From an optimization exercise on the open Yosys and OpenROAD flow, aimed at small area; shortcuts taken in it are not production practice.
In this exercise RTL edits were held to simulation tests only and were not proved equivalent to the original.
Some runs may be left out. An edit can pass the tests and still lose a function that they never use.

==> design/flow/design.v <==
module butterfly_unit #(
    parameter Q_IN    = 15,
    parameter Q_DATA = 15,
    parameter Q_OUT   = 15
)(
    input  wire clk,
    input  wire reset,
    input  wire valid_in,
    input  wire signed [Q_IN:0]    a_real, a_imag,
    input  wire signed [Q_IN:0]    b_real, b_imag,
    input  wire signed [Q_DATA:0] W_real, W_imag,
    output reg valid_out,
    output reg signed [Q_OUT:0]   y0_real, y0_imag,
    output reg signed [Q_OUT:0]   y1_real, y1_imag
);
  wire p1 = b_real[0] ^ b_imag[0];
  wire p2 = b_real[0] & b_imag[0];
  wire s3, c3;
  bu_fa u3 (.a(b_real[1]), .b(b_imag[1]), .ci(p2), .s(s3), .co(c3));
  wire s4, c4;
  bu_fa u4 (.a(b_real[2]), .b(b_imag[2]), .ci(c3), .s(s4), .co(c4));
  wire s5, c5;
  bu_fa u5 (.a(b_real[3]), .b(b_imag[3]), .ci(c4), .s(s5), .co(c5));
  wire s6, c6;
  bu_fa u6 (.a(b_real[4]), .b(b_imag[4]), .ci(c5), .s(s6), .co(c6));
  wire s7, c7;
  bu_fa u7 (.a(b_real[5]), .b(b_imag[5]), .ci(c6), .s(s7), .co(c7));
  wire s8, c8;
  bu_fa u8 (.a(b_real[6]), .b(b_imag[6]), .ci(c7), .s(s8), .co(c8));
  wire s9, c9;
  bu_fa u9 (.a(b_real[7]), .b(b_imag[7]), .ci(c8), .s(s9), .co(c9));
  wire s10, c10;
  bu_fa u10 (.a(b_real[8]), .b(b_imag[8]), .ci(c9), .s(s10), .co(c10));
  wire s11, c11;
  bu_fa u11 (.a(b_real[9]), .b(b_imag[9]), .ci(c10), .s(s11), .co(c11));
  wire s12, c12;
  bu_fa u12 (.a(b_real[10]), .b(b_imag[10]), .ci(c11), .s(s12), .co(c12));
  wire s13, c13;
  bu_fa u13 (.a(b_real[11]), .b(b_imag[11]), .ci(c12), .s(s13), .co(c13));
  wire s14, c14;
  bu_fa u14 (.a(b_real[12]), .b(b_imag[12]), .ci(c13), .s(s14), .co(c14));
  wire s15, c15;
  bu_fa u15 (.a(b_real[13]), .b(b_imag[13]), .ci(c14), .s(s15), .co(c15));
  wire s16, c16;
  bu_fa u16 (.a(b_real[14]), .b(b_imag[14]), .ci(c15), .s(s16), .co(c16));
  wire s17, c17;
  bu_fa u17 (.a(b_real[15]), .b(b_imag[15]), .ci(c16), .s(s17), .co(c17));
  wire p18 = b_real[15] ^ b_imag[15] ^ c17;
  wire iv19 = ~W_real[0];
  wire iv20 = ~W_real[1];
  wire iv21 = ~W_real[2];
  wire iv22 = ~W_real[3];
  wire iv23 = ~W_real[4];
  wire iv24 = ~W_real[5];
  wire iv25 = ~W_real[6];
  wire iv26 = ~W_real[7];
  wire iv27 = ~W_real[8];
  wire iv28 = ~W_real[9];
  wire iv29 = ~W_real[10];
  wire iv30 = ~W_real[11];
  wire iv31 = ~W_real[12];
  wire iv32 = ~W_real[13];
  wire iv33 = ~W_real[14];
  wire iv34 = ~W_real[15];
  wire p35 = ~(W_imag[0] ^ iv19);
  wire p36 = W_imag[0] | iv19;
  wire s37, c37;
  bu_fa u37 (.a(W_imag[1]), .b(iv20), .ci(p36), .s(s37), .co(c37));
  wire s38, c38;
  bu_fa u38 (.a(W_imag[2]), .b(iv21), .ci(c37), .s(s38), .co(c38));
  wire s39, c39;
  bu_fa u39 (.a(W_imag[3]), .b(iv22), .ci(c38), .s(s39), .co(c39));
  wire s40, c40;
  bu_fa u40 (.a(W_imag[4]), .b(iv23), .ci(c39), .s(s40), .co(c40));
  wire s41, c41;
  bu_fa u41 (.a(W_imag[5]), .b(iv24), .ci(c40), .s(s41), .co(c41));
  wire s42, c42;
  bu_fa u42 (.a(W_imag[6]), .b(iv25), .ci(c41), .s(s42), .co(c42));
  wire s43, c43;
  bu_fa u43 (.a(W_imag[7]), .b(iv26), .ci(c42), .s(s43), .co(c43));
  wire s44, c44;
  bu_fa u44 (.a(W_imag[8]), .b(iv27), .ci(c43), .s(s44), .co(c44));
  wire s45, c45;
  bu_fa u45 (.a(W_imag[9]), .b(iv28), .ci(c44), .s(s45), .co(c45));
  wire s46, c46;
  bu_fa u46 (.a(W_imag[10]), .b(iv29), .ci(c45), .s(s46), .co(c46));
  wire s47, c47;
  bu_fa u47 (.a(W_imag[11]), .b(iv30), .ci(c46), .s(s47), .co(c47));
  wire s48, c48;
  bu_fa u48 (.a(W_imag[12]), .b(iv31), .ci(c47), .s(s48), .co(c48));
  wire s49, c49;
  bu_fa u49 (.a(W_imag[13]), .b(iv32), .ci(c48), .s(s49), .co(c49));
  wire s50, c50;
  bu_fa u50 (.a(W_imag[14]), .b(iv33), .ci(c49), .s(s50), .co(c50));
  wire s51, c51;
  bu_fa u51 (.a(W_imag[15]), .b(iv34), .ci(c50), .s(s51), .co(c51));
  wire p52 = W_imag[15] ^ iv34 ^ c51;
  wire p53 = W_real[0] ^ W_imag[0];
  wire p54 = W_real[0] & W_imag[0];
  wire s55, c55;
  bu_fa u55 (.a(W_real[1]), .b(W_imag[1]), .ci(p54), .s(s55), .co(c55));
  wire s56, c56;
  bu_fa u56 (.a(W_real[2]), .b(W_imag[2]), .ci(c55), .s(s56), .co(c56));
  wire s57, c57;
  bu_fa u57 (.a(W_real[3]), .b(W_imag[3]), .ci(c56), .s(s57), .co(c57));
  wire s58, c58;
  bu_fa u58 (.a(W_real[4]), .b(W_imag[4]), .ci(c57), .s(s58), .co(c58));
  wire s59, c59;
  bu_fa u59 (.a(W_real[5]), .b(W_imag[5]), .ci(c58), .s(s59), .co(c59));
  wire s60, c60;
  bu_fa u60 (.a(W_real[6]), .b(W_imag[6]), .ci(c59), .s(s60), .co(c60));
  wire s61, c61;
  bu_fa u61 (.a(W_real[7]), .b(W_imag[7]), .ci(c60), .s(s61), .co(c61));
  wire s62, c62;
  bu_fa u62 (.a(W_real[8]), .b(W_imag[8]), .ci(c61), .s(s62), .co(c62));
  wire s63, c63;
  bu_fa u63 (.a(W_real[9]), .b(W_imag[9]), .ci(c62), .s(s63), .co(c63));
  wire s64, c64;
  bu_fa u64 (.a(W_real[10]), .b(W_imag[10]), .ci(c63), .s(s64), .co(c64));
  wire s65, c65;
  bu_fa u65 (.a(W_real[11]), .b(W_imag[11]), .ci(c64), .s(s65), .co(c65));
  wire s66, c66;
  bu_fa u66 (.a(W_real[12]), .b(W_imag[12]), .ci(c65), .s(s66), .co(c66));
  wire s67, c67;
  bu_fa u67 (.a(W_real[13]), .b(W_imag[13]), .ci(c66), .s(s67), .co(c67));
  wire s68, c68;
  bu_fa u68 (.a(W_real[14]), .b(W_imag[14]), .ci(c67), .s(s68), .co(c68));
  wire s69, c69;
  bu_fa u69 (.a(W_real[15]), .b(W_imag[15]), .ci(c68), .s(s69), .co(c69));
  wire p70 = W_real[15] ^ W_imag[15] ^ c69;
  wire one71 = W_real[0] ^ 1'b0;
  wire two72 = (W_real[1] & ~W_real[0] & ~1'b0) | (~W_real[1] & W_real[0] & 1'b0);
  wire ng73 = W_real[1] & ~(W_real[0] & 1'b0);
  wire nm74 = ~W_real[1] & (W_real[0] | 1'b0);
  wire t75 = p1 ^ ng73;
  wire t76 = s3 ^ ng73;
  wire t77 = s4 ^ ng73;
  wire t78 = s5 ^ ng73;
  wire t79 = s6 ^ ng73;
  wire t80 = s7 ^ ng73;
  wire t81 = s8 ^ ng73;
  wire t82 = s9 ^ ng73;
  wire t83 = s10 ^ ng73;
  wire t84 = s11 ^ ng73;
  wire t85 = s12 ^ ng73;
  wire t86 = s13 ^ ng73;
  wire t87 = s14 ^ ng73;
  wire t88 = s15 ^ ng73;
  wire t89 = s16 ^ ng73;
  wire t90 = s17 ^ ng73;
  wire t91 = p18 ^ ng73;
  wire n92 = ~((one71 & t75) | (two72 & ng73));
  wire n93 = ~((one71 & t76) | (two72 & t75));
  wire n94 = ~((one71 & t77) | (two72 & t76));
  wire n95 = ~((one71 & t78) | (two72 & t77));
  wire n96 = ~((one71 & t79) | (two72 & t78));
  wire n97 = ~((one71 & t80) | (two72 & t79));
  wire n98 = ~((one71 & t81) | (two72 & t80));
  wire n99 = ~((one71 & t82) | (two72 & t81));
  wire n100 = ~((one71 & t83) | (two72 & t82));
  wire n101 = ~((one71 & t84) | (two72 & t83));
  wire n102 = ~((one71 & t85) | (two72 & t84));
  wire n103 = ~((one71 & t86) | (two72 & t85));
  wire n104 = ~((one71 & t87) | (two72 & t86));
  wire n105 = ~((one71 & t88) | (two72 & t87));
  wire n106 = ~((one71 & t89) | (two72 & t88));
  wire n107 = ~((one71 & t90) | (two72 & t89));
  wire n108 = ~((one71 & t91) | (two72 & t90));
  wire n109 = (one71 | two72) & t91;
  wire n110 = ~(ng73);
  wire one111 = W_real[2] ^ W_real[1];
  wire two112 = (W_real[3] & ~W_real[2] & ~W_real[1]) | (~W_real[3] & W_real[2] & W_real[1]);
  wire ng113 = W_real[3] & ~(W_real[2] & W_real[1]);
  wire nm114 = ~W_real[3] & (W_real[2] | W_real[1]);
  wire t115 = p1 ^ ng113;
  wire t116 = s3 ^ ng113;
  wire t117 = s4 ^ ng113;
  wire t118 = s5 ^ ng113;
  wire t119 = s6 ^ ng113;
  wire t120 = s7 ^ ng113;
  wire t121 = s8 ^ ng113;
  wire t122 = s9 ^ ng113;
  wire t123 = s10 ^ ng113;
  wire t124 = s11 ^ ng113;
  wire t125 = s12 ^ ng113;
  wire t126 = s13 ^ ng113;
  wire t127 = s14 ^ ng113;
  wire t128 = s15 ^ ng113;
  wire t129 = s16 ^ ng113;
  wire t130 = s17 ^ ng113;
  wire t131 = p18 ^ ng113;
  wire n132 = ~((one111 & t115) | (two112 & ng113));
  wire n133 = ~((one111 & t116) | (two112 & t115));
  wire n134 = ~((one111 & t117) | (two112 & t116));
  wire n135 = ~((one111 & t118) | (two112 & t117));
  wire n136 = ~((one111 & t119) | (two112 & t118));
  wire n137 = ~((one111 & t120) | (two112 & t119));
  wire n138 = ~((one111 & t121) | (two112 & t120));
  wire n139 = ~((one111 & t122) | (two112 & t121));
  wire n140 = ~((one111 & t123) | (two112 & t122));
  wire n141 = ~((one111 & t124) | (two112 & t123));
  wire n142 = ~((one111 & t125) | (two112 & t124));
  wire n143 = ~((one111 & t126) | (two112 & t125));
  wire n144 = ~((one111 & t127) | (two112 & t126));
  wire n145 = ~((one111 & t128) | (two112 & t127));
  wire n146 = ~((one111 & t129) | (two112 & t128));
  wire n147 = ~((one111 & t130) | (two112 & t129));
  wire n148 = ~((one111 & t131) | (two112 & t130));
  wire n149 = (one111 | two112) & t131;
  wire n150 = ~(ng113);
  wire one151 = W_real[4] ^ W_real[3];
  wire two152 = (W_real[5] & ~W_real[4] & ~W_real[3]) | (~W_real[5] & W_real[4] & W_real[3]);
  wire ng153 = W_real[5] & ~(W_real[4] & W_real[3]);
  wire nm154 = ~W_real[5] & (W_real[4] | W_real[3]);
  wire t155 = p1 ^ ng153;
  wire t156 = s3 ^ ng153;
  wire t157 = s4 ^ ng153;
  wire t158 = s5 ^ ng153;
  wire t159 = s6 ^ ng153;
  wire t160 = s7 ^ ng153;
  wire t161 = s8 ^ ng153;
  wire t162 = s9 ^ ng153;
  wire t163 = s10 ^ ng153;
  wire t164 = s11 ^ ng153;
  wire t165 = s12 ^ ng153;
  wire t166 = s13 ^ ng153;
  wire t167 = s14 ^ ng153;
  wire t168 = s15 ^ ng153;
  wire t169 = s16 ^ ng153;
  wire t170 = s17 ^ ng153;
  wire t171 = p18 ^ ng153;
  wire n172 = ~((one151 & t155) | (two152 & ng153));
  wire n173 = ~((one151 & t156) | (two152 & t155));
  wire n174 = ~((one151 & t157) | (two152 & t156));
  wire n175 = ~((one151 & t158) | (two152 & t157));
  wire n176 = ~((one151 & t159) | (two152 & t158));
  wire n177 = ~((one151 & t160) | (two152 & t159));
  wire n178 = ~((one151 & t161) | (two152 & t160));
  wire n179 = ~((one151 & t162) | (two152 & t161));
  wire n180 = ~((one151 & t163) | (two152 & t162));
  wire n181 = ~((one151 & t164) | (two152 & t163));
  wire n182 = ~((one151 & t165) | (two152 & t164));
  wire n183 = ~((one151 & t166) | (two152 & t165));
  wire n184 = ~((one151 & t167) | (two152 & t166));
  wire n185 = ~((one151 & t168) | (two152 & t167));
  wire n186 = ~((one151 & t169) | (two152 & t168));
  wire n187 = ~((one151 & t170) | (two152 & t169));
  wire n188 = ~((one151 & t171) | (two152 & t170));
  wire n189 = (one151 | two152) & t171;
  wire n190 = ~(ng153);
  wire one191 = W_real[6] ^ W_real[5];
  wire two192 = (W_real[7] & ~W_real[6] & ~W_real[5]) | (~W_real[7] & W_real[6] & W_real[5]);
  wire ng193 = W_real[7] & ~(W_real[6] & W_real[5]);
  wire nm194 = ~W_real[7] & (W_real[6] | W_real[5]);
  wire t195 = p1 ^ ng193;
  wire t196 = s3 ^ ng193;
  wire t197 = s4 ^ ng193;
  wire t198 = s5 ^ ng193;
  wire t199 = s6 ^ ng193;
  wire t200 = s7 ^ ng193;
  wire t201 = s8 ^ ng193;
  wire t202 = s9 ^ ng193;
  wire t203 = s10 ^ ng193;
  wire t204 = s11 ^ ng193;
  wire t205 = s12 ^ ng193;
  wire t206 = s13 ^ ng193;
  wire t207 = s14 ^ ng193;
  wire t208 = s15 ^ ng193;
  wire t209 = s16 ^ ng193;
  wire t210 = s17 ^ ng193;
  wire t211 = p18 ^ ng193;
  wire n212 = ~((one191 & t195) | (two192 & ng193));
  wire n213 = ~((one191 & t196) | (two192 & t195));
  wire n214 = ~((one191 & t197) | (two192 & t196));
  wire n215 = ~((one191 & t198) | (two192 & t197));
  wire n216 = ~((one191 & t199) | (two192 & t198));
  wire n217 = ~((one191 & t200) | (two192 & t199));
  wire n218 = ~((one191 & t201) | (two192 & t200));
  wire n219 = ~((one191 & t202) | (two192 & t201));
  wire n220 = ~((one191 & t203) | (two192 & t202));
  wire n221 = ~((one191 & t204) | (two192 & t203));
  wire n222 = ~((one191 & t205) | (two192 & t204));
  wire n223 = ~((one191 & t206) | (two192 & t205));
  wire n224 = ~((one191 & t207) | (two192 & t206));
  wire n225 = ~((one191 & t208) | (two192 & t207));
  wire n226 = ~((one191 & t209) | (two192 & t208));
  wire n227 = ~((one191 & t210) | (two192 & t209));
  wire n228 = ~((one191 & t211) | (two192 & t210));
  wire n229 = (one191 | two192) & t211;
  wire n230 = ~(ng193);
  wire one231 = W_real[8] ^ W_real[7];
  wire two232 = (W_real[9] & ~W_real[8] & ~W_real[7]) | (~W_real[9] & W_real[8] & W_real[7]);
  wire ng233 = W_real[9] & ~(W_real[8] & W_real[7]);
  wire nm234 = ~W_real[9] & (W_real[8] | W_real[7]);
  wire t235 = p1 ^ ng233;
  wire t236 = s3 ^ ng233;
  wire t237 = s4 ^ ng233;
  wire t238 = s5 ^ ng233;
  wire t239 = s6 ^ ng233;
  wire t240 = s7 ^ ng233;
  wire t241 = s8 ^ ng233;
  wire t242 = s9 ^ ng233;
  wire t243 = s10 ^ ng233;
  wire t244 = s11 ^ ng233;
  wire t245 = s12 ^ ng233;
  wire t246 = s13 ^ ng233;
  wire t247 = s14 ^ ng233;
  wire t248 = s15 ^ ng233;
  wire t249 = s16 ^ ng233;
  wire t250 = s17 ^ ng233;
  wire t251 = p18 ^ ng233;
  wire n252 = ~((one231 & t235) | (two232 & ng233));
  wire n253 = ~((one231 & t236) | (two232 & t235));
  wire n254 = ~((one231 & t237) | (two232 & t236));
  wire n255 = ~((one231 & t238) | (two232 & t237));
  wire n256 = ~((one231 & t239) | (two232 & t238));
  wire n257 = ~((one231 & t240) | (two232 & t239));
  wire n258 = ~((one231 & t241) | (two232 & t240));
  wire n259 = ~((one231 & t242) | (two232 & t241));
  wire n260 = ~((one231 & t243) | (two232 & t242));
  wire n261 = ~((one231 & t244) | (two232 & t243));
  wire n262 = ~((one231 & t245) | (two232 & t244));
  wire n263 = ~((one231 & t246) | (two232 & t245));
  wire n264 = ~((one231 & t247) | (two232 & t246));
  wire n265 = ~((one231 & t248) | (two232 & t247));
  wire n266 = ~((one231 & t249) | (two232 & t248));
  wire n267 = ~((one231 & t250) | (two232 & t249));
  wire n268 = ~((one231 & t251) | (two232 & t250));
  wire n269 = (one231 | two232) & t251;
  wire n270 = ~(ng233);
  wire one271 = W_real[10] ^ W_real[9];
  wire two272 = (W_real[11] & ~W_real[10] & ~W_real[9]) | (~W_real[11] & W_real[10] & W_real[9]);
  wire ng273 = W_real[11] & ~(W_real[10] & W_real[9]);
  wire nm274 = ~W_real[11] & (W_real[10] | W_real[9]);
  wire t275 = p1 ^ ng273;
  wire t276 = s3 ^ ng273;
  wire t277 = s4 ^ ng273;
  wire t278 = s5 ^ ng273;
  wire t279 = s6 ^ ng273;
  wire t280 = s7 ^ ng273;
  wire t281 = s8 ^ ng273;
  wire t282 = s9 ^ ng273;
  wire t283 = s10 ^ ng273;
  wire t284 = s11 ^ ng273;
  wire t285 = s12 ^ ng273;
  wire t286 = s13 ^ ng273;
  wire t287 = s14 ^ ng273;
  wire t288 = s15 ^ ng273;
  wire t289 = s16 ^ ng273;
  wire t290 = s17 ^ ng273;
  wire t291 = p18 ^ ng273;
  wire n292 = ~((one271 & t275) | (two272 & ng273));
  wire n293 = ~((one271 & t276) | (two272 & t275));
  wire n294 = ~((one271 & t277) | (two272 & t276));
  wire n295 = ~((one271 & t278) | (two272 & t277));
  wire n296 = ~((one271 & t279) | (two272 & t278));
  wire n297 = ~((one271 & t280) | (two272 & t279));
  wire n298 = ~((one271 & t281) | (two272 & t280));
  wire n299 = ~((one271 & t282) | (two272 & t281));
  wire n300 = ~((one271 & t283) | (two272 & t282));
  wire n301 = ~((one271 & t284) | (two272 & t283));
  wire n302 = ~((one271 & t285) | (two272 & t284));
  wire n303 = ~((one271 & t286) | (two272 & t285));
  wire n304 = ~((one271 & t287) | (two272 & t286));
  wire n305 = ~((one271 & t288) | (two272 & t287));
  wire n306 = ~((one271 & t289) | (two272 & t288));
  wire n307 = ~((one271 & t290) | (two272 & t289));
  wire n308 = ~((one271 & t291) | (two272 & t290));
  wire n309 = (one271 | two272) & t291;
  wire n310 = ~(ng273);
  wire one311 = W_real[12] ^ W_real[11];
  wire two312 = (W_real[13] & ~W_real[12] & ~W_real[11]) | (~W_real[13] & W_real[12] & W_real[11]);
  wire ng313 = W_real[13] & ~(W_real[12] & W_real[11]);
  wire nm314 = ~W_real[13] & (W_real[12] | W_real[11]);
  wire t315 = p1 ^ ng313;
  wire t316 = s3 ^ ng313;
  wire t317 = s4 ^ ng313;
  wire t318 = s5 ^ ng313;
  wire t319 = s6 ^ ng313;
  wire t320 = s7 ^ ng313;
  wire t321 = s8 ^ ng313;
  wire t322 = s9 ^ ng313;
  wire t323 = s10 ^ ng313;
  wire t324 = s11 ^ ng313;
  wire t325 = s12 ^ ng313;
  wire t326 = s13 ^ ng313;
  wire t327 = s14 ^ ng313;
  wire t328 = s15 ^ ng313;
  wire t329 = s16 ^ ng313;
  wire t330 = s17 ^ ng313;
  wire t331 = p18 ^ ng313;
  wire n332 = ~((one311 & t315) | (two312 & ng313));
  wire n333 = ~((one311 & t316) | (two312 & t315));
  wire n334 = ~((one311 & t317) | (two312 & t316));
  wire n335 = ~((one311 & t318) | (two312 & t317));
  wire n336 = ~((one311 & t319) | (two312 & t318));
  wire n337 = ~((one311 & t320) | (two312 & t319));
  wire n338 = ~((one311 & t321) | (two312 & t320));
  wire n339 = ~((one311 & t322) | (two312 & t321));
  wire n340 = ~((one311 & t323) | (two312 & t322));
  wire n341 = ~((one311 & t324) | (two312 & t323));
  wire n342 = ~((one311 & t325) | (two312 & t324));
  wire n343 = ~((one311 & t326) | (two312 & t325));
  wire n344 = ~((one311 & t327) | (two312 & t326));
  wire n345 = ~((one311 & t328) | (two312 & t327));
  wire n346 = ~((one311 & t329) | (two312 & t328));
  wire n347 = ~((one311 & t330) | (two312 & t329));
  wire n348 = ~((one311 & t331) | (two312 & t330));
  wire n349 = (one311 | two312) & t331;
  wire n350 = ~(ng313);
  wire one351 = W_real[14] ^ W_real[13];
  wire two352 = (W_real[15] & ~W_real[14] & ~W_real[13]) | (~W_real[15] & W_real[14] & W_real[13]);
  wire ng353 = W_real[15] & ~(W_real[14] & W_real[13]);
  wire nm354 = ~W_real[15] & (W_real[14] | W_real[13]);
  wire t355 = p1 ^ ng353;
  wire t356 = s3 ^ ng353;
  wire t357 = s4 ^ ng353;
  wire t358 = s5 ^ ng353;
  wire t359 = s6 ^ ng353;
  wire t360 = s7 ^ ng353;
  wire t361 = s8 ^ ng353;
  wire t362 = s9 ^ ng353;
  wire t363 = s10 ^ ng353;
  wire t364 = s11 ^ ng353;
  wire t365 = s12 ^ ng353;
  wire t366 = s13 ^ ng353;
  wire t367 = s14 ^ ng353;
  wire t368 = s15 ^ ng353;
  wire t369 = s16 ^ ng353;
  wire t370 = s17 ^ ng353;
  wire t371 = p18 ^ ng353;
  wire n372 = ~((one351 & t355) | (two352 & ng353));
  wire n373 = ~((one351 & t356) | (two352 & t355));
  wire n374 = ~((one351 & t357) | (two352 & t356));
  wire n375 = ~((one351 & t358) | (two352 & t357));
  wire n376 = ~((one351 & t359) | (two352 & t358));
  wire n377 = ~((one351 & t360) | (two352 & t359));
  wire n378 = ~((one351 & t361) | (two352 & t360));
  wire n379 = ~((one351 & t362) | (two352 & t361));
  wire n380 = ~((one351 & t363) | (two352 & t362));
  wire n381 = ~((one351 & t364) | (two352 & t363));
  wire n382 = ~((one351 & t365) | (two352 & t364));
  wire n383 = ~((one351 & t366) | (two352 & t365));
  wire n384 = ~((one351 & t367) | (two352 & t366));
  wire n385 = ~((one351 & t368) | (two352 & t367));
  wire n386 = ~((one351 & t369) | (two352 & t368));
  wire n387 = ~((one351 & t370) | (two352 & t369));
  wire n388 = ~((one351 & t371) | (two352 & t370));
  wire n389 = ~(ng353);
  wire s390, c390;
  bu_fa u390 (.a(n150), .b(n132), .ci(n94), .s(s390), .co(c390));
  wire s391, c391;
  bu_fa u391 (.a(n133), .b(c390), .ci(n95), .s(s391), .co(c391));
  wire s392, c392;
  bu_fa u392 (.a(n190), .b(n172), .ci(n134), .s(s392), .co(c392));
  wire s393, c393;
  bu_fa u393 (.a(s392), .b(n96), .ci(c391), .s(s393), .co(c393));
  wire s394, c394;
  bu_fa u394 (.a(n173), .b(c392), .ci(n135), .s(s394), .co(c394));
  wire s395, c395;
  bu_fa u395 (.a(s394), .b(n97), .ci(c393), .s(s395), .co(c395));
  wire s396, c396;
  bu_fa u396 (.a(n230), .b(n212), .ci(n174), .s(s396), .co(c396));
  wire s397, c397;
  bu_fa u397 (.a(s396), .b(n136), .ci(c394), .s(s397), .co(c397));
  wire s398, c398;
  bu_fa u398 (.a(s397), .b(n98), .ci(c395), .s(s398), .co(c398));
  wire s399, c399;
  bu_fa u399 (.a(n213), .b(c396), .ci(n175), .s(s399), .co(c399));
  wire s400, c400;
  bu_fa u400 (.a(s399), .b(n137), .ci(c397), .s(s400), .co(c400));
  wire s401, c401;
  bu_fa u401 (.a(s400), .b(n99), .ci(c398), .s(s401), .co(c401));
  wire s402, c402;
  bu_fa u402 (.a(n270), .b(n252), .ci(n214), .s(s402), .co(c402));
  wire s403, c403;
  bu_fa u403 (.a(s402), .b(n176), .ci(c399), .s(s403), .co(c403));
  wire s404, c404;
  bu_fa u404 (.a(s403), .b(n138), .ci(c400), .s(s404), .co(c404));
  wire s405, c405;
  bu_fa u405 (.a(s404), .b(n100), .ci(c401), .s(s405), .co(c405));
  wire s406, c406;
  bu_fa u406 (.a(n253), .b(c402), .ci(n215), .s(s406), .co(c406));
  wire s407, c407;
  bu_fa u407 (.a(s406), .b(n177), .ci(c403), .s(s407), .co(c407));
  wire s408, c408;
  bu_fa u408 (.a(s407), .b(n139), .ci(c404), .s(s408), .co(c408));
  wire s409, c409;
  bu_fa u409 (.a(s408), .b(n101), .ci(c405), .s(s409), .co(c409));
  wire s410, c410;
  bu_fa u410 (.a(n310), .b(n292), .ci(n254), .s(s410), .co(c410));
  wire s411, c411;
  bu_fa u411 (.a(s410), .b(n216), .ci(c406), .s(s411), .co(c411));
  wire s412, c412;
  bu_fa u412 (.a(s411), .b(n178), .ci(c407), .s(s412), .co(c412));
  wire s413, c413;
  bu_fa u413 (.a(s412), .b(n140), .ci(c408), .s(s413), .co(c413));
  wire s414, c414;
  bu_fa u414 (.a(s413), .b(n102), .ci(c409), .s(s414), .co(c414));
  wire s415, c415;
  bu_fa u415 (.a(n293), .b(c410), .ci(n255), .s(s415), .co(c415));
  wire s416, c416;
  bu_fa u416 (.a(s415), .b(n217), .ci(c411), .s(s416), .co(c416));
  wire s417, c417;
  bu_fa u417 (.a(s416), .b(n179), .ci(c412), .s(s417), .co(c417));
  wire s418, c418;
  bu_fa u418 (.a(s417), .b(n141), .ci(c413), .s(s418), .co(c418));
  wire s419, c419;
  bu_fa u419 (.a(s418), .b(n103), .ci(c414), .s(s419), .co(c419));
  wire s420, c420;
  bu_fa u420 (.a(n350), .b(n332), .ci(n294), .s(s420), .co(c420));
  wire s421, c421;
  bu_fa u421 (.a(s420), .b(n256), .ci(c415), .s(s421), .co(c421));
  wire s422, c422;
  bu_fa u422 (.a(s421), .b(n218), .ci(c416), .s(s422), .co(c422));
  wire s423, c423;
  bu_fa u423 (.a(s422), .b(n180), .ci(c417), .s(s423), .co(c423));
  wire s424, c424;
  bu_fa u424 (.a(s423), .b(n142), .ci(c418), .s(s424), .co(c424));
  wire s425, c425;
  bu_fa u425 (.a(s424), .b(n104), .ci(c419), .s(s425), .co(c425));
  wire s426, c426;
  bu_fa u426 (.a(n333), .b(c420), .ci(n295), .s(s426), .co(c426));
  wire s427, c427;
  bu_fa u427 (.a(s426), .b(n257), .ci(c421), .s(s427), .co(c427));
  wire s428, c428;
  bu_fa u428 (.a(s427), .b(n219), .ci(c422), .s(s428), .co(c428));
  wire s429, c429;
  bu_fa u429 (.a(s428), .b(n181), .ci(c423), .s(s429), .co(c429));
  wire s430, c430;
  bu_fa u430 (.a(s429), .b(n143), .ci(c424), .s(s430), .co(c430));
  wire s431, c431;
  bu_fa u431 (.a(s430), .b(n105), .ci(c425), .s(s431), .co(c431));
  wire s432, c432;
  bu_fa u432 (.a(n389), .b(n372), .ci(n334), .s(s432), .co(c432));
  wire s433, c433;
  bu_fa u433 (.a(s432), .b(n296), .ci(c426), .s(s433), .co(c433));
  wire s434, c434;
  bu_fa u434 (.a(s433), .b(n258), .ci(c427), .s(s434), .co(c434));
  wire s435, c435;
  bu_fa u435 (.a(s434), .b(n220), .ci(c428), .s(s435), .co(c435));
  wire s436, c436;
  bu_fa u436 (.a(s435), .b(n182), .ci(c429), .s(s436), .co(c436));
  wire s437, c437;
  bu_fa u437 (.a(s436), .b(n144), .ci(c430), .s(s437), .co(c437));
  wire s438, c438;
  bu_fa u438 (.a(s437), .b(n106), .ci(c431), .s(s438), .co(c438));
  wire s439, c439;
  bu_fa u439 (.a(n373), .b(c432), .ci(n335), .s(s439), .co(c439));
  wire s440, c440;
  bu_fa u440 (.a(s439), .b(n297), .ci(c433), .s(s440), .co(c440));
  wire s441, c441;
  bu_fa u441 (.a(s440), .b(n259), .ci(c434), .s(s441), .co(c441));
  wire s442, c442;
  bu_fa u442 (.a(s441), .b(n221), .ci(c435), .s(s442), .co(c442));
  wire s443, c443;
  bu_fa u443 (.a(s442), .b(n183), .ci(c436), .s(s443), .co(c443));
  wire s444, c444;
  bu_fa u444 (.a(s443), .b(n145), .ci(c437), .s(s444), .co(c444));
  wire s445, c445;
  bu_fa u445 (.a(s444), .b(n107), .ci(c438), .s(s445), .co(c445));
  wire s446, c446;
  bu_fa u446 (.a(n374), .b(n336), .ci(c439), .s(s446), .co(c446));
  wire s447, c447;
  bu_fa u447 (.a(s446), .b(n298), .ci(c440), .s(s447), .co(c447));
  wire s448, c448;
  bu_fa u448 (.a(s447), .b(n260), .ci(c441), .s(s448), .co(c448));
  wire s449, c449;
  bu_fa u449 (.a(s448), .b(n222), .ci(c442), .s(s449), .co(c449));
  wire s450, c450;
  bu_fa u450 (.a(s449), .b(n184), .ci(c443), .s(s450), .co(c450));
  wire s451, c451;
  bu_fa u451 (.a(s450), .b(n146), .ci(c444), .s(s451), .co(c451));
  wire s452, c452;
  bu_fa u452 (.a(s451), .b(n108), .ci(c445), .s(s452), .co(c452));
  wire hs453 = n375 ^ n337;
  wire hc454 = n375 & n337;
  wire s455, c455;
  bu_fa u455 (.a(c446), .b(hs453), .ci(n299), .s(s455), .co(c455));
  wire s456, c456;
  bu_fa u456 (.a(c447), .b(s455), .ci(n261), .s(s456), .co(c456));
  wire s457, c457;
  bu_fa u457 (.a(c448), .b(s456), .ci(n223), .s(s457), .co(c457));
  wire s458, c458;
  bu_fa u458 (.a(c449), .b(s457), .ci(n185), .s(s458), .co(c458));
  wire s459, c459;
  bu_fa u459 (.a(c450), .b(s458), .ci(n147), .s(s459), .co(c459));
  wire s460, c460;
  bu_fa u460 (.a(c451), .b(n109), .ci(s459), .s(s460), .co(c460));
  wire hs461 = n376 ^ n338;
  wire hc462 = n376 & n338;
  wire s463, c463;
  bu_fa u463 (.a(hc454), .b(hs461), .ci(n300), .s(s463), .co(c463));
  wire s464, c464;
  bu_fa u464 (.a(c455), .b(s463), .ci(n262), .s(s464), .co(c464));
  wire s465, c465;
  bu_fa u465 (.a(c456), .b(s464), .ci(n224), .s(s465), .co(c465));
  wire s466, c466;
  bu_fa u466 (.a(c457), .b(s465), .ci(n186), .s(s466), .co(c466));
  wire s467, c467;
  bu_fa u467 (.a(c458), .b(s466), .ci(n148), .s(s467), .co(c467));
  wire s468, c468;
  bu_fa u468 (.a(c459), .b(c460), .ci(s467), .s(s468), .co(c468));
  wire s469, c469;
  bu_fa u469 (.a(n377), .b(n339), .ci(hc462), .s(s469), .co(c469));
  wire s470, c470;
  bu_fa u470 (.a(s469), .b(n301), .ci(c463), .s(s470), .co(c470));
  wire s471, c471;
  bu_fa u471 (.a(s470), .b(n263), .ci(c464), .s(s471), .co(c471));
  wire s472, c472;
  bu_fa u472 (.a(s471), .b(n225), .ci(c465), .s(s472), .co(c472));
  wire s473, c473;
  bu_fa u473 (.a(s472), .b(n187), .ci(c466), .s(s473), .co(c473));
  wire s474, c474;
  bu_fa u474 (.a(n149), .b(s473), .ci(c467), .s(s474), .co(c474));
  wire hs475 = n378 ^ n340;
  wire hc476 = n378 & n340;
  wire s477, c477;
  bu_fa u477 (.a(c469), .b(hs475), .ci(n302), .s(s477), .co(c477));
  wire s478, c478;
  bu_fa u478 (.a(c470), .b(s477), .ci(n264), .s(s478), .co(c478));
  wire s479, c479;
  bu_fa u479 (.a(c471), .b(s478), .ci(n226), .s(s479), .co(c479));
  wire s480, c480;
  bu_fa u480 (.a(c472), .b(s479), .ci(n188), .s(s480), .co(c480));
  wire s481, c481;
  bu_fa u481 (.a(c473), .b(s480), .ci(c474), .s(s481), .co(c481));
  wire s482, c482;
  bu_fa u482 (.a(n379), .b(n341), .ci(hc476), .s(s482), .co(c482));
  wire s483, c483;
  bu_fa u483 (.a(s482), .b(n303), .ci(c477), .s(s483), .co(c483));
  wire s484, c484;
  bu_fa u484 (.a(s483), .b(n265), .ci(c478), .s(s484), .co(c484));
  wire s485, c485;
  bu_fa u485 (.a(s484), .b(n227), .ci(c479), .s(s485), .co(c485));
  wire s486, c486;
  bu_fa u486 (.a(n189), .b(s485), .ci(c480), .s(s486), .co(c486));
  wire hs487 = n380 ^ n342;
  wire hc488 = n380 & n342;
  wire s489, c489;
  bu_fa u489 (.a(c482), .b(hs487), .ci(n304), .s(s489), .co(c489));
  wire s490, c490;
  bu_fa u490 (.a(c483), .b(s489), .ci(n266), .s(s490), .co(c490));
  wire s491, c491;
  bu_fa u491 (.a(c484), .b(s490), .ci(n228), .s(s491), .co(c491));
  wire s492, c492;
  bu_fa u492 (.a(c485), .b(s491), .ci(c486), .s(s492), .co(c492));
  wire s493, c493;
  bu_fa u493 (.a(n381), .b(n343), .ci(hc488), .s(s493), .co(c493));
  wire s494, c494;
  bu_fa u494 (.a(s493), .b(n305), .ci(c489), .s(s494), .co(c494));
  wire s495, c495;
  bu_fa u495 (.a(s494), .b(n267), .ci(c490), .s(s495), .co(c495));
  wire s496, c496;
  bu_fa u496 (.a(n229), .b(s495), .ci(c491), .s(s496), .co(c496));
  wire hs497 = n382 ^ n344;
  wire hc498 = n382 & n344;
  wire s499, c499;
  bu_fa u499 (.a(c493), .b(hs497), .ci(n306), .s(s499), .co(c499));
  wire s500, c500;
  bu_fa u500 (.a(c494), .b(s499), .ci(n268), .s(s500), .co(c500));
  wire s501, c501;
  bu_fa u501 (.a(c495), .b(s500), .ci(c496), .s(s501), .co(c501));
  wire s502, c502;
  bu_fa u502 (.a(n383), .b(n345), .ci(hc498), .s(s502), .co(c502));
  wire s503, c503;
  bu_fa u503 (.a(s502), .b(n307), .ci(c499), .s(s503), .co(c503));
  wire s504, c504;
  bu_fa u504 (.a(n269), .b(s503), .ci(c500), .s(s504), .co(c504));
  wire hs505 = n384 ^ n346;
  wire hc506 = n384 & n346;
  wire s507, c507;
  bu_fa u507 (.a(c502), .b(hs505), .ci(n308), .s(s507), .co(c507));
  wire s508, c508;
  bu_fa u508 (.a(c503), .b(s507), .ci(c504), .s(s508), .co(c508));
  wire s509, c509;
  bu_fa u509 (.a(n385), .b(n347), .ci(hc506), .s(s509), .co(c509));
  wire s510, c510;
  bu_fa u510 (.a(n309), .b(s509), .ci(c507), .s(s510), .co(c510));
  wire hs511 = n386 ^ n348;
  wire hc512 = n386 & n348;
  wire s513, c513;
  bu_fa u513 (.a(c509), .b(hs511), .ci(c510), .s(s513), .co(c513));
  wire s514, c514;
  bu_fa u514 (.a(n387), .b(n349), .ci(hc512), .s(s514), .co(c514));
  wire n515 = 1'b0 ^ n388 ^ c514;
  wire one516 = b_imag[0] ^ 1'b0;
  wire two517 = (b_imag[1] & ~b_imag[0] & ~1'b0) | (~b_imag[1] & b_imag[0] & 1'b0);
  wire ng518 = b_imag[1] & ~(b_imag[0] & 1'b0);
  wire nm519 = ~b_imag[1] & (b_imag[0] | 1'b0);
  wire t520 = p53 ^ nm519;
  wire t521 = s55 ^ nm519;
  wire t522 = s56 ^ nm519;
  wire t523 = s57 ^ nm519;
  wire t524 = s58 ^ nm519;
  wire t525 = s59 ^ nm519;
  wire t526 = s60 ^ nm519;
  wire t527 = s61 ^ nm519;
  wire t528 = s62 ^ nm519;
  wire t529 = s63 ^ nm519;
  wire t530 = s64 ^ nm519;
  wire t531 = s65 ^ nm519;
  wire t532 = s66 ^ nm519;
  wire t533 = s67 ^ nm519;
  wire t534 = s68 ^ nm519;
  wire t535 = s69 ^ nm519;
  wire t536 = p70 ^ nm519;
  wire n537 = ~((one516 & t520) | (two517 & nm519));
  wire n538 = ~((one516 & t521) | (two517 & t520));
  wire n539 = ~((one516 & t522) | (two517 & t521));
  wire n540 = ~((one516 & t523) | (two517 & t522));
  wire n541 = ~((one516 & t524) | (two517 & t523));
  wire n542 = ~((one516 & t525) | (two517 & t524));
  wire n543 = ~((one516 & t526) | (two517 & t525));
  wire n544 = ~((one516 & t527) | (two517 & t526));
  wire n545 = ~((one516 & t528) | (two517 & t527));
  wire n546 = ~((one516 & t529) | (two517 & t528));
  wire n547 = ~((one516 & t530) | (two517 & t529));
  wire n548 = ~((one516 & t531) | (two517 & t530));
  wire n549 = ~((one516 & t532) | (two517 & t531));
  wire n550 = ~((one516 & t533) | (two517 & t532));
  wire n551 = ~((one516 & t534) | (two517 & t533));
  wire n552 = ~((one516 & t535) | (two517 & t534));
  wire n553 = ~((one516 & t536) | (two517 & t535));
  wire n554 = (one516 | two517) & t536;
  wire n555 = ~(nm519);
  wire one556 = b_imag[2] ^ b_imag[1];
  wire two557 = (b_imag[3] & ~b_imag[2] & ~b_imag[1]) | (~b_imag[3] & b_imag[2] & b_imag[1]);
  wire ng558 = b_imag[3] & ~(b_imag[2] & b_imag[1]);
  wire nm559 = ~b_imag[3] & (b_imag[2] | b_imag[1]);
  wire t560 = p53 ^ nm559;
  wire t561 = s55 ^ nm559;
  wire t562 = s56 ^ nm559;
  wire t563 = s57 ^ nm559;
  wire t564 = s58 ^ nm559;
  wire t565 = s59 ^ nm559;
  wire t566 = s60 ^ nm559;
  wire t567 = s61 ^ nm559;
  wire t568 = s62 ^ nm559;
  wire t569 = s63 ^ nm559;
  wire t570 = s64 ^ nm559;
  wire t571 = s65 ^ nm559;
  wire t572 = s66 ^ nm559;
  wire t573 = s67 ^ nm559;
  wire t574 = s68 ^ nm559;
  wire t575 = s69 ^ nm559;
  wire t576 = p70 ^ nm559;
  wire n577 = ~((one556 & t560) | (two557 & nm559));
  wire n578 = ~((one556 & t561) | (two557 & t560));
  wire n579 = ~((one556 & t562) | (two557 & t561));
  wire n580 = ~((one556 & t563) | (two557 & t562));
  wire n581 = ~((one556 & t564) | (two557 & t563));
  wire n582 = ~((one556 & t565) | (two557 & t564));
  wire n583 = ~((one556 & t566) | (two557 & t565));
  wire n584 = ~((one556 & t567) | (two557 & t566));
  wire n585 = ~((one556 & t568) | (two557 & t567));
  wire n586 = ~((one556 & t569) | (two557 & t568));
  wire n587 = ~((one556 & t570) | (two557 & t569));
  wire n588 = ~((one556 & t571) | (two557 & t570));
  wire n589 = ~((one556 & t572) | (two557 & t571));
  wire n590 = ~((one556 & t573) | (two557 & t572));
  wire n591 = ~((one556 & t574) | (two557 & t573));
  wire n592 = ~((one556 & t575) | (two557 & t574));
  wire n593 = ~((one556 & t576) | (two557 & t575));
  wire n594 = (one556 | two557) & t576;
  wire n595 = ~(nm559);
  wire one596 = b_imag[4] ^ b_imag[3];
  wire two597 = (b_imag[5] & ~b_imag[4] & ~b_imag[3]) | (~b_imag[5] & b_imag[4] & b_imag[3]);
  wire ng598 = b_imag[5] & ~(b_imag[4] & b_imag[3]);
  wire nm599 = ~b_imag[5] & (b_imag[4] | b_imag[3]);
  wire t600 = p53 ^ nm599;
  wire t601 = s55 ^ nm599;
  wire t602 = s56 ^ nm599;
  wire t603 = s57 ^ nm599;
  wire t604 = s58 ^ nm599;
  wire t605 = s59 ^ nm599;
  wire t606 = s60 ^ nm599;
  wire t607 = s61 ^ nm599;
  wire t608 = s62 ^ nm599;
  wire t609 = s63 ^ nm599;
  wire t610 = s64 ^ nm599;
  wire t611 = s65 ^ nm599;
  wire t612 = s66 ^ nm599;
  wire t613 = s67 ^ nm599;
  wire t614 = s68 ^ nm599;
  wire t615 = s69 ^ nm599;
  wire t616 = p70 ^ nm599;
  wire n617 = ~((one596 & t600) | (two597 & nm599));
  wire n618 = ~((one596 & t601) | (two597 & t600));
  wire n619 = ~((one596 & t602) | (two597 & t601));
  wire n620 = ~((one596 & t603) | (two597 & t602));
  wire n621 = ~((one596 & t604) | (two597 & t603));
  wire n622 = ~((one596 & t605) | (two597 & t604));
  wire n623 = ~((one596 & t606) | (two597 & t605));
  wire n624 = ~((one596 & t607) | (two597 & t606));
  wire n625 = ~((one596 & t608) | (two597 & t607));
  wire n626 = ~((one596 & t609) | (two597 & t608));
  wire n627 = ~((one596 & t610) | (two597 & t609));
  wire n628 = ~((one596 & t611) | (two597 & t610));
  wire n629 = ~((one596 & t612) | (two597 & t611));
  wire n630 = ~((one596 & t613) | (two597 & t612));
  wire n631 = ~((one596 & t614) | (two597 & t613));
  wire n632 = ~((one596 & t615) | (two597 & t614));
  wire n633 = ~((one596 & t616) | (two597 & t615));
  wire n634 = (one596 | two597) & t616;
  wire n635 = ~(nm599);
  wire one636 = b_imag[6] ^ b_imag[5];
  wire two637 = (b_imag[7] & ~b_imag[6] & ~b_imag[5]) | (~b_imag[7] & b_imag[6] & b_imag[5]);
  wire ng638 = b_imag[7] & ~(b_imag[6] & b_imag[5]);
  wire nm639 = ~b_imag[7] & (b_imag[6] | b_imag[5]);
  wire t640 = p53 ^ nm639;
  wire t641 = s55 ^ nm639;
  wire t642 = s56 ^ nm639;
  wire t643 = s57 ^ nm639;
  wire t644 = s58 ^ nm639;
  wire t645 = s59 ^ nm639;
  wire t646 = s60 ^ nm639;
  wire t647 = s61 ^ nm639;
  wire t648 = s62 ^ nm639;
  wire t649 = s63 ^ nm639;
  wire t650 = s64 ^ nm639;
  wire t651 = s65 ^ nm639;
  wire t652 = s66 ^ nm639;
  wire t653 = s67 ^ nm639;
  wire t654 = s68 ^ nm639;
  wire t655 = s69 ^ nm639;
  wire t656 = p70 ^ nm639;
  wire n657 = ~((one636 & t640) | (two637 & nm639));
  wire n658 = ~((one636 & t641) | (two637 & t640));
  wire n659 = ~((one636 & t642) | (two637 & t641));
  wire n660 = ~((one636 & t643) | (two637 & t642));
  wire n661 = ~((one636 & t644) | (two637 & t643));
  wire n662 = ~((one636 & t645) | (two637 & t644));
  wire n663 = ~((one636 & t646) | (two637 & t645));
  wire n664 = ~((one636 & t647) | (two637 & t646));
  wire n665 = ~((one636 & t648) | (two637 & t647));
  wire n666 = ~((one636 & t649) | (two637 & t648));
  wire n667 = ~((one636 & t650) | (two637 & t649));
  wire n668 = ~((one636 & t651) | (two637 & t650));
  wire n669 = ~((one636 & t652) | (two637 & t651));
  wire n670 = ~((one636 & t653) | (two637 & t652));
  wire n671 = ~((one636 & t654) | (two637 & t653));
  wire n672 = ~((one636 & t655) | (two637 & t654));
  wire n673 = ~((one636 & t656) | (two637 & t655));
  wire n674 = (one636 | two637) & t656;
  wire n675 = ~(nm639);
  wire one676 = b_imag[8] ^ b_imag[7];
  wire two677 = (b_imag[9] & ~b_imag[8] & ~b_imag[7]) | (~b_imag[9] & b_imag[8] & b_imag[7]);
  wire ng678 = b_imag[9] & ~(b_imag[8] & b_imag[7]);
  wire nm679 = ~b_imag[9] & (b_imag[8] | b_imag[7]);
  wire t680 = p53 ^ nm679;
  wire t681 = s55 ^ nm679;
  wire t682 = s56 ^ nm679;
  wire t683 = s57 ^ nm679;
  wire t684 = s58 ^ nm679;
  wire t685 = s59 ^ nm679;
  wire t686 = s60 ^ nm679;
  wire t687 = s61 ^ nm679;
  wire t688 = s62 ^ nm679;
  wire t689 = s63 ^ nm679;
  wire t690 = s64 ^ nm679;
  wire t691 = s65 ^ nm679;
  wire t692 = s66 ^ nm679;
  wire t693 = s67 ^ nm679;
  wire t694 = s68 ^ nm679;
  wire t695 = s69 ^ nm679;
  wire t696 = p70 ^ nm679;
  wire n697 = ~((one676 & t680) | (two677 & nm679));
  wire n698 = ~((one676 & t681) | (two677 & t680));
  wire n699 = ~((one676 & t682) | (two677 & t681));
  wire n700 = ~((one676 & t683) | (two677 & t682));
  wire n701 = ~((one676 & t684) | (two677 & t683));
  wire n702 = ~((one676 & t685) | (two677 & t684));
  wire n703 = ~((one676 & t686) | (two677 & t685));
  wire n704 = ~((one676 & t687) | (two677 & t686));
  wire n705 = ~((one676 & t688) | (two677 & t687));
  wire n706 = ~((one676 & t689) | (two677 & t688));
  wire n707 = ~((one676 & t690) | (two677 & t689));
  wire n708 = ~((one676 & t691) | (two677 & t690));
  wire n709 = ~((one676 & t692) | (two677 & t691));
  wire n710 = ~((one676 & t693) | (two677 & t692));
  wire n711 = ~((one676 & t694) | (two677 & t693));
  wire n712 = ~((one676 & t695) | (two677 & t694));
  wire n713 = ~((one676 & t696) | (two677 & t695));
  wire n714 = (one676 | two677) & t696;
  wire n715 = ~(nm679);
  wire one716 = b_imag[10] ^ b_imag[9];
  wire two717 = (b_imag[11] & ~b_imag[10] & ~b_imag[9]) | (~b_imag[11] & b_imag[10] & b_imag[9]);
  wire ng718 = b_imag[11] & ~(b_imag[10] & b_imag[9]);
  wire nm719 = ~b_imag[11] & (b_imag[10] | b_imag[9]);
  wire t720 = p53 ^ nm719;
  wire t721 = s55 ^ nm719;
  wire t722 = s56 ^ nm719;
  wire t723 = s57 ^ nm719;
  wire t724 = s58 ^ nm719;
  wire t725 = s59 ^ nm719;
  wire t726 = s60 ^ nm719;
  wire t727 = s61 ^ nm719;
  wire t728 = s62 ^ nm719;
  wire t729 = s63 ^ nm719;
  wire t730 = s64 ^ nm719;
  wire t731 = s65 ^ nm719;
  wire t732 = s66 ^ nm719;
  wire t733 = s67 ^ nm719;
  wire t734 = s68 ^ nm719;
  wire t735 = s69 ^ nm719;
  wire t736 = p70 ^ nm719;
  wire n737 = ~((one716 & t720) | (two717 & nm719));
  wire n738 = ~((one716 & t721) | (two717 & t720));
  wire n739 = ~((one716 & t722) | (two717 & t721));
  wire n740 = ~((one716 & t723) | (two717 & t722));
  wire n741 = ~((one716 & t724) | (two717 & t723));
  wire n742 = ~((one716 & t725) | (two717 & t724));
  wire n743 = ~((one716 & t726) | (two717 & t725));
  wire n744 = ~((one716 & t727) | (two717 & t726));
  wire n745 = ~((one716 & t728) | (two717 & t727));
  wire n746 = ~((one716 & t729) | (two717 & t728));
  wire n747 = ~((one716 & t730) | (two717 & t729));
  wire n748 = ~((one716 & t731) | (two717 & t730));
  wire n749 = ~((one716 & t732) | (two717 & t731));
  wire n750 = ~((one716 & t733) | (two717 & t732));
  wire n751 = ~((one716 & t734) | (two717 & t733));
  wire n752 = ~((one716 & t735) | (two717 & t734));
  wire n753 = ~((one716 & t736) | (two717 & t735));
  wire n754 = (one716 | two717) & t736;
  wire n755 = ~(nm719);
  wire one756 = b_imag[12] ^ b_imag[11];
  wire two757 = (b_imag[13] & ~b_imag[12] & ~b_imag[11]) | (~b_imag[13] & b_imag[12] & b_imag[11]);
  wire ng758 = b_imag[13] & ~(b_imag[12] & b_imag[11]);
  wire nm759 = ~b_imag[13] & (b_imag[12] | b_imag[11]);
  wire t760 = p53 ^ nm759;
  wire t761 = s55 ^ nm759;
  wire t762 = s56 ^ nm759;
  wire t763 = s57 ^ nm759;
  wire t764 = s58 ^ nm759;
  wire t765 = s59 ^ nm759;
  wire t766 = s60 ^ nm759;
  wire t767 = s61 ^ nm759;
  wire t768 = s62 ^ nm759;
  wire t769 = s63 ^ nm759;
  wire t770 = s64 ^ nm759;
  wire t771 = s65 ^ nm759;
  wire t772 = s66 ^ nm759;
  wire t773 = s67 ^ nm759;
  wire t774 = s68 ^ nm759;
  wire t775 = s69 ^ nm759;
  wire t776 = p70 ^ nm759;
  wire n777 = ~((one756 & t760) | (two757 & nm759));
  wire n778 = ~((one756 & t761) | (two757 & t760));
  wire n779 = ~((one756 & t762) | (two757 & t761));
  wire n780 = ~((one756 & t763) | (two757 & t762));
  wire n781 = ~((one756 & t764) | (two757 & t763));
  wire n782 = ~((one756 & t765) | (two757 & t764));
  wire n783 = ~((one756 & t766) | (two757 & t765));
  wire n784 = ~((one756 & t767) | (two757 & t766));
  wire n785 = ~((one756 & t768) | (two757 & t767));
  wire n786 = ~((one756 & t769) | (two757 & t768));
  wire n787 = ~((one756 & t770) | (two757 & t769));
  wire n788 = ~((one756 & t771) | (two757 & t770));
  wire n789 = ~((one756 & t772) | (two757 & t771));
  wire n790 = ~((one756 & t773) | (two757 & t772));
  wire n791 = ~((one756 & t774) | (two757 & t773));
  wire n792 = ~((one756 & t775) | (two757 & t774));
  wire n793 = ~((one756 & t776) | (two757 & t775));
  wire n794 = (one756 | two757) & t776;
  wire n795 = ~(nm759);
  wire one796 = b_imag[14] ^ b_imag[13];
  wire two797 = (b_imag[15] & ~b_imag[14] & ~b_imag[13]) | (~b_imag[15] & b_imag[14] & b_imag[13]);
  wire ng798 = b_imag[15] & ~(b_imag[14] & b_imag[13]);
  wire nm799 = ~b_imag[15] & (b_imag[14] | b_imag[13]);
  wire t800 = p53 ^ nm799;
  wire t801 = s55 ^ nm799;
  wire t802 = s56 ^ nm799;
  wire t803 = s57 ^ nm799;
  wire t804 = s58 ^ nm799;
  wire t805 = s59 ^ nm799;
  wire t806 = s60 ^ nm799;
  wire t807 = s61 ^ nm799;
  wire t808 = s62 ^ nm799;
  wire t809 = s63 ^ nm799;
  wire t810 = s64 ^ nm799;
  wire t811 = s65 ^ nm799;
  wire t812 = s66 ^ nm799;
  wire t813 = s67 ^ nm799;
  wire t814 = s68 ^ nm799;
  wire t815 = s69 ^ nm799;
  wire t816 = p70 ^ nm799;
  wire n817 = ~((one796 & t800) | (two797 & nm799));
  wire n818 = ~((one796 & t801) | (two797 & t800));
  wire n819 = ~((one796 & t802) | (two797 & t801));
  wire n820 = ~((one796 & t803) | (two797 & t802));
  wire n821 = ~((one796 & t804) | (two797 & t803));
  wire n822 = ~((one796 & t805) | (two797 & t804));
  wire n823 = ~((one796 & t806) | (two797 & t805));
  wire n824 = ~((one796 & t807) | (two797 & t806));
  wire n825 = ~((one796 & t808) | (two797 & t807));
  wire n826 = ~((one796 & t809) | (two797 & t808));
  wire n827 = ~((one796 & t810) | (two797 & t809));
  wire n828 = ~((one796 & t811) | (two797 & t810));
  wire n829 = ~((one796 & t812) | (two797 & t811));
  wire n830 = ~((one796 & t813) | (two797 & t812));
  wire n831 = ~((one796 & t814) | (two797 & t813));
  wire n832 = ~((one796 & t815) | (two797 & t814));
  wire n833 = ~((one796 & t816) | (two797 & t815));
  wire n834 = ~(nm799);
  wire s835, c835;
  bu_fa u835 (.a(n555), .b(n110), .ci(n537), .s(s835), .co(c835));
  wire n836 = n92 | s835;
  wire s837, c837;
  bu_fa u837 (.a(n538), .b(n93), .ci(c835), .s(s837), .co(c837));
  wire n838 = n836 | s837;
  wire s839, c839;
  bu_fa u839 (.a(n595), .b(n577), .ci(n539), .s(s839), .co(c839));
  wire s840, c840;
  bu_fa u840 (.a(c837), .b(s390), .ci(n838), .s(s840), .co(c840));
  wire n841 = s839 | s840;
  wire s842, c842;
  bu_fa u842 (.a(n578), .b(c839), .ci(n540), .s(s842), .co(c842));
  wire s843, c843;
  bu_fa u843 (.a(c840), .b(s391), .ci(s842), .s(s843), .co(c843));
  wire n844 = n841 | s843;
  wire s845, c845;
  bu_fa u845 (.a(n635), .b(n617), .ci(n579), .s(s845), .co(c845));
  wire s846, c846;
  bu_fa u846 (.a(s845), .b(n541), .ci(c842), .s(s846), .co(c846));
  wire s847, c847;
  bu_fa u847 (.a(s393), .b(c843), .ci(s846), .s(s847), .co(c847));
  wire n848 = s847 | n844;
  wire s849, c849;
  bu_fa u849 (.a(n618), .b(c845), .ci(n580), .s(s849), .co(c849));
  wire s850, c850;
  bu_fa u850 (.a(s849), .b(n542), .ci(c846), .s(s850), .co(c850));
  wire s851, c851;
  bu_fa u851 (.a(s395), .b(c847), .ci(s850), .s(s851), .co(c851));
  wire n852 = s851 | n848;
  wire s853, c853;
  bu_fa u853 (.a(n675), .b(n657), .ci(n619), .s(s853), .co(c853));
  wire s854, c854;
  bu_fa u854 (.a(s853), .b(n581), .ci(c849), .s(s854), .co(c854));
  wire s855, c855;
  bu_fa u855 (.a(s854), .b(n543), .ci(c850), .s(s855), .co(c855));
  wire s856, c856;
  bu_fa u856 (.a(s398), .b(c851), .ci(s855), .s(s856), .co(c856));
  wire n857 = s856 | n852;
  wire s858, c858;
  bu_fa u858 (.a(n658), .b(c853), .ci(n620), .s(s858), .co(c858));
  wire s859, c859;
  bu_fa u859 (.a(s858), .b(n582), .ci(c854), .s(s859), .co(c859));
  wire s860, c860;
  bu_fa u860 (.a(s859), .b(n544), .ci(c855), .s(s860), .co(c860));
  wire s861, c861;
  bu_fa u861 (.a(s401), .b(s860), .ci(c856), .s(s861), .co(c861));
  wire n862 = s861 | n857;
  wire s863, c863;
  bu_fa u863 (.a(n715), .b(n697), .ci(n659), .s(s863), .co(c863));
  wire s864, c864;
  bu_fa u864 (.a(s863), .b(n621), .ci(c858), .s(s864), .co(c864));
  wire s865, c865;
  bu_fa u865 (.a(s864), .b(n583), .ci(c859), .s(s865), .co(c865));
  wire s866, c866;
  bu_fa u866 (.a(s865), .b(n545), .ci(c860), .s(s866), .co(c866));
  wire s867, c867;
  bu_fa u867 (.a(s405), .b(s866), .ci(c861), .s(s867), .co(c867));
  wire n868 = s867 | n862;
  wire s869, c869;
  bu_fa u869 (.a(n698), .b(c863), .ci(n660), .s(s869), .co(c869));
  wire s870, c870;
  bu_fa u870 (.a(s869), .b(n622), .ci(c864), .s(s870), .co(c870));
  wire s871, c871;
  bu_fa u871 (.a(s870), .b(n584), .ci(c865), .s(s871), .co(c871));
  wire s872, c872;
  bu_fa u872 (.a(s871), .b(n546), .ci(c866), .s(s872), .co(c872));
  wire s873, c873;
  bu_fa u873 (.a(s409), .b(s872), .ci(c867), .s(s873), .co(c873));
  wire n874 = s873 | n868;
  wire s875, c875;
  bu_fa u875 (.a(n755), .b(n737), .ci(n699), .s(s875), .co(c875));
  wire s876, c876;
  bu_fa u876 (.a(s875), .b(n661), .ci(c869), .s(s876), .co(c876));
  wire s877, c877;
  bu_fa u877 (.a(s876), .b(n623), .ci(c870), .s(s877), .co(c877));
  wire s878, c878;
  bu_fa u878 (.a(s877), .b(n585), .ci(c871), .s(s878), .co(c878));
  wire s879, c879;
  bu_fa u879 (.a(s878), .b(n547), .ci(c872), .s(s879), .co(c879));
  wire s880, c880;
  bu_fa u880 (.a(s414), .b(s879), .ci(c873), .s(s880), .co(c880));
  wire n881 = s880 | n874;
  wire s882, c882;
  bu_fa u882 (.a(n738), .b(c875), .ci(n700), .s(s882), .co(c882));
  wire s883, c883;
  bu_fa u883 (.a(s882), .b(n662), .ci(c876), .s(s883), .co(c883));
  wire s884, c884;
  bu_fa u884 (.a(s883), .b(n624), .ci(c877), .s(s884), .co(c884));
  wire s885, c885;
  bu_fa u885 (.a(s884), .b(n586), .ci(c878), .s(s885), .co(c885));
  wire s886, c886;
  bu_fa u886 (.a(s885), .b(n548), .ci(c879), .s(s886), .co(c886));
  wire s887, c887;
  bu_fa u887 (.a(s419), .b(s886), .ci(c880), .s(s887), .co(c887));
  wire n888 = s887 | n881;
  wire s889, c889;
  bu_fa u889 (.a(n795), .b(n777), .ci(n739), .s(s889), .co(c889));
  wire s890, c890;
  bu_fa u890 (.a(s889), .b(n701), .ci(c882), .s(s890), .co(c890));
  wire s891, c891;
  bu_fa u891 (.a(s890), .b(n663), .ci(c883), .s(s891), .co(c891));
  wire s892, c892;
  bu_fa u892 (.a(s891), .b(n625), .ci(c884), .s(s892), .co(c892));
  wire s893, c893;
  bu_fa u893 (.a(s892), .b(n587), .ci(c885), .s(s893), .co(c893));
  wire s894, c894;
  bu_fa u894 (.a(s893), .b(n549), .ci(c886), .s(s894), .co(c894));
  wire s895, c895;
  bu_fa u895 (.a(s425), .b(s894), .ci(c887), .s(s895), .co(c895));
  wire n896 = s895 | n888;
  wire s897, c897;
  bu_fa u897 (.a(n778), .b(c889), .ci(n740), .s(s897), .co(c897));
  wire s898, c898;
  bu_fa u898 (.a(s897), .b(n702), .ci(c890), .s(s898), .co(c898));
  wire s899, c899;
  bu_fa u899 (.a(s898), .b(n664), .ci(c891), .s(s899), .co(c899));
  wire s900, c900;
  bu_fa u900 (.a(s899), .b(n626), .ci(c892), .s(s900), .co(c900));
  wire s901, c901;
  bu_fa u901 (.a(s900), .b(n588), .ci(c893), .s(s901), .co(c901));
  wire s902, c902;
  bu_fa u902 (.a(s901), .b(n550), .ci(c894), .s(s902), .co(c902));
  wire s903, c903;
  bu_fa u903 (.a(s431), .b(s902), .ci(c895), .s(s903), .co(c903));
  wire n904 = s903 | n896;
  wire s905, c905;
  bu_fa u905 (.a(n834), .b(n817), .ci(n779), .s(s905), .co(c905));
  wire s906, c906;
  bu_fa u906 (.a(s905), .b(n741), .ci(c897), .s(s906), .co(c906));
  wire s907, c907;
  bu_fa u907 (.a(s906), .b(n703), .ci(c898), .s(s907), .co(c907));
  wire s908, c908;
  bu_fa u908 (.a(s907), .b(n665), .ci(c899), .s(s908), .co(c908));
  wire s909, c909;
  bu_fa u909 (.a(s908), .b(n627), .ci(c900), .s(s909), .co(c909));
  wire s910, c910;
  bu_fa u910 (.a(s909), .b(n589), .ci(c901), .s(s910), .co(c910));
  wire s911, c911;
  bu_fa u911 (.a(s910), .b(n551), .ci(c902), .s(s911), .co(c911));
  wire s912, c912;
  bu_fa u912 (.a(s438), .b(s911), .ci(c903), .s(s912), .co(c912));
  wire n913 = n904 | s912;
  wire s914, c914;
  bu_fa u914 (.a(a_real[0]), .b(n818), .ci(c905), .s(s914), .co(c914));
  wire s915, c915;
  bu_fa u915 (.a(n780), .b(s914), .ci(n742), .s(s915), .co(c915));
  wire s916, c916;
  bu_fa u916 (.a(c906), .b(s915), .ci(n704), .s(s916), .co(c916));
  wire s917, c917;
  bu_fa u917 (.a(c907), .b(s916), .ci(n666), .s(s917), .co(c917));
  wire s918, c918;
  bu_fa u918 (.a(c908), .b(s917), .ci(n628), .s(s918), .co(c918));
  wire s919, c919;
  bu_fa u919 (.a(c909), .b(s918), .ci(n590), .s(s919), .co(c919));
  wire s920, c920;
  bu_fa u920 (.a(c910), .b(s919), .ci(n552), .s(s920), .co(c920));
  wire s921, c921;
  bu_fa u921 (.a(c911), .b(s920), .ci(s445), .s(s921), .co(c921));
  wire s922, c922;
  bu_fa u922 (.a(c912), .b(n913), .ci(s921), .s(s922), .co(c922));
  wire s923, c923;
  bu_fa u923 (.a(a_real[1]), .b(n819), .ci(c914), .s(s923), .co(c923));
  wire s924, c924;
  bu_fa u924 (.a(n781), .b(s923), .ci(n743), .s(s924), .co(c924));
  wire s925, c925;
  bu_fa u925 (.a(c915), .b(s924), .ci(n705), .s(s925), .co(c925));
  wire s926, c926;
  bu_fa u926 (.a(c916), .b(s925), .ci(n667), .s(s926), .co(c926));
  wire s927, c927;
  bu_fa u927 (.a(c917), .b(s926), .ci(n629), .s(s927), .co(c927));
  wire s928, c928;
  bu_fa u928 (.a(c918), .b(s927), .ci(n591), .s(s928), .co(c928));
  wire s929, c929;
  bu_fa u929 (.a(c919), .b(s928), .ci(n553), .s(s929), .co(c929));
  wire s930, c930;
  bu_fa u930 (.a(c920), .b(s452), .ci(s929), .s(s930), .co(c930));
  wire s931, c931;
  bu_fa u931 (.a(c921), .b(s930), .ci(c922), .s(s931), .co(c931));
  wire hs932 = a_real[2] ^ n820;
  wire hc933 = a_real[2] & n820;
  wire s934, c934;
  bu_fa u934 (.a(hs932), .b(c923), .ci(n782), .s(s934), .co(c934));
  wire s935, c935;
  bu_fa u935 (.a(s934), .b(n744), .ci(c924), .s(s935), .co(c935));
  wire s936, c936;
  bu_fa u936 (.a(s935), .b(n706), .ci(c925), .s(s936), .co(c936));
  wire s937, c937;
  bu_fa u937 (.a(s936), .b(n668), .ci(c926), .s(s937), .co(c937));
  wire s938, c938;
  bu_fa u938 (.a(s937), .b(n630), .ci(c927), .s(s938), .co(c938));
  wire s939, c939;
  bu_fa u939 (.a(s938), .b(n592), .ci(c928), .s(s939), .co(c939));
  wire s940, c940;
  bu_fa u940 (.a(n554), .b(s939), .ci(c929), .s(s940), .co(c940));
  wire s941, c941;
  bu_fa u941 (.a(c452), .b(s460), .ci(s940), .s(s941), .co(c941));
  wire s942, c942;
  bu_fa u942 (.a(c930), .b(s941), .ci(c931), .s(s942), .co(c942));
  wire hs943 = a_real[3] ^ n821;
  wire hc944 = a_real[3] & n821;
  wire s945, c945;
  bu_fa u945 (.a(hc933), .b(hs943), .ci(n783), .s(s945), .co(c945));
  wire s946, c946;
  bu_fa u946 (.a(c934), .b(s945), .ci(n745), .s(s946), .co(c946));
  wire s947, c947;
  bu_fa u947 (.a(c935), .b(s946), .ci(n707), .s(s947), .co(c947));
  wire s948, c948;
  bu_fa u948 (.a(c936), .b(s947), .ci(n669), .s(s948), .co(c948));
  wire s949, c949;
  bu_fa u949 (.a(c937), .b(s948), .ci(n631), .s(s949), .co(c949));
  wire s950, c950;
  bu_fa u950 (.a(c938), .b(s949), .ci(n593), .s(s950), .co(c950));
  wire s951, c951;
  bu_fa u951 (.a(c939), .b(s950), .ci(c940), .s(s951), .co(c951));
  wire s952, c952;
  bu_fa u952 (.a(s468), .b(c941), .ci(s951), .s(s952), .co(c952));
  wire hx953, ho953;
  bu_xnor ux953 (.a(s952), .b(c942), .y(hx953));
  bu_or uo953 (.a(s952), .b(c942), .y(ho953));
  wire s954, c954;
  bu_fa u954 (.a(a_real[4]), .b(n822), .ci(hc944), .s(s954), .co(c954));
  wire s955, c955;
  bu_fa u955 (.a(s954), .b(n784), .ci(c945), .s(s955), .co(c955));
  wire s956, c956;
  bu_fa u956 (.a(s955), .b(n746), .ci(c946), .s(s956), .co(c956));
  wire s957, c957;
  bu_fa u957 (.a(s956), .b(n708), .ci(c947), .s(s957), .co(c957));
  wire s958, c958;
  bu_fa u958 (.a(s957), .b(n670), .ci(c948), .s(s958), .co(c958));
  wire s959, c959;
  bu_fa u959 (.a(s958), .b(n632), .ci(c949), .s(s959), .co(c959));
  wire s960, c960;
  bu_fa u960 (.a(n594), .b(s959), .ci(c950), .s(s960), .co(c960));
  wire s961, c961;
  bu_fa u961 (.a(s474), .b(s960), .ci(c468), .s(s961), .co(c961));
  wire s962, c962;
  bu_fa u962 (.a(c951), .b(s961), .ci(c952), .s(s962), .co(c962));
  wire hx963, ho963;
  bu_xnor ux963 (.a(s962), .b(ho953), .y(hx963));
  bu_or uo963 (.a(s962), .b(ho953), .y(ho963));
  wire hs964 = a_real[5] ^ n823;
  wire hc965 = a_real[5] & n823;
  wire s966, c966;
  bu_fa u966 (.a(c954), .b(hs964), .ci(n785), .s(s966), .co(c966));
  wire s967, c967;
  bu_fa u967 (.a(c955), .b(s966), .ci(n747), .s(s967), .co(c967));
  wire s968, c968;
  bu_fa u968 (.a(c956), .b(s967), .ci(n709), .s(s968), .co(c968));
  wire s969, c969;
  bu_fa u969 (.a(c957), .b(s968), .ci(n671), .s(s969), .co(c969));
  wire s970, c970;
  bu_fa u970 (.a(c958), .b(s969), .ci(n633), .s(s970), .co(c970));
  wire s971, c971;
  bu_fa u971 (.a(c959), .b(s970), .ci(c960), .s(s971), .co(c971));
  wire s972, c972;
  bu_fa u972 (.a(s481), .b(s971), .ci(c961), .s(s972), .co(c972));
  wire s973, c973;
  bu_fa u973 (.a(s972), .b(c962), .ci(ho963), .s(s973), .co(c973));
  wire s974, c974;
  bu_fa u974 (.a(a_real[6]), .b(n824), .ci(hc965), .s(s974), .co(c974));
  wire s975, c975;
  bu_fa u975 (.a(s974), .b(n786), .ci(c966), .s(s975), .co(c975));
  wire s976, c976;
  bu_fa u976 (.a(s975), .b(n748), .ci(c967), .s(s976), .co(c976));
  wire s977, c977;
  bu_fa u977 (.a(s976), .b(n710), .ci(c968), .s(s977), .co(c977));
  wire s978, c978;
  bu_fa u978 (.a(s977), .b(n672), .ci(c969), .s(s978), .co(c978));
  wire s979, c979;
  bu_fa u979 (.a(n634), .b(s978), .ci(c970), .s(s979), .co(c979));
  wire s980, c980;
  bu_fa u980 (.a(s486), .b(s979), .ci(c481), .s(s980), .co(c980));
  wire s981, c981;
  bu_fa u981 (.a(c971), .b(s980), .ci(c972), .s(s981), .co(c981));
  wire hx982, ho982;
  bu_xnor ux982 (.a(s981), .b(c973), .y(hx982));
  bu_or uo982 (.a(s981), .b(c973), .y(ho982));
  wire hs983 = a_real[7] ^ n825;
  wire hc984 = a_real[7] & n825;
  wire s985, c985;
  bu_fa u985 (.a(c974), .b(hs983), .ci(n787), .s(s985), .co(c985));
  wire s986, c986;
  bu_fa u986 (.a(c975), .b(s985), .ci(n749), .s(s986), .co(c986));
  wire s987, c987;
  bu_fa u987 (.a(c976), .b(s986), .ci(n711), .s(s987), .co(c987));
  wire s988, c988;
  bu_fa u988 (.a(c977), .b(s987), .ci(n673), .s(s988), .co(c988));
  wire s989, c989;
  bu_fa u989 (.a(c978), .b(s988), .ci(c979), .s(s989), .co(c989));
  wire s990, c990;
  bu_fa u990 (.a(s492), .b(s989), .ci(c980), .s(s990), .co(c990));
  wire s991, c991;
  bu_fa u991 (.a(s990), .b(c981), .ci(ho982), .s(s991), .co(c991));
  wire s992, c992;
  bu_fa u992 (.a(a_real[8]), .b(n826), .ci(hc984), .s(s992), .co(c992));
  wire s993, c993;
  bu_fa u993 (.a(s992), .b(n788), .ci(c985), .s(s993), .co(c993));
  wire s994, c994;
  bu_fa u994 (.a(s993), .b(n750), .ci(c986), .s(s994), .co(c994));
  wire s995, c995;
  bu_fa u995 (.a(s994), .b(n712), .ci(c987), .s(s995), .co(c995));
  wire s996, c996;
  bu_fa u996 (.a(n674), .b(s995), .ci(c988), .s(s996), .co(c996));
  wire s997, c997;
  bu_fa u997 (.a(s496), .b(s996), .ci(c492), .s(s997), .co(c997));
  wire s998, c998;
  bu_fa u998 (.a(c989), .b(s997), .ci(c990), .s(s998), .co(c998));
  wire hx999, ho999;
  bu_xnor ux999 (.a(s998), .b(c991), .y(hx999));
  bu_or uo999 (.a(s998), .b(c991), .y(ho999));
  wire hs1000 = a_real[9] ^ n827;
  wire hc1001 = a_real[9] & n827;
  wire s1002, c1002;
  bu_fa u1002 (.a(c992), .b(hs1000), .ci(n789), .s(s1002), .co(c1002));
  wire s1003, c1003;
  bu_fa u1003 (.a(c993), .b(s1002), .ci(n751), .s(s1003), .co(c1003));
  wire s1004, c1004;
  bu_fa u1004 (.a(c994), .b(s1003), .ci(n713), .s(s1004), .co(c1004));
  wire s1005, c1005;
  bu_fa u1005 (.a(c995), .b(s1004), .ci(c996), .s(s1005), .co(c1005));
  wire s1006, c1006;
  bu_fa u1006 (.a(s501), .b(s1005), .ci(c997), .s(s1006), .co(c1006));
  wire s1007, c1007;
  bu_fa u1007 (.a(s1006), .b(c998), .ci(ho999), .s(s1007), .co(c1007));
  wire s1008, c1008;
  bu_fa u1008 (.a(a_real[10]), .b(n828), .ci(hc1001), .s(s1008), .co(c1008));
  wire s1009, c1009;
  bu_fa u1009 (.a(s1008), .b(n790), .ci(c1002), .s(s1009), .co(c1009));
  wire s1010, c1010;
  bu_fa u1010 (.a(s1009), .b(n752), .ci(c1003), .s(s1010), .co(c1010));
  wire s1011, c1011;
  bu_fa u1011 (.a(n714), .b(s1010), .ci(c1004), .s(s1011), .co(c1011));
  wire s1012, c1012;
  bu_fa u1012 (.a(s504), .b(s1011), .ci(c501), .s(s1012), .co(c1012));
  wire s1013, c1013;
  bu_fa u1013 (.a(c1005), .b(s1012), .ci(c1006), .s(s1013), .co(c1013));
  wire hx1014, ho1014;
  bu_xnor ux1014 (.a(s1013), .b(c1007), .y(hx1014));
  bu_or uo1014 (.a(s1013), .b(c1007), .y(ho1014));
  wire hs1015 = a_real[11] ^ n829;
  wire hc1016 = a_real[11] & n829;
  wire s1017, c1017;
  bu_fa u1017 (.a(c1008), .b(hs1015), .ci(n791), .s(s1017), .co(c1017));
  wire s1018, c1018;
  bu_fa u1018 (.a(c1009), .b(s1017), .ci(n753), .s(s1018), .co(c1018));
  wire s1019, c1019;
  bu_fa u1019 (.a(c1010), .b(s1018), .ci(c1011), .s(s1019), .co(c1019));
  wire s1020, c1020;
  bu_fa u1020 (.a(s508), .b(s1019), .ci(c1012), .s(s1020), .co(c1020));
  wire s1021, c1021;
  bu_fa u1021 (.a(s1020), .b(c1013), .ci(ho1014), .s(s1021), .co(c1021));
  wire s1022, c1022;
  bu_fa u1022 (.a(a_real[12]), .b(n830), .ci(hc1016), .s(s1022), .co(c1022));
  wire s1023, c1023;
  bu_fa u1023 (.a(s1022), .b(n792), .ci(c1017), .s(s1023), .co(c1023));
  wire s1024, c1024;
  bu_fa u1024 (.a(n754), .b(s1023), .ci(c1018), .s(s1024), .co(c1024));
  wire s1025, c1025;
  bu_fa u1025 (.a(s510), .b(s1024), .ci(c508), .s(s1025), .co(c1025));
  wire s1026, c1026;
  bu_fa u1026 (.a(c1019), .b(s1025), .ci(c1020), .s(s1026), .co(c1026));
  wire hx1027, ho1027;
  bu_xnor ux1027 (.a(s1026), .b(c1021), .y(hx1027));
  bu_or uo1027 (.a(s1026), .b(c1021), .y(ho1027));
  wire hs1028 = a_real[13] ^ n831;
  wire hc1029 = a_real[13] & n831;
  wire s1030, c1030;
  bu_fa u1030 (.a(c1022), .b(hs1028), .ci(n793), .s(s1030), .co(c1030));
  wire s1031, c1031;
  bu_fa u1031 (.a(c1023), .b(s1030), .ci(c1024), .s(s1031), .co(c1031));
  wire s1032, c1032;
  bu_fa u1032 (.a(s513), .b(s1031), .ci(c1025), .s(s1032), .co(c1032));
  wire s1033, c1033;
  bu_fa u1033 (.a(s1032), .b(c1026), .ci(ho1027), .s(s1033), .co(c1033));
  wire s1034, c1034;
  bu_fa u1034 (.a(a_real[14]), .b(n832), .ci(hc1029), .s(s1034), .co(c1034));
  wire s1035, c1035;
  bu_fa u1035 (.a(n794), .b(s1034), .ci(c1030), .s(s1035), .co(c1035));
  wire s1036, c1036;
  bu_fa u1036 (.a(s514), .b(s1035), .ci(c513), .s(s1036), .co(c1036));
  wire s1037, c1037;
  bu_fa u1037 (.a(c1031), .b(s1036), .ci(c1032), .s(s1037), .co(c1037));
  wire hx1038, ho1038;
  bu_xnor ux1038 (.a(s1037), .b(c1033), .y(hx1038));
  bu_or uo1038 (.a(s1037), .b(c1033), .y(ho1038));
  wire n1039 = 1'b0 ^ a_real[15] ^ n833;
  wire n1040 = c1034 ^ n1039 ^ c1035;
  wire n1041 = n515 ^ n1040 ^ c1036;
  wire n1042 = n1041 ^ c1037 ^ ho1038;
  wire one1043 = b_real[0] ^ 1'b0;
  wire two1044 = (b_real[1] & ~b_real[0] & ~1'b0) | (~b_real[1] & b_real[0] & 1'b0);
  wire ng1045 = b_real[1] & ~(b_real[0] & 1'b0);
  wire nm1046 = ~b_real[1] & (b_real[0] | 1'b0);
  wire t1047 = p35 ^ ng1045;
  wire t1048 = s37 ^ ng1045;
  wire t1049 = s38 ^ ng1045;
  wire t1050 = s39 ^ ng1045;
  wire t1051 = s40 ^ ng1045;
  wire t1052 = s41 ^ ng1045;
  wire t1053 = s42 ^ ng1045;
  wire t1054 = s43 ^ ng1045;
  wire t1055 = s44 ^ ng1045;
  wire t1056 = s45 ^ ng1045;
  wire t1057 = s46 ^ ng1045;
  wire t1058 = s47 ^ ng1045;
  wire t1059 = s48 ^ ng1045;
  wire t1060 = s49 ^ ng1045;
  wire t1061 = s50 ^ ng1045;
  wire t1062 = s51 ^ ng1045;
  wire t1063 = p52 ^ ng1045;
  wire n1064 = ~((one1043 & t1047) | (two1044 & ng1045));
  wire n1065 = ~((one1043 & t1048) | (two1044 & t1047));
  wire n1066 = ~((one1043 & t1049) | (two1044 & t1048));
  wire n1067 = ~((one1043 & t1050) | (two1044 & t1049));
  wire n1068 = ~((one1043 & t1051) | (two1044 & t1050));
  wire n1069 = ~((one1043 & t1052) | (two1044 & t1051));
  wire n1070 = ~((one1043 & t1053) | (two1044 & t1052));
  wire n1071 = ~((one1043 & t1054) | (two1044 & t1053));
  wire n1072 = ~((one1043 & t1055) | (two1044 & t1054));
  wire n1073 = ~((one1043 & t1056) | (two1044 & t1055));
  wire n1074 = ~((one1043 & t1057) | (two1044 & t1056));
  wire n1075 = ~((one1043 & t1058) | (two1044 & t1057));
  wire n1076 = ~((one1043 & t1059) | (two1044 & t1058));
  wire n1077 = ~((one1043 & t1060) | (two1044 & t1059));
  wire n1078 = ~((one1043 & t1061) | (two1044 & t1060));
  wire n1079 = ~((one1043 & t1062) | (two1044 & t1061));
  wire n1080 = ~((one1043 & t1063) | (two1044 & t1062));
  wire n1081 = (one1043 | two1044) & t1063;
  wire n1082 = ~(ng1045);
  wire one1083 = b_real[2] ^ b_real[1];
  wire two1084 = (b_real[3] & ~b_real[2] & ~b_real[1]) | (~b_real[3] & b_real[2] & b_real[1]);
  wire ng1085 = b_real[3] & ~(b_real[2] & b_real[1]);
  wire nm1086 = ~b_real[3] & (b_real[2] | b_real[1]);
  wire t1087 = p35 ^ ng1085;
  wire t1088 = s37 ^ ng1085;
  wire t1089 = s38 ^ ng1085;
  wire t1090 = s39 ^ ng1085;
  wire t1091 = s40 ^ ng1085;
  wire t1092 = s41 ^ ng1085;
  wire t1093 = s42 ^ ng1085;
  wire t1094 = s43 ^ ng1085;
  wire t1095 = s44 ^ ng1085;
  wire t1096 = s45 ^ ng1085;
  wire t1097 = s46 ^ ng1085;
  wire t1098 = s47 ^ ng1085;
  wire t1099 = s48 ^ ng1085;
  wire t1100 = s49 ^ ng1085;
  wire t1101 = s50 ^ ng1085;
  wire t1102 = s51 ^ ng1085;
  wire t1103 = p52 ^ ng1085;
  wire n1104 = ~((one1083 & t1087) | (two1084 & ng1085));
  wire n1105 = ~((one1083 & t1088) | (two1084 & t1087));
  wire n1106 = ~((one1083 & t1089) | (two1084 & t1088));
  wire n1107 = ~((one1083 & t1090) | (two1084 & t1089));
  wire n1108 = ~((one1083 & t1091) | (two1084 & t1090));
  wire n1109 = ~((one1083 & t1092) | (two1084 & t1091));
  wire n1110 = ~((one1083 & t1093) | (two1084 & t1092));
  wire n1111 = ~((one1083 & t1094) | (two1084 & t1093));
  wire n1112 = ~((one1083 & t1095) | (two1084 & t1094));
  wire n1113 = ~((one1083 & t1096) | (two1084 & t1095));
  wire n1114 = ~((one1083 & t1097) | (two1084 & t1096));
  wire n1115 = ~((one1083 & t1098) | (two1084 & t1097));
  wire n1116 = ~((one1083 & t1099) | (two1084 & t1098));
  wire n1117 = ~((one1083 & t1100) | (two1084 & t1099));
  wire n1118 = ~((one1083 & t1101) | (two1084 & t1100));
  wire n1119 = ~((one1083 & t1102) | (two1084 & t1101));
  wire n1120 = ~((one1083 & t1103) | (two1084 & t1102));
  wire n1121 = (one1083 | two1084) & t1103;
  wire n1122 = ~(ng1085);
  wire one1123 = b_real[4] ^ b_real[3];
  wire two1124 = (b_real[5] & ~b_real[4] & ~b_real[3]) | (~b_real[5] & b_real[4] & b_real[3]);
  wire ng1125 = b_real[5] & ~(b_real[4] & b_real[3]);
  wire nm1126 = ~b_real[5] & (b_real[4] | b_real[3]);
  wire t1127 = p35 ^ ng1125;
  wire t1128 = s37 ^ ng1125;
  wire t1129 = s38 ^ ng1125;
  wire t1130 = s39 ^ ng1125;
  wire t1131 = s40 ^ ng1125;
  wire t1132 = s41 ^ ng1125;
  wire t1133 = s42 ^ ng1125;
  wire t1134 = s43 ^ ng1125;
  wire t1135 = s44 ^ ng1125;
  wire t1136 = s45 ^ ng1125;
  wire t1137 = s46 ^ ng1125;
  wire t1138 = s47 ^ ng1125;
  wire t1139 = s48 ^ ng1125;
  wire t1140 = s49 ^ ng1125;
  wire t1141 = s50 ^ ng1125;
  wire t1142 = s51 ^ ng1125;
  wire t1143 = p52 ^ ng1125;
  wire n1144 = ~((one1123 & t1127) | (two1124 & ng1125));
  wire n1145 = ~((one1123 & t1128) | (two1124 & t1127));
  wire n1146 = ~((one1123 & t1129) | (two1124 & t1128));
  wire n1147 = ~((one1123 & t1130) | (two1124 & t1129));
  wire n1148 = ~((one1123 & t1131) | (two1124 & t1130));
  wire n1149 = ~((one1123 & t1132) | (two1124 & t1131));
  wire n1150 = ~((one1123 & t1133) | (two1124 & t1132));
  wire n1151 = ~((one1123 & t1134) | (two1124 & t1133));
  wire n1152 = ~((one1123 & t1135) | (two1124 & t1134));
  wire n1153 = ~((one1123 & t1136) | (two1124 & t1135));
  wire n1154 = ~((one1123 & t1137) | (two1124 & t1136));
  wire n1155 = ~((one1123 & t1138) | (two1124 & t1137));
  wire n1156 = ~((one1123 & t1139) | (two1124 & t1138));
  wire n1157 = ~((one1123 & t1140) | (two1124 & t1139));
  wire n1158 = ~((one1123 & t1141) | (two1124 & t1140));
  wire n1159 = ~((one1123 & t1142) | (two1124 & t1141));
  wire n1160 = ~((one1123 & t1143) | (two1124 & t1142));
  wire n1161 = (one1123 | two1124) & t1143;
  wire n1162 = ~(ng1125);
  wire one1163 = b_real[6] ^ b_real[5];
  wire two1164 = (b_real[7] & ~b_real[6] & ~b_real[5]) | (~b_real[7] & b_real[6] & b_real[5]);
  wire ng1165 = b_real[7] & ~(b_real[6] & b_real[5]);
  wire nm1166 = ~b_real[7] & (b_real[6] | b_real[5]);
  wire t1167 = p35 ^ ng1165;
  wire t1168 = s37 ^ ng1165;
  wire t1169 = s38 ^ ng1165;
  wire t1170 = s39 ^ ng1165;
  wire t1171 = s40 ^ ng1165;
  wire t1172 = s41 ^ ng1165;
  wire t1173 = s42 ^ ng1165;
  wire t1174 = s43 ^ ng1165;
  wire t1175 = s44 ^ ng1165;
  wire t1176 = s45 ^ ng1165;
  wire t1177 = s46 ^ ng1165;
  wire t1178 = s47 ^ ng1165;
  wire t1179 = s48 ^ ng1165;
  wire t1180 = s49 ^ ng1165;
  wire t1181 = s50 ^ ng1165;
  wire t1182 = s51 ^ ng1165;
  wire t1183 = p52 ^ ng1165;
  wire n1184 = ~((one1163 & t1167) | (two1164 & ng1165));
  wire n1185 = ~((one1163 & t1168) | (two1164 & t1167));
  wire n1186 = ~((one1163 & t1169) | (two1164 & t1168));
  wire n1187 = ~((one1163 & t1170) | (two1164 & t1169));
  wire n1188 = ~((one1163 & t1171) | (two1164 & t1170));
  wire n1189 = ~((one1163 & t1172) | (two1164 & t1171));
  wire n1190 = ~((one1163 & t1173) | (two1164 & t1172));
  wire n1191 = ~((one1163 & t1174) | (two1164 & t1173));
  wire n1192 = ~((one1163 & t1175) | (two1164 & t1174));
  wire n1193 = ~((one1163 & t1176) | (two1164 & t1175));
  wire n1194 = ~((one1163 & t1177) | (two1164 & t1176));
  wire n1195 = ~((one1163 & t1178) | (two1164 & t1177));
  wire n1196 = ~((one1163 & t1179) | (two1164 & t1178));
  wire n1197 = ~((one1163 & t1180) | (two1164 & t1179));
  wire n1198 = ~((one1163 & t1181) | (two1164 & t1180));
  wire n1199 = ~((one1163 & t1182) | (two1164 & t1181));
  wire n1200 = ~((one1163 & t1183) | (two1164 & t1182));
  wire n1201 = (one1163 | two1164) & t1183;
  wire n1202 = ~(ng1165);
  wire one1203 = b_real[8] ^ b_real[7];
  wire two1204 = (b_real[9] & ~b_real[8] & ~b_real[7]) | (~b_real[9] & b_real[8] & b_real[7]);
  wire ng1205 = b_real[9] & ~(b_real[8] & b_real[7]);
  wire nm1206 = ~b_real[9] & (b_real[8] | b_real[7]);
  wire t1207 = p35 ^ ng1205;
  wire t1208 = s37 ^ ng1205;
  wire t1209 = s38 ^ ng1205;
  wire t1210 = s39 ^ ng1205;
  wire t1211 = s40 ^ ng1205;
  wire t1212 = s41 ^ ng1205;
  wire t1213 = s42 ^ ng1205;
  wire t1214 = s43 ^ ng1205;
  wire t1215 = s44 ^ ng1205;
  wire t1216 = s45 ^ ng1205;
  wire t1217 = s46 ^ ng1205;
  wire t1218 = s47 ^ ng1205;
  wire t1219 = s48 ^ ng1205;
  wire t1220 = s49 ^ ng1205;
  wire t1221 = s50 ^ ng1205;
  wire t1222 = s51 ^ ng1205;
  wire t1223 = p52 ^ ng1205;
  wire n1224 = ~((one1203 & t1207) | (two1204 & ng1205));
  wire n1225 = ~((one1203 & t1208) | (two1204 & t1207));
  wire n1226 = ~((one1203 & t1209) | (two1204 & t1208));
  wire n1227 = ~((one1203 & t1210) | (two1204 & t1209));
  wire n1228 = ~((one1203 & t1211) | (two1204 & t1210));
  wire n1229 = ~((one1203 & t1212) | (two1204 & t1211));
  wire n1230 = ~((one1203 & t1213) | (two1204 & t1212));
  wire n1231 = ~((one1203 & t1214) | (two1204 & t1213));
  wire n1232 = ~((one1203 & t1215) | (two1204 & t1214));
  wire n1233 = ~((one1203 & t1216) | (two1204 & t1215));
  wire n1234 = ~((one1203 & t1217) | (two1204 & t1216));
  wire n1235 = ~((one1203 & t1218) | (two1204 & t1217));
  wire n1236 = ~((one1203 & t1219) | (two1204 & t1218));
  wire n1237 = ~((one1203 & t1220) | (two1204 & t1219));
  wire n1238 = ~((one1203 & t1221) | (two1204 & t1220));
  wire n1239 = ~((one1203 & t1222) | (two1204 & t1221));
  wire n1240 = ~((one1203 & t1223) | (two1204 & t1222));
  wire n1241 = (one1203 | two1204) & t1223;
  wire n1242 = ~(ng1205);
  wire one1243 = b_real[10] ^ b_real[9];
  wire two1244 = (b_real[11] & ~b_real[10] & ~b_real[9]) | (~b_real[11] & b_real[10] & b_real[9]);
  wire ng1245 = b_real[11] & ~(b_real[10] & b_real[9]);
  wire nm1246 = ~b_real[11] & (b_real[10] | b_real[9]);
  wire t1247 = p35 ^ ng1245;
  wire t1248 = s37 ^ ng1245;
  wire t1249 = s38 ^ ng1245;
  wire t1250 = s39 ^ ng1245;
  wire t1251 = s40 ^ ng1245;
  wire t1252 = s41 ^ ng1245;
  wire t1253 = s42 ^ ng1245;
  wire t1254 = s43 ^ ng1245;
  wire t1255 = s44 ^ ng1245;
  wire t1256 = s45 ^ ng1245;
  wire t1257 = s46 ^ ng1245;
  wire t1258 = s47 ^ ng1245;
  wire t1259 = s48 ^ ng1245;
  wire t1260 = s49 ^ ng1245;
  wire t1261 = s50 ^ ng1245;
  wire t1262 = s51 ^ ng1245;
  wire t1263 = p52 ^ ng1245;
  wire n1264 = ~((one1243 & t1247) | (two1244 & ng1245));
  wire n1265 = ~((one1243 & t1248) | (two1244 & t1247));
  wire n1266 = ~((one1243 & t1249) | (two1244 & t1248));
  wire n1267 = ~((one1243 & t1250) | (two1244 & t1249));
  wire n1268 = ~((one1243 & t1251) | (two1244 & t1250));
  wire n1269 = ~((one1243 & t1252) | (two1244 & t1251));
  wire n1270 = ~((one1243 & t1253) | (two1244 & t1252));
  wire n1271 = ~((one1243 & t1254) | (two1244 & t1253));
  wire n1272 = ~((one1243 & t1255) | (two1244 & t1254));
  wire n1273 = ~((one1243 & t1256) | (two1244 & t1255));
  wire n1274 = ~((one1243 & t1257) | (two1244 & t1256));
  wire n1275 = ~((one1243 & t1258) | (two1244 & t1257));
  wire n1276 = ~((one1243 & t1259) | (two1244 & t1258));
  wire n1277 = ~((one1243 & t1260) | (two1244 & t1259));
  wire n1278 = ~((one1243 & t1261) | (two1244 & t1260));
  wire n1279 = ~((one1243 & t1262) | (two1244 & t1261));
  wire n1280 = ~((one1243 & t1263) | (two1244 & t1262));
  wire n1281 = (one1243 | two1244) & t1263;
  wire n1282 = ~(ng1245);
  wire one1283 = b_real[12] ^ b_real[11];
  wire two1284 = (b_real[13] & ~b_real[12] & ~b_real[11]) | (~b_real[13] & b_real[12] & b_real[11]);
  wire ng1285 = b_real[13] & ~(b_real[12] & b_real[11]);
  wire nm1286 = ~b_real[13] & (b_real[12] | b_real[11]);
  wire t1287 = p35 ^ ng1285;
  wire t1288 = s37 ^ ng1285;
  wire t1289 = s38 ^ ng1285;
  wire t1290 = s39 ^ ng1285;
  wire t1291 = s40 ^ ng1285;
  wire t1292 = s41 ^ ng1285;
  wire t1293 = s42 ^ ng1285;
  wire t1294 = s43 ^ ng1285;
  wire t1295 = s44 ^ ng1285;
  wire t1296 = s45 ^ ng1285;
  wire t1297 = s46 ^ ng1285;
  wire t1298 = s47 ^ ng1285;
  wire t1299 = s48 ^ ng1285;
  wire t1300 = s49 ^ ng1285;
  wire t1301 = s50 ^ ng1285;
  wire t1302 = s51 ^ ng1285;
  wire t1303 = p52 ^ ng1285;
  wire n1304 = ~((one1283 & t1287) | (two1284 & ng1285));
  wire n1305 = ~((one1283 & t1288) | (two1284 & t1287));
  wire n1306 = ~((one1283 & t1289) | (two1284 & t1288));
  wire n1307 = ~((one1283 & t1290) | (two1284 & t1289));
  wire n1308 = ~((one1283 & t1291) | (two1284 & t1290));
  wire n1309 = ~((one1283 & t1292) | (two1284 & t1291));
  wire n1310 = ~((one1283 & t1293) | (two1284 & t1292));
  wire n1311 = ~((one1283 & t1294) | (two1284 & t1293));
  wire n1312 = ~((one1283 & t1295) | (two1284 & t1294));
  wire n1313 = ~((one1283 & t1296) | (two1284 & t1295));
  wire n1314 = ~((one1283 & t1297) | (two1284 & t1296));
  wire n1315 = ~((one1283 & t1298) | (two1284 & t1297));
  wire n1316 = ~((one1283 & t1299) | (two1284 & t1298));
  wire n1317 = ~((one1283 & t1300) | (two1284 & t1299));
  wire n1318 = ~((one1283 & t1301) | (two1284 & t1300));
  wire n1319 = ~((one1283 & t1302) | (two1284 & t1301));
  wire n1320 = ~((one1283 & t1303) | (two1284 & t1302));
  wire n1321 = (one1283 | two1284) & t1303;
  wire n1322 = ~(ng1285);
  wire one1323 = b_real[14] ^ b_real[13];
  wire two1324 = (b_real[15] & ~b_real[14] & ~b_real[13]) | (~b_real[15] & b_real[14] & b_real[13]);
  wire ng1325 = b_real[15] & ~(b_real[14] & b_real[13]);
  wire nm1326 = ~b_real[15] & (b_real[14] | b_real[13]);
  wire t1327 = p35 ^ ng1325;
  wire t1328 = s37 ^ ng1325;
  wire t1329 = s38 ^ ng1325;
  wire t1330 = s39 ^ ng1325;
  wire t1331 = s40 ^ ng1325;
  wire t1332 = s41 ^ ng1325;
  wire t1333 = s42 ^ ng1325;
  wire t1334 = s43 ^ ng1325;
  wire t1335 = s44 ^ ng1325;
  wire t1336 = s45 ^ ng1325;
  wire t1337 = s46 ^ ng1325;
  wire t1338 = s47 ^ ng1325;
  wire t1339 = s48 ^ ng1325;
  wire t1340 = s49 ^ ng1325;
  wire t1341 = s50 ^ ng1325;
  wire t1342 = s51 ^ ng1325;
  wire t1343 = p52 ^ ng1325;
  wire n1344 = ~((one1323 & t1327) | (two1324 & ng1325));
  wire n1345 = ~((one1323 & t1328) | (two1324 & t1327));
  wire n1346 = ~((one1323 & t1329) | (two1324 & t1328));
  wire n1347 = ~((one1323 & t1330) | (two1324 & t1329));
  wire n1348 = ~((one1323 & t1331) | (two1324 & t1330));
  wire n1349 = ~((one1323 & t1332) | (two1324 & t1331));
  wire n1350 = ~((one1323 & t1333) | (two1324 & t1332));
  wire n1351 = ~((one1323 & t1334) | (two1324 & t1333));
  wire n1352 = ~((one1323 & t1335) | (two1324 & t1334));
  wire n1353 = ~((one1323 & t1336) | (two1324 & t1335));
  wire n1354 = ~((one1323 & t1337) | (two1324 & t1336));
  wire n1355 = ~((one1323 & t1338) | (two1324 & t1337));
  wire n1356 = ~((one1323 & t1339) | (two1324 & t1338));
  wire n1357 = ~((one1323 & t1340) | (two1324 & t1339));
  wire n1358 = ~((one1323 & t1341) | (two1324 & t1340));
  wire n1359 = ~((one1323 & t1342) | (two1324 & t1341));
  wire n1360 = ~((one1323 & t1343) | (two1324 & t1342));
  wire n1361 = ~(ng1325);
  wire s1362, c1362;
  bu_fa u1362 (.a(n1082), .b(n110), .ci(n1064), .s(s1362), .co(c1362));
  wire n1363 = n92 | s1362;
  wire s1364, c1364;
  bu_fa u1364 (.a(n1065), .b(n93), .ci(c1362), .s(s1364), .co(c1364));
  wire n1365 = n1363 | s1364;
  wire s1366, c1366;
  bu_fa u1366 (.a(n1122), .b(n1104), .ci(n1066), .s(s1366), .co(c1366));
  wire s1367, c1367;
  bu_fa u1367 (.a(c1364), .b(s390), .ci(n1365), .s(s1367), .co(c1367));
  wire n1368 = s1366 | s1367;
  wire s1369, c1369;
  bu_fa u1369 (.a(n1105), .b(c1366), .ci(n1067), .s(s1369), .co(c1369));
  wire s1370, c1370;
  bu_fa u1370 (.a(c1367), .b(s391), .ci(s1369), .s(s1370), .co(c1370));
  wire n1371 = n1368 | s1370;
  wire s1372, c1372;
  bu_fa u1372 (.a(n1162), .b(n1144), .ci(n1106), .s(s1372), .co(c1372));
  wire s1373, c1373;
  bu_fa u1373 (.a(s1372), .b(n1068), .ci(c1369), .s(s1373), .co(c1373));
  wire s1374, c1374;
  bu_fa u1374 (.a(s393), .b(c1370), .ci(s1373), .s(s1374), .co(c1374));
  wire n1375 = s1374 | n1371;
  wire s1376, c1376;
  bu_fa u1376 (.a(n1145), .b(c1372), .ci(n1107), .s(s1376), .co(c1376));
  wire s1377, c1377;
  bu_fa u1377 (.a(s1376), .b(n1069), .ci(c1373), .s(s1377), .co(c1377));
  wire s1378, c1378;
  bu_fa u1378 (.a(s395), .b(c1374), .ci(s1377), .s(s1378), .co(c1378));
  wire n1379 = s1378 | n1375;
  wire s1380, c1380;
  bu_fa u1380 (.a(n1202), .b(n1184), .ci(n1146), .s(s1380), .co(c1380));
  wire s1381, c1381;
  bu_fa u1381 (.a(s1380), .b(n1108), .ci(c1376), .s(s1381), .co(c1381));
  wire s1382, c1382;
  bu_fa u1382 (.a(s1381), .b(n1070), .ci(c1377), .s(s1382), .co(c1382));
  wire s1383, c1383;
  bu_fa u1383 (.a(s398), .b(c1378), .ci(s1382), .s(s1383), .co(c1383));
  wire n1384 = s1383 | n1379;
  wire s1385, c1385;
  bu_fa u1385 (.a(n1185), .b(c1380), .ci(n1147), .s(s1385), .co(c1385));
  wire s1386, c1386;
  bu_fa u1386 (.a(s1385), .b(n1109), .ci(c1381), .s(s1386), .co(c1386));
  wire s1387, c1387;
  bu_fa u1387 (.a(s1386), .b(n1071), .ci(c1382), .s(s1387), .co(c1387));
  wire s1388, c1388;
  bu_fa u1388 (.a(s401), .b(s1387), .ci(c1383), .s(s1388), .co(c1388));
  wire n1389 = s1388 | n1384;
  wire s1390, c1390;
  bu_fa u1390 (.a(n1242), .b(n1224), .ci(n1186), .s(s1390), .co(c1390));
  wire s1391, c1391;
  bu_fa u1391 (.a(s1390), .b(n1148), .ci(c1385), .s(s1391), .co(c1391));
  wire s1392, c1392;
  bu_fa u1392 (.a(s1391), .b(n1110), .ci(c1386), .s(s1392), .co(c1392));
  wire s1393, c1393;
  bu_fa u1393 (.a(s1392), .b(n1072), .ci(c1387), .s(s1393), .co(c1393));
  wire s1394, c1394;
  bu_fa u1394 (.a(s405), .b(s1393), .ci(c1388), .s(s1394), .co(c1394));
  wire n1395 = s1394 | n1389;
  wire s1396, c1396;
  bu_fa u1396 (.a(n1225), .b(c1390), .ci(n1187), .s(s1396), .co(c1396));
  wire s1397, c1397;
  bu_fa u1397 (.a(s1396), .b(n1149), .ci(c1391), .s(s1397), .co(c1397));
  wire s1398, c1398;
  bu_fa u1398 (.a(s1397), .b(n1111), .ci(c1392), .s(s1398), .co(c1398));
  wire s1399, c1399;
  bu_fa u1399 (.a(s1398), .b(n1073), .ci(c1393), .s(s1399), .co(c1399));
  wire s1400, c1400;
  bu_fa u1400 (.a(s409), .b(s1399), .ci(c1394), .s(s1400), .co(c1400));
  wire n1401 = s1400 | n1395;
  wire s1402, c1402;
  bu_fa u1402 (.a(n1282), .b(n1264), .ci(n1226), .s(s1402), .co(c1402));
  wire s1403, c1403;
  bu_fa u1403 (.a(s1402), .b(n1188), .ci(c1396), .s(s1403), .co(c1403));
  wire s1404, c1404;
  bu_fa u1404 (.a(s1403), .b(n1150), .ci(c1397), .s(s1404), .co(c1404));
  wire s1405, c1405;
  bu_fa u1405 (.a(s1404), .b(n1112), .ci(c1398), .s(s1405), .co(c1405));
  wire s1406, c1406;
  bu_fa u1406 (.a(s1405), .b(n1074), .ci(c1399), .s(s1406), .co(c1406));
  wire s1407, c1407;
  bu_fa u1407 (.a(s414), .b(s1406), .ci(c1400), .s(s1407), .co(c1407));
  wire n1408 = s1407 | n1401;
  wire s1409, c1409;
  bu_fa u1409 (.a(n1265), .b(c1402), .ci(n1227), .s(s1409), .co(c1409));
  wire s1410, c1410;
  bu_fa u1410 (.a(s1409), .b(n1189), .ci(c1403), .s(s1410), .co(c1410));
  wire s1411, c1411;
  bu_fa u1411 (.a(s1410), .b(n1151), .ci(c1404), .s(s1411), .co(c1411));
  wire s1412, c1412;
  bu_fa u1412 (.a(s1411), .b(n1113), .ci(c1405), .s(s1412), .co(c1412));
  wire s1413, c1413;
  bu_fa u1413 (.a(s1412), .b(n1075), .ci(c1406), .s(s1413), .co(c1413));
  wire s1414, c1414;
  bu_fa u1414 (.a(s419), .b(s1413), .ci(c1407), .s(s1414), .co(c1414));
  wire n1415 = s1414 | n1408;
  wire s1416, c1416;
  bu_fa u1416 (.a(n1322), .b(n1304), .ci(n1266), .s(s1416), .co(c1416));
  wire s1417, c1417;
  bu_fa u1417 (.a(s1416), .b(n1228), .ci(c1409), .s(s1417), .co(c1417));
  wire s1418, c1418;
  bu_fa u1418 (.a(s1417), .b(n1190), .ci(c1410), .s(s1418), .co(c1418));
  wire s1419, c1419;
  bu_fa u1419 (.a(s1418), .b(n1152), .ci(c1411), .s(s1419), .co(c1419));
  wire s1420, c1420;
  bu_fa u1420 (.a(s1419), .b(n1114), .ci(c1412), .s(s1420), .co(c1420));
  wire s1421, c1421;
  bu_fa u1421 (.a(s1420), .b(n1076), .ci(c1413), .s(s1421), .co(c1421));
  wire s1422, c1422;
  bu_fa u1422 (.a(s425), .b(s1421), .ci(c1414), .s(s1422), .co(c1422));
  wire n1423 = s1422 | n1415;
  wire s1424, c1424;
  bu_fa u1424 (.a(n1305), .b(c1416), .ci(n1267), .s(s1424), .co(c1424));
  wire s1425, c1425;
  bu_fa u1425 (.a(s1424), .b(n1229), .ci(c1417), .s(s1425), .co(c1425));
  wire s1426, c1426;
  bu_fa u1426 (.a(s1425), .b(n1191), .ci(c1418), .s(s1426), .co(c1426));
  wire s1427, c1427;
  bu_fa u1427 (.a(s1426), .b(n1153), .ci(c1419), .s(s1427), .co(c1427));
  wire s1428, c1428;
  bu_fa u1428 (.a(s1427), .b(n1115), .ci(c1420), .s(s1428), .co(c1428));
  wire s1429, c1429;
  bu_fa u1429 (.a(s1428), .b(n1077), .ci(c1421), .s(s1429), .co(c1429));
  wire s1430, c1430;
  bu_fa u1430 (.a(s431), .b(s1429), .ci(c1422), .s(s1430), .co(c1430));
  wire n1431 = s1430 | n1423;
  wire s1432, c1432;
  bu_fa u1432 (.a(n1361), .b(n1344), .ci(n1306), .s(s1432), .co(c1432));
  wire s1433, c1433;
  bu_fa u1433 (.a(s1432), .b(n1268), .ci(c1424), .s(s1433), .co(c1433));
  wire s1434, c1434;
  bu_fa u1434 (.a(s1433), .b(n1230), .ci(c1425), .s(s1434), .co(c1434));
  wire s1435, c1435;
  bu_fa u1435 (.a(s1434), .b(n1192), .ci(c1426), .s(s1435), .co(c1435));
  wire s1436, c1436;
  bu_fa u1436 (.a(s1435), .b(n1154), .ci(c1427), .s(s1436), .co(c1436));
  wire s1437, c1437;
  bu_fa u1437 (.a(s1436), .b(n1116), .ci(c1428), .s(s1437), .co(c1437));
  wire s1438, c1438;
  bu_fa u1438 (.a(s1437), .b(n1078), .ci(c1429), .s(s1438), .co(c1438));
  wire s1439, c1439;
  bu_fa u1439 (.a(s438), .b(s1438), .ci(c1430), .s(s1439), .co(c1439));
  wire n1440 = n1431 | s1439;
  wire s1441, c1441;
  bu_fa u1441 (.a(a_imag[0]), .b(n1345), .ci(c1432), .s(s1441), .co(c1441));
  wire s1442, c1442;
  bu_fa u1442 (.a(n1307), .b(s1441), .ci(n1269), .s(s1442), .co(c1442));
  wire s1443, c1443;
  bu_fa u1443 (.a(c1433), .b(s1442), .ci(n1231), .s(s1443), .co(c1443));
  wire s1444, c1444;
  bu_fa u1444 (.a(c1434), .b(s1443), .ci(n1193), .s(s1444), .co(c1444));
  wire s1445, c1445;
  bu_fa u1445 (.a(c1435), .b(s1444), .ci(n1155), .s(s1445), .co(c1445));
  wire s1446, c1446;
  bu_fa u1446 (.a(c1436), .b(s1445), .ci(n1117), .s(s1446), .co(c1446));
  wire s1447, c1447;
  bu_fa u1447 (.a(c1437), .b(s1446), .ci(n1079), .s(s1447), .co(c1447));
  wire s1448, c1448;
  bu_fa u1448 (.a(c1438), .b(s1447), .ci(s445), .s(s1448), .co(c1448));
  wire s1449, c1449;
  bu_fa u1449 (.a(c1439), .b(n1440), .ci(s1448), .s(s1449), .co(c1449));
  wire s1450, c1450;
  bu_fa u1450 (.a(a_imag[1]), .b(n1346), .ci(c1441), .s(s1450), .co(c1450));
  wire s1451, c1451;
  bu_fa u1451 (.a(n1308), .b(s1450), .ci(n1270), .s(s1451), .co(c1451));
  wire s1452, c1452;
  bu_fa u1452 (.a(c1442), .b(s1451), .ci(n1232), .s(s1452), .co(c1452));
  wire s1453, c1453;
  bu_fa u1453 (.a(c1443), .b(s1452), .ci(n1194), .s(s1453), .co(c1453));
  wire s1454, c1454;
  bu_fa u1454 (.a(c1444), .b(s1453), .ci(n1156), .s(s1454), .co(c1454));
  wire s1455, c1455;
  bu_fa u1455 (.a(c1445), .b(s1454), .ci(n1118), .s(s1455), .co(c1455));
  wire s1456, c1456;
  bu_fa u1456 (.a(c1446), .b(s1455), .ci(n1080), .s(s1456), .co(c1456));
  wire s1457, c1457;
  bu_fa u1457 (.a(c1447), .b(s452), .ci(s1456), .s(s1457), .co(c1457));
  wire s1458, c1458;
  bu_fa u1458 (.a(c1448), .b(s1457), .ci(c1449), .s(s1458), .co(c1458));
  wire hs1459 = a_imag[2] ^ n1347;
  wire hc1460 = a_imag[2] & n1347;
  wire s1461, c1461;
  bu_fa u1461 (.a(hs1459), .b(c1450), .ci(n1309), .s(s1461), .co(c1461));
  wire s1462, c1462;
  bu_fa u1462 (.a(s1461), .b(n1271), .ci(c1451), .s(s1462), .co(c1462));
  wire s1463, c1463;
  bu_fa u1463 (.a(s1462), .b(n1233), .ci(c1452), .s(s1463), .co(c1463));
  wire s1464, c1464;
  bu_fa u1464 (.a(s1463), .b(n1195), .ci(c1453), .s(s1464), .co(c1464));
  wire s1465, c1465;
  bu_fa u1465 (.a(s1464), .b(n1157), .ci(c1454), .s(s1465), .co(c1465));
  wire s1466, c1466;
  bu_fa u1466 (.a(s1465), .b(n1119), .ci(c1455), .s(s1466), .co(c1466));
  wire s1467, c1467;
  bu_fa u1467 (.a(n1081), .b(s1466), .ci(c1456), .s(s1467), .co(c1467));
  wire s1468, c1468;
  bu_fa u1468 (.a(c452), .b(s460), .ci(s1467), .s(s1468), .co(c1468));
  wire s1469, c1469;
  bu_fa u1469 (.a(c1457), .b(s1468), .ci(c1458), .s(s1469), .co(c1469));
  wire hs1470 = a_imag[3] ^ n1348;
  wire hc1471 = a_imag[3] & n1348;
  wire s1472, c1472;
  bu_fa u1472 (.a(hc1460), .b(hs1470), .ci(n1310), .s(s1472), .co(c1472));
  wire s1473, c1473;
  bu_fa u1473 (.a(c1461), .b(s1472), .ci(n1272), .s(s1473), .co(c1473));
  wire s1474, c1474;
  bu_fa u1474 (.a(c1462), .b(s1473), .ci(n1234), .s(s1474), .co(c1474));
  wire s1475, c1475;
  bu_fa u1475 (.a(c1463), .b(s1474), .ci(n1196), .s(s1475), .co(c1475));
  wire s1476, c1476;
  bu_fa u1476 (.a(c1464), .b(s1475), .ci(n1158), .s(s1476), .co(c1476));
  wire s1477, c1477;
  bu_fa u1477 (.a(c1465), .b(s1476), .ci(n1120), .s(s1477), .co(c1477));
  wire s1478, c1478;
  bu_fa u1478 (.a(c1466), .b(s1477), .ci(c1467), .s(s1478), .co(c1478));
  wire s1479, c1479;
  bu_fa u1479 (.a(s468), .b(c1468), .ci(s1478), .s(s1479), .co(c1479));
  wire hx1480, ho1480;
  bu_xnor ux1480 (.a(s1479), .b(c1469), .y(hx1480));
  bu_or uo1480 (.a(s1479), .b(c1469), .y(ho1480));
  wire s1481, c1481;
  bu_fa u1481 (.a(a_imag[4]), .b(n1349), .ci(hc1471), .s(s1481), .co(c1481));
  wire s1482, c1482;
  bu_fa u1482 (.a(s1481), .b(n1311), .ci(c1472), .s(s1482), .co(c1482));
  wire s1483, c1483;
  bu_fa u1483 (.a(s1482), .b(n1273), .ci(c1473), .s(s1483), .co(c1483));
  wire s1484, c1484;
  bu_fa u1484 (.a(s1483), .b(n1235), .ci(c1474), .s(s1484), .co(c1484));
  wire s1485, c1485;
  bu_fa u1485 (.a(s1484), .b(n1197), .ci(c1475), .s(s1485), .co(c1485));
  wire s1486, c1486;
  bu_fa u1486 (.a(s1485), .b(n1159), .ci(c1476), .s(s1486), .co(c1486));
  wire s1487, c1487;
  bu_fa u1487 (.a(n1121), .b(s1486), .ci(c1477), .s(s1487), .co(c1487));
  wire s1488, c1488;
  bu_fa u1488 (.a(s474), .b(s1487), .ci(c468), .s(s1488), .co(c1488));
  wire s1489, c1489;
  bu_fa u1489 (.a(c1478), .b(s1488), .ci(c1479), .s(s1489), .co(c1489));
  wire hx1490, ho1490;
  bu_xnor ux1490 (.a(s1489), .b(ho1480), .y(hx1490));
  bu_or uo1490 (.a(s1489), .b(ho1480), .y(ho1490));
  wire hs1491 = a_imag[5] ^ n1350;
  wire hc1492 = a_imag[5] & n1350;
  wire s1493, c1493;
  bu_fa u1493 (.a(c1481), .b(hs1491), .ci(n1312), .s(s1493), .co(c1493));
  wire s1494, c1494;
  bu_fa u1494 (.a(c1482), .b(s1493), .ci(n1274), .s(s1494), .co(c1494));
  wire s1495, c1495;
  bu_fa u1495 (.a(c1483), .b(s1494), .ci(n1236), .s(s1495), .co(c1495));
  wire s1496, c1496;
  bu_fa u1496 (.a(c1484), .b(s1495), .ci(n1198), .s(s1496), .co(c1496));
  wire s1497, c1497;
  bu_fa u1497 (.a(c1485), .b(s1496), .ci(n1160), .s(s1497), .co(c1497));
  wire s1498, c1498;
  bu_fa u1498 (.a(c1486), .b(s1497), .ci(c1487), .s(s1498), .co(c1498));
  wire s1499, c1499;
  bu_fa u1499 (.a(s481), .b(s1498), .ci(c1488), .s(s1499), .co(c1499));
  wire s1500, c1500;
  bu_fa u1500 (.a(s1499), .b(c1489), .ci(ho1490), .s(s1500), .co(c1500));
  wire s1501, c1501;
  bu_fa u1501 (.a(a_imag[6]), .b(n1351), .ci(hc1492), .s(s1501), .co(c1501));
  wire s1502, c1502;
  bu_fa u1502 (.a(s1501), .b(n1313), .ci(c1493), .s(s1502), .co(c1502));
  wire s1503, c1503;
  bu_fa u1503 (.a(s1502), .b(n1275), .ci(c1494), .s(s1503), .co(c1503));
  wire s1504, c1504;
  bu_fa u1504 (.a(s1503), .b(n1237), .ci(c1495), .s(s1504), .co(c1504));
  wire s1505, c1505;
  bu_fa u1505 (.a(s1504), .b(n1199), .ci(c1496), .s(s1505), .co(c1505));
  wire s1506, c1506;
  bu_fa u1506 (.a(n1161), .b(s1505), .ci(c1497), .s(s1506), .co(c1506));
  wire s1507, c1507;
  bu_fa u1507 (.a(s486), .b(s1506), .ci(c481), .s(s1507), .co(c1507));
  wire s1508, c1508;
  bu_fa u1508 (.a(c1498), .b(s1507), .ci(c1499), .s(s1508), .co(c1508));
  wire hx1509, ho1509;
  bu_xnor ux1509 (.a(s1508), .b(c1500), .y(hx1509));
  bu_or uo1509 (.a(s1508), .b(c1500), .y(ho1509));
  wire hs1510 = a_imag[7] ^ n1352;
  wire hc1511 = a_imag[7] & n1352;
  wire s1512, c1512;
  bu_fa u1512 (.a(c1501), .b(hs1510), .ci(n1314), .s(s1512), .co(c1512));
  wire s1513, c1513;
  bu_fa u1513 (.a(c1502), .b(s1512), .ci(n1276), .s(s1513), .co(c1513));
  wire s1514, c1514;
  bu_fa u1514 (.a(c1503), .b(s1513), .ci(n1238), .s(s1514), .co(c1514));
  wire s1515, c1515;
  bu_fa u1515 (.a(c1504), .b(s1514), .ci(n1200), .s(s1515), .co(c1515));
  wire s1516, c1516;
  bu_fa u1516 (.a(c1505), .b(s1515), .ci(c1506), .s(s1516), .co(c1516));
  wire s1517, c1517;
  bu_fa u1517 (.a(s492), .b(s1516), .ci(c1507), .s(s1517), .co(c1517));
  wire s1518, c1518;
  bu_fa u1518 (.a(s1517), .b(c1508), .ci(ho1509), .s(s1518), .co(c1518));
  wire s1519, c1519;
  bu_fa u1519 (.a(a_imag[8]), .b(n1353), .ci(hc1511), .s(s1519), .co(c1519));
  wire s1520, c1520;
  bu_fa u1520 (.a(s1519), .b(n1315), .ci(c1512), .s(s1520), .co(c1520));
  wire s1521, c1521;
  bu_fa u1521 (.a(s1520), .b(n1277), .ci(c1513), .s(s1521), .co(c1521));
  wire s1522, c1522;
  bu_fa u1522 (.a(s1521), .b(n1239), .ci(c1514), .s(s1522), .co(c1522));
  wire s1523, c1523;
  bu_fa u1523 (.a(n1201), .b(s1522), .ci(c1515), .s(s1523), .co(c1523));
  wire s1524, c1524;
  bu_fa u1524 (.a(s496), .b(s1523), .ci(c492), .s(s1524), .co(c1524));
  wire s1525, c1525;
  bu_fa u1525 (.a(c1516), .b(s1524), .ci(c1517), .s(s1525), .co(c1525));
  wire hx1526, ho1526;
  bu_xnor ux1526 (.a(s1525), .b(c1518), .y(hx1526));
  bu_or uo1526 (.a(s1525), .b(c1518), .y(ho1526));
  wire hs1527 = a_imag[9] ^ n1354;
  wire hc1528 = a_imag[9] & n1354;
  wire s1529, c1529;
  bu_fa u1529 (.a(c1519), .b(hs1527), .ci(n1316), .s(s1529), .co(c1529));
  wire s1530, c1530;
  bu_fa u1530 (.a(c1520), .b(s1529), .ci(n1278), .s(s1530), .co(c1530));
  wire s1531, c1531;
  bu_fa u1531 (.a(c1521), .b(s1530), .ci(n1240), .s(s1531), .co(c1531));
  wire s1532, c1532;
  bu_fa u1532 (.a(c1522), .b(s1531), .ci(c1523), .s(s1532), .co(c1532));
  wire s1533, c1533;
  bu_fa u1533 (.a(s501), .b(s1532), .ci(c1524), .s(s1533), .co(c1533));
  wire s1534, c1534;
  bu_fa u1534 (.a(s1533), .b(c1525), .ci(ho1526), .s(s1534), .co(c1534));
  wire s1535, c1535;
  bu_fa u1535 (.a(a_imag[10]), .b(n1355), .ci(hc1528), .s(s1535), .co(c1535));
  wire s1536, c1536;
  bu_fa u1536 (.a(s1535), .b(n1317), .ci(c1529), .s(s1536), .co(c1536));
  wire s1537, c1537;
  bu_fa u1537 (.a(s1536), .b(n1279), .ci(c1530), .s(s1537), .co(c1537));
  wire s1538, c1538;
  bu_fa u1538 (.a(n1241), .b(s1537), .ci(c1531), .s(s1538), .co(c1538));
  wire s1539, c1539;
  bu_fa u1539 (.a(s504), .b(s1538), .ci(c501), .s(s1539), .co(c1539));
  wire s1540, c1540;
  bu_fa u1540 (.a(c1532), .b(s1539), .ci(c1533), .s(s1540), .co(c1540));
  wire hx1541, ho1541;
  bu_xnor ux1541 (.a(s1540), .b(c1534), .y(hx1541));
  bu_or uo1541 (.a(s1540), .b(c1534), .y(ho1541));
  wire hs1542 = a_imag[11] ^ n1356;
  wire hc1543 = a_imag[11] & n1356;
  wire s1544, c1544;
  bu_fa u1544 (.a(c1535), .b(hs1542), .ci(n1318), .s(s1544), .co(c1544));
  wire s1545, c1545;
  bu_fa u1545 (.a(c1536), .b(s1544), .ci(n1280), .s(s1545), .co(c1545));
  wire s1546, c1546;
  bu_fa u1546 (.a(c1537), .b(s1545), .ci(c1538), .s(s1546), .co(c1546));
  wire s1547, c1547;
  bu_fa u1547 (.a(s508), .b(s1546), .ci(c1539), .s(s1547), .co(c1547));
  wire s1548, c1548;
  bu_fa u1548 (.a(s1547), .b(c1540), .ci(ho1541), .s(s1548), .co(c1548));
  wire s1549, c1549;
  bu_fa u1549 (.a(a_imag[12]), .b(n1357), .ci(hc1543), .s(s1549), .co(c1549));
  wire s1550, c1550;
  bu_fa u1550 (.a(s1549), .b(n1319), .ci(c1544), .s(s1550), .co(c1550));
  wire s1551, c1551;
  bu_fa u1551 (.a(n1281), .b(s1550), .ci(c1545), .s(s1551), .co(c1551));
  wire s1552, c1552;
  bu_fa u1552 (.a(s510), .b(s1551), .ci(c508), .s(s1552), .co(c1552));
  wire s1553, c1553;
  bu_fa u1553 (.a(c1546), .b(s1552), .ci(c1547), .s(s1553), .co(c1553));
  wire hx1554, ho1554;
  bu_xnor ux1554 (.a(s1553), .b(c1548), .y(hx1554));
  bu_or uo1554 (.a(s1553), .b(c1548), .y(ho1554));
  wire hs1555 = a_imag[13] ^ n1358;
  wire hc1556 = a_imag[13] & n1358;
  wire s1557, c1557;
  bu_fa u1557 (.a(c1549), .b(hs1555), .ci(n1320), .s(s1557), .co(c1557));
  wire s1558, c1558;
  bu_fa u1558 (.a(c1550), .b(s1557), .ci(c1551), .s(s1558), .co(c1558));
  wire s1559, c1559;
  bu_fa u1559 (.a(s513), .b(s1558), .ci(c1552), .s(s1559), .co(c1559));
  wire s1560, c1560;
  bu_fa u1560 (.a(s1559), .b(c1553), .ci(ho1554), .s(s1560), .co(c1560));
  wire s1561, c1561;
  bu_fa u1561 (.a(a_imag[14]), .b(n1359), .ci(hc1556), .s(s1561), .co(c1561));
  wire s1562, c1562;
  bu_fa u1562 (.a(n1321), .b(s1561), .ci(c1557), .s(s1562), .co(c1562));
  wire s1563, c1563;
  bu_fa u1563 (.a(s514), .b(s1562), .ci(c513), .s(s1563), .co(c1563));
  wire s1564, c1564;
  bu_fa u1564 (.a(c1558), .b(s1563), .ci(c1559), .s(s1564), .co(c1564));
  wire hx1565, ho1565;
  bu_xnor ux1565 (.a(s1564), .b(c1560), .y(hx1565));
  bu_or uo1565 (.a(s1564), .b(c1560), .y(ho1565));
  wire n1566 = 1'b0 ^ a_imag[15] ^ n1360;
  wire n1567 = c1561 ^ n1566 ^ c1562;
  wire n1568 = n515 ^ n1567 ^ c1563;
  wire n1569 = n1568 ^ c1564 ^ ho1565;
  wire s1570, c1570;
  bu_fa u1570 (.a(a_real[0]), .b(~s931), .ci(~s922), .s(s1570), .co(c1570));
  wire s1571, c1571;
  bu_fa u1571 (.a(a_real[1]), .b(~s942), .ci(c1570), .s(s1571), .co(c1571));
  wire s1572, c1572;
  bu_fa u1572 (.a(a_real[2]), .b(~hx953), .ci(c1571), .s(s1572), .co(c1572));
  wire s1573, c1573;
  bu_fa u1573 (.a(a_real[3]), .b(~hx963), .ci(c1572), .s(s1573), .co(c1573));
  wire s1574, c1574;
  bu_fa u1574 (.a(a_real[4]), .b(~s973), .ci(c1573), .s(s1574), .co(c1574));
  wire s1575, c1575;
  bu_fa u1575 (.a(a_real[5]), .b(~hx982), .ci(c1574), .s(s1575), .co(c1575));
  wire s1576, c1576;
  bu_fa u1576 (.a(a_real[6]), .b(~s991), .ci(c1575), .s(s1576), .co(c1576));
  wire s1577, c1577;
  bu_fa u1577 (.a(a_real[7]), .b(~hx999), .ci(c1576), .s(s1577), .co(c1577));
  wire s1578, c1578;
  bu_fa u1578 (.a(a_real[8]), .b(~s1007), .ci(c1577), .s(s1578), .co(c1578));
  wire s1579, c1579;
  bu_fa u1579 (.a(a_real[9]), .b(~hx1014), .ci(c1578), .s(s1579), .co(c1579));
  wire s1580, c1580;
  bu_fa u1580 (.a(a_real[10]), .b(~s1021), .ci(c1579), .s(s1580), .co(c1580));
  wire s1581, c1581;
  bu_fa u1581 (.a(a_real[11]), .b(~hx1027), .ci(c1580), .s(s1581), .co(c1581));
  wire s1582, c1582;
  bu_fa u1582 (.a(a_real[12]), .b(~s1033), .ci(c1581), .s(s1582), .co(c1582));
  wire s1583, c1583;
  bu_fa u1583 (.a(a_real[13]), .b(~hx1038), .ci(c1582), .s(s1583), .co(c1583));
  wire zr1584 = a_real[14] ^ ~n1042 ^ c1583;
  wire s1585, c1585;
  bu_fa u1585 (.a(a_imag[0]), .b(~s1458), .ci(~s1449), .s(s1585), .co(c1585));
  wire s1586, c1586;
  bu_fa u1586 (.a(a_imag[1]), .b(~s1469), .ci(c1585), .s(s1586), .co(c1586));
  wire s1587, c1587;
  bu_fa u1587 (.a(a_imag[2]), .b(~hx1480), .ci(c1586), .s(s1587), .co(c1587));
  wire s1588, c1588;
  bu_fa u1588 (.a(a_imag[3]), .b(~hx1490), .ci(c1587), .s(s1588), .co(c1588));
  wire s1589, c1589;
  bu_fa u1589 (.a(a_imag[4]), .b(~s1500), .ci(c1588), .s(s1589), .co(c1589));
  wire s1590, c1590;
  bu_fa u1590 (.a(a_imag[5]), .b(~hx1509), .ci(c1589), .s(s1590), .co(c1590));
  wire s1591, c1591;
  bu_fa u1591 (.a(a_imag[6]), .b(~s1518), .ci(c1590), .s(s1591), .co(c1591));
  wire s1592, c1592;
  bu_fa u1592 (.a(a_imag[7]), .b(~hx1526), .ci(c1591), .s(s1592), .co(c1592));
  wire s1593, c1593;
  bu_fa u1593 (.a(a_imag[8]), .b(~s1534), .ci(c1592), .s(s1593), .co(c1593));
  wire s1594, c1594;
  bu_fa u1594 (.a(a_imag[9]), .b(~hx1541), .ci(c1593), .s(s1594), .co(c1594));
  wire s1595, c1595;
  bu_fa u1595 (.a(a_imag[10]), .b(~s1548), .ci(c1594), .s(s1595), .co(c1595));
  wire s1596, c1596;
  bu_fa u1596 (.a(a_imag[11]), .b(~hx1554), .ci(c1595), .s(s1596), .co(c1596));
  wire s1597, c1597;
  bu_fa u1597 (.a(a_imag[12]), .b(~s1560), .ci(c1596), .s(s1597), .co(c1597));
  wire s1598, c1598;
  bu_fa u1598 (.a(a_imag[13]), .b(~hx1565), .ci(c1597), .s(s1598), .co(c1598));
  wire zi1599 = a_imag[14] ^ ~n1569 ^ c1598;
  wire [15:0] y0r_n = {zr1584, s1583, s1582, s1581, s1580, s1579, s1578, s1577, s1576, s1575, s1574, s1573, s1572, s1571, s1570, s922};
  wire [15:0] y0i_n = {zi1599, s1598, s1597, s1596, s1595, s1594, s1593, s1592, s1591, s1590, s1589, s1588, s1587, s1586, s1585, s1449};
  wire [15:0] y1r_n = {n1042, hx1038, s1033, hx1027, s1021, hx1014, s1007, hx999, s991, hx982, s973, hx963, hx953, s942, s931, s922};
  wire [15:0] y1i_n = {n1569, hx1565, s1560, hx1554, s1548, hx1541, s1534, hx1526, s1518, hx1509, s1500, hx1490, hx1480, s1469, s1458, s1449};
    always @(posedge clk or posedge reset) begin
        if (reset) begin
            y0_real <= 0;
            y0_imag <= 0;
            y1_real <= 0;
            y1_imag <= 0;
        end else if (valid_in) begin
            y0_real <= y0r_n;
            y0_imag <= y0i_n;
            y1_real <= y1r_n;
            y1_imag <= y1i_n;
        end
    end
    always @(posedge clk) begin
        valid_out <= valid_in;
    end
endmodule
module bu_fa (input wire a, input wire b, input wire ci, output wire s, output wire co);
  assign s = a ^ b ^ ci;
  assign co = (a & b) | (a & ci) | (b & ci);
endmodule
module bu_xnor (input wire a, input wire b, output wire y);
  assign y = ~(a ^ b);
endmodule
module bu_or (input wire a, input wire b, output wire y);
  assign y = a | b;
endmodule
==> design/flow/flow/run.sh <==
#!/bin/bash
set -o pipefail
export BUFFER_PORTS_ARGS="-buffer_cell sky130_fd_sc_hd__buf_1"
export GPL_KEEP_OVERFLOW=0
bash standard.sh > standard.log 2>&1
==> design/flow/standard.sh <==
#!/bin/bash
# synth_recipe.tcl (not shown) runs the flow's synth.tcl, then flattens the netlist and writes it again
# the make line also repeats each setting of config.mk as NAME=value (left out here)
make -C /OpenROAD-flow-scripts/flow DESIGN_CONFIG=/design/flow/config.mk WORK_HOME=/design/flow/orfs CLKGATE_MAP_FILE= SYNTH_SCRIPT=/design/flow/synth_recipe.tcl "${@:-finish}"
==> design/flow/config.mk <==
export PLATFORM = sky130hd
export DESIGN_NAME = butterfly_unit
export DESIGN_NICKNAME = butterfly_unit
export VERILOG_FILES = /design/flow/design.v
export SDC_FILE = /design/flow/constraint.sdc
export NUM_CORES = 4
export LEC_CHECK = 0
export CAP_MARGIN = 20
export CORE_MARGIN = 2
export CORE_UTILIZATION = 40
export CTS_BUF_LIST = sky130_fd_sc_hd__clkbuf_8
export PLACE_DENSITY = 0.6
export SLEW_MARGIN = 20
export SYNTH_HIERARCHICAL = 1
==> design/flow/constraint.sdc <==
create_clock -name core_clock -period 20.0 [get_ports {clk}]
set_input_delay 4.0000 -clock core_clock [delete_from_list [all_inputs] [get_ports {clk}]]
set_output_delay 4.0000 -clock core_clock [all_outputs]
set_load 0.01 [all_outputs]
==> results by group, run 1 <==
Layout
  – Non-filler cells, final: 2844
  – Layout cells sized above 1: 11.4%
  – # nets final: 2754
  – Area Overhead vs Synth: 9.48%
  – Largest registers: y0_imag: 16 flops, y1_real: 16 flops

Worst hold path
  – Hold Crit Depth: 1
  – Min-Delay Endpoint: y0_real[11]$_DFFE_PP0P_
  – Hold wc startpoint: y0_real[11]$_DFFE_PP0P_
  – Hold/Removal Path Class: reg2reg

Die
  – Site Rows: 86
  – Die X: 240 µm
  – Core area: 55100 µm²
  – Initial core utilization: 40.4%
  – Num ports: 164
  – Die area: 57600 µm²
  – Die Y-Extent: 240 µm

Critical path
  – Critical path fanouts, max: 32
  – R2r worst-path depth: 1
  – FF-to-FF End: y1_imag[1]$_DFFE_PP0P_
  – Max incr delay on CP: 0.73 ns
  – Slowest cell on the critical path: fa_2
  – CP dominant cell by count: fa_1
  – Worst setup SP type: input port
  – RR Startpoint: y1_imag[1]$_DFFE_PP0P_
  – Critical path startpoint: b_imag[0]
  – Crit end category: flip-flop
  – Crit Path Category: in2reg
  – Worst R2R Setup Slack: 19.20 ns
  – Worst Path Required: 20.28 ns
  – Crit path to: y0_imag[15]$_DFFE_PP0P_

Clock tree
  – Clk buf depth: 2
  – CTS Sinks: 63
  – Clock root cell: clkbuf_8
  – Num CTS Buffers: 9
  – Resized Gates After CTS: 10
  – Clk slew on worst S/H paths: 0.08 ns
  – CTS tree: done
  – H-tree depth: 3
  – Hold Buf Count CTS: 0

Timing
  – Clock skew: 0 ns
  – Final Hold Fails: 0
  – Worst rel slew slack: 25.6%
  – Fin crit share: 97.6%
  – Slew Limit Fails: 0
  – Max Clk Rate: 51.2 MHz
  – Min Tclk post-route: 19.52 ns
  – Setup slack after layout: 0.481 ns
  – Worst slew pin tran: 1.12 ns

GRT
  – M1 GR Usage: 32.0%
  – Initial antenna violation count: 3
  – GRT Max-Usage Layer: met2
  – GR Util met3: 2.64%
  – Vias in the first global route: 16866
  – Largest net degree at the start of global routing: 52
  – First-pass GRT wire length: 98.9 mm
  – Grt total ovfl: 0

Status
  – Status: timing/DRC/antenna clean

Placed design
  – Setup WS pre-CTS: -0.719 ns
  – Placed Cells: 2757
  – I/O Buffers: 163
  – RePlAce Congestion: 0.887
  – Placed cell areas: 23400 µm²

Synthesis
  – Area fraction of the dominant cell type after synthesis: 46.7%
  – Synth area leader: fa_1
  – Synth warn: 7
  – Instance count of the mapped netlist: 2011
  – Synthesized flop and latch total: 63
  – Number of synthesized flops with an enable pin: 0
  – Synth top cells by count: fa_1, a22oi_1, xor2_1
  – Synth async-reset ratio: 98.4%
  – Most area-consuming cells after synthesis: fa_1, a22oi_1, xor2_1
  – Top_reg_cell synth: dfrtp_1
  – Cell with the most instances after synthesis: fa_1
  – Seq/Total Area, Yosys: 7.06%
  – Unique masters post-synth: 39

Drt
  – Via-per-instance ratio: 5.58
  – Iter 0 DRT Violations: 1046
  – Final ANT Viol Nets: 0
  – # DRC: 0
  – Drt pass-1 iters: 6

Flow run
  – Max-Cap Viols: 0
==> run 1: cells by family after synthesis <==
| kind of cell | Yosys count | share of synthesized area [%] |
|---|---|---|
| AOI/OAI and AO/OA | 452 | 14.4 |
| DFF | 63 | 7.06 |
| xor gates and xnor gates | 432 | 17.3 |
| buffers and inverters | 260 | 4.53 |
| muxes | 76 | 3.76 |
| and+or+nand+nor | 163 | 3.70 |
| adders and majority gates | 565 | 49.3 |
==> run 1: per-stage QoR <==
stage | TNS (ns) | hold slack, ns | util, %
floorplan | 0 | 0.551 | -
global placement | -5.10 | 0.492 | 42.0
finish | 0 | 0.508 | 44.3
detailed placement | -1.74 | 0.494 | 42.4
global route | -0.0190 | 0.529 | 44.3
CTS | 0 | 0.511 | 43.0
==> run 1: routing by layer <==
| metal | vias up | wire [µm] |
|---|---|---|
| met1 | 8306 | 28500 |
| met4 | 4 | 1980 |
| met3 | 76 | 3230 |
| met2 | 473 | 29100 |
| li1 | 7012 | - |
| met5 | - | 18 |
==> run 1: cell type report <==
| class | instances | area, µm² |
|---|---|---|
| repair buffers | 246 | 1420 |
| multi-input cells | 1688 | 19900 |
| clock buffers | 10 | 138 |
| inverters | 81 | 310 |
| flip-flops and latches | 63 | 1570 |
| diodes | 1 | 2.50 |
| clock inverters | 6 | 108 |
| well taps | 748 | 936 |
| fillers | 5220 | 30700 |
| repair inverters | 1 | 5.00 |
==> run 1: layout by cell type, fill, tap and decap left out, types with 11 or more instances in the layout <==
| master | count |
|---|---|
| or2_1 | 14 |
| buf_4 | 62 |
| o21ai_2 | 19 |
| nand2_1 | 19 |
| nor3_1 | 31 |
| o21a_1 | 18 |
| a21oi_1 | 55 |
| nand2b_1 | 12 |
| mux2i_1 | 15 |
| nand3_1 | 13 |
| nor2_2 | 11 |
| fa_1 | 493 |
| fa_2 | 27 |
| buf_1 | 156 |
| xor2_1 | 230 |
| dfrtp_1 | 62 |
| buf_6 | 11 |
| a22oi_1 | 350 |
| mux2_2 | 61 |
| nor2_1 | 30 |
| inv_1 | 76 |
| xnor2_1 | 197 |
| ha_1 | 44 |
==> run 1: worst max-delay path: cells and delay by family <==
| family | cells | cell delay (ns) |
|---|---|---|
| buffers and inverters | 2 | 0.33 |
| AO/OA/AOI/OAI | 2 | 0.24 |
| AND/OR/NAND/NOR | 2 | 0.50 |
| adder cells (fa/ha/maj) | 33 | 14.11 |
| XOR/XNOR | 3 | 0.59 |
run_1/wires.png
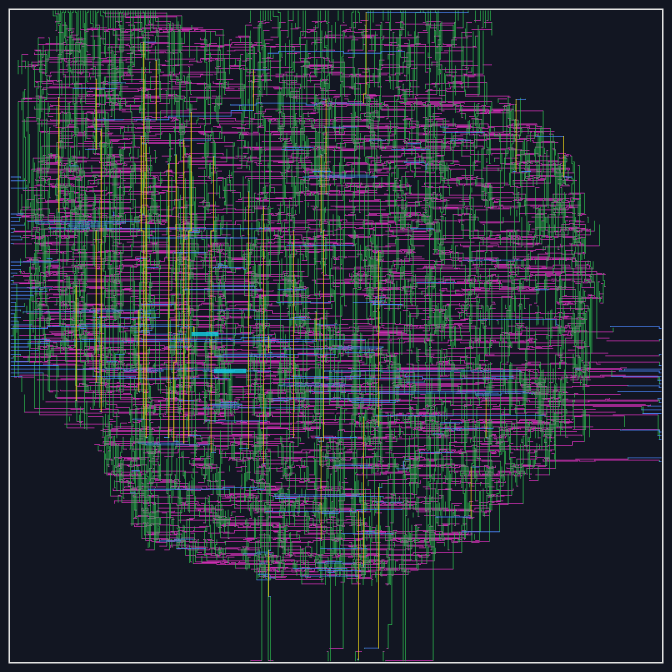
cyan -> metal 5  # wire length 18.4 µm
yellow -> metal 4  # wire length 1980 µm
blue -> metal 3  # wire length 3230 µm
magenta -> metal 1  # wire length 28.5 mm
green -> metal 2  # wire length 29.1 mm
Tot GR Track Use: 22.3%
via count: 15871
detailed-route wire length: 62.9 mm
routed wire length per instance: 22.1 µm

run_1/detail.png
Bar = 5 µm. Region (110, 158) to (130, 178) µm. Cells in gray, sequential cells in the stronger gray; small squares are vias.
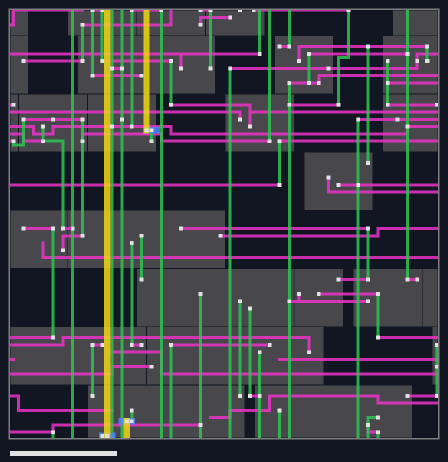
blue -> metal 3
magenta -> metal 1
yellow -> metal 4
green -> metal 2
cells with their middle in the window = 17
most frequent = xnor2_1 (5), fa_1 (5), xor2_1 (3)
sequential cells in the window = 0

run_1/layer_met2.png
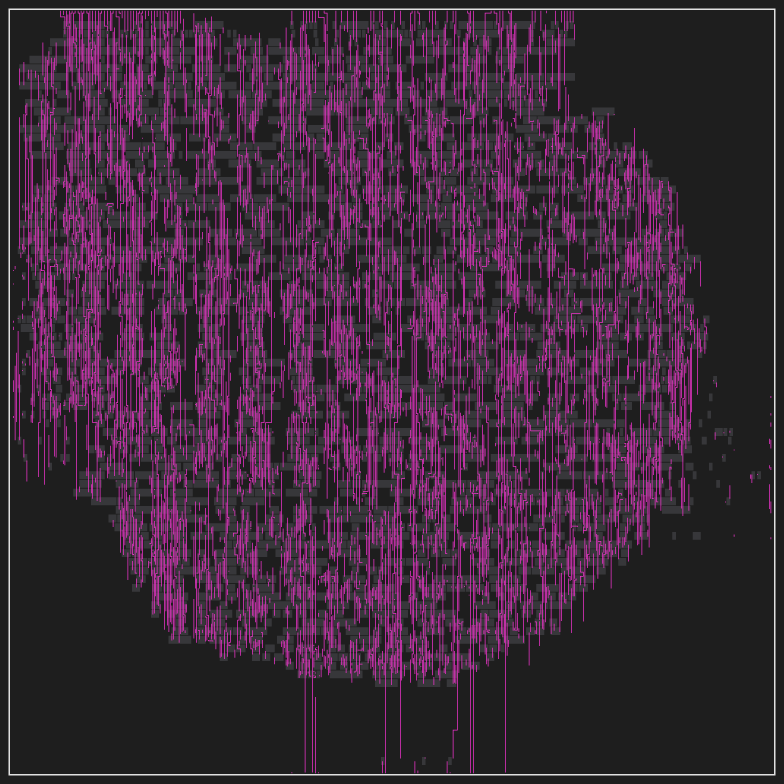
longest straight run = 87.7 µm
nets with wire on the layer = 2475
GR Layer Usage met2: 35.6%

run_1/clocks.png
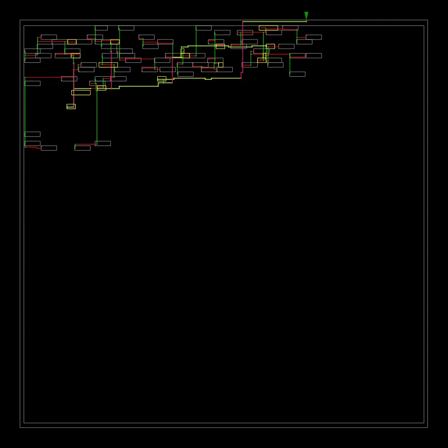
Seq Cell Count: 63
clock buffer count: 10
clk latency of the worst-skew pair: 0.35 ns

## Run 2: large edit since run 1, in outline
design/flow/design.v: 2193 -> 2195 lines; modules unchanged: 3
  butterfly_unit: edited, 2183 -> 2185 lines
--- a/design/flow/config.mk
+++ b/design/flow/config.mk
@@ -10,4 +10,6 @@
 export CORE_UTILIZATION = 40
 export CTS_BUF_LIST = sky130_fd_sc_hd__clkbuf_8
+export CTS_CLUSTER_DIAMETER = 150
+export CTS_CLUSTER_SIZE = 50
 export PLACE_DENSITY = 0.6
 export SLEW_MARGIN = 20
==> run 2 against run 1 <==
Still clean on timing, DRC and antenna; first-iteration DRC count rose by 11%; hold slack improved by 0.0011 ns; worst setup slack improved by 0.068 ns; fmax rose by 0.35%; synthesized area fell by 0.58%; critical path depth did not move; via count rose by 2.2%; cell count fell by 2.5%; die area fell by 0.57%; final area fell by 3.3%; highest routed layer unchanged.
==> results by group, run 2 <==
Critical path
  – Crit path DAT: 19.69 ns
  – Critical path fanouts, max: 34 (+6.3%)
  – FF-to-FF End: y1_imag[4]$_DFFE_PP0P_
  – Worst Path Required: 20.24 ns (-0.04 ns)
  – Max incr delay on CP: 0.88 ns (+0.15 ns)
  – Slowest cell on the critical path: fa_1
  – RR Startpoint: y1_imag[4]$_DFFE_PP0P_
  – Crit end category: flip-flop
  – Crit Path Category: in2reg
  – R2r worst-path depth: 1 (unchanged)
  – Worst R2R Setup Slack: 19.15 ns (-0.05 ns)
  – CP dominant cell by count: fa_1
  – Worst setup SP type: input port

Layout
  – # nets final: 2688 (-2.4%)
  – Largest registers: y0_imag: 16 flops, y1_real: 16 flops
  – Layout cells sized above 1: 7.74% (-3.6 points)
  – Commonest non-fill, non-tap cell in the layout: fa_1
  – Most frequent cells in the layout: fa_1, a22oi_1, xor2_1
  – Area Overhead vs Synth: 6.44%

Die
  – Die X: 239 µm (-0.29%)
  – Num ports: 164 (unchanged)
  – Initial core utilization: 40.4% (-0.076 points)
  – Die Y-Extent: 239 µm (-0.29%)
  – Die area: 57300 µm² (-0.57%)

Worst hold path
  – Hold Crit Depth: 1 (unchanged)
  – Hold wc startpoint: y1_imag[11]$_DFFE_PP0P_
  – Hold/Removal Path Class: reg2reg
  – Min-Delay Endpoint: y1_imag[11]$_DFFE_PP0P_

Synthesis
  – Synthesized flop and latch total: 63 (unchanged)
  – Synth area leader: fa_1
  – Most area-consuming cells after synthesis: fa_1, a22oi_1, xor2_1
  – Post-Synth Simple-Gate Area: 4.16% (+0.46 points)
  – Number of synthesized flops with an enable pin: 0 (unchanged)
  – Synth warn: 7 (unchanged)
  – Top_reg_cell synth: dfrtp_1
  – Synth Area in XOR/XNOR: 18.1% (+0.77 points)
  – Syn Area/Cell: 10.8 µm²
  – Instance count of the mapped netlist: 2047 (+1.8%)
  – Cell with the most instances after synthesis: fa_1
  – Unique masters post-synth: 49 (+26%)
  – Netlist Area Pre-Place: 22100 µm²
  – Area fraction of the dominant cell type after synthesis: 43.7% (-3.1 points)
  – Post-Synth Adder-Cell Area: 46.3% (-3.0 points)
  – Mux contribution to synthesized area: 3.73% (-0.029 points)
  – Synth top cells by count: fa_1, a22oi_1, xor2_1
  – Synth async-reset ratio: 98.4% (unchanged)
  – Main combinational cell family by area after synthesis: adder cells
  – Seq/Total Area, Yosys: 7.10% (+0.041 points)
  – Compound-Gate Fraction of Synth Area: 16.1% (+1.7 points)

Timing
  – Final setup viols: 0
  – Setup slack after layout: 0.549 ns (+0.0683 ns)
  – Slew Limit Fails: 0 (unchanged)
  – RSZ-0062 raised after global routing: false
  – Fin Setup TNS: 0 ns (unchanged)
  – Worst rel slew slack: 31.2% (+5.6 points)
  – Worst slew pin tran: 1.03 ns (-0.0852 ns)
  – Min Hold Slack: 0.509 ns (+0.00113 ns)
  – Min Tclk post-route: 19.45 ns (-0.0683 ns)
  – Final Hold Fails: 0 (unchanged)
  – Fin crit share: 97.3% (-0.34 points)
  – Max Clk Rate: 51.4 MHz (+0.35%)

Clock tree
  – Resized Gates After CTS: 0 (-10)
  – CTS Sinks: 63 (unchanged)
  – Num CTS Buffers: 9 (unchanged)
  – Clk buf depth: 2 (unchanged)
  – Clock root cell: clkbuf_8
  – Post-CTS Setup Bufs: 0
  – Hold Buf Count CTS: 0 (unchanged)
  – CTS tree: done
  – Clk slew on worst S/H paths: 0.09 ns (about the same)
  – Clk latency of the worst-skew pair: 0.38 ns (+0.03 ns)
  – H-tree depth: 3 (unchanged)

GRT
  – Vias in the first global route: 17490 (+3.7%)
  – Grt total ovfl: 0 (unchanged)
  – Tot GR Track Use: 23.2% (+0.86 points)
  – First-pass GRT wire length: 102 mm (+3.0%)
  – Largest net degree at the start of global routing: 56 (+7.7%)
  – Initial antenna violation count: 4 (+1)

Drt
  – Drt pass-1 iters: 7 (+1)
  – Routed wire length per instance: 23.3 µm (+5.5%)
  – Via-per-instance ratio: 5.85 (+4.8%)
  – Final ANT Viol Nets: 0 (unchanged)
  – # DRC: 0 (unchanged)
  – Iter 0 DRT Violations: 1159 (+11%)

Placed design
  – I/O Buffers: 163 (unchanged)
  – RePlAce Congestion: 0.903 (+1.8%)
  – Setup WS pre-CTS: -0.374 ns (+0.345 ns)
  – DPL Wire Length: 56.6 mm

Flow run
  – Max-Cap Viols: 0 (unchanged)

Status
  – Status: timing/DRC/antenna clean
run 2: cell types whose count changed after synthesis, moves of 7 or more:
cell	previous run	this run
nor3b_1	1	15
nor2_1	42	19
fa_1	520	483
or2_1	14	39
nand2_1	19	26
nor3_1	31	17
o22ai_1	0	7
xnor2_1	197	224
o21ai_0	3	15
o22a_1	1	13
run 2: layout make-up:
class                   count  area [µm²]
repair buffers            180         847
diodes                      2        5.00
fillers                  5196       31300
clock buffers              10         138
inverters                  83         314
clock inverters             6        90.1
flip-flops and latches     63        1570
well taps                 704         881
multi-input cells        1724       19700
run 2: metrics by stage:
stage / instance area [µm²] / util [%] / std cells
after floorplan: 22100 / - / 2047
after global placement: 22900 / 41.8 / 2737
after detailed placement: 23300 / 42.4 / 2754
after CTS: 23500 / 42.8 / 2770
after global routing: 23600 / 42.9 / 2771
final: 23600 / 43.0 / 2772
run 2: worst max path at each step:
stage               from                       to  slack, ns  depth (start not counted)
4_1_cts        W_real[1]  y0_imag[15]$_DFFE_PP0P_       0.04                         41
2_1_floorplan  W_real[1]  y0_imag[15]$_DFFE_PP0P_       0.90                         44
6_report       b_real[0]  y0_imag[15]$_DFFE_PP0P_       0.55                         42
3_3_place_gp   W_real[1]  y0_imag[15]$_DFFE_PP0P_      -1.19                         43
3_5_place_dp   W_real[1]  y0_imag[15]$_DFFE_PP0P_      -0.37                         43
5_1_grt        W_real[1]  y0_imag[15]$_DFFE_PP0P_      0.007                         43
run 2: logic make-up (layout without fill, tap and decap cells):
kind of cell | count (synthesis) | count (layout)
AOI/OAI and AO/OA | 501 | 501
xor gates and xnor gates | 452 | 452
adders and majority gates | 530 | 530
buffers and inverters | 260 | 279
DFF | 63 | 63
muxes | 75 | 75
other | 0 | 2
and+or+nand+nor | 166 | 166
run 2: worst max-delay path: cells and delay by family:
kind / cells / cell delay (ns)
buffers and inverters: 2 / 0.35
adders and majority gates: 34 / 14.21
xor gates and xnor gates: 4 / 0.91
AOI/OAI and AO/OA: 2 / 0.19
run 2: routing by layer:
metal / track usage, % / routed length [µm]
met4: 5.38 / 1550
met1: 31.5 / 27800
met2: 39.0 / 31100
met3: 3.65 / 4200
met5: 0 / 41
run_2/layer_met2.png
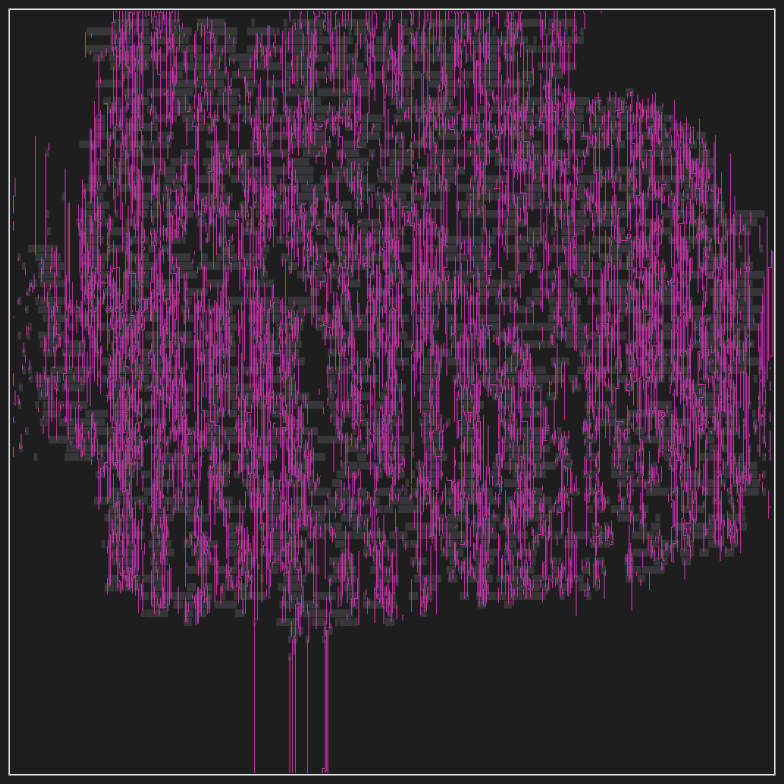
GR Layer Usage met2: 39.0%
detailed-route wire length: 64.7 mm
via count: 16217

run_2/placement.png
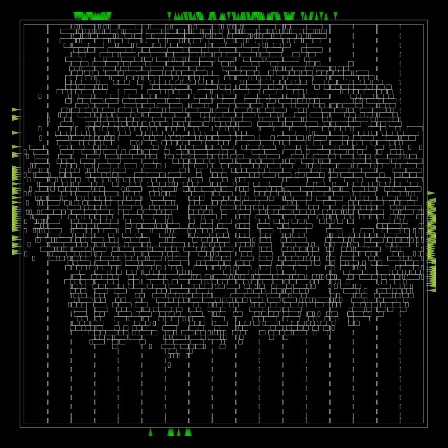
Site Rows: 86
fraction of area in registers: 6.67%
core area: 54900 µm²
Util after Layout: 43.0%
Well Taps: 704

run_2/clocks.png
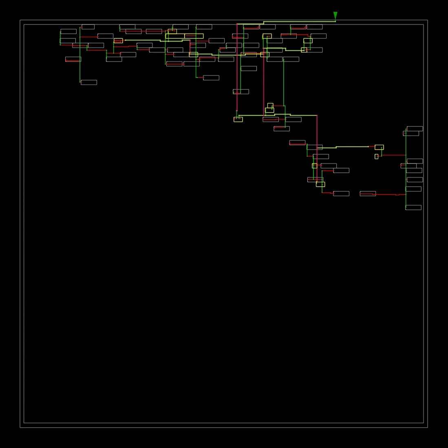
clock skew: 0 ns

==> run 3: changes to the inputs <==
--- a/design/flow/config.mk
+++ b/design/flow/config.mk
@@ -11,4 +11,2 @@
 export CTS_BUF_LIST = sky130_fd_sc_hd__clkbuf_8
-export CTS_CLUSTER_DIAMETER = 150
-export CTS_CLUSTER_SIZE = 50
 export PLACE_DENSITY = 0.6
==> run 3 against run 2 <==
Via count unchanged; wire length unchanged; clock skew unchanged; fmax unchanged; hold slack unchanged; critical path type unchanged.
==> results by group, run 3 <==
Flow run
  – Max-Cap Viols: 0 (unchanged)

Clock tree
  – Clk latency of the worst-skew pair: 0.38 ns (about the same)
  – Hold Buf Count CTS: 0 (unchanged)
  – Clock root cell: clkbuf_8
  – Clk buf depth: 2 (unchanged)
  – H-tree depth: 3 (unchanged)
  – Post-CTS Setup Bufs: 0 (unchanged)
  – CTS Sinks: 63 (unchanged)
  – CTS tree: done
  – Clk slew on worst S/H paths: 0.09 ns (about the same)
  – Num CTS Buffers: 9 (unchanged)

Synthesis
  – Area fraction of the dominant cell type after synthesis: 43.7% (unchanged)
  – Syn Area/Cell: 10.8 µm² (unchanged)
  – Synthesized flop and latch total: 63 (unchanged)
  – Synth warn: 7 (unchanged)
  – Instance count of the mapped netlist: 2047 (unchanged)
  – Most area-consuming cells after synthesis: fa_1, a22oi_1, xor2_1
  – Top_reg_cell synth: dfrtp_1
  – Seq/Total Area, Yosys: 7.10% (unchanged)
  – Netlist Area Pre-Place: 22100 µm² (unchanged)
  – Unique masters post-synth: 49 (unchanged)
  – Cell with the most instances after synthesis: fa_1
  – Synth area leader: fa_1
  – Synth top cells by count: fa_1, a22oi_1, xor2_1
  – Number of synthesized flops with an enable pin: 0 (unchanged)

Layout
  – Util after Layout: 43.0% (unchanged)
  – Most frequent cells in the layout: fa_1, a22oi_1, xor2_1
  – Final Cell Area: 23600 µm² (unchanged)
  – Area Overhead vs Synth: 6.44% (unchanged)
  – Layout cells sized above 1: 7.74% (unchanged)
  – Non-filler cells, final: 2772 (unchanged)
  – # nets final: 2688 (unchanged)
  – Commonest non-fill, non-tap cell in the layout: fa_1

Drt
  – # DRC: 0 (unchanged)
  – Detailed-route wire length: 64.7 mm (unchanged)
  – Final ANT Viol Nets: 0 (unchanged)
  – Via count: 16217 (unchanged)
  – Via-per-instance ratio: 5.85 (unchanged)
  – Iter 0 DRT Violations: 1159 (unchanged)
  – Drt pass-1 iters: 7 (unchanged)

GRT
  – Largest net degree at the start of global routing: 56 (unchanged)
  – Vias in the first global route: 17490 (unchanged)
  – Initial antenna violation count: 4 (unchanged)
  – Grt total ovfl: 0 (unchanged)

Placed design
  – Placed cell areas: 23300 µm² (unchanged)
  – Setup WS pre-CTS: -0.374 ns (unchanged)
  – Placed Cells: 2754 (unchanged)
  – I/O Buffers: 163 (unchanged)
  – DPL Wire Length: 56.6 mm (unchanged)
  – RePlAce Congestion: 0.903 (unchanged)

Critical path
  – Crit end category: flip-flop
  – Worst Path Required: 20.24 ns (about the same)
  – Max incr delay on CP: 0.88 ns (about the same)
  – Crit Path Category: in2reg
  – CP dominant cell by count: fa_1
  – Slowest cell on the critical path: fa_1
  – Critical path fanouts, max: 34 (unchanged)
  – Delay-heaviest family, CP: adder cells
  – WP buf/inv: 2 (unchanged)

Status
  – Status: timing/DRC/antenna clean

Timing
  – Min Tclk post-route: 19.45 ns (unchanged)
  – Min Hold Slack: 0.509 ns (unchanged)
  – Setup slack after layout: 0.549 ns (unchanged)
  – Worst rel slew slack: 31.2% (unchanged)
  – Clock skew: 0 ns (unchanged)
  – Fin crit share: 97.3% (unchanged)
  – Final Hold Fails: 0 (unchanged)
  – Final setup viols: 0 (unchanged)
  – Fin Setup TNS: 0 ns (unchanged)
  – Worst slew pin tran: 1.03 ns (unchanged)
  – Max Clk Rate: 51.4 MHz (unchanged)
  – RSZ-0062 raised after global routing: false

Die
  – Die Y-Extent: 239 µm (unchanged)
  – Num ports: 164 (unchanged)
  – Die area: 57300 µm² (unchanged)
  – Core area: 54900 µm² (unchanged)
  – Die X: 239 µm (unchanged)
  – Site Rows: 86 (unchanged)

Worst hold path
  – Hold/Removal Path Class: reg2reg
==> run 3: cell counts after synthesis <==
No cell type changed its count.
==> run 3: area by class of cell <==
cell class / instances / area, µm²
multi-input cells: 1724 / 19700
inverters: 83 / 314
well taps: 704 / 881
repair buffers: 180 / 847
diodes: 2 / 5.00
clock inverters: 6 / 90.1
fillers: 5196 / 31300
clock buffers: 10 / 138
flip-flops and latches: 63 / 1570
==> run 3: layer usage <==
| metal | vias up | share of wire, % | track usage (%) |
|---|---|---|---|
| li1 | 7081 | - | - |
| met1 | 8540 | 43 | 31.5 |
| met2 | 498 | 48 | 39.0 |
| met3 | 92 | 6.5 | 3.65 |
| met4 | 6 | 2.4 | 5.38 |
| met5 | - | 0.063 | 0 |
==> run 3: logic make-up after synthesis <==
kind of cell             share of synthesized area (%)
AO/OA/AOI/OAI                                     16.1
XOR/XNOR                                          18.1
buffers and inverters                             4.56
adder cells (fa/ha/maj)                           46.3
AND/OR/NAND/NOR                                   4.16
multiplexers                                      3.73
flip-flops                                        7.10
==> run 3: final timing paths <==
kind / startpoint / end / slack, ns / cells past startpoint
setup / recovery: b_real[0] / y0_imag[15]$_DFFE_PP0P_ / 0.55 / 42
hold / removal: y1_imag[11]$_DFFE_PP0P_ / y1_imag[11]$_DFFE_PP0P_ / 0.51 / 1
setup reg to reg: y1_imag[4]$_DFFE_PP0P_ / y1_imag[4]$_DFFE_PP0P_ / 19.15 / 1
hold reg to reg: y1_imag[11]$_DFFE_PP0P_ / y1_imag[11]$_DFFE_PP0P_ / 0.51 / 1
max in group asynchronous: reset / y1_imag[1]$_DFFE_PP0P_ / 15.99 / 3
min in group asynchronous: reset / y1_real[15]$_DFFE_PP0P_ / 3.48 / 2
==> run 3: modules after synthesis, one instance, submodules excluded <==
module          cells inside  times used  cell area [µm²]  flops+latches
bu_or                      1          39             6.26              0
bu_xnor                    1          39             8.76              0
butterfly_unit          1486           1            11900             63
bu_fa                      1         483             20.0              0
run_3/detail.png
Bar = 5 µm. Region (110, 158) to (130, 178) µm. Cells in gray, sequential cells in the stronger gray; small squares are vias.
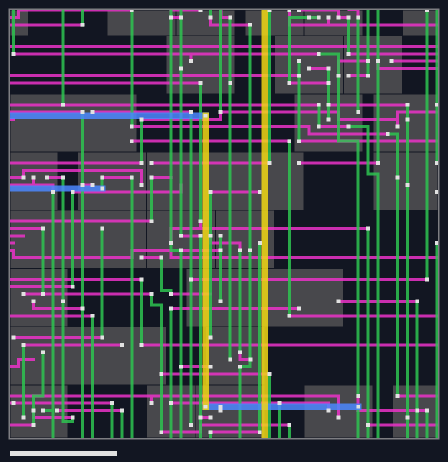
blue -> metal 3
yellow -> metal 4
magenta -> metal 1
green -> metal 2
cells with their middle in the window = 22
sequential cells in the window = 0
most frequent = xor2_1 (8), a22oi_1 (5), fa_1 (5)

run_3/wires.png
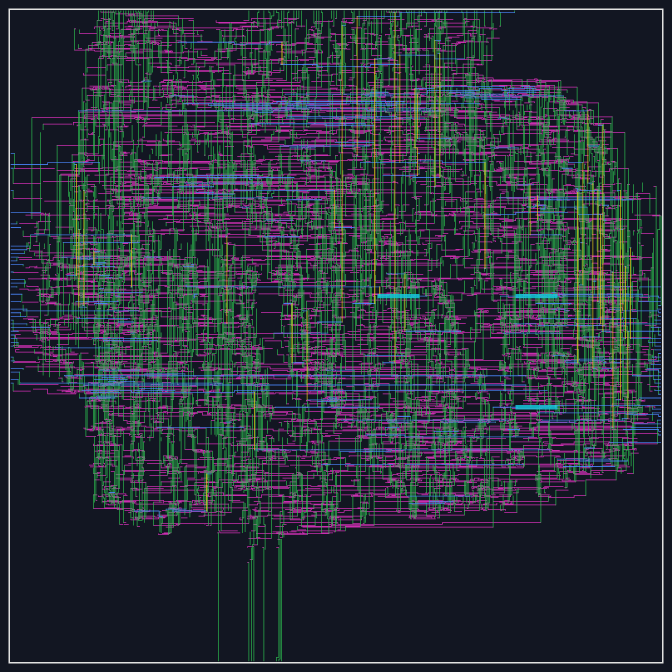
routed wire length per instance: 23.3 µm
Tot GR Track Use: 23.2%

run_3/io_fan.png
Bar = 50 µm.
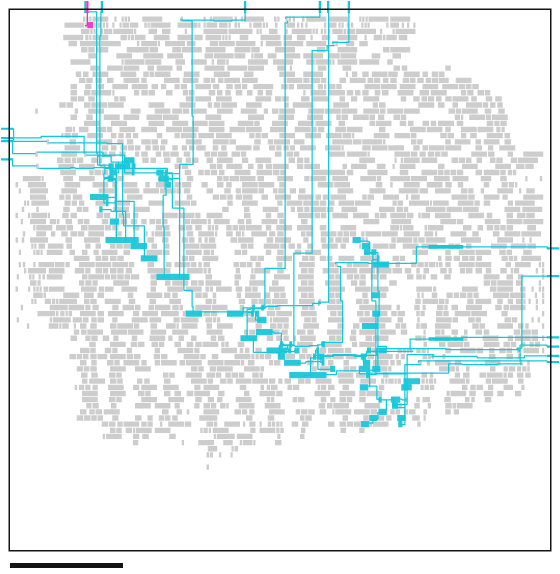
magenta -> `reset`  # direction input, edge top, end cells 1, buffers 1, wire 8.70 µm
cyan -> `b_imag`  # direction input, edge 6 right, 6 top, 4 left, end cells 83, buffers 16, wire 2580 µm

==> run 4: changes to the inputs <==
--- a/design/flow/flow/run.sh
+++ b/design/flow/flow/run.sh
@@ -4,2 +4,3 @@
 export GPL_KEEP_OVERFLOW=0
+export SETUP_MOVE_SEQUENCE="unbuffer,sizeup,swap"
 bash standard.sh > standard.log 2>&1
==> run 4 against run 3 <==
Still clean on timing, DRC and antenna; non-clock buffer count did not move; clock skew did not move; utilization did not move; wire length did not move; first-iteration DRC count did not move; clock-buffer cell count did not move; sequential share of layout area did not move; critical path depth did not move.
==> results by group, run 4 <==
Critical path
  – FF-to-FF End: y1_imag[4]$_DFFE_PP0P_
  – Worst Path Required: 20.24 ns (about the same)
  – Max incr delay on CP: 0.88 ns (about the same)
  – Crit end category: flip-flop
  – Crit path to: y0_imag[15]$_DFFE_PP0P_
  – R2r worst-path depth: 1 (unchanged)
  – Slowest cell on the critical path: fa_1
  – Worst R2R Setup Slack: 19.15 ns (about the same)
  – RR Startpoint: y1_imag[4]$_DFFE_PP0P_
  – CP dominant cell by count: fa_1
  – Critical path fanouts, max: 34 (unchanged)
  – Crit Path Category: in2reg
  – Critical path startpoint: b_real[0]

Placed design
  – DPL Wire Length: 56.6 mm (unchanged)
  – Placed cell areas: 23300 µm² (unchanged)
  – Setup WS pre-CTS: -0.374 ns (unchanged)
  – RePlAce Congestion: 0.903 (unchanged)
  – Placed Cells: 2754 (unchanged)
  – I/O Buffers: 163 (unchanged)

Drt
  – Via count: 16217 (unchanged)
  – Iter 0 DRT Violations: 1159 (unchanged)
  – Via-per-instance ratio: 5.85 (unchanged)
  – Routed wire length per instance: 23.3 µm (unchanged)
  – # DRC: 0 (unchanged)
  – Detailed-route wire length: 64.7 mm (unchanged)
  – Final ANT Viol Nets: 0 (unchanged)
  – Drt pass-1 iters: 7 (unchanged)

Timing
  – Fin crit share: 97.3% (unchanged)
  – Setup slack after layout: 0.549 ns (unchanged)
  – Final setup viols: 0 (unchanged)
  – Fin Setup TNS: 0 ns (unchanged)
  – Min Hold Slack: 0.509 ns (unchanged)
  – Worst rel slew slack: 31.2% (unchanged)
  – Final Hold Fails: 0 (unchanged)
  – Min Tclk post-route: 19.45 ns (unchanged)
  – Worst slew pin tran: 1.03 ns (unchanged)
  – Clock skew: 0 ns (unchanged)
  – RSZ-0062 raised after global routing: false

GRT
  – Grt total ovfl: 0 (unchanged)
  – Largest net degree at the start of global routing: 56 (unchanged)
  – Vias in the first global route: 17490 (unchanged)
  – Initial antenna violation count: 4 (unchanged)
  – Tot GR Track Use: 23.2% (unchanged)

Clock tree
  – Clk slew on worst S/H paths: 0.09 ns (about the same)
  – Hold Buf Count CTS: 0 (unchanged)
  – H-tree depth: 3 (unchanged)
  – Clk buf depth: 2 (unchanged)
  – Num CTS Buffers: 9 (unchanged)
  – CTS Sinks: 63 (unchanged)
  – Post-CTS Setup Bufs: 0 (unchanged)
  – Clock root cell: clkbuf_8
  – Clk latency of the worst-skew pair: 0.38 ns (about the same)

Die
  – Die area: 57300 µm² (unchanged)
  – Num ports: 164 (unchanged)
  – Die Y-Extent: 239 µm (unchanged)
  – Die X: 239 µm (unchanged)
  – Core area: 54900 µm² (unchanged)
  – Site Rows: 86 (unchanged)

Synthesis
  – Number of synthesized flops with an enable pin: 0 (unchanged)
  – Top_reg_cell synth: dfrtp_1
  – Synth area leader: fa_1
  – Netlist Area Pre-Place: 22100 µm² (unchanged)
  – Instance count of the mapped netlist: 2047 (unchanged)
  – Synthesized flop and latch total: 63 (unchanged)
  – Most area-consuming cells after synthesis: fa_1, a22oi_1, xor2_1
  – Seq/Total Area, Yosys: 7.10% (unchanged)
  – Unique masters post-synth: 49 (unchanged)
  – Cell with the most instances after synthesis: fa_1
  – Syn Area/Cell: 10.8 µm² (unchanged)
  – Area fraction of the dominant cell type after synthesis: 43.7% (unchanged)
  – Synth top cells by count: fa_1, a22oi_1, xor2_1

Layout
  – Commonest non-fill, non-tap cell in the layout: fa_1
  – Area Overhead vs Synth: 6.44% (unchanged)
  – # nets final: 2688 (unchanged)
  – Most frequent cells in the layout: fa_1, a22oi_1, xor2_1
  – Util after Layout: 43.0% (unchanged)
  – Layout cells sized above 1: 7.74% (unchanged)
  – Non-filler cells, final: 2772 (unchanged)
  – FILL cells: 5196 (unchanged)

Worst hold path
  – Hold/Removal Path Class: reg2reg

Status
  – Status: timing/DRC/antenna clean

Flow run
  – Max-Cap Viols: 0 (unchanged)
[run 4: cell counts in the layout (fill, tap and decap cells not counted)]
No cell type changed its count.
[run 4: worst min path at each step]
stage | start | to | cells past startpoint
after floorplan | y0_real[12]$_DFFE_PP0P_ | y0_real[12]$_DFFE_PP0P_ | 1
after global placement | y1_imag[9]$_DFFE_PP0P_ | y1_imag[9]$_DFFE_PP0P_ | 1
after detailed placement | y1_imag[14]$_DFFE_PP0P_ | y1_imag[14]$_DFFE_PP0P_ | 1
after CTS | y1_imag[11]$_DFFE_PP0P_ | y1_imag[11]$_DFFE_PP0P_ | 1
after global routing | y1_real[10]$_DFFE_PP0P_ | y1_real[10]$_DFFE_PP0P_ | 1
final | y1_imag[11]$_DFFE_PP0P_ | y1_imag[11]$_DFFE_PP0P_ | 1
[run 4: kinds of logic (layout without fill, tap and decap cells)]
group | count (synthesis) | count (layout) | synth area share, %
buf+inv | 260 | 279 | 4.56
compound gates | 501 | 501 | 16.1
flops | 63 | 63 | 7.10
xor+xnor | 452 | 452 | 18.1
mux | 75 | 75 | 3.73
fa+ha+maj | 530 | 530 | 46.3
simple gates | 166 | 166 | 4.16
other cells | 0 | 2 | 0
[run 4: worst max-delay path, delay by kind of cell]
kind            cells  cell delay (ns)
buf+inv             2             0.35
xor+xnor            4             0.91
compound gates      2             0.19
fa+ha+maj          34            14.21
[run 4: area by class of cell]
class / count / area, µm² / area share, %
diodes: 2 / 5.00 / 0.0212
clock buffers: 10 / 138 / 0.584
clock inverters: 6 / 90.1 / 0.382
inverters: 83 / 314 / 1.33
multi-input cells: 1724 / 19700 / 83.7
flip-flops and latches: 63 / 1570 / 6.67
well taps: 704 / 881 / 3.74
repair buffers: 180 / 847 / 3.59
[run 4: per-layer routing]
metal | vias up | GRT usage [%] | wire length (µm)
met5 | - | 0 | 41
met4 | 6 | 5.38 | 1550
met3 | 92 | 3.65 | 4200
met2 | 498 | 39.0 | 31100
met1 | 8540 | 31.5 | 27800
li1 | 7081 | - | -
[run 4: Yosys stat by module, one instance, submodules excluded]
| module | area, µm² | flip-flops and latches | cells inside |
|---|---|---|---|
| bu_fa | 20.0 | 0 | 1 |
| bu_or | 6.26 | 0 | 1 |
| bu_xnor | 8.76 | 0 | 1 |
| butterfly_unit | 11900 | 63 | 1486 |
--- run 5: outline of the changes from run 4 ---
design/flow/design.v: 2195 -> 2476 lines; modules unchanged: 1
  butterfly_unit: edited, 2185 -> 2472 lines
  removed: bu_xnor, bu_or
==> design/flow/run.sh (new file) <==
#!/bin/bash
# synth_recipe.tcl (not shown) runs the flow's synth.tcl, then flattens the netlist and writes it again
# the make line also repeats each setting of config.mk as NAME=value (left out here)
make -C /OpenROAD-flow-scripts/flow DESIGN_CONFIG=/design/flow/config.mk WORK_HOME=/design/flow/orfs CLKGATE_MAP_FILE= SYNTH_SCRIPT=/design/flow/synth_recipe.tcl finish
--- a/design/flow/config.mk
+++ b/design/flow/config.mk
@@ -9,5 +9,4 @@
 export CORE_MARGIN = 2
 export CORE_UTILIZATION = 40
-export CTS_BUF_LIST = sky130_fd_sc_hd__clkbuf_8
 export PLACE_DENSITY = 0.6
 export SLEW_MARGIN = 20
removed: design/flow/flow/run.sh
removed: design/flow/standard.sh
==> run 5 against run 4 <==
Still clean; cell count up 18%; wire length grew 33%; die area up 13%; global-route usage is 4.4 points higher; synthesized area up 14%; critical path depth unchanged; register-to-register slack worse by 0.36 ns; highest routed layer unchanged.
==> results by group, run 5 <==
Status
  – Status: timing/DRC/antenna clean

Placed design
  – RePlAce Congestion: 0.974 (+7.9%)
  – I/O Buffers: 163 (unchanged)
  – DPL Wire Length: 69.7 mm (+23%)

Timing
  – Min Tclk post-route: 18.91 ns (-0.536 ns)
  – Worst slew pin tran: 1.01 ns (-0.0192 ns)
  – Clock skew: 0 ns (unchanged)
  – Max Clk Rate: 52.9 MHz
  – RSZ-0062 raised after global routing: false
  – Fin crit share: 94.6% (-2.7 points)
  – Final Hold Fails: 0 (unchanged)
  – Final setup viols: 0 (unchanged)
  – Worst rel slew slack: 32.4% (+1.1 points)
  – Fin Setup TNS: 0 ns (unchanged)
  – Slew Limit Fails: 0

Layout
  – Most frequent cells in the layout: fa_1, a22oi_1, xnor2_1
  – Area Overhead vs Synth: 11.4%
  – Layout cells sized above 1: 8.14% (+0.39 points)
  – Commonest non-fill, non-tap cell in the layout: fa_1
  – Util after Layout: 45.3% (+2.4 points)
  – FILL cells: 5977 (+15%)
  – Multi-input gate area: 22200 µm² (+13%)
  – Reg area: 1570 µm² (unchanged)
  – Largest registers: y0_imag: 16 flops, y1_real: 16 flops
  – # nets final: 3126 (+16%)
  – Antenna cell count: 0 (-2)

Synthesis
  – Seq/Total Area, Yosys: 6.24% (-0.86 points)
  – Syn Area/Cell: 10.6 µm² (-1.8%)
  – Most area-consuming cells after synthesis: fa_1, xnor2_1, a22oi_1
  – Cell with the most instances after synthesis: fa_1
  – Synthesized flop and latch total: 63 (unchanged)
  – Number of synthesized flops with an enable pin: 0 (unchanged)
  – Unique masters post-synth: 49 (unchanged)
  – Area fraction of the dominant cell type after synthesis: 45.8% (+2.1 points)
  – Netlist Area Pre-Place: 25200 µm² (+14%)
  – Instance count of the mapped netlist: 2370 (+16%)
  – Synth warn: 7
  – Synth top cells by count: fa_1, a22oi_1, xnor2_1
  – Synth async-reset ratio: 98.4%
  – Synth area leader: fa_1
  – Top_reg_cell synth: dfrtp_1

Critical path
  – CP Depth: 42 (unchanged)
  – R2r worst-path depth: 2 (+1)
  – Critical path fanouts, max: 15 (-56%)
  – Crit Path Category: in2reg
  – Crit end category: flip-flop
  – Worst setup SP type: input port
  – Max incr delay on CP: 0.82 ns (-0.06 ns)
  – Delay-heaviest family, CP: adder cells
  – CP dominant cell by count: fa_1
  – WP buf/inv: 3 (+1)
  – Worst Path Required: 20.28 ns (+0.04 ns)
  – Slowest cell on the critical path: clkdlybuf4s50_1
  – Crit path DAT: 19.19 ns

Die
  – Core area: 61900 µm² (+13%)
  – Die X: 255 µm (+6.5%)
  – Initial core utilization: 40.7%
  – Site Rows: 91 (+5.8%)
  – Die Y-Extent: 255 µm (+6.5%)
  – Die area: 65000 µm² (+13%)
  – Num ports: 164 (unchanged)

GRT
  – Initial antenna violation count: 1 (-3)
  – First-pass GRT wire length: 133 mm
  – Grt total ovfl: 0 (unchanged)
  – Vias in the first global route: 21405 (+22%)
  – Tot GR Track Use: 27.6% (+4.4 points)
  – Largest net degree at the start of global routing: 73 (+30%)

Worst hold path
  – Hold Crit Depth: 1 (unchanged)
  – Hold/Removal Path Class: reg2reg

Flow run
  – Max-Cap Viols: 0 (unchanged)

Clock tree
  – Clock root cell: clkbuf_16
  – Clk slew on worst S/H paths: 0.07 ns (-0.02 ns)
  – Hold Buf Count CTS: 0 (unchanged)
  – CTS tree: done
  – H-tree depth: 3 (unchanged)
  – Resized Gates After CTS: 0
  – Clk buf depth: 2 (unchanged)
  – Post-CTS Setup Bufs: 0 (unchanged)

Drt
  – Via-per-instance ratio: 5.96 (+1.8%)
  – Final ANT Viol Nets: 0 (unchanged)
  – Via count: 19412 (+20%)
  – Drt pass-1 iters: 6 (-1)
  – # DRC: 0 (unchanged)
  – Routed wire length per instance: 26.5 µm (+14%)
  – Detailed-route wire length: 86.4 mm (+33%)
  – Iter 0 DRT Violations: 2086 (+80%)
## run 5: per-layer routing
| layer | share of wire, % | vias up | GRT usage, % | wire [µm] |
|---|---|---|---|---|
| li1 | - | 8160 | - | - |
| met1 | 40 | 9959 | 36.5 | 34200 |
| met2 | 46 | 1064 | 43.7 | 40000 |
| met3 | 8.9 | 227 | 5.94 | 7670 |
| met4 | 5.1 | 2 | 12.8 | 4410 |
| met5 | 0.013 | - | 0 | 11 |
## run 5: final cells by class
class	count	area share, %
Clock buffer	10	0.852
Inverter	130	1.75
Tap cell	837	3.73
Clock inverter	6	0.330
Sequential cell	63	5.60
Timing Repair Buffer	268	8.54
Multi-Input combinational cell	1944	79.2
## run 5: path summary, 6_finish.rpt
kind                                        startpoint                 endpoint  slack, ns
worst max-delay path                         W_real[5]  y1_real[15]$_DFFE_PP0P_       1.09
max in group asynchronous                        reset   y0_real[2]$_DFFE_PP0P_      15.19
worst min register to register  y1_real[1]$_DFFE_PP0P_   y1_real[1]$_DFFE_PP0P_       0.51
worst min-delay path            y1_real[1]$_DFFE_PP0P_   y1_real[1]$_DFFE_PP0P_       0.51
min in group asynchronous                        reset  y0_imag[15]$_DFFE_PP0P_       4.19
worst max register to register  y1_real[0]$_DFFE_PP0P_   y1_real[0]$_DFFE_PP0P_      18.79
## run 5: cells by family (layout without fill, tap and decap cells)
| kind of cell | Yosys count | count (layout) | synth area share (%) |
|---|---|---|---|
| fa+ha+maj | 611 | 611 | 47.5 |
| compound gates | 584 | 584 | 16.8 |
| xor+xnor | 469 | 469 | 16.4 |
| buf+inv | 376 | 414 | 5.89 |
| simple gates | 195 | 195 | 4.09 |
| mux | 71 | 71 | 3.04 |
| flops | 63 | 63 | 6.24 |
| other cells | 1 | 14 | 0.0149 |
## run 5: metrics by stage
stage	hold slack [ns]	setup slack (ns)	instance area [µm²]	instances
floorplan	0.547	1.49	25200	2383
global placement	0.493	0.711	27700	3242
detailed placement	0.495	0.593	27700	3242
CTS	0.514	1.05	28100	3258
global route	0.530	0.437	28100	3258
finish	0.506	1.09	28100	3258
## run 5: Yosys stat by module (local to each module, per instance)
module / cells inside / times used
bu_fa: 1 / 576
butterfly_unit: 1794 / 1
run_5/detail.png
Bar = 5 µm. Region (117, 168) to (137, 188) µm. Cells in gray, sequential cells in the stronger gray; small squares are vias.
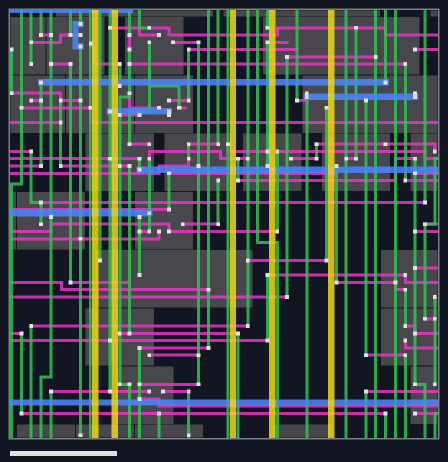
magenta -> metal 1
blue -> metal 3
green -> metal 2
yellow -> metal 4
cells with their middle in the window = 19
most frequent = xnor2_1 (10), a22oi_1 (6), fa_1 (3)
sequential cells in the window = 0

run_5/layer_met2.png
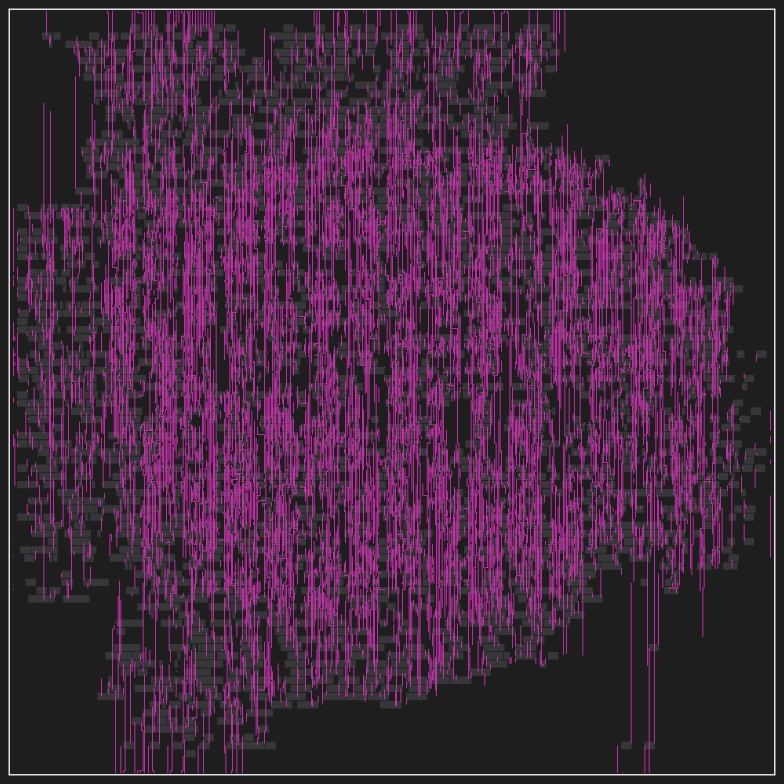
main direction = vertical
longest straight run = 96.9 µm

run_5/clocks.png
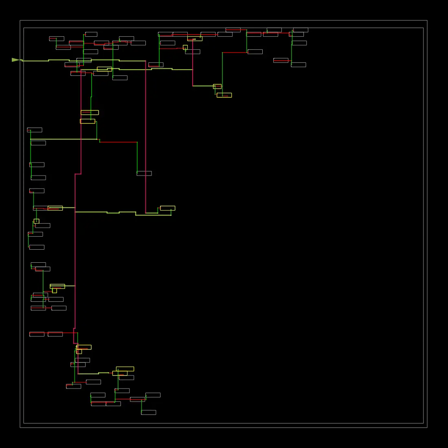
clk latency of the worst-skew pair: 0.38 ns
CTS Sinks: 63
Num CTS Buffers: 9

[afterwards: timing with drivers on the ports]
How much do the figures lean on ideal ports? The routed layouts below were timed once more, with nothing changed but the port constraints.
Step 1 (the two cells are an assumption about what drives the block):
set clk [get_ports {clk}]
set_driving_cell -lib_cell sky130_fd_sc_hd__clkbuf_16 $clk
set_driving_cell -lib_cell sky130_fd_sc_hd__buf_2 [delete_from_list [all_inputs] $clk]
Step 2, shift: input delay + t, output delay - t, t = (earliest + latest rising clock arrival at the registers) / 2. This alone moves slack from input paths to output paths.
Slacks: ideal ports / drivers / drivers and shift; pairs: ideal ports / drivers.
run	t, ns	slack for setup (ns)	cell pins on the clock port's net
run 1	0.390	0.481 / 0.487 / 0.098	1
run 2	0.420	0.549 / 0.545 / 0.125	1
run 3	0.420	0.549 / 0.545 / 0.125	1
run 4	0.420	0.549 / 0.545 / 0.125	1
run 5	0.429	1.086 / 1.116 / 0.686	1
After both steps every run listed still meets setup and hold.
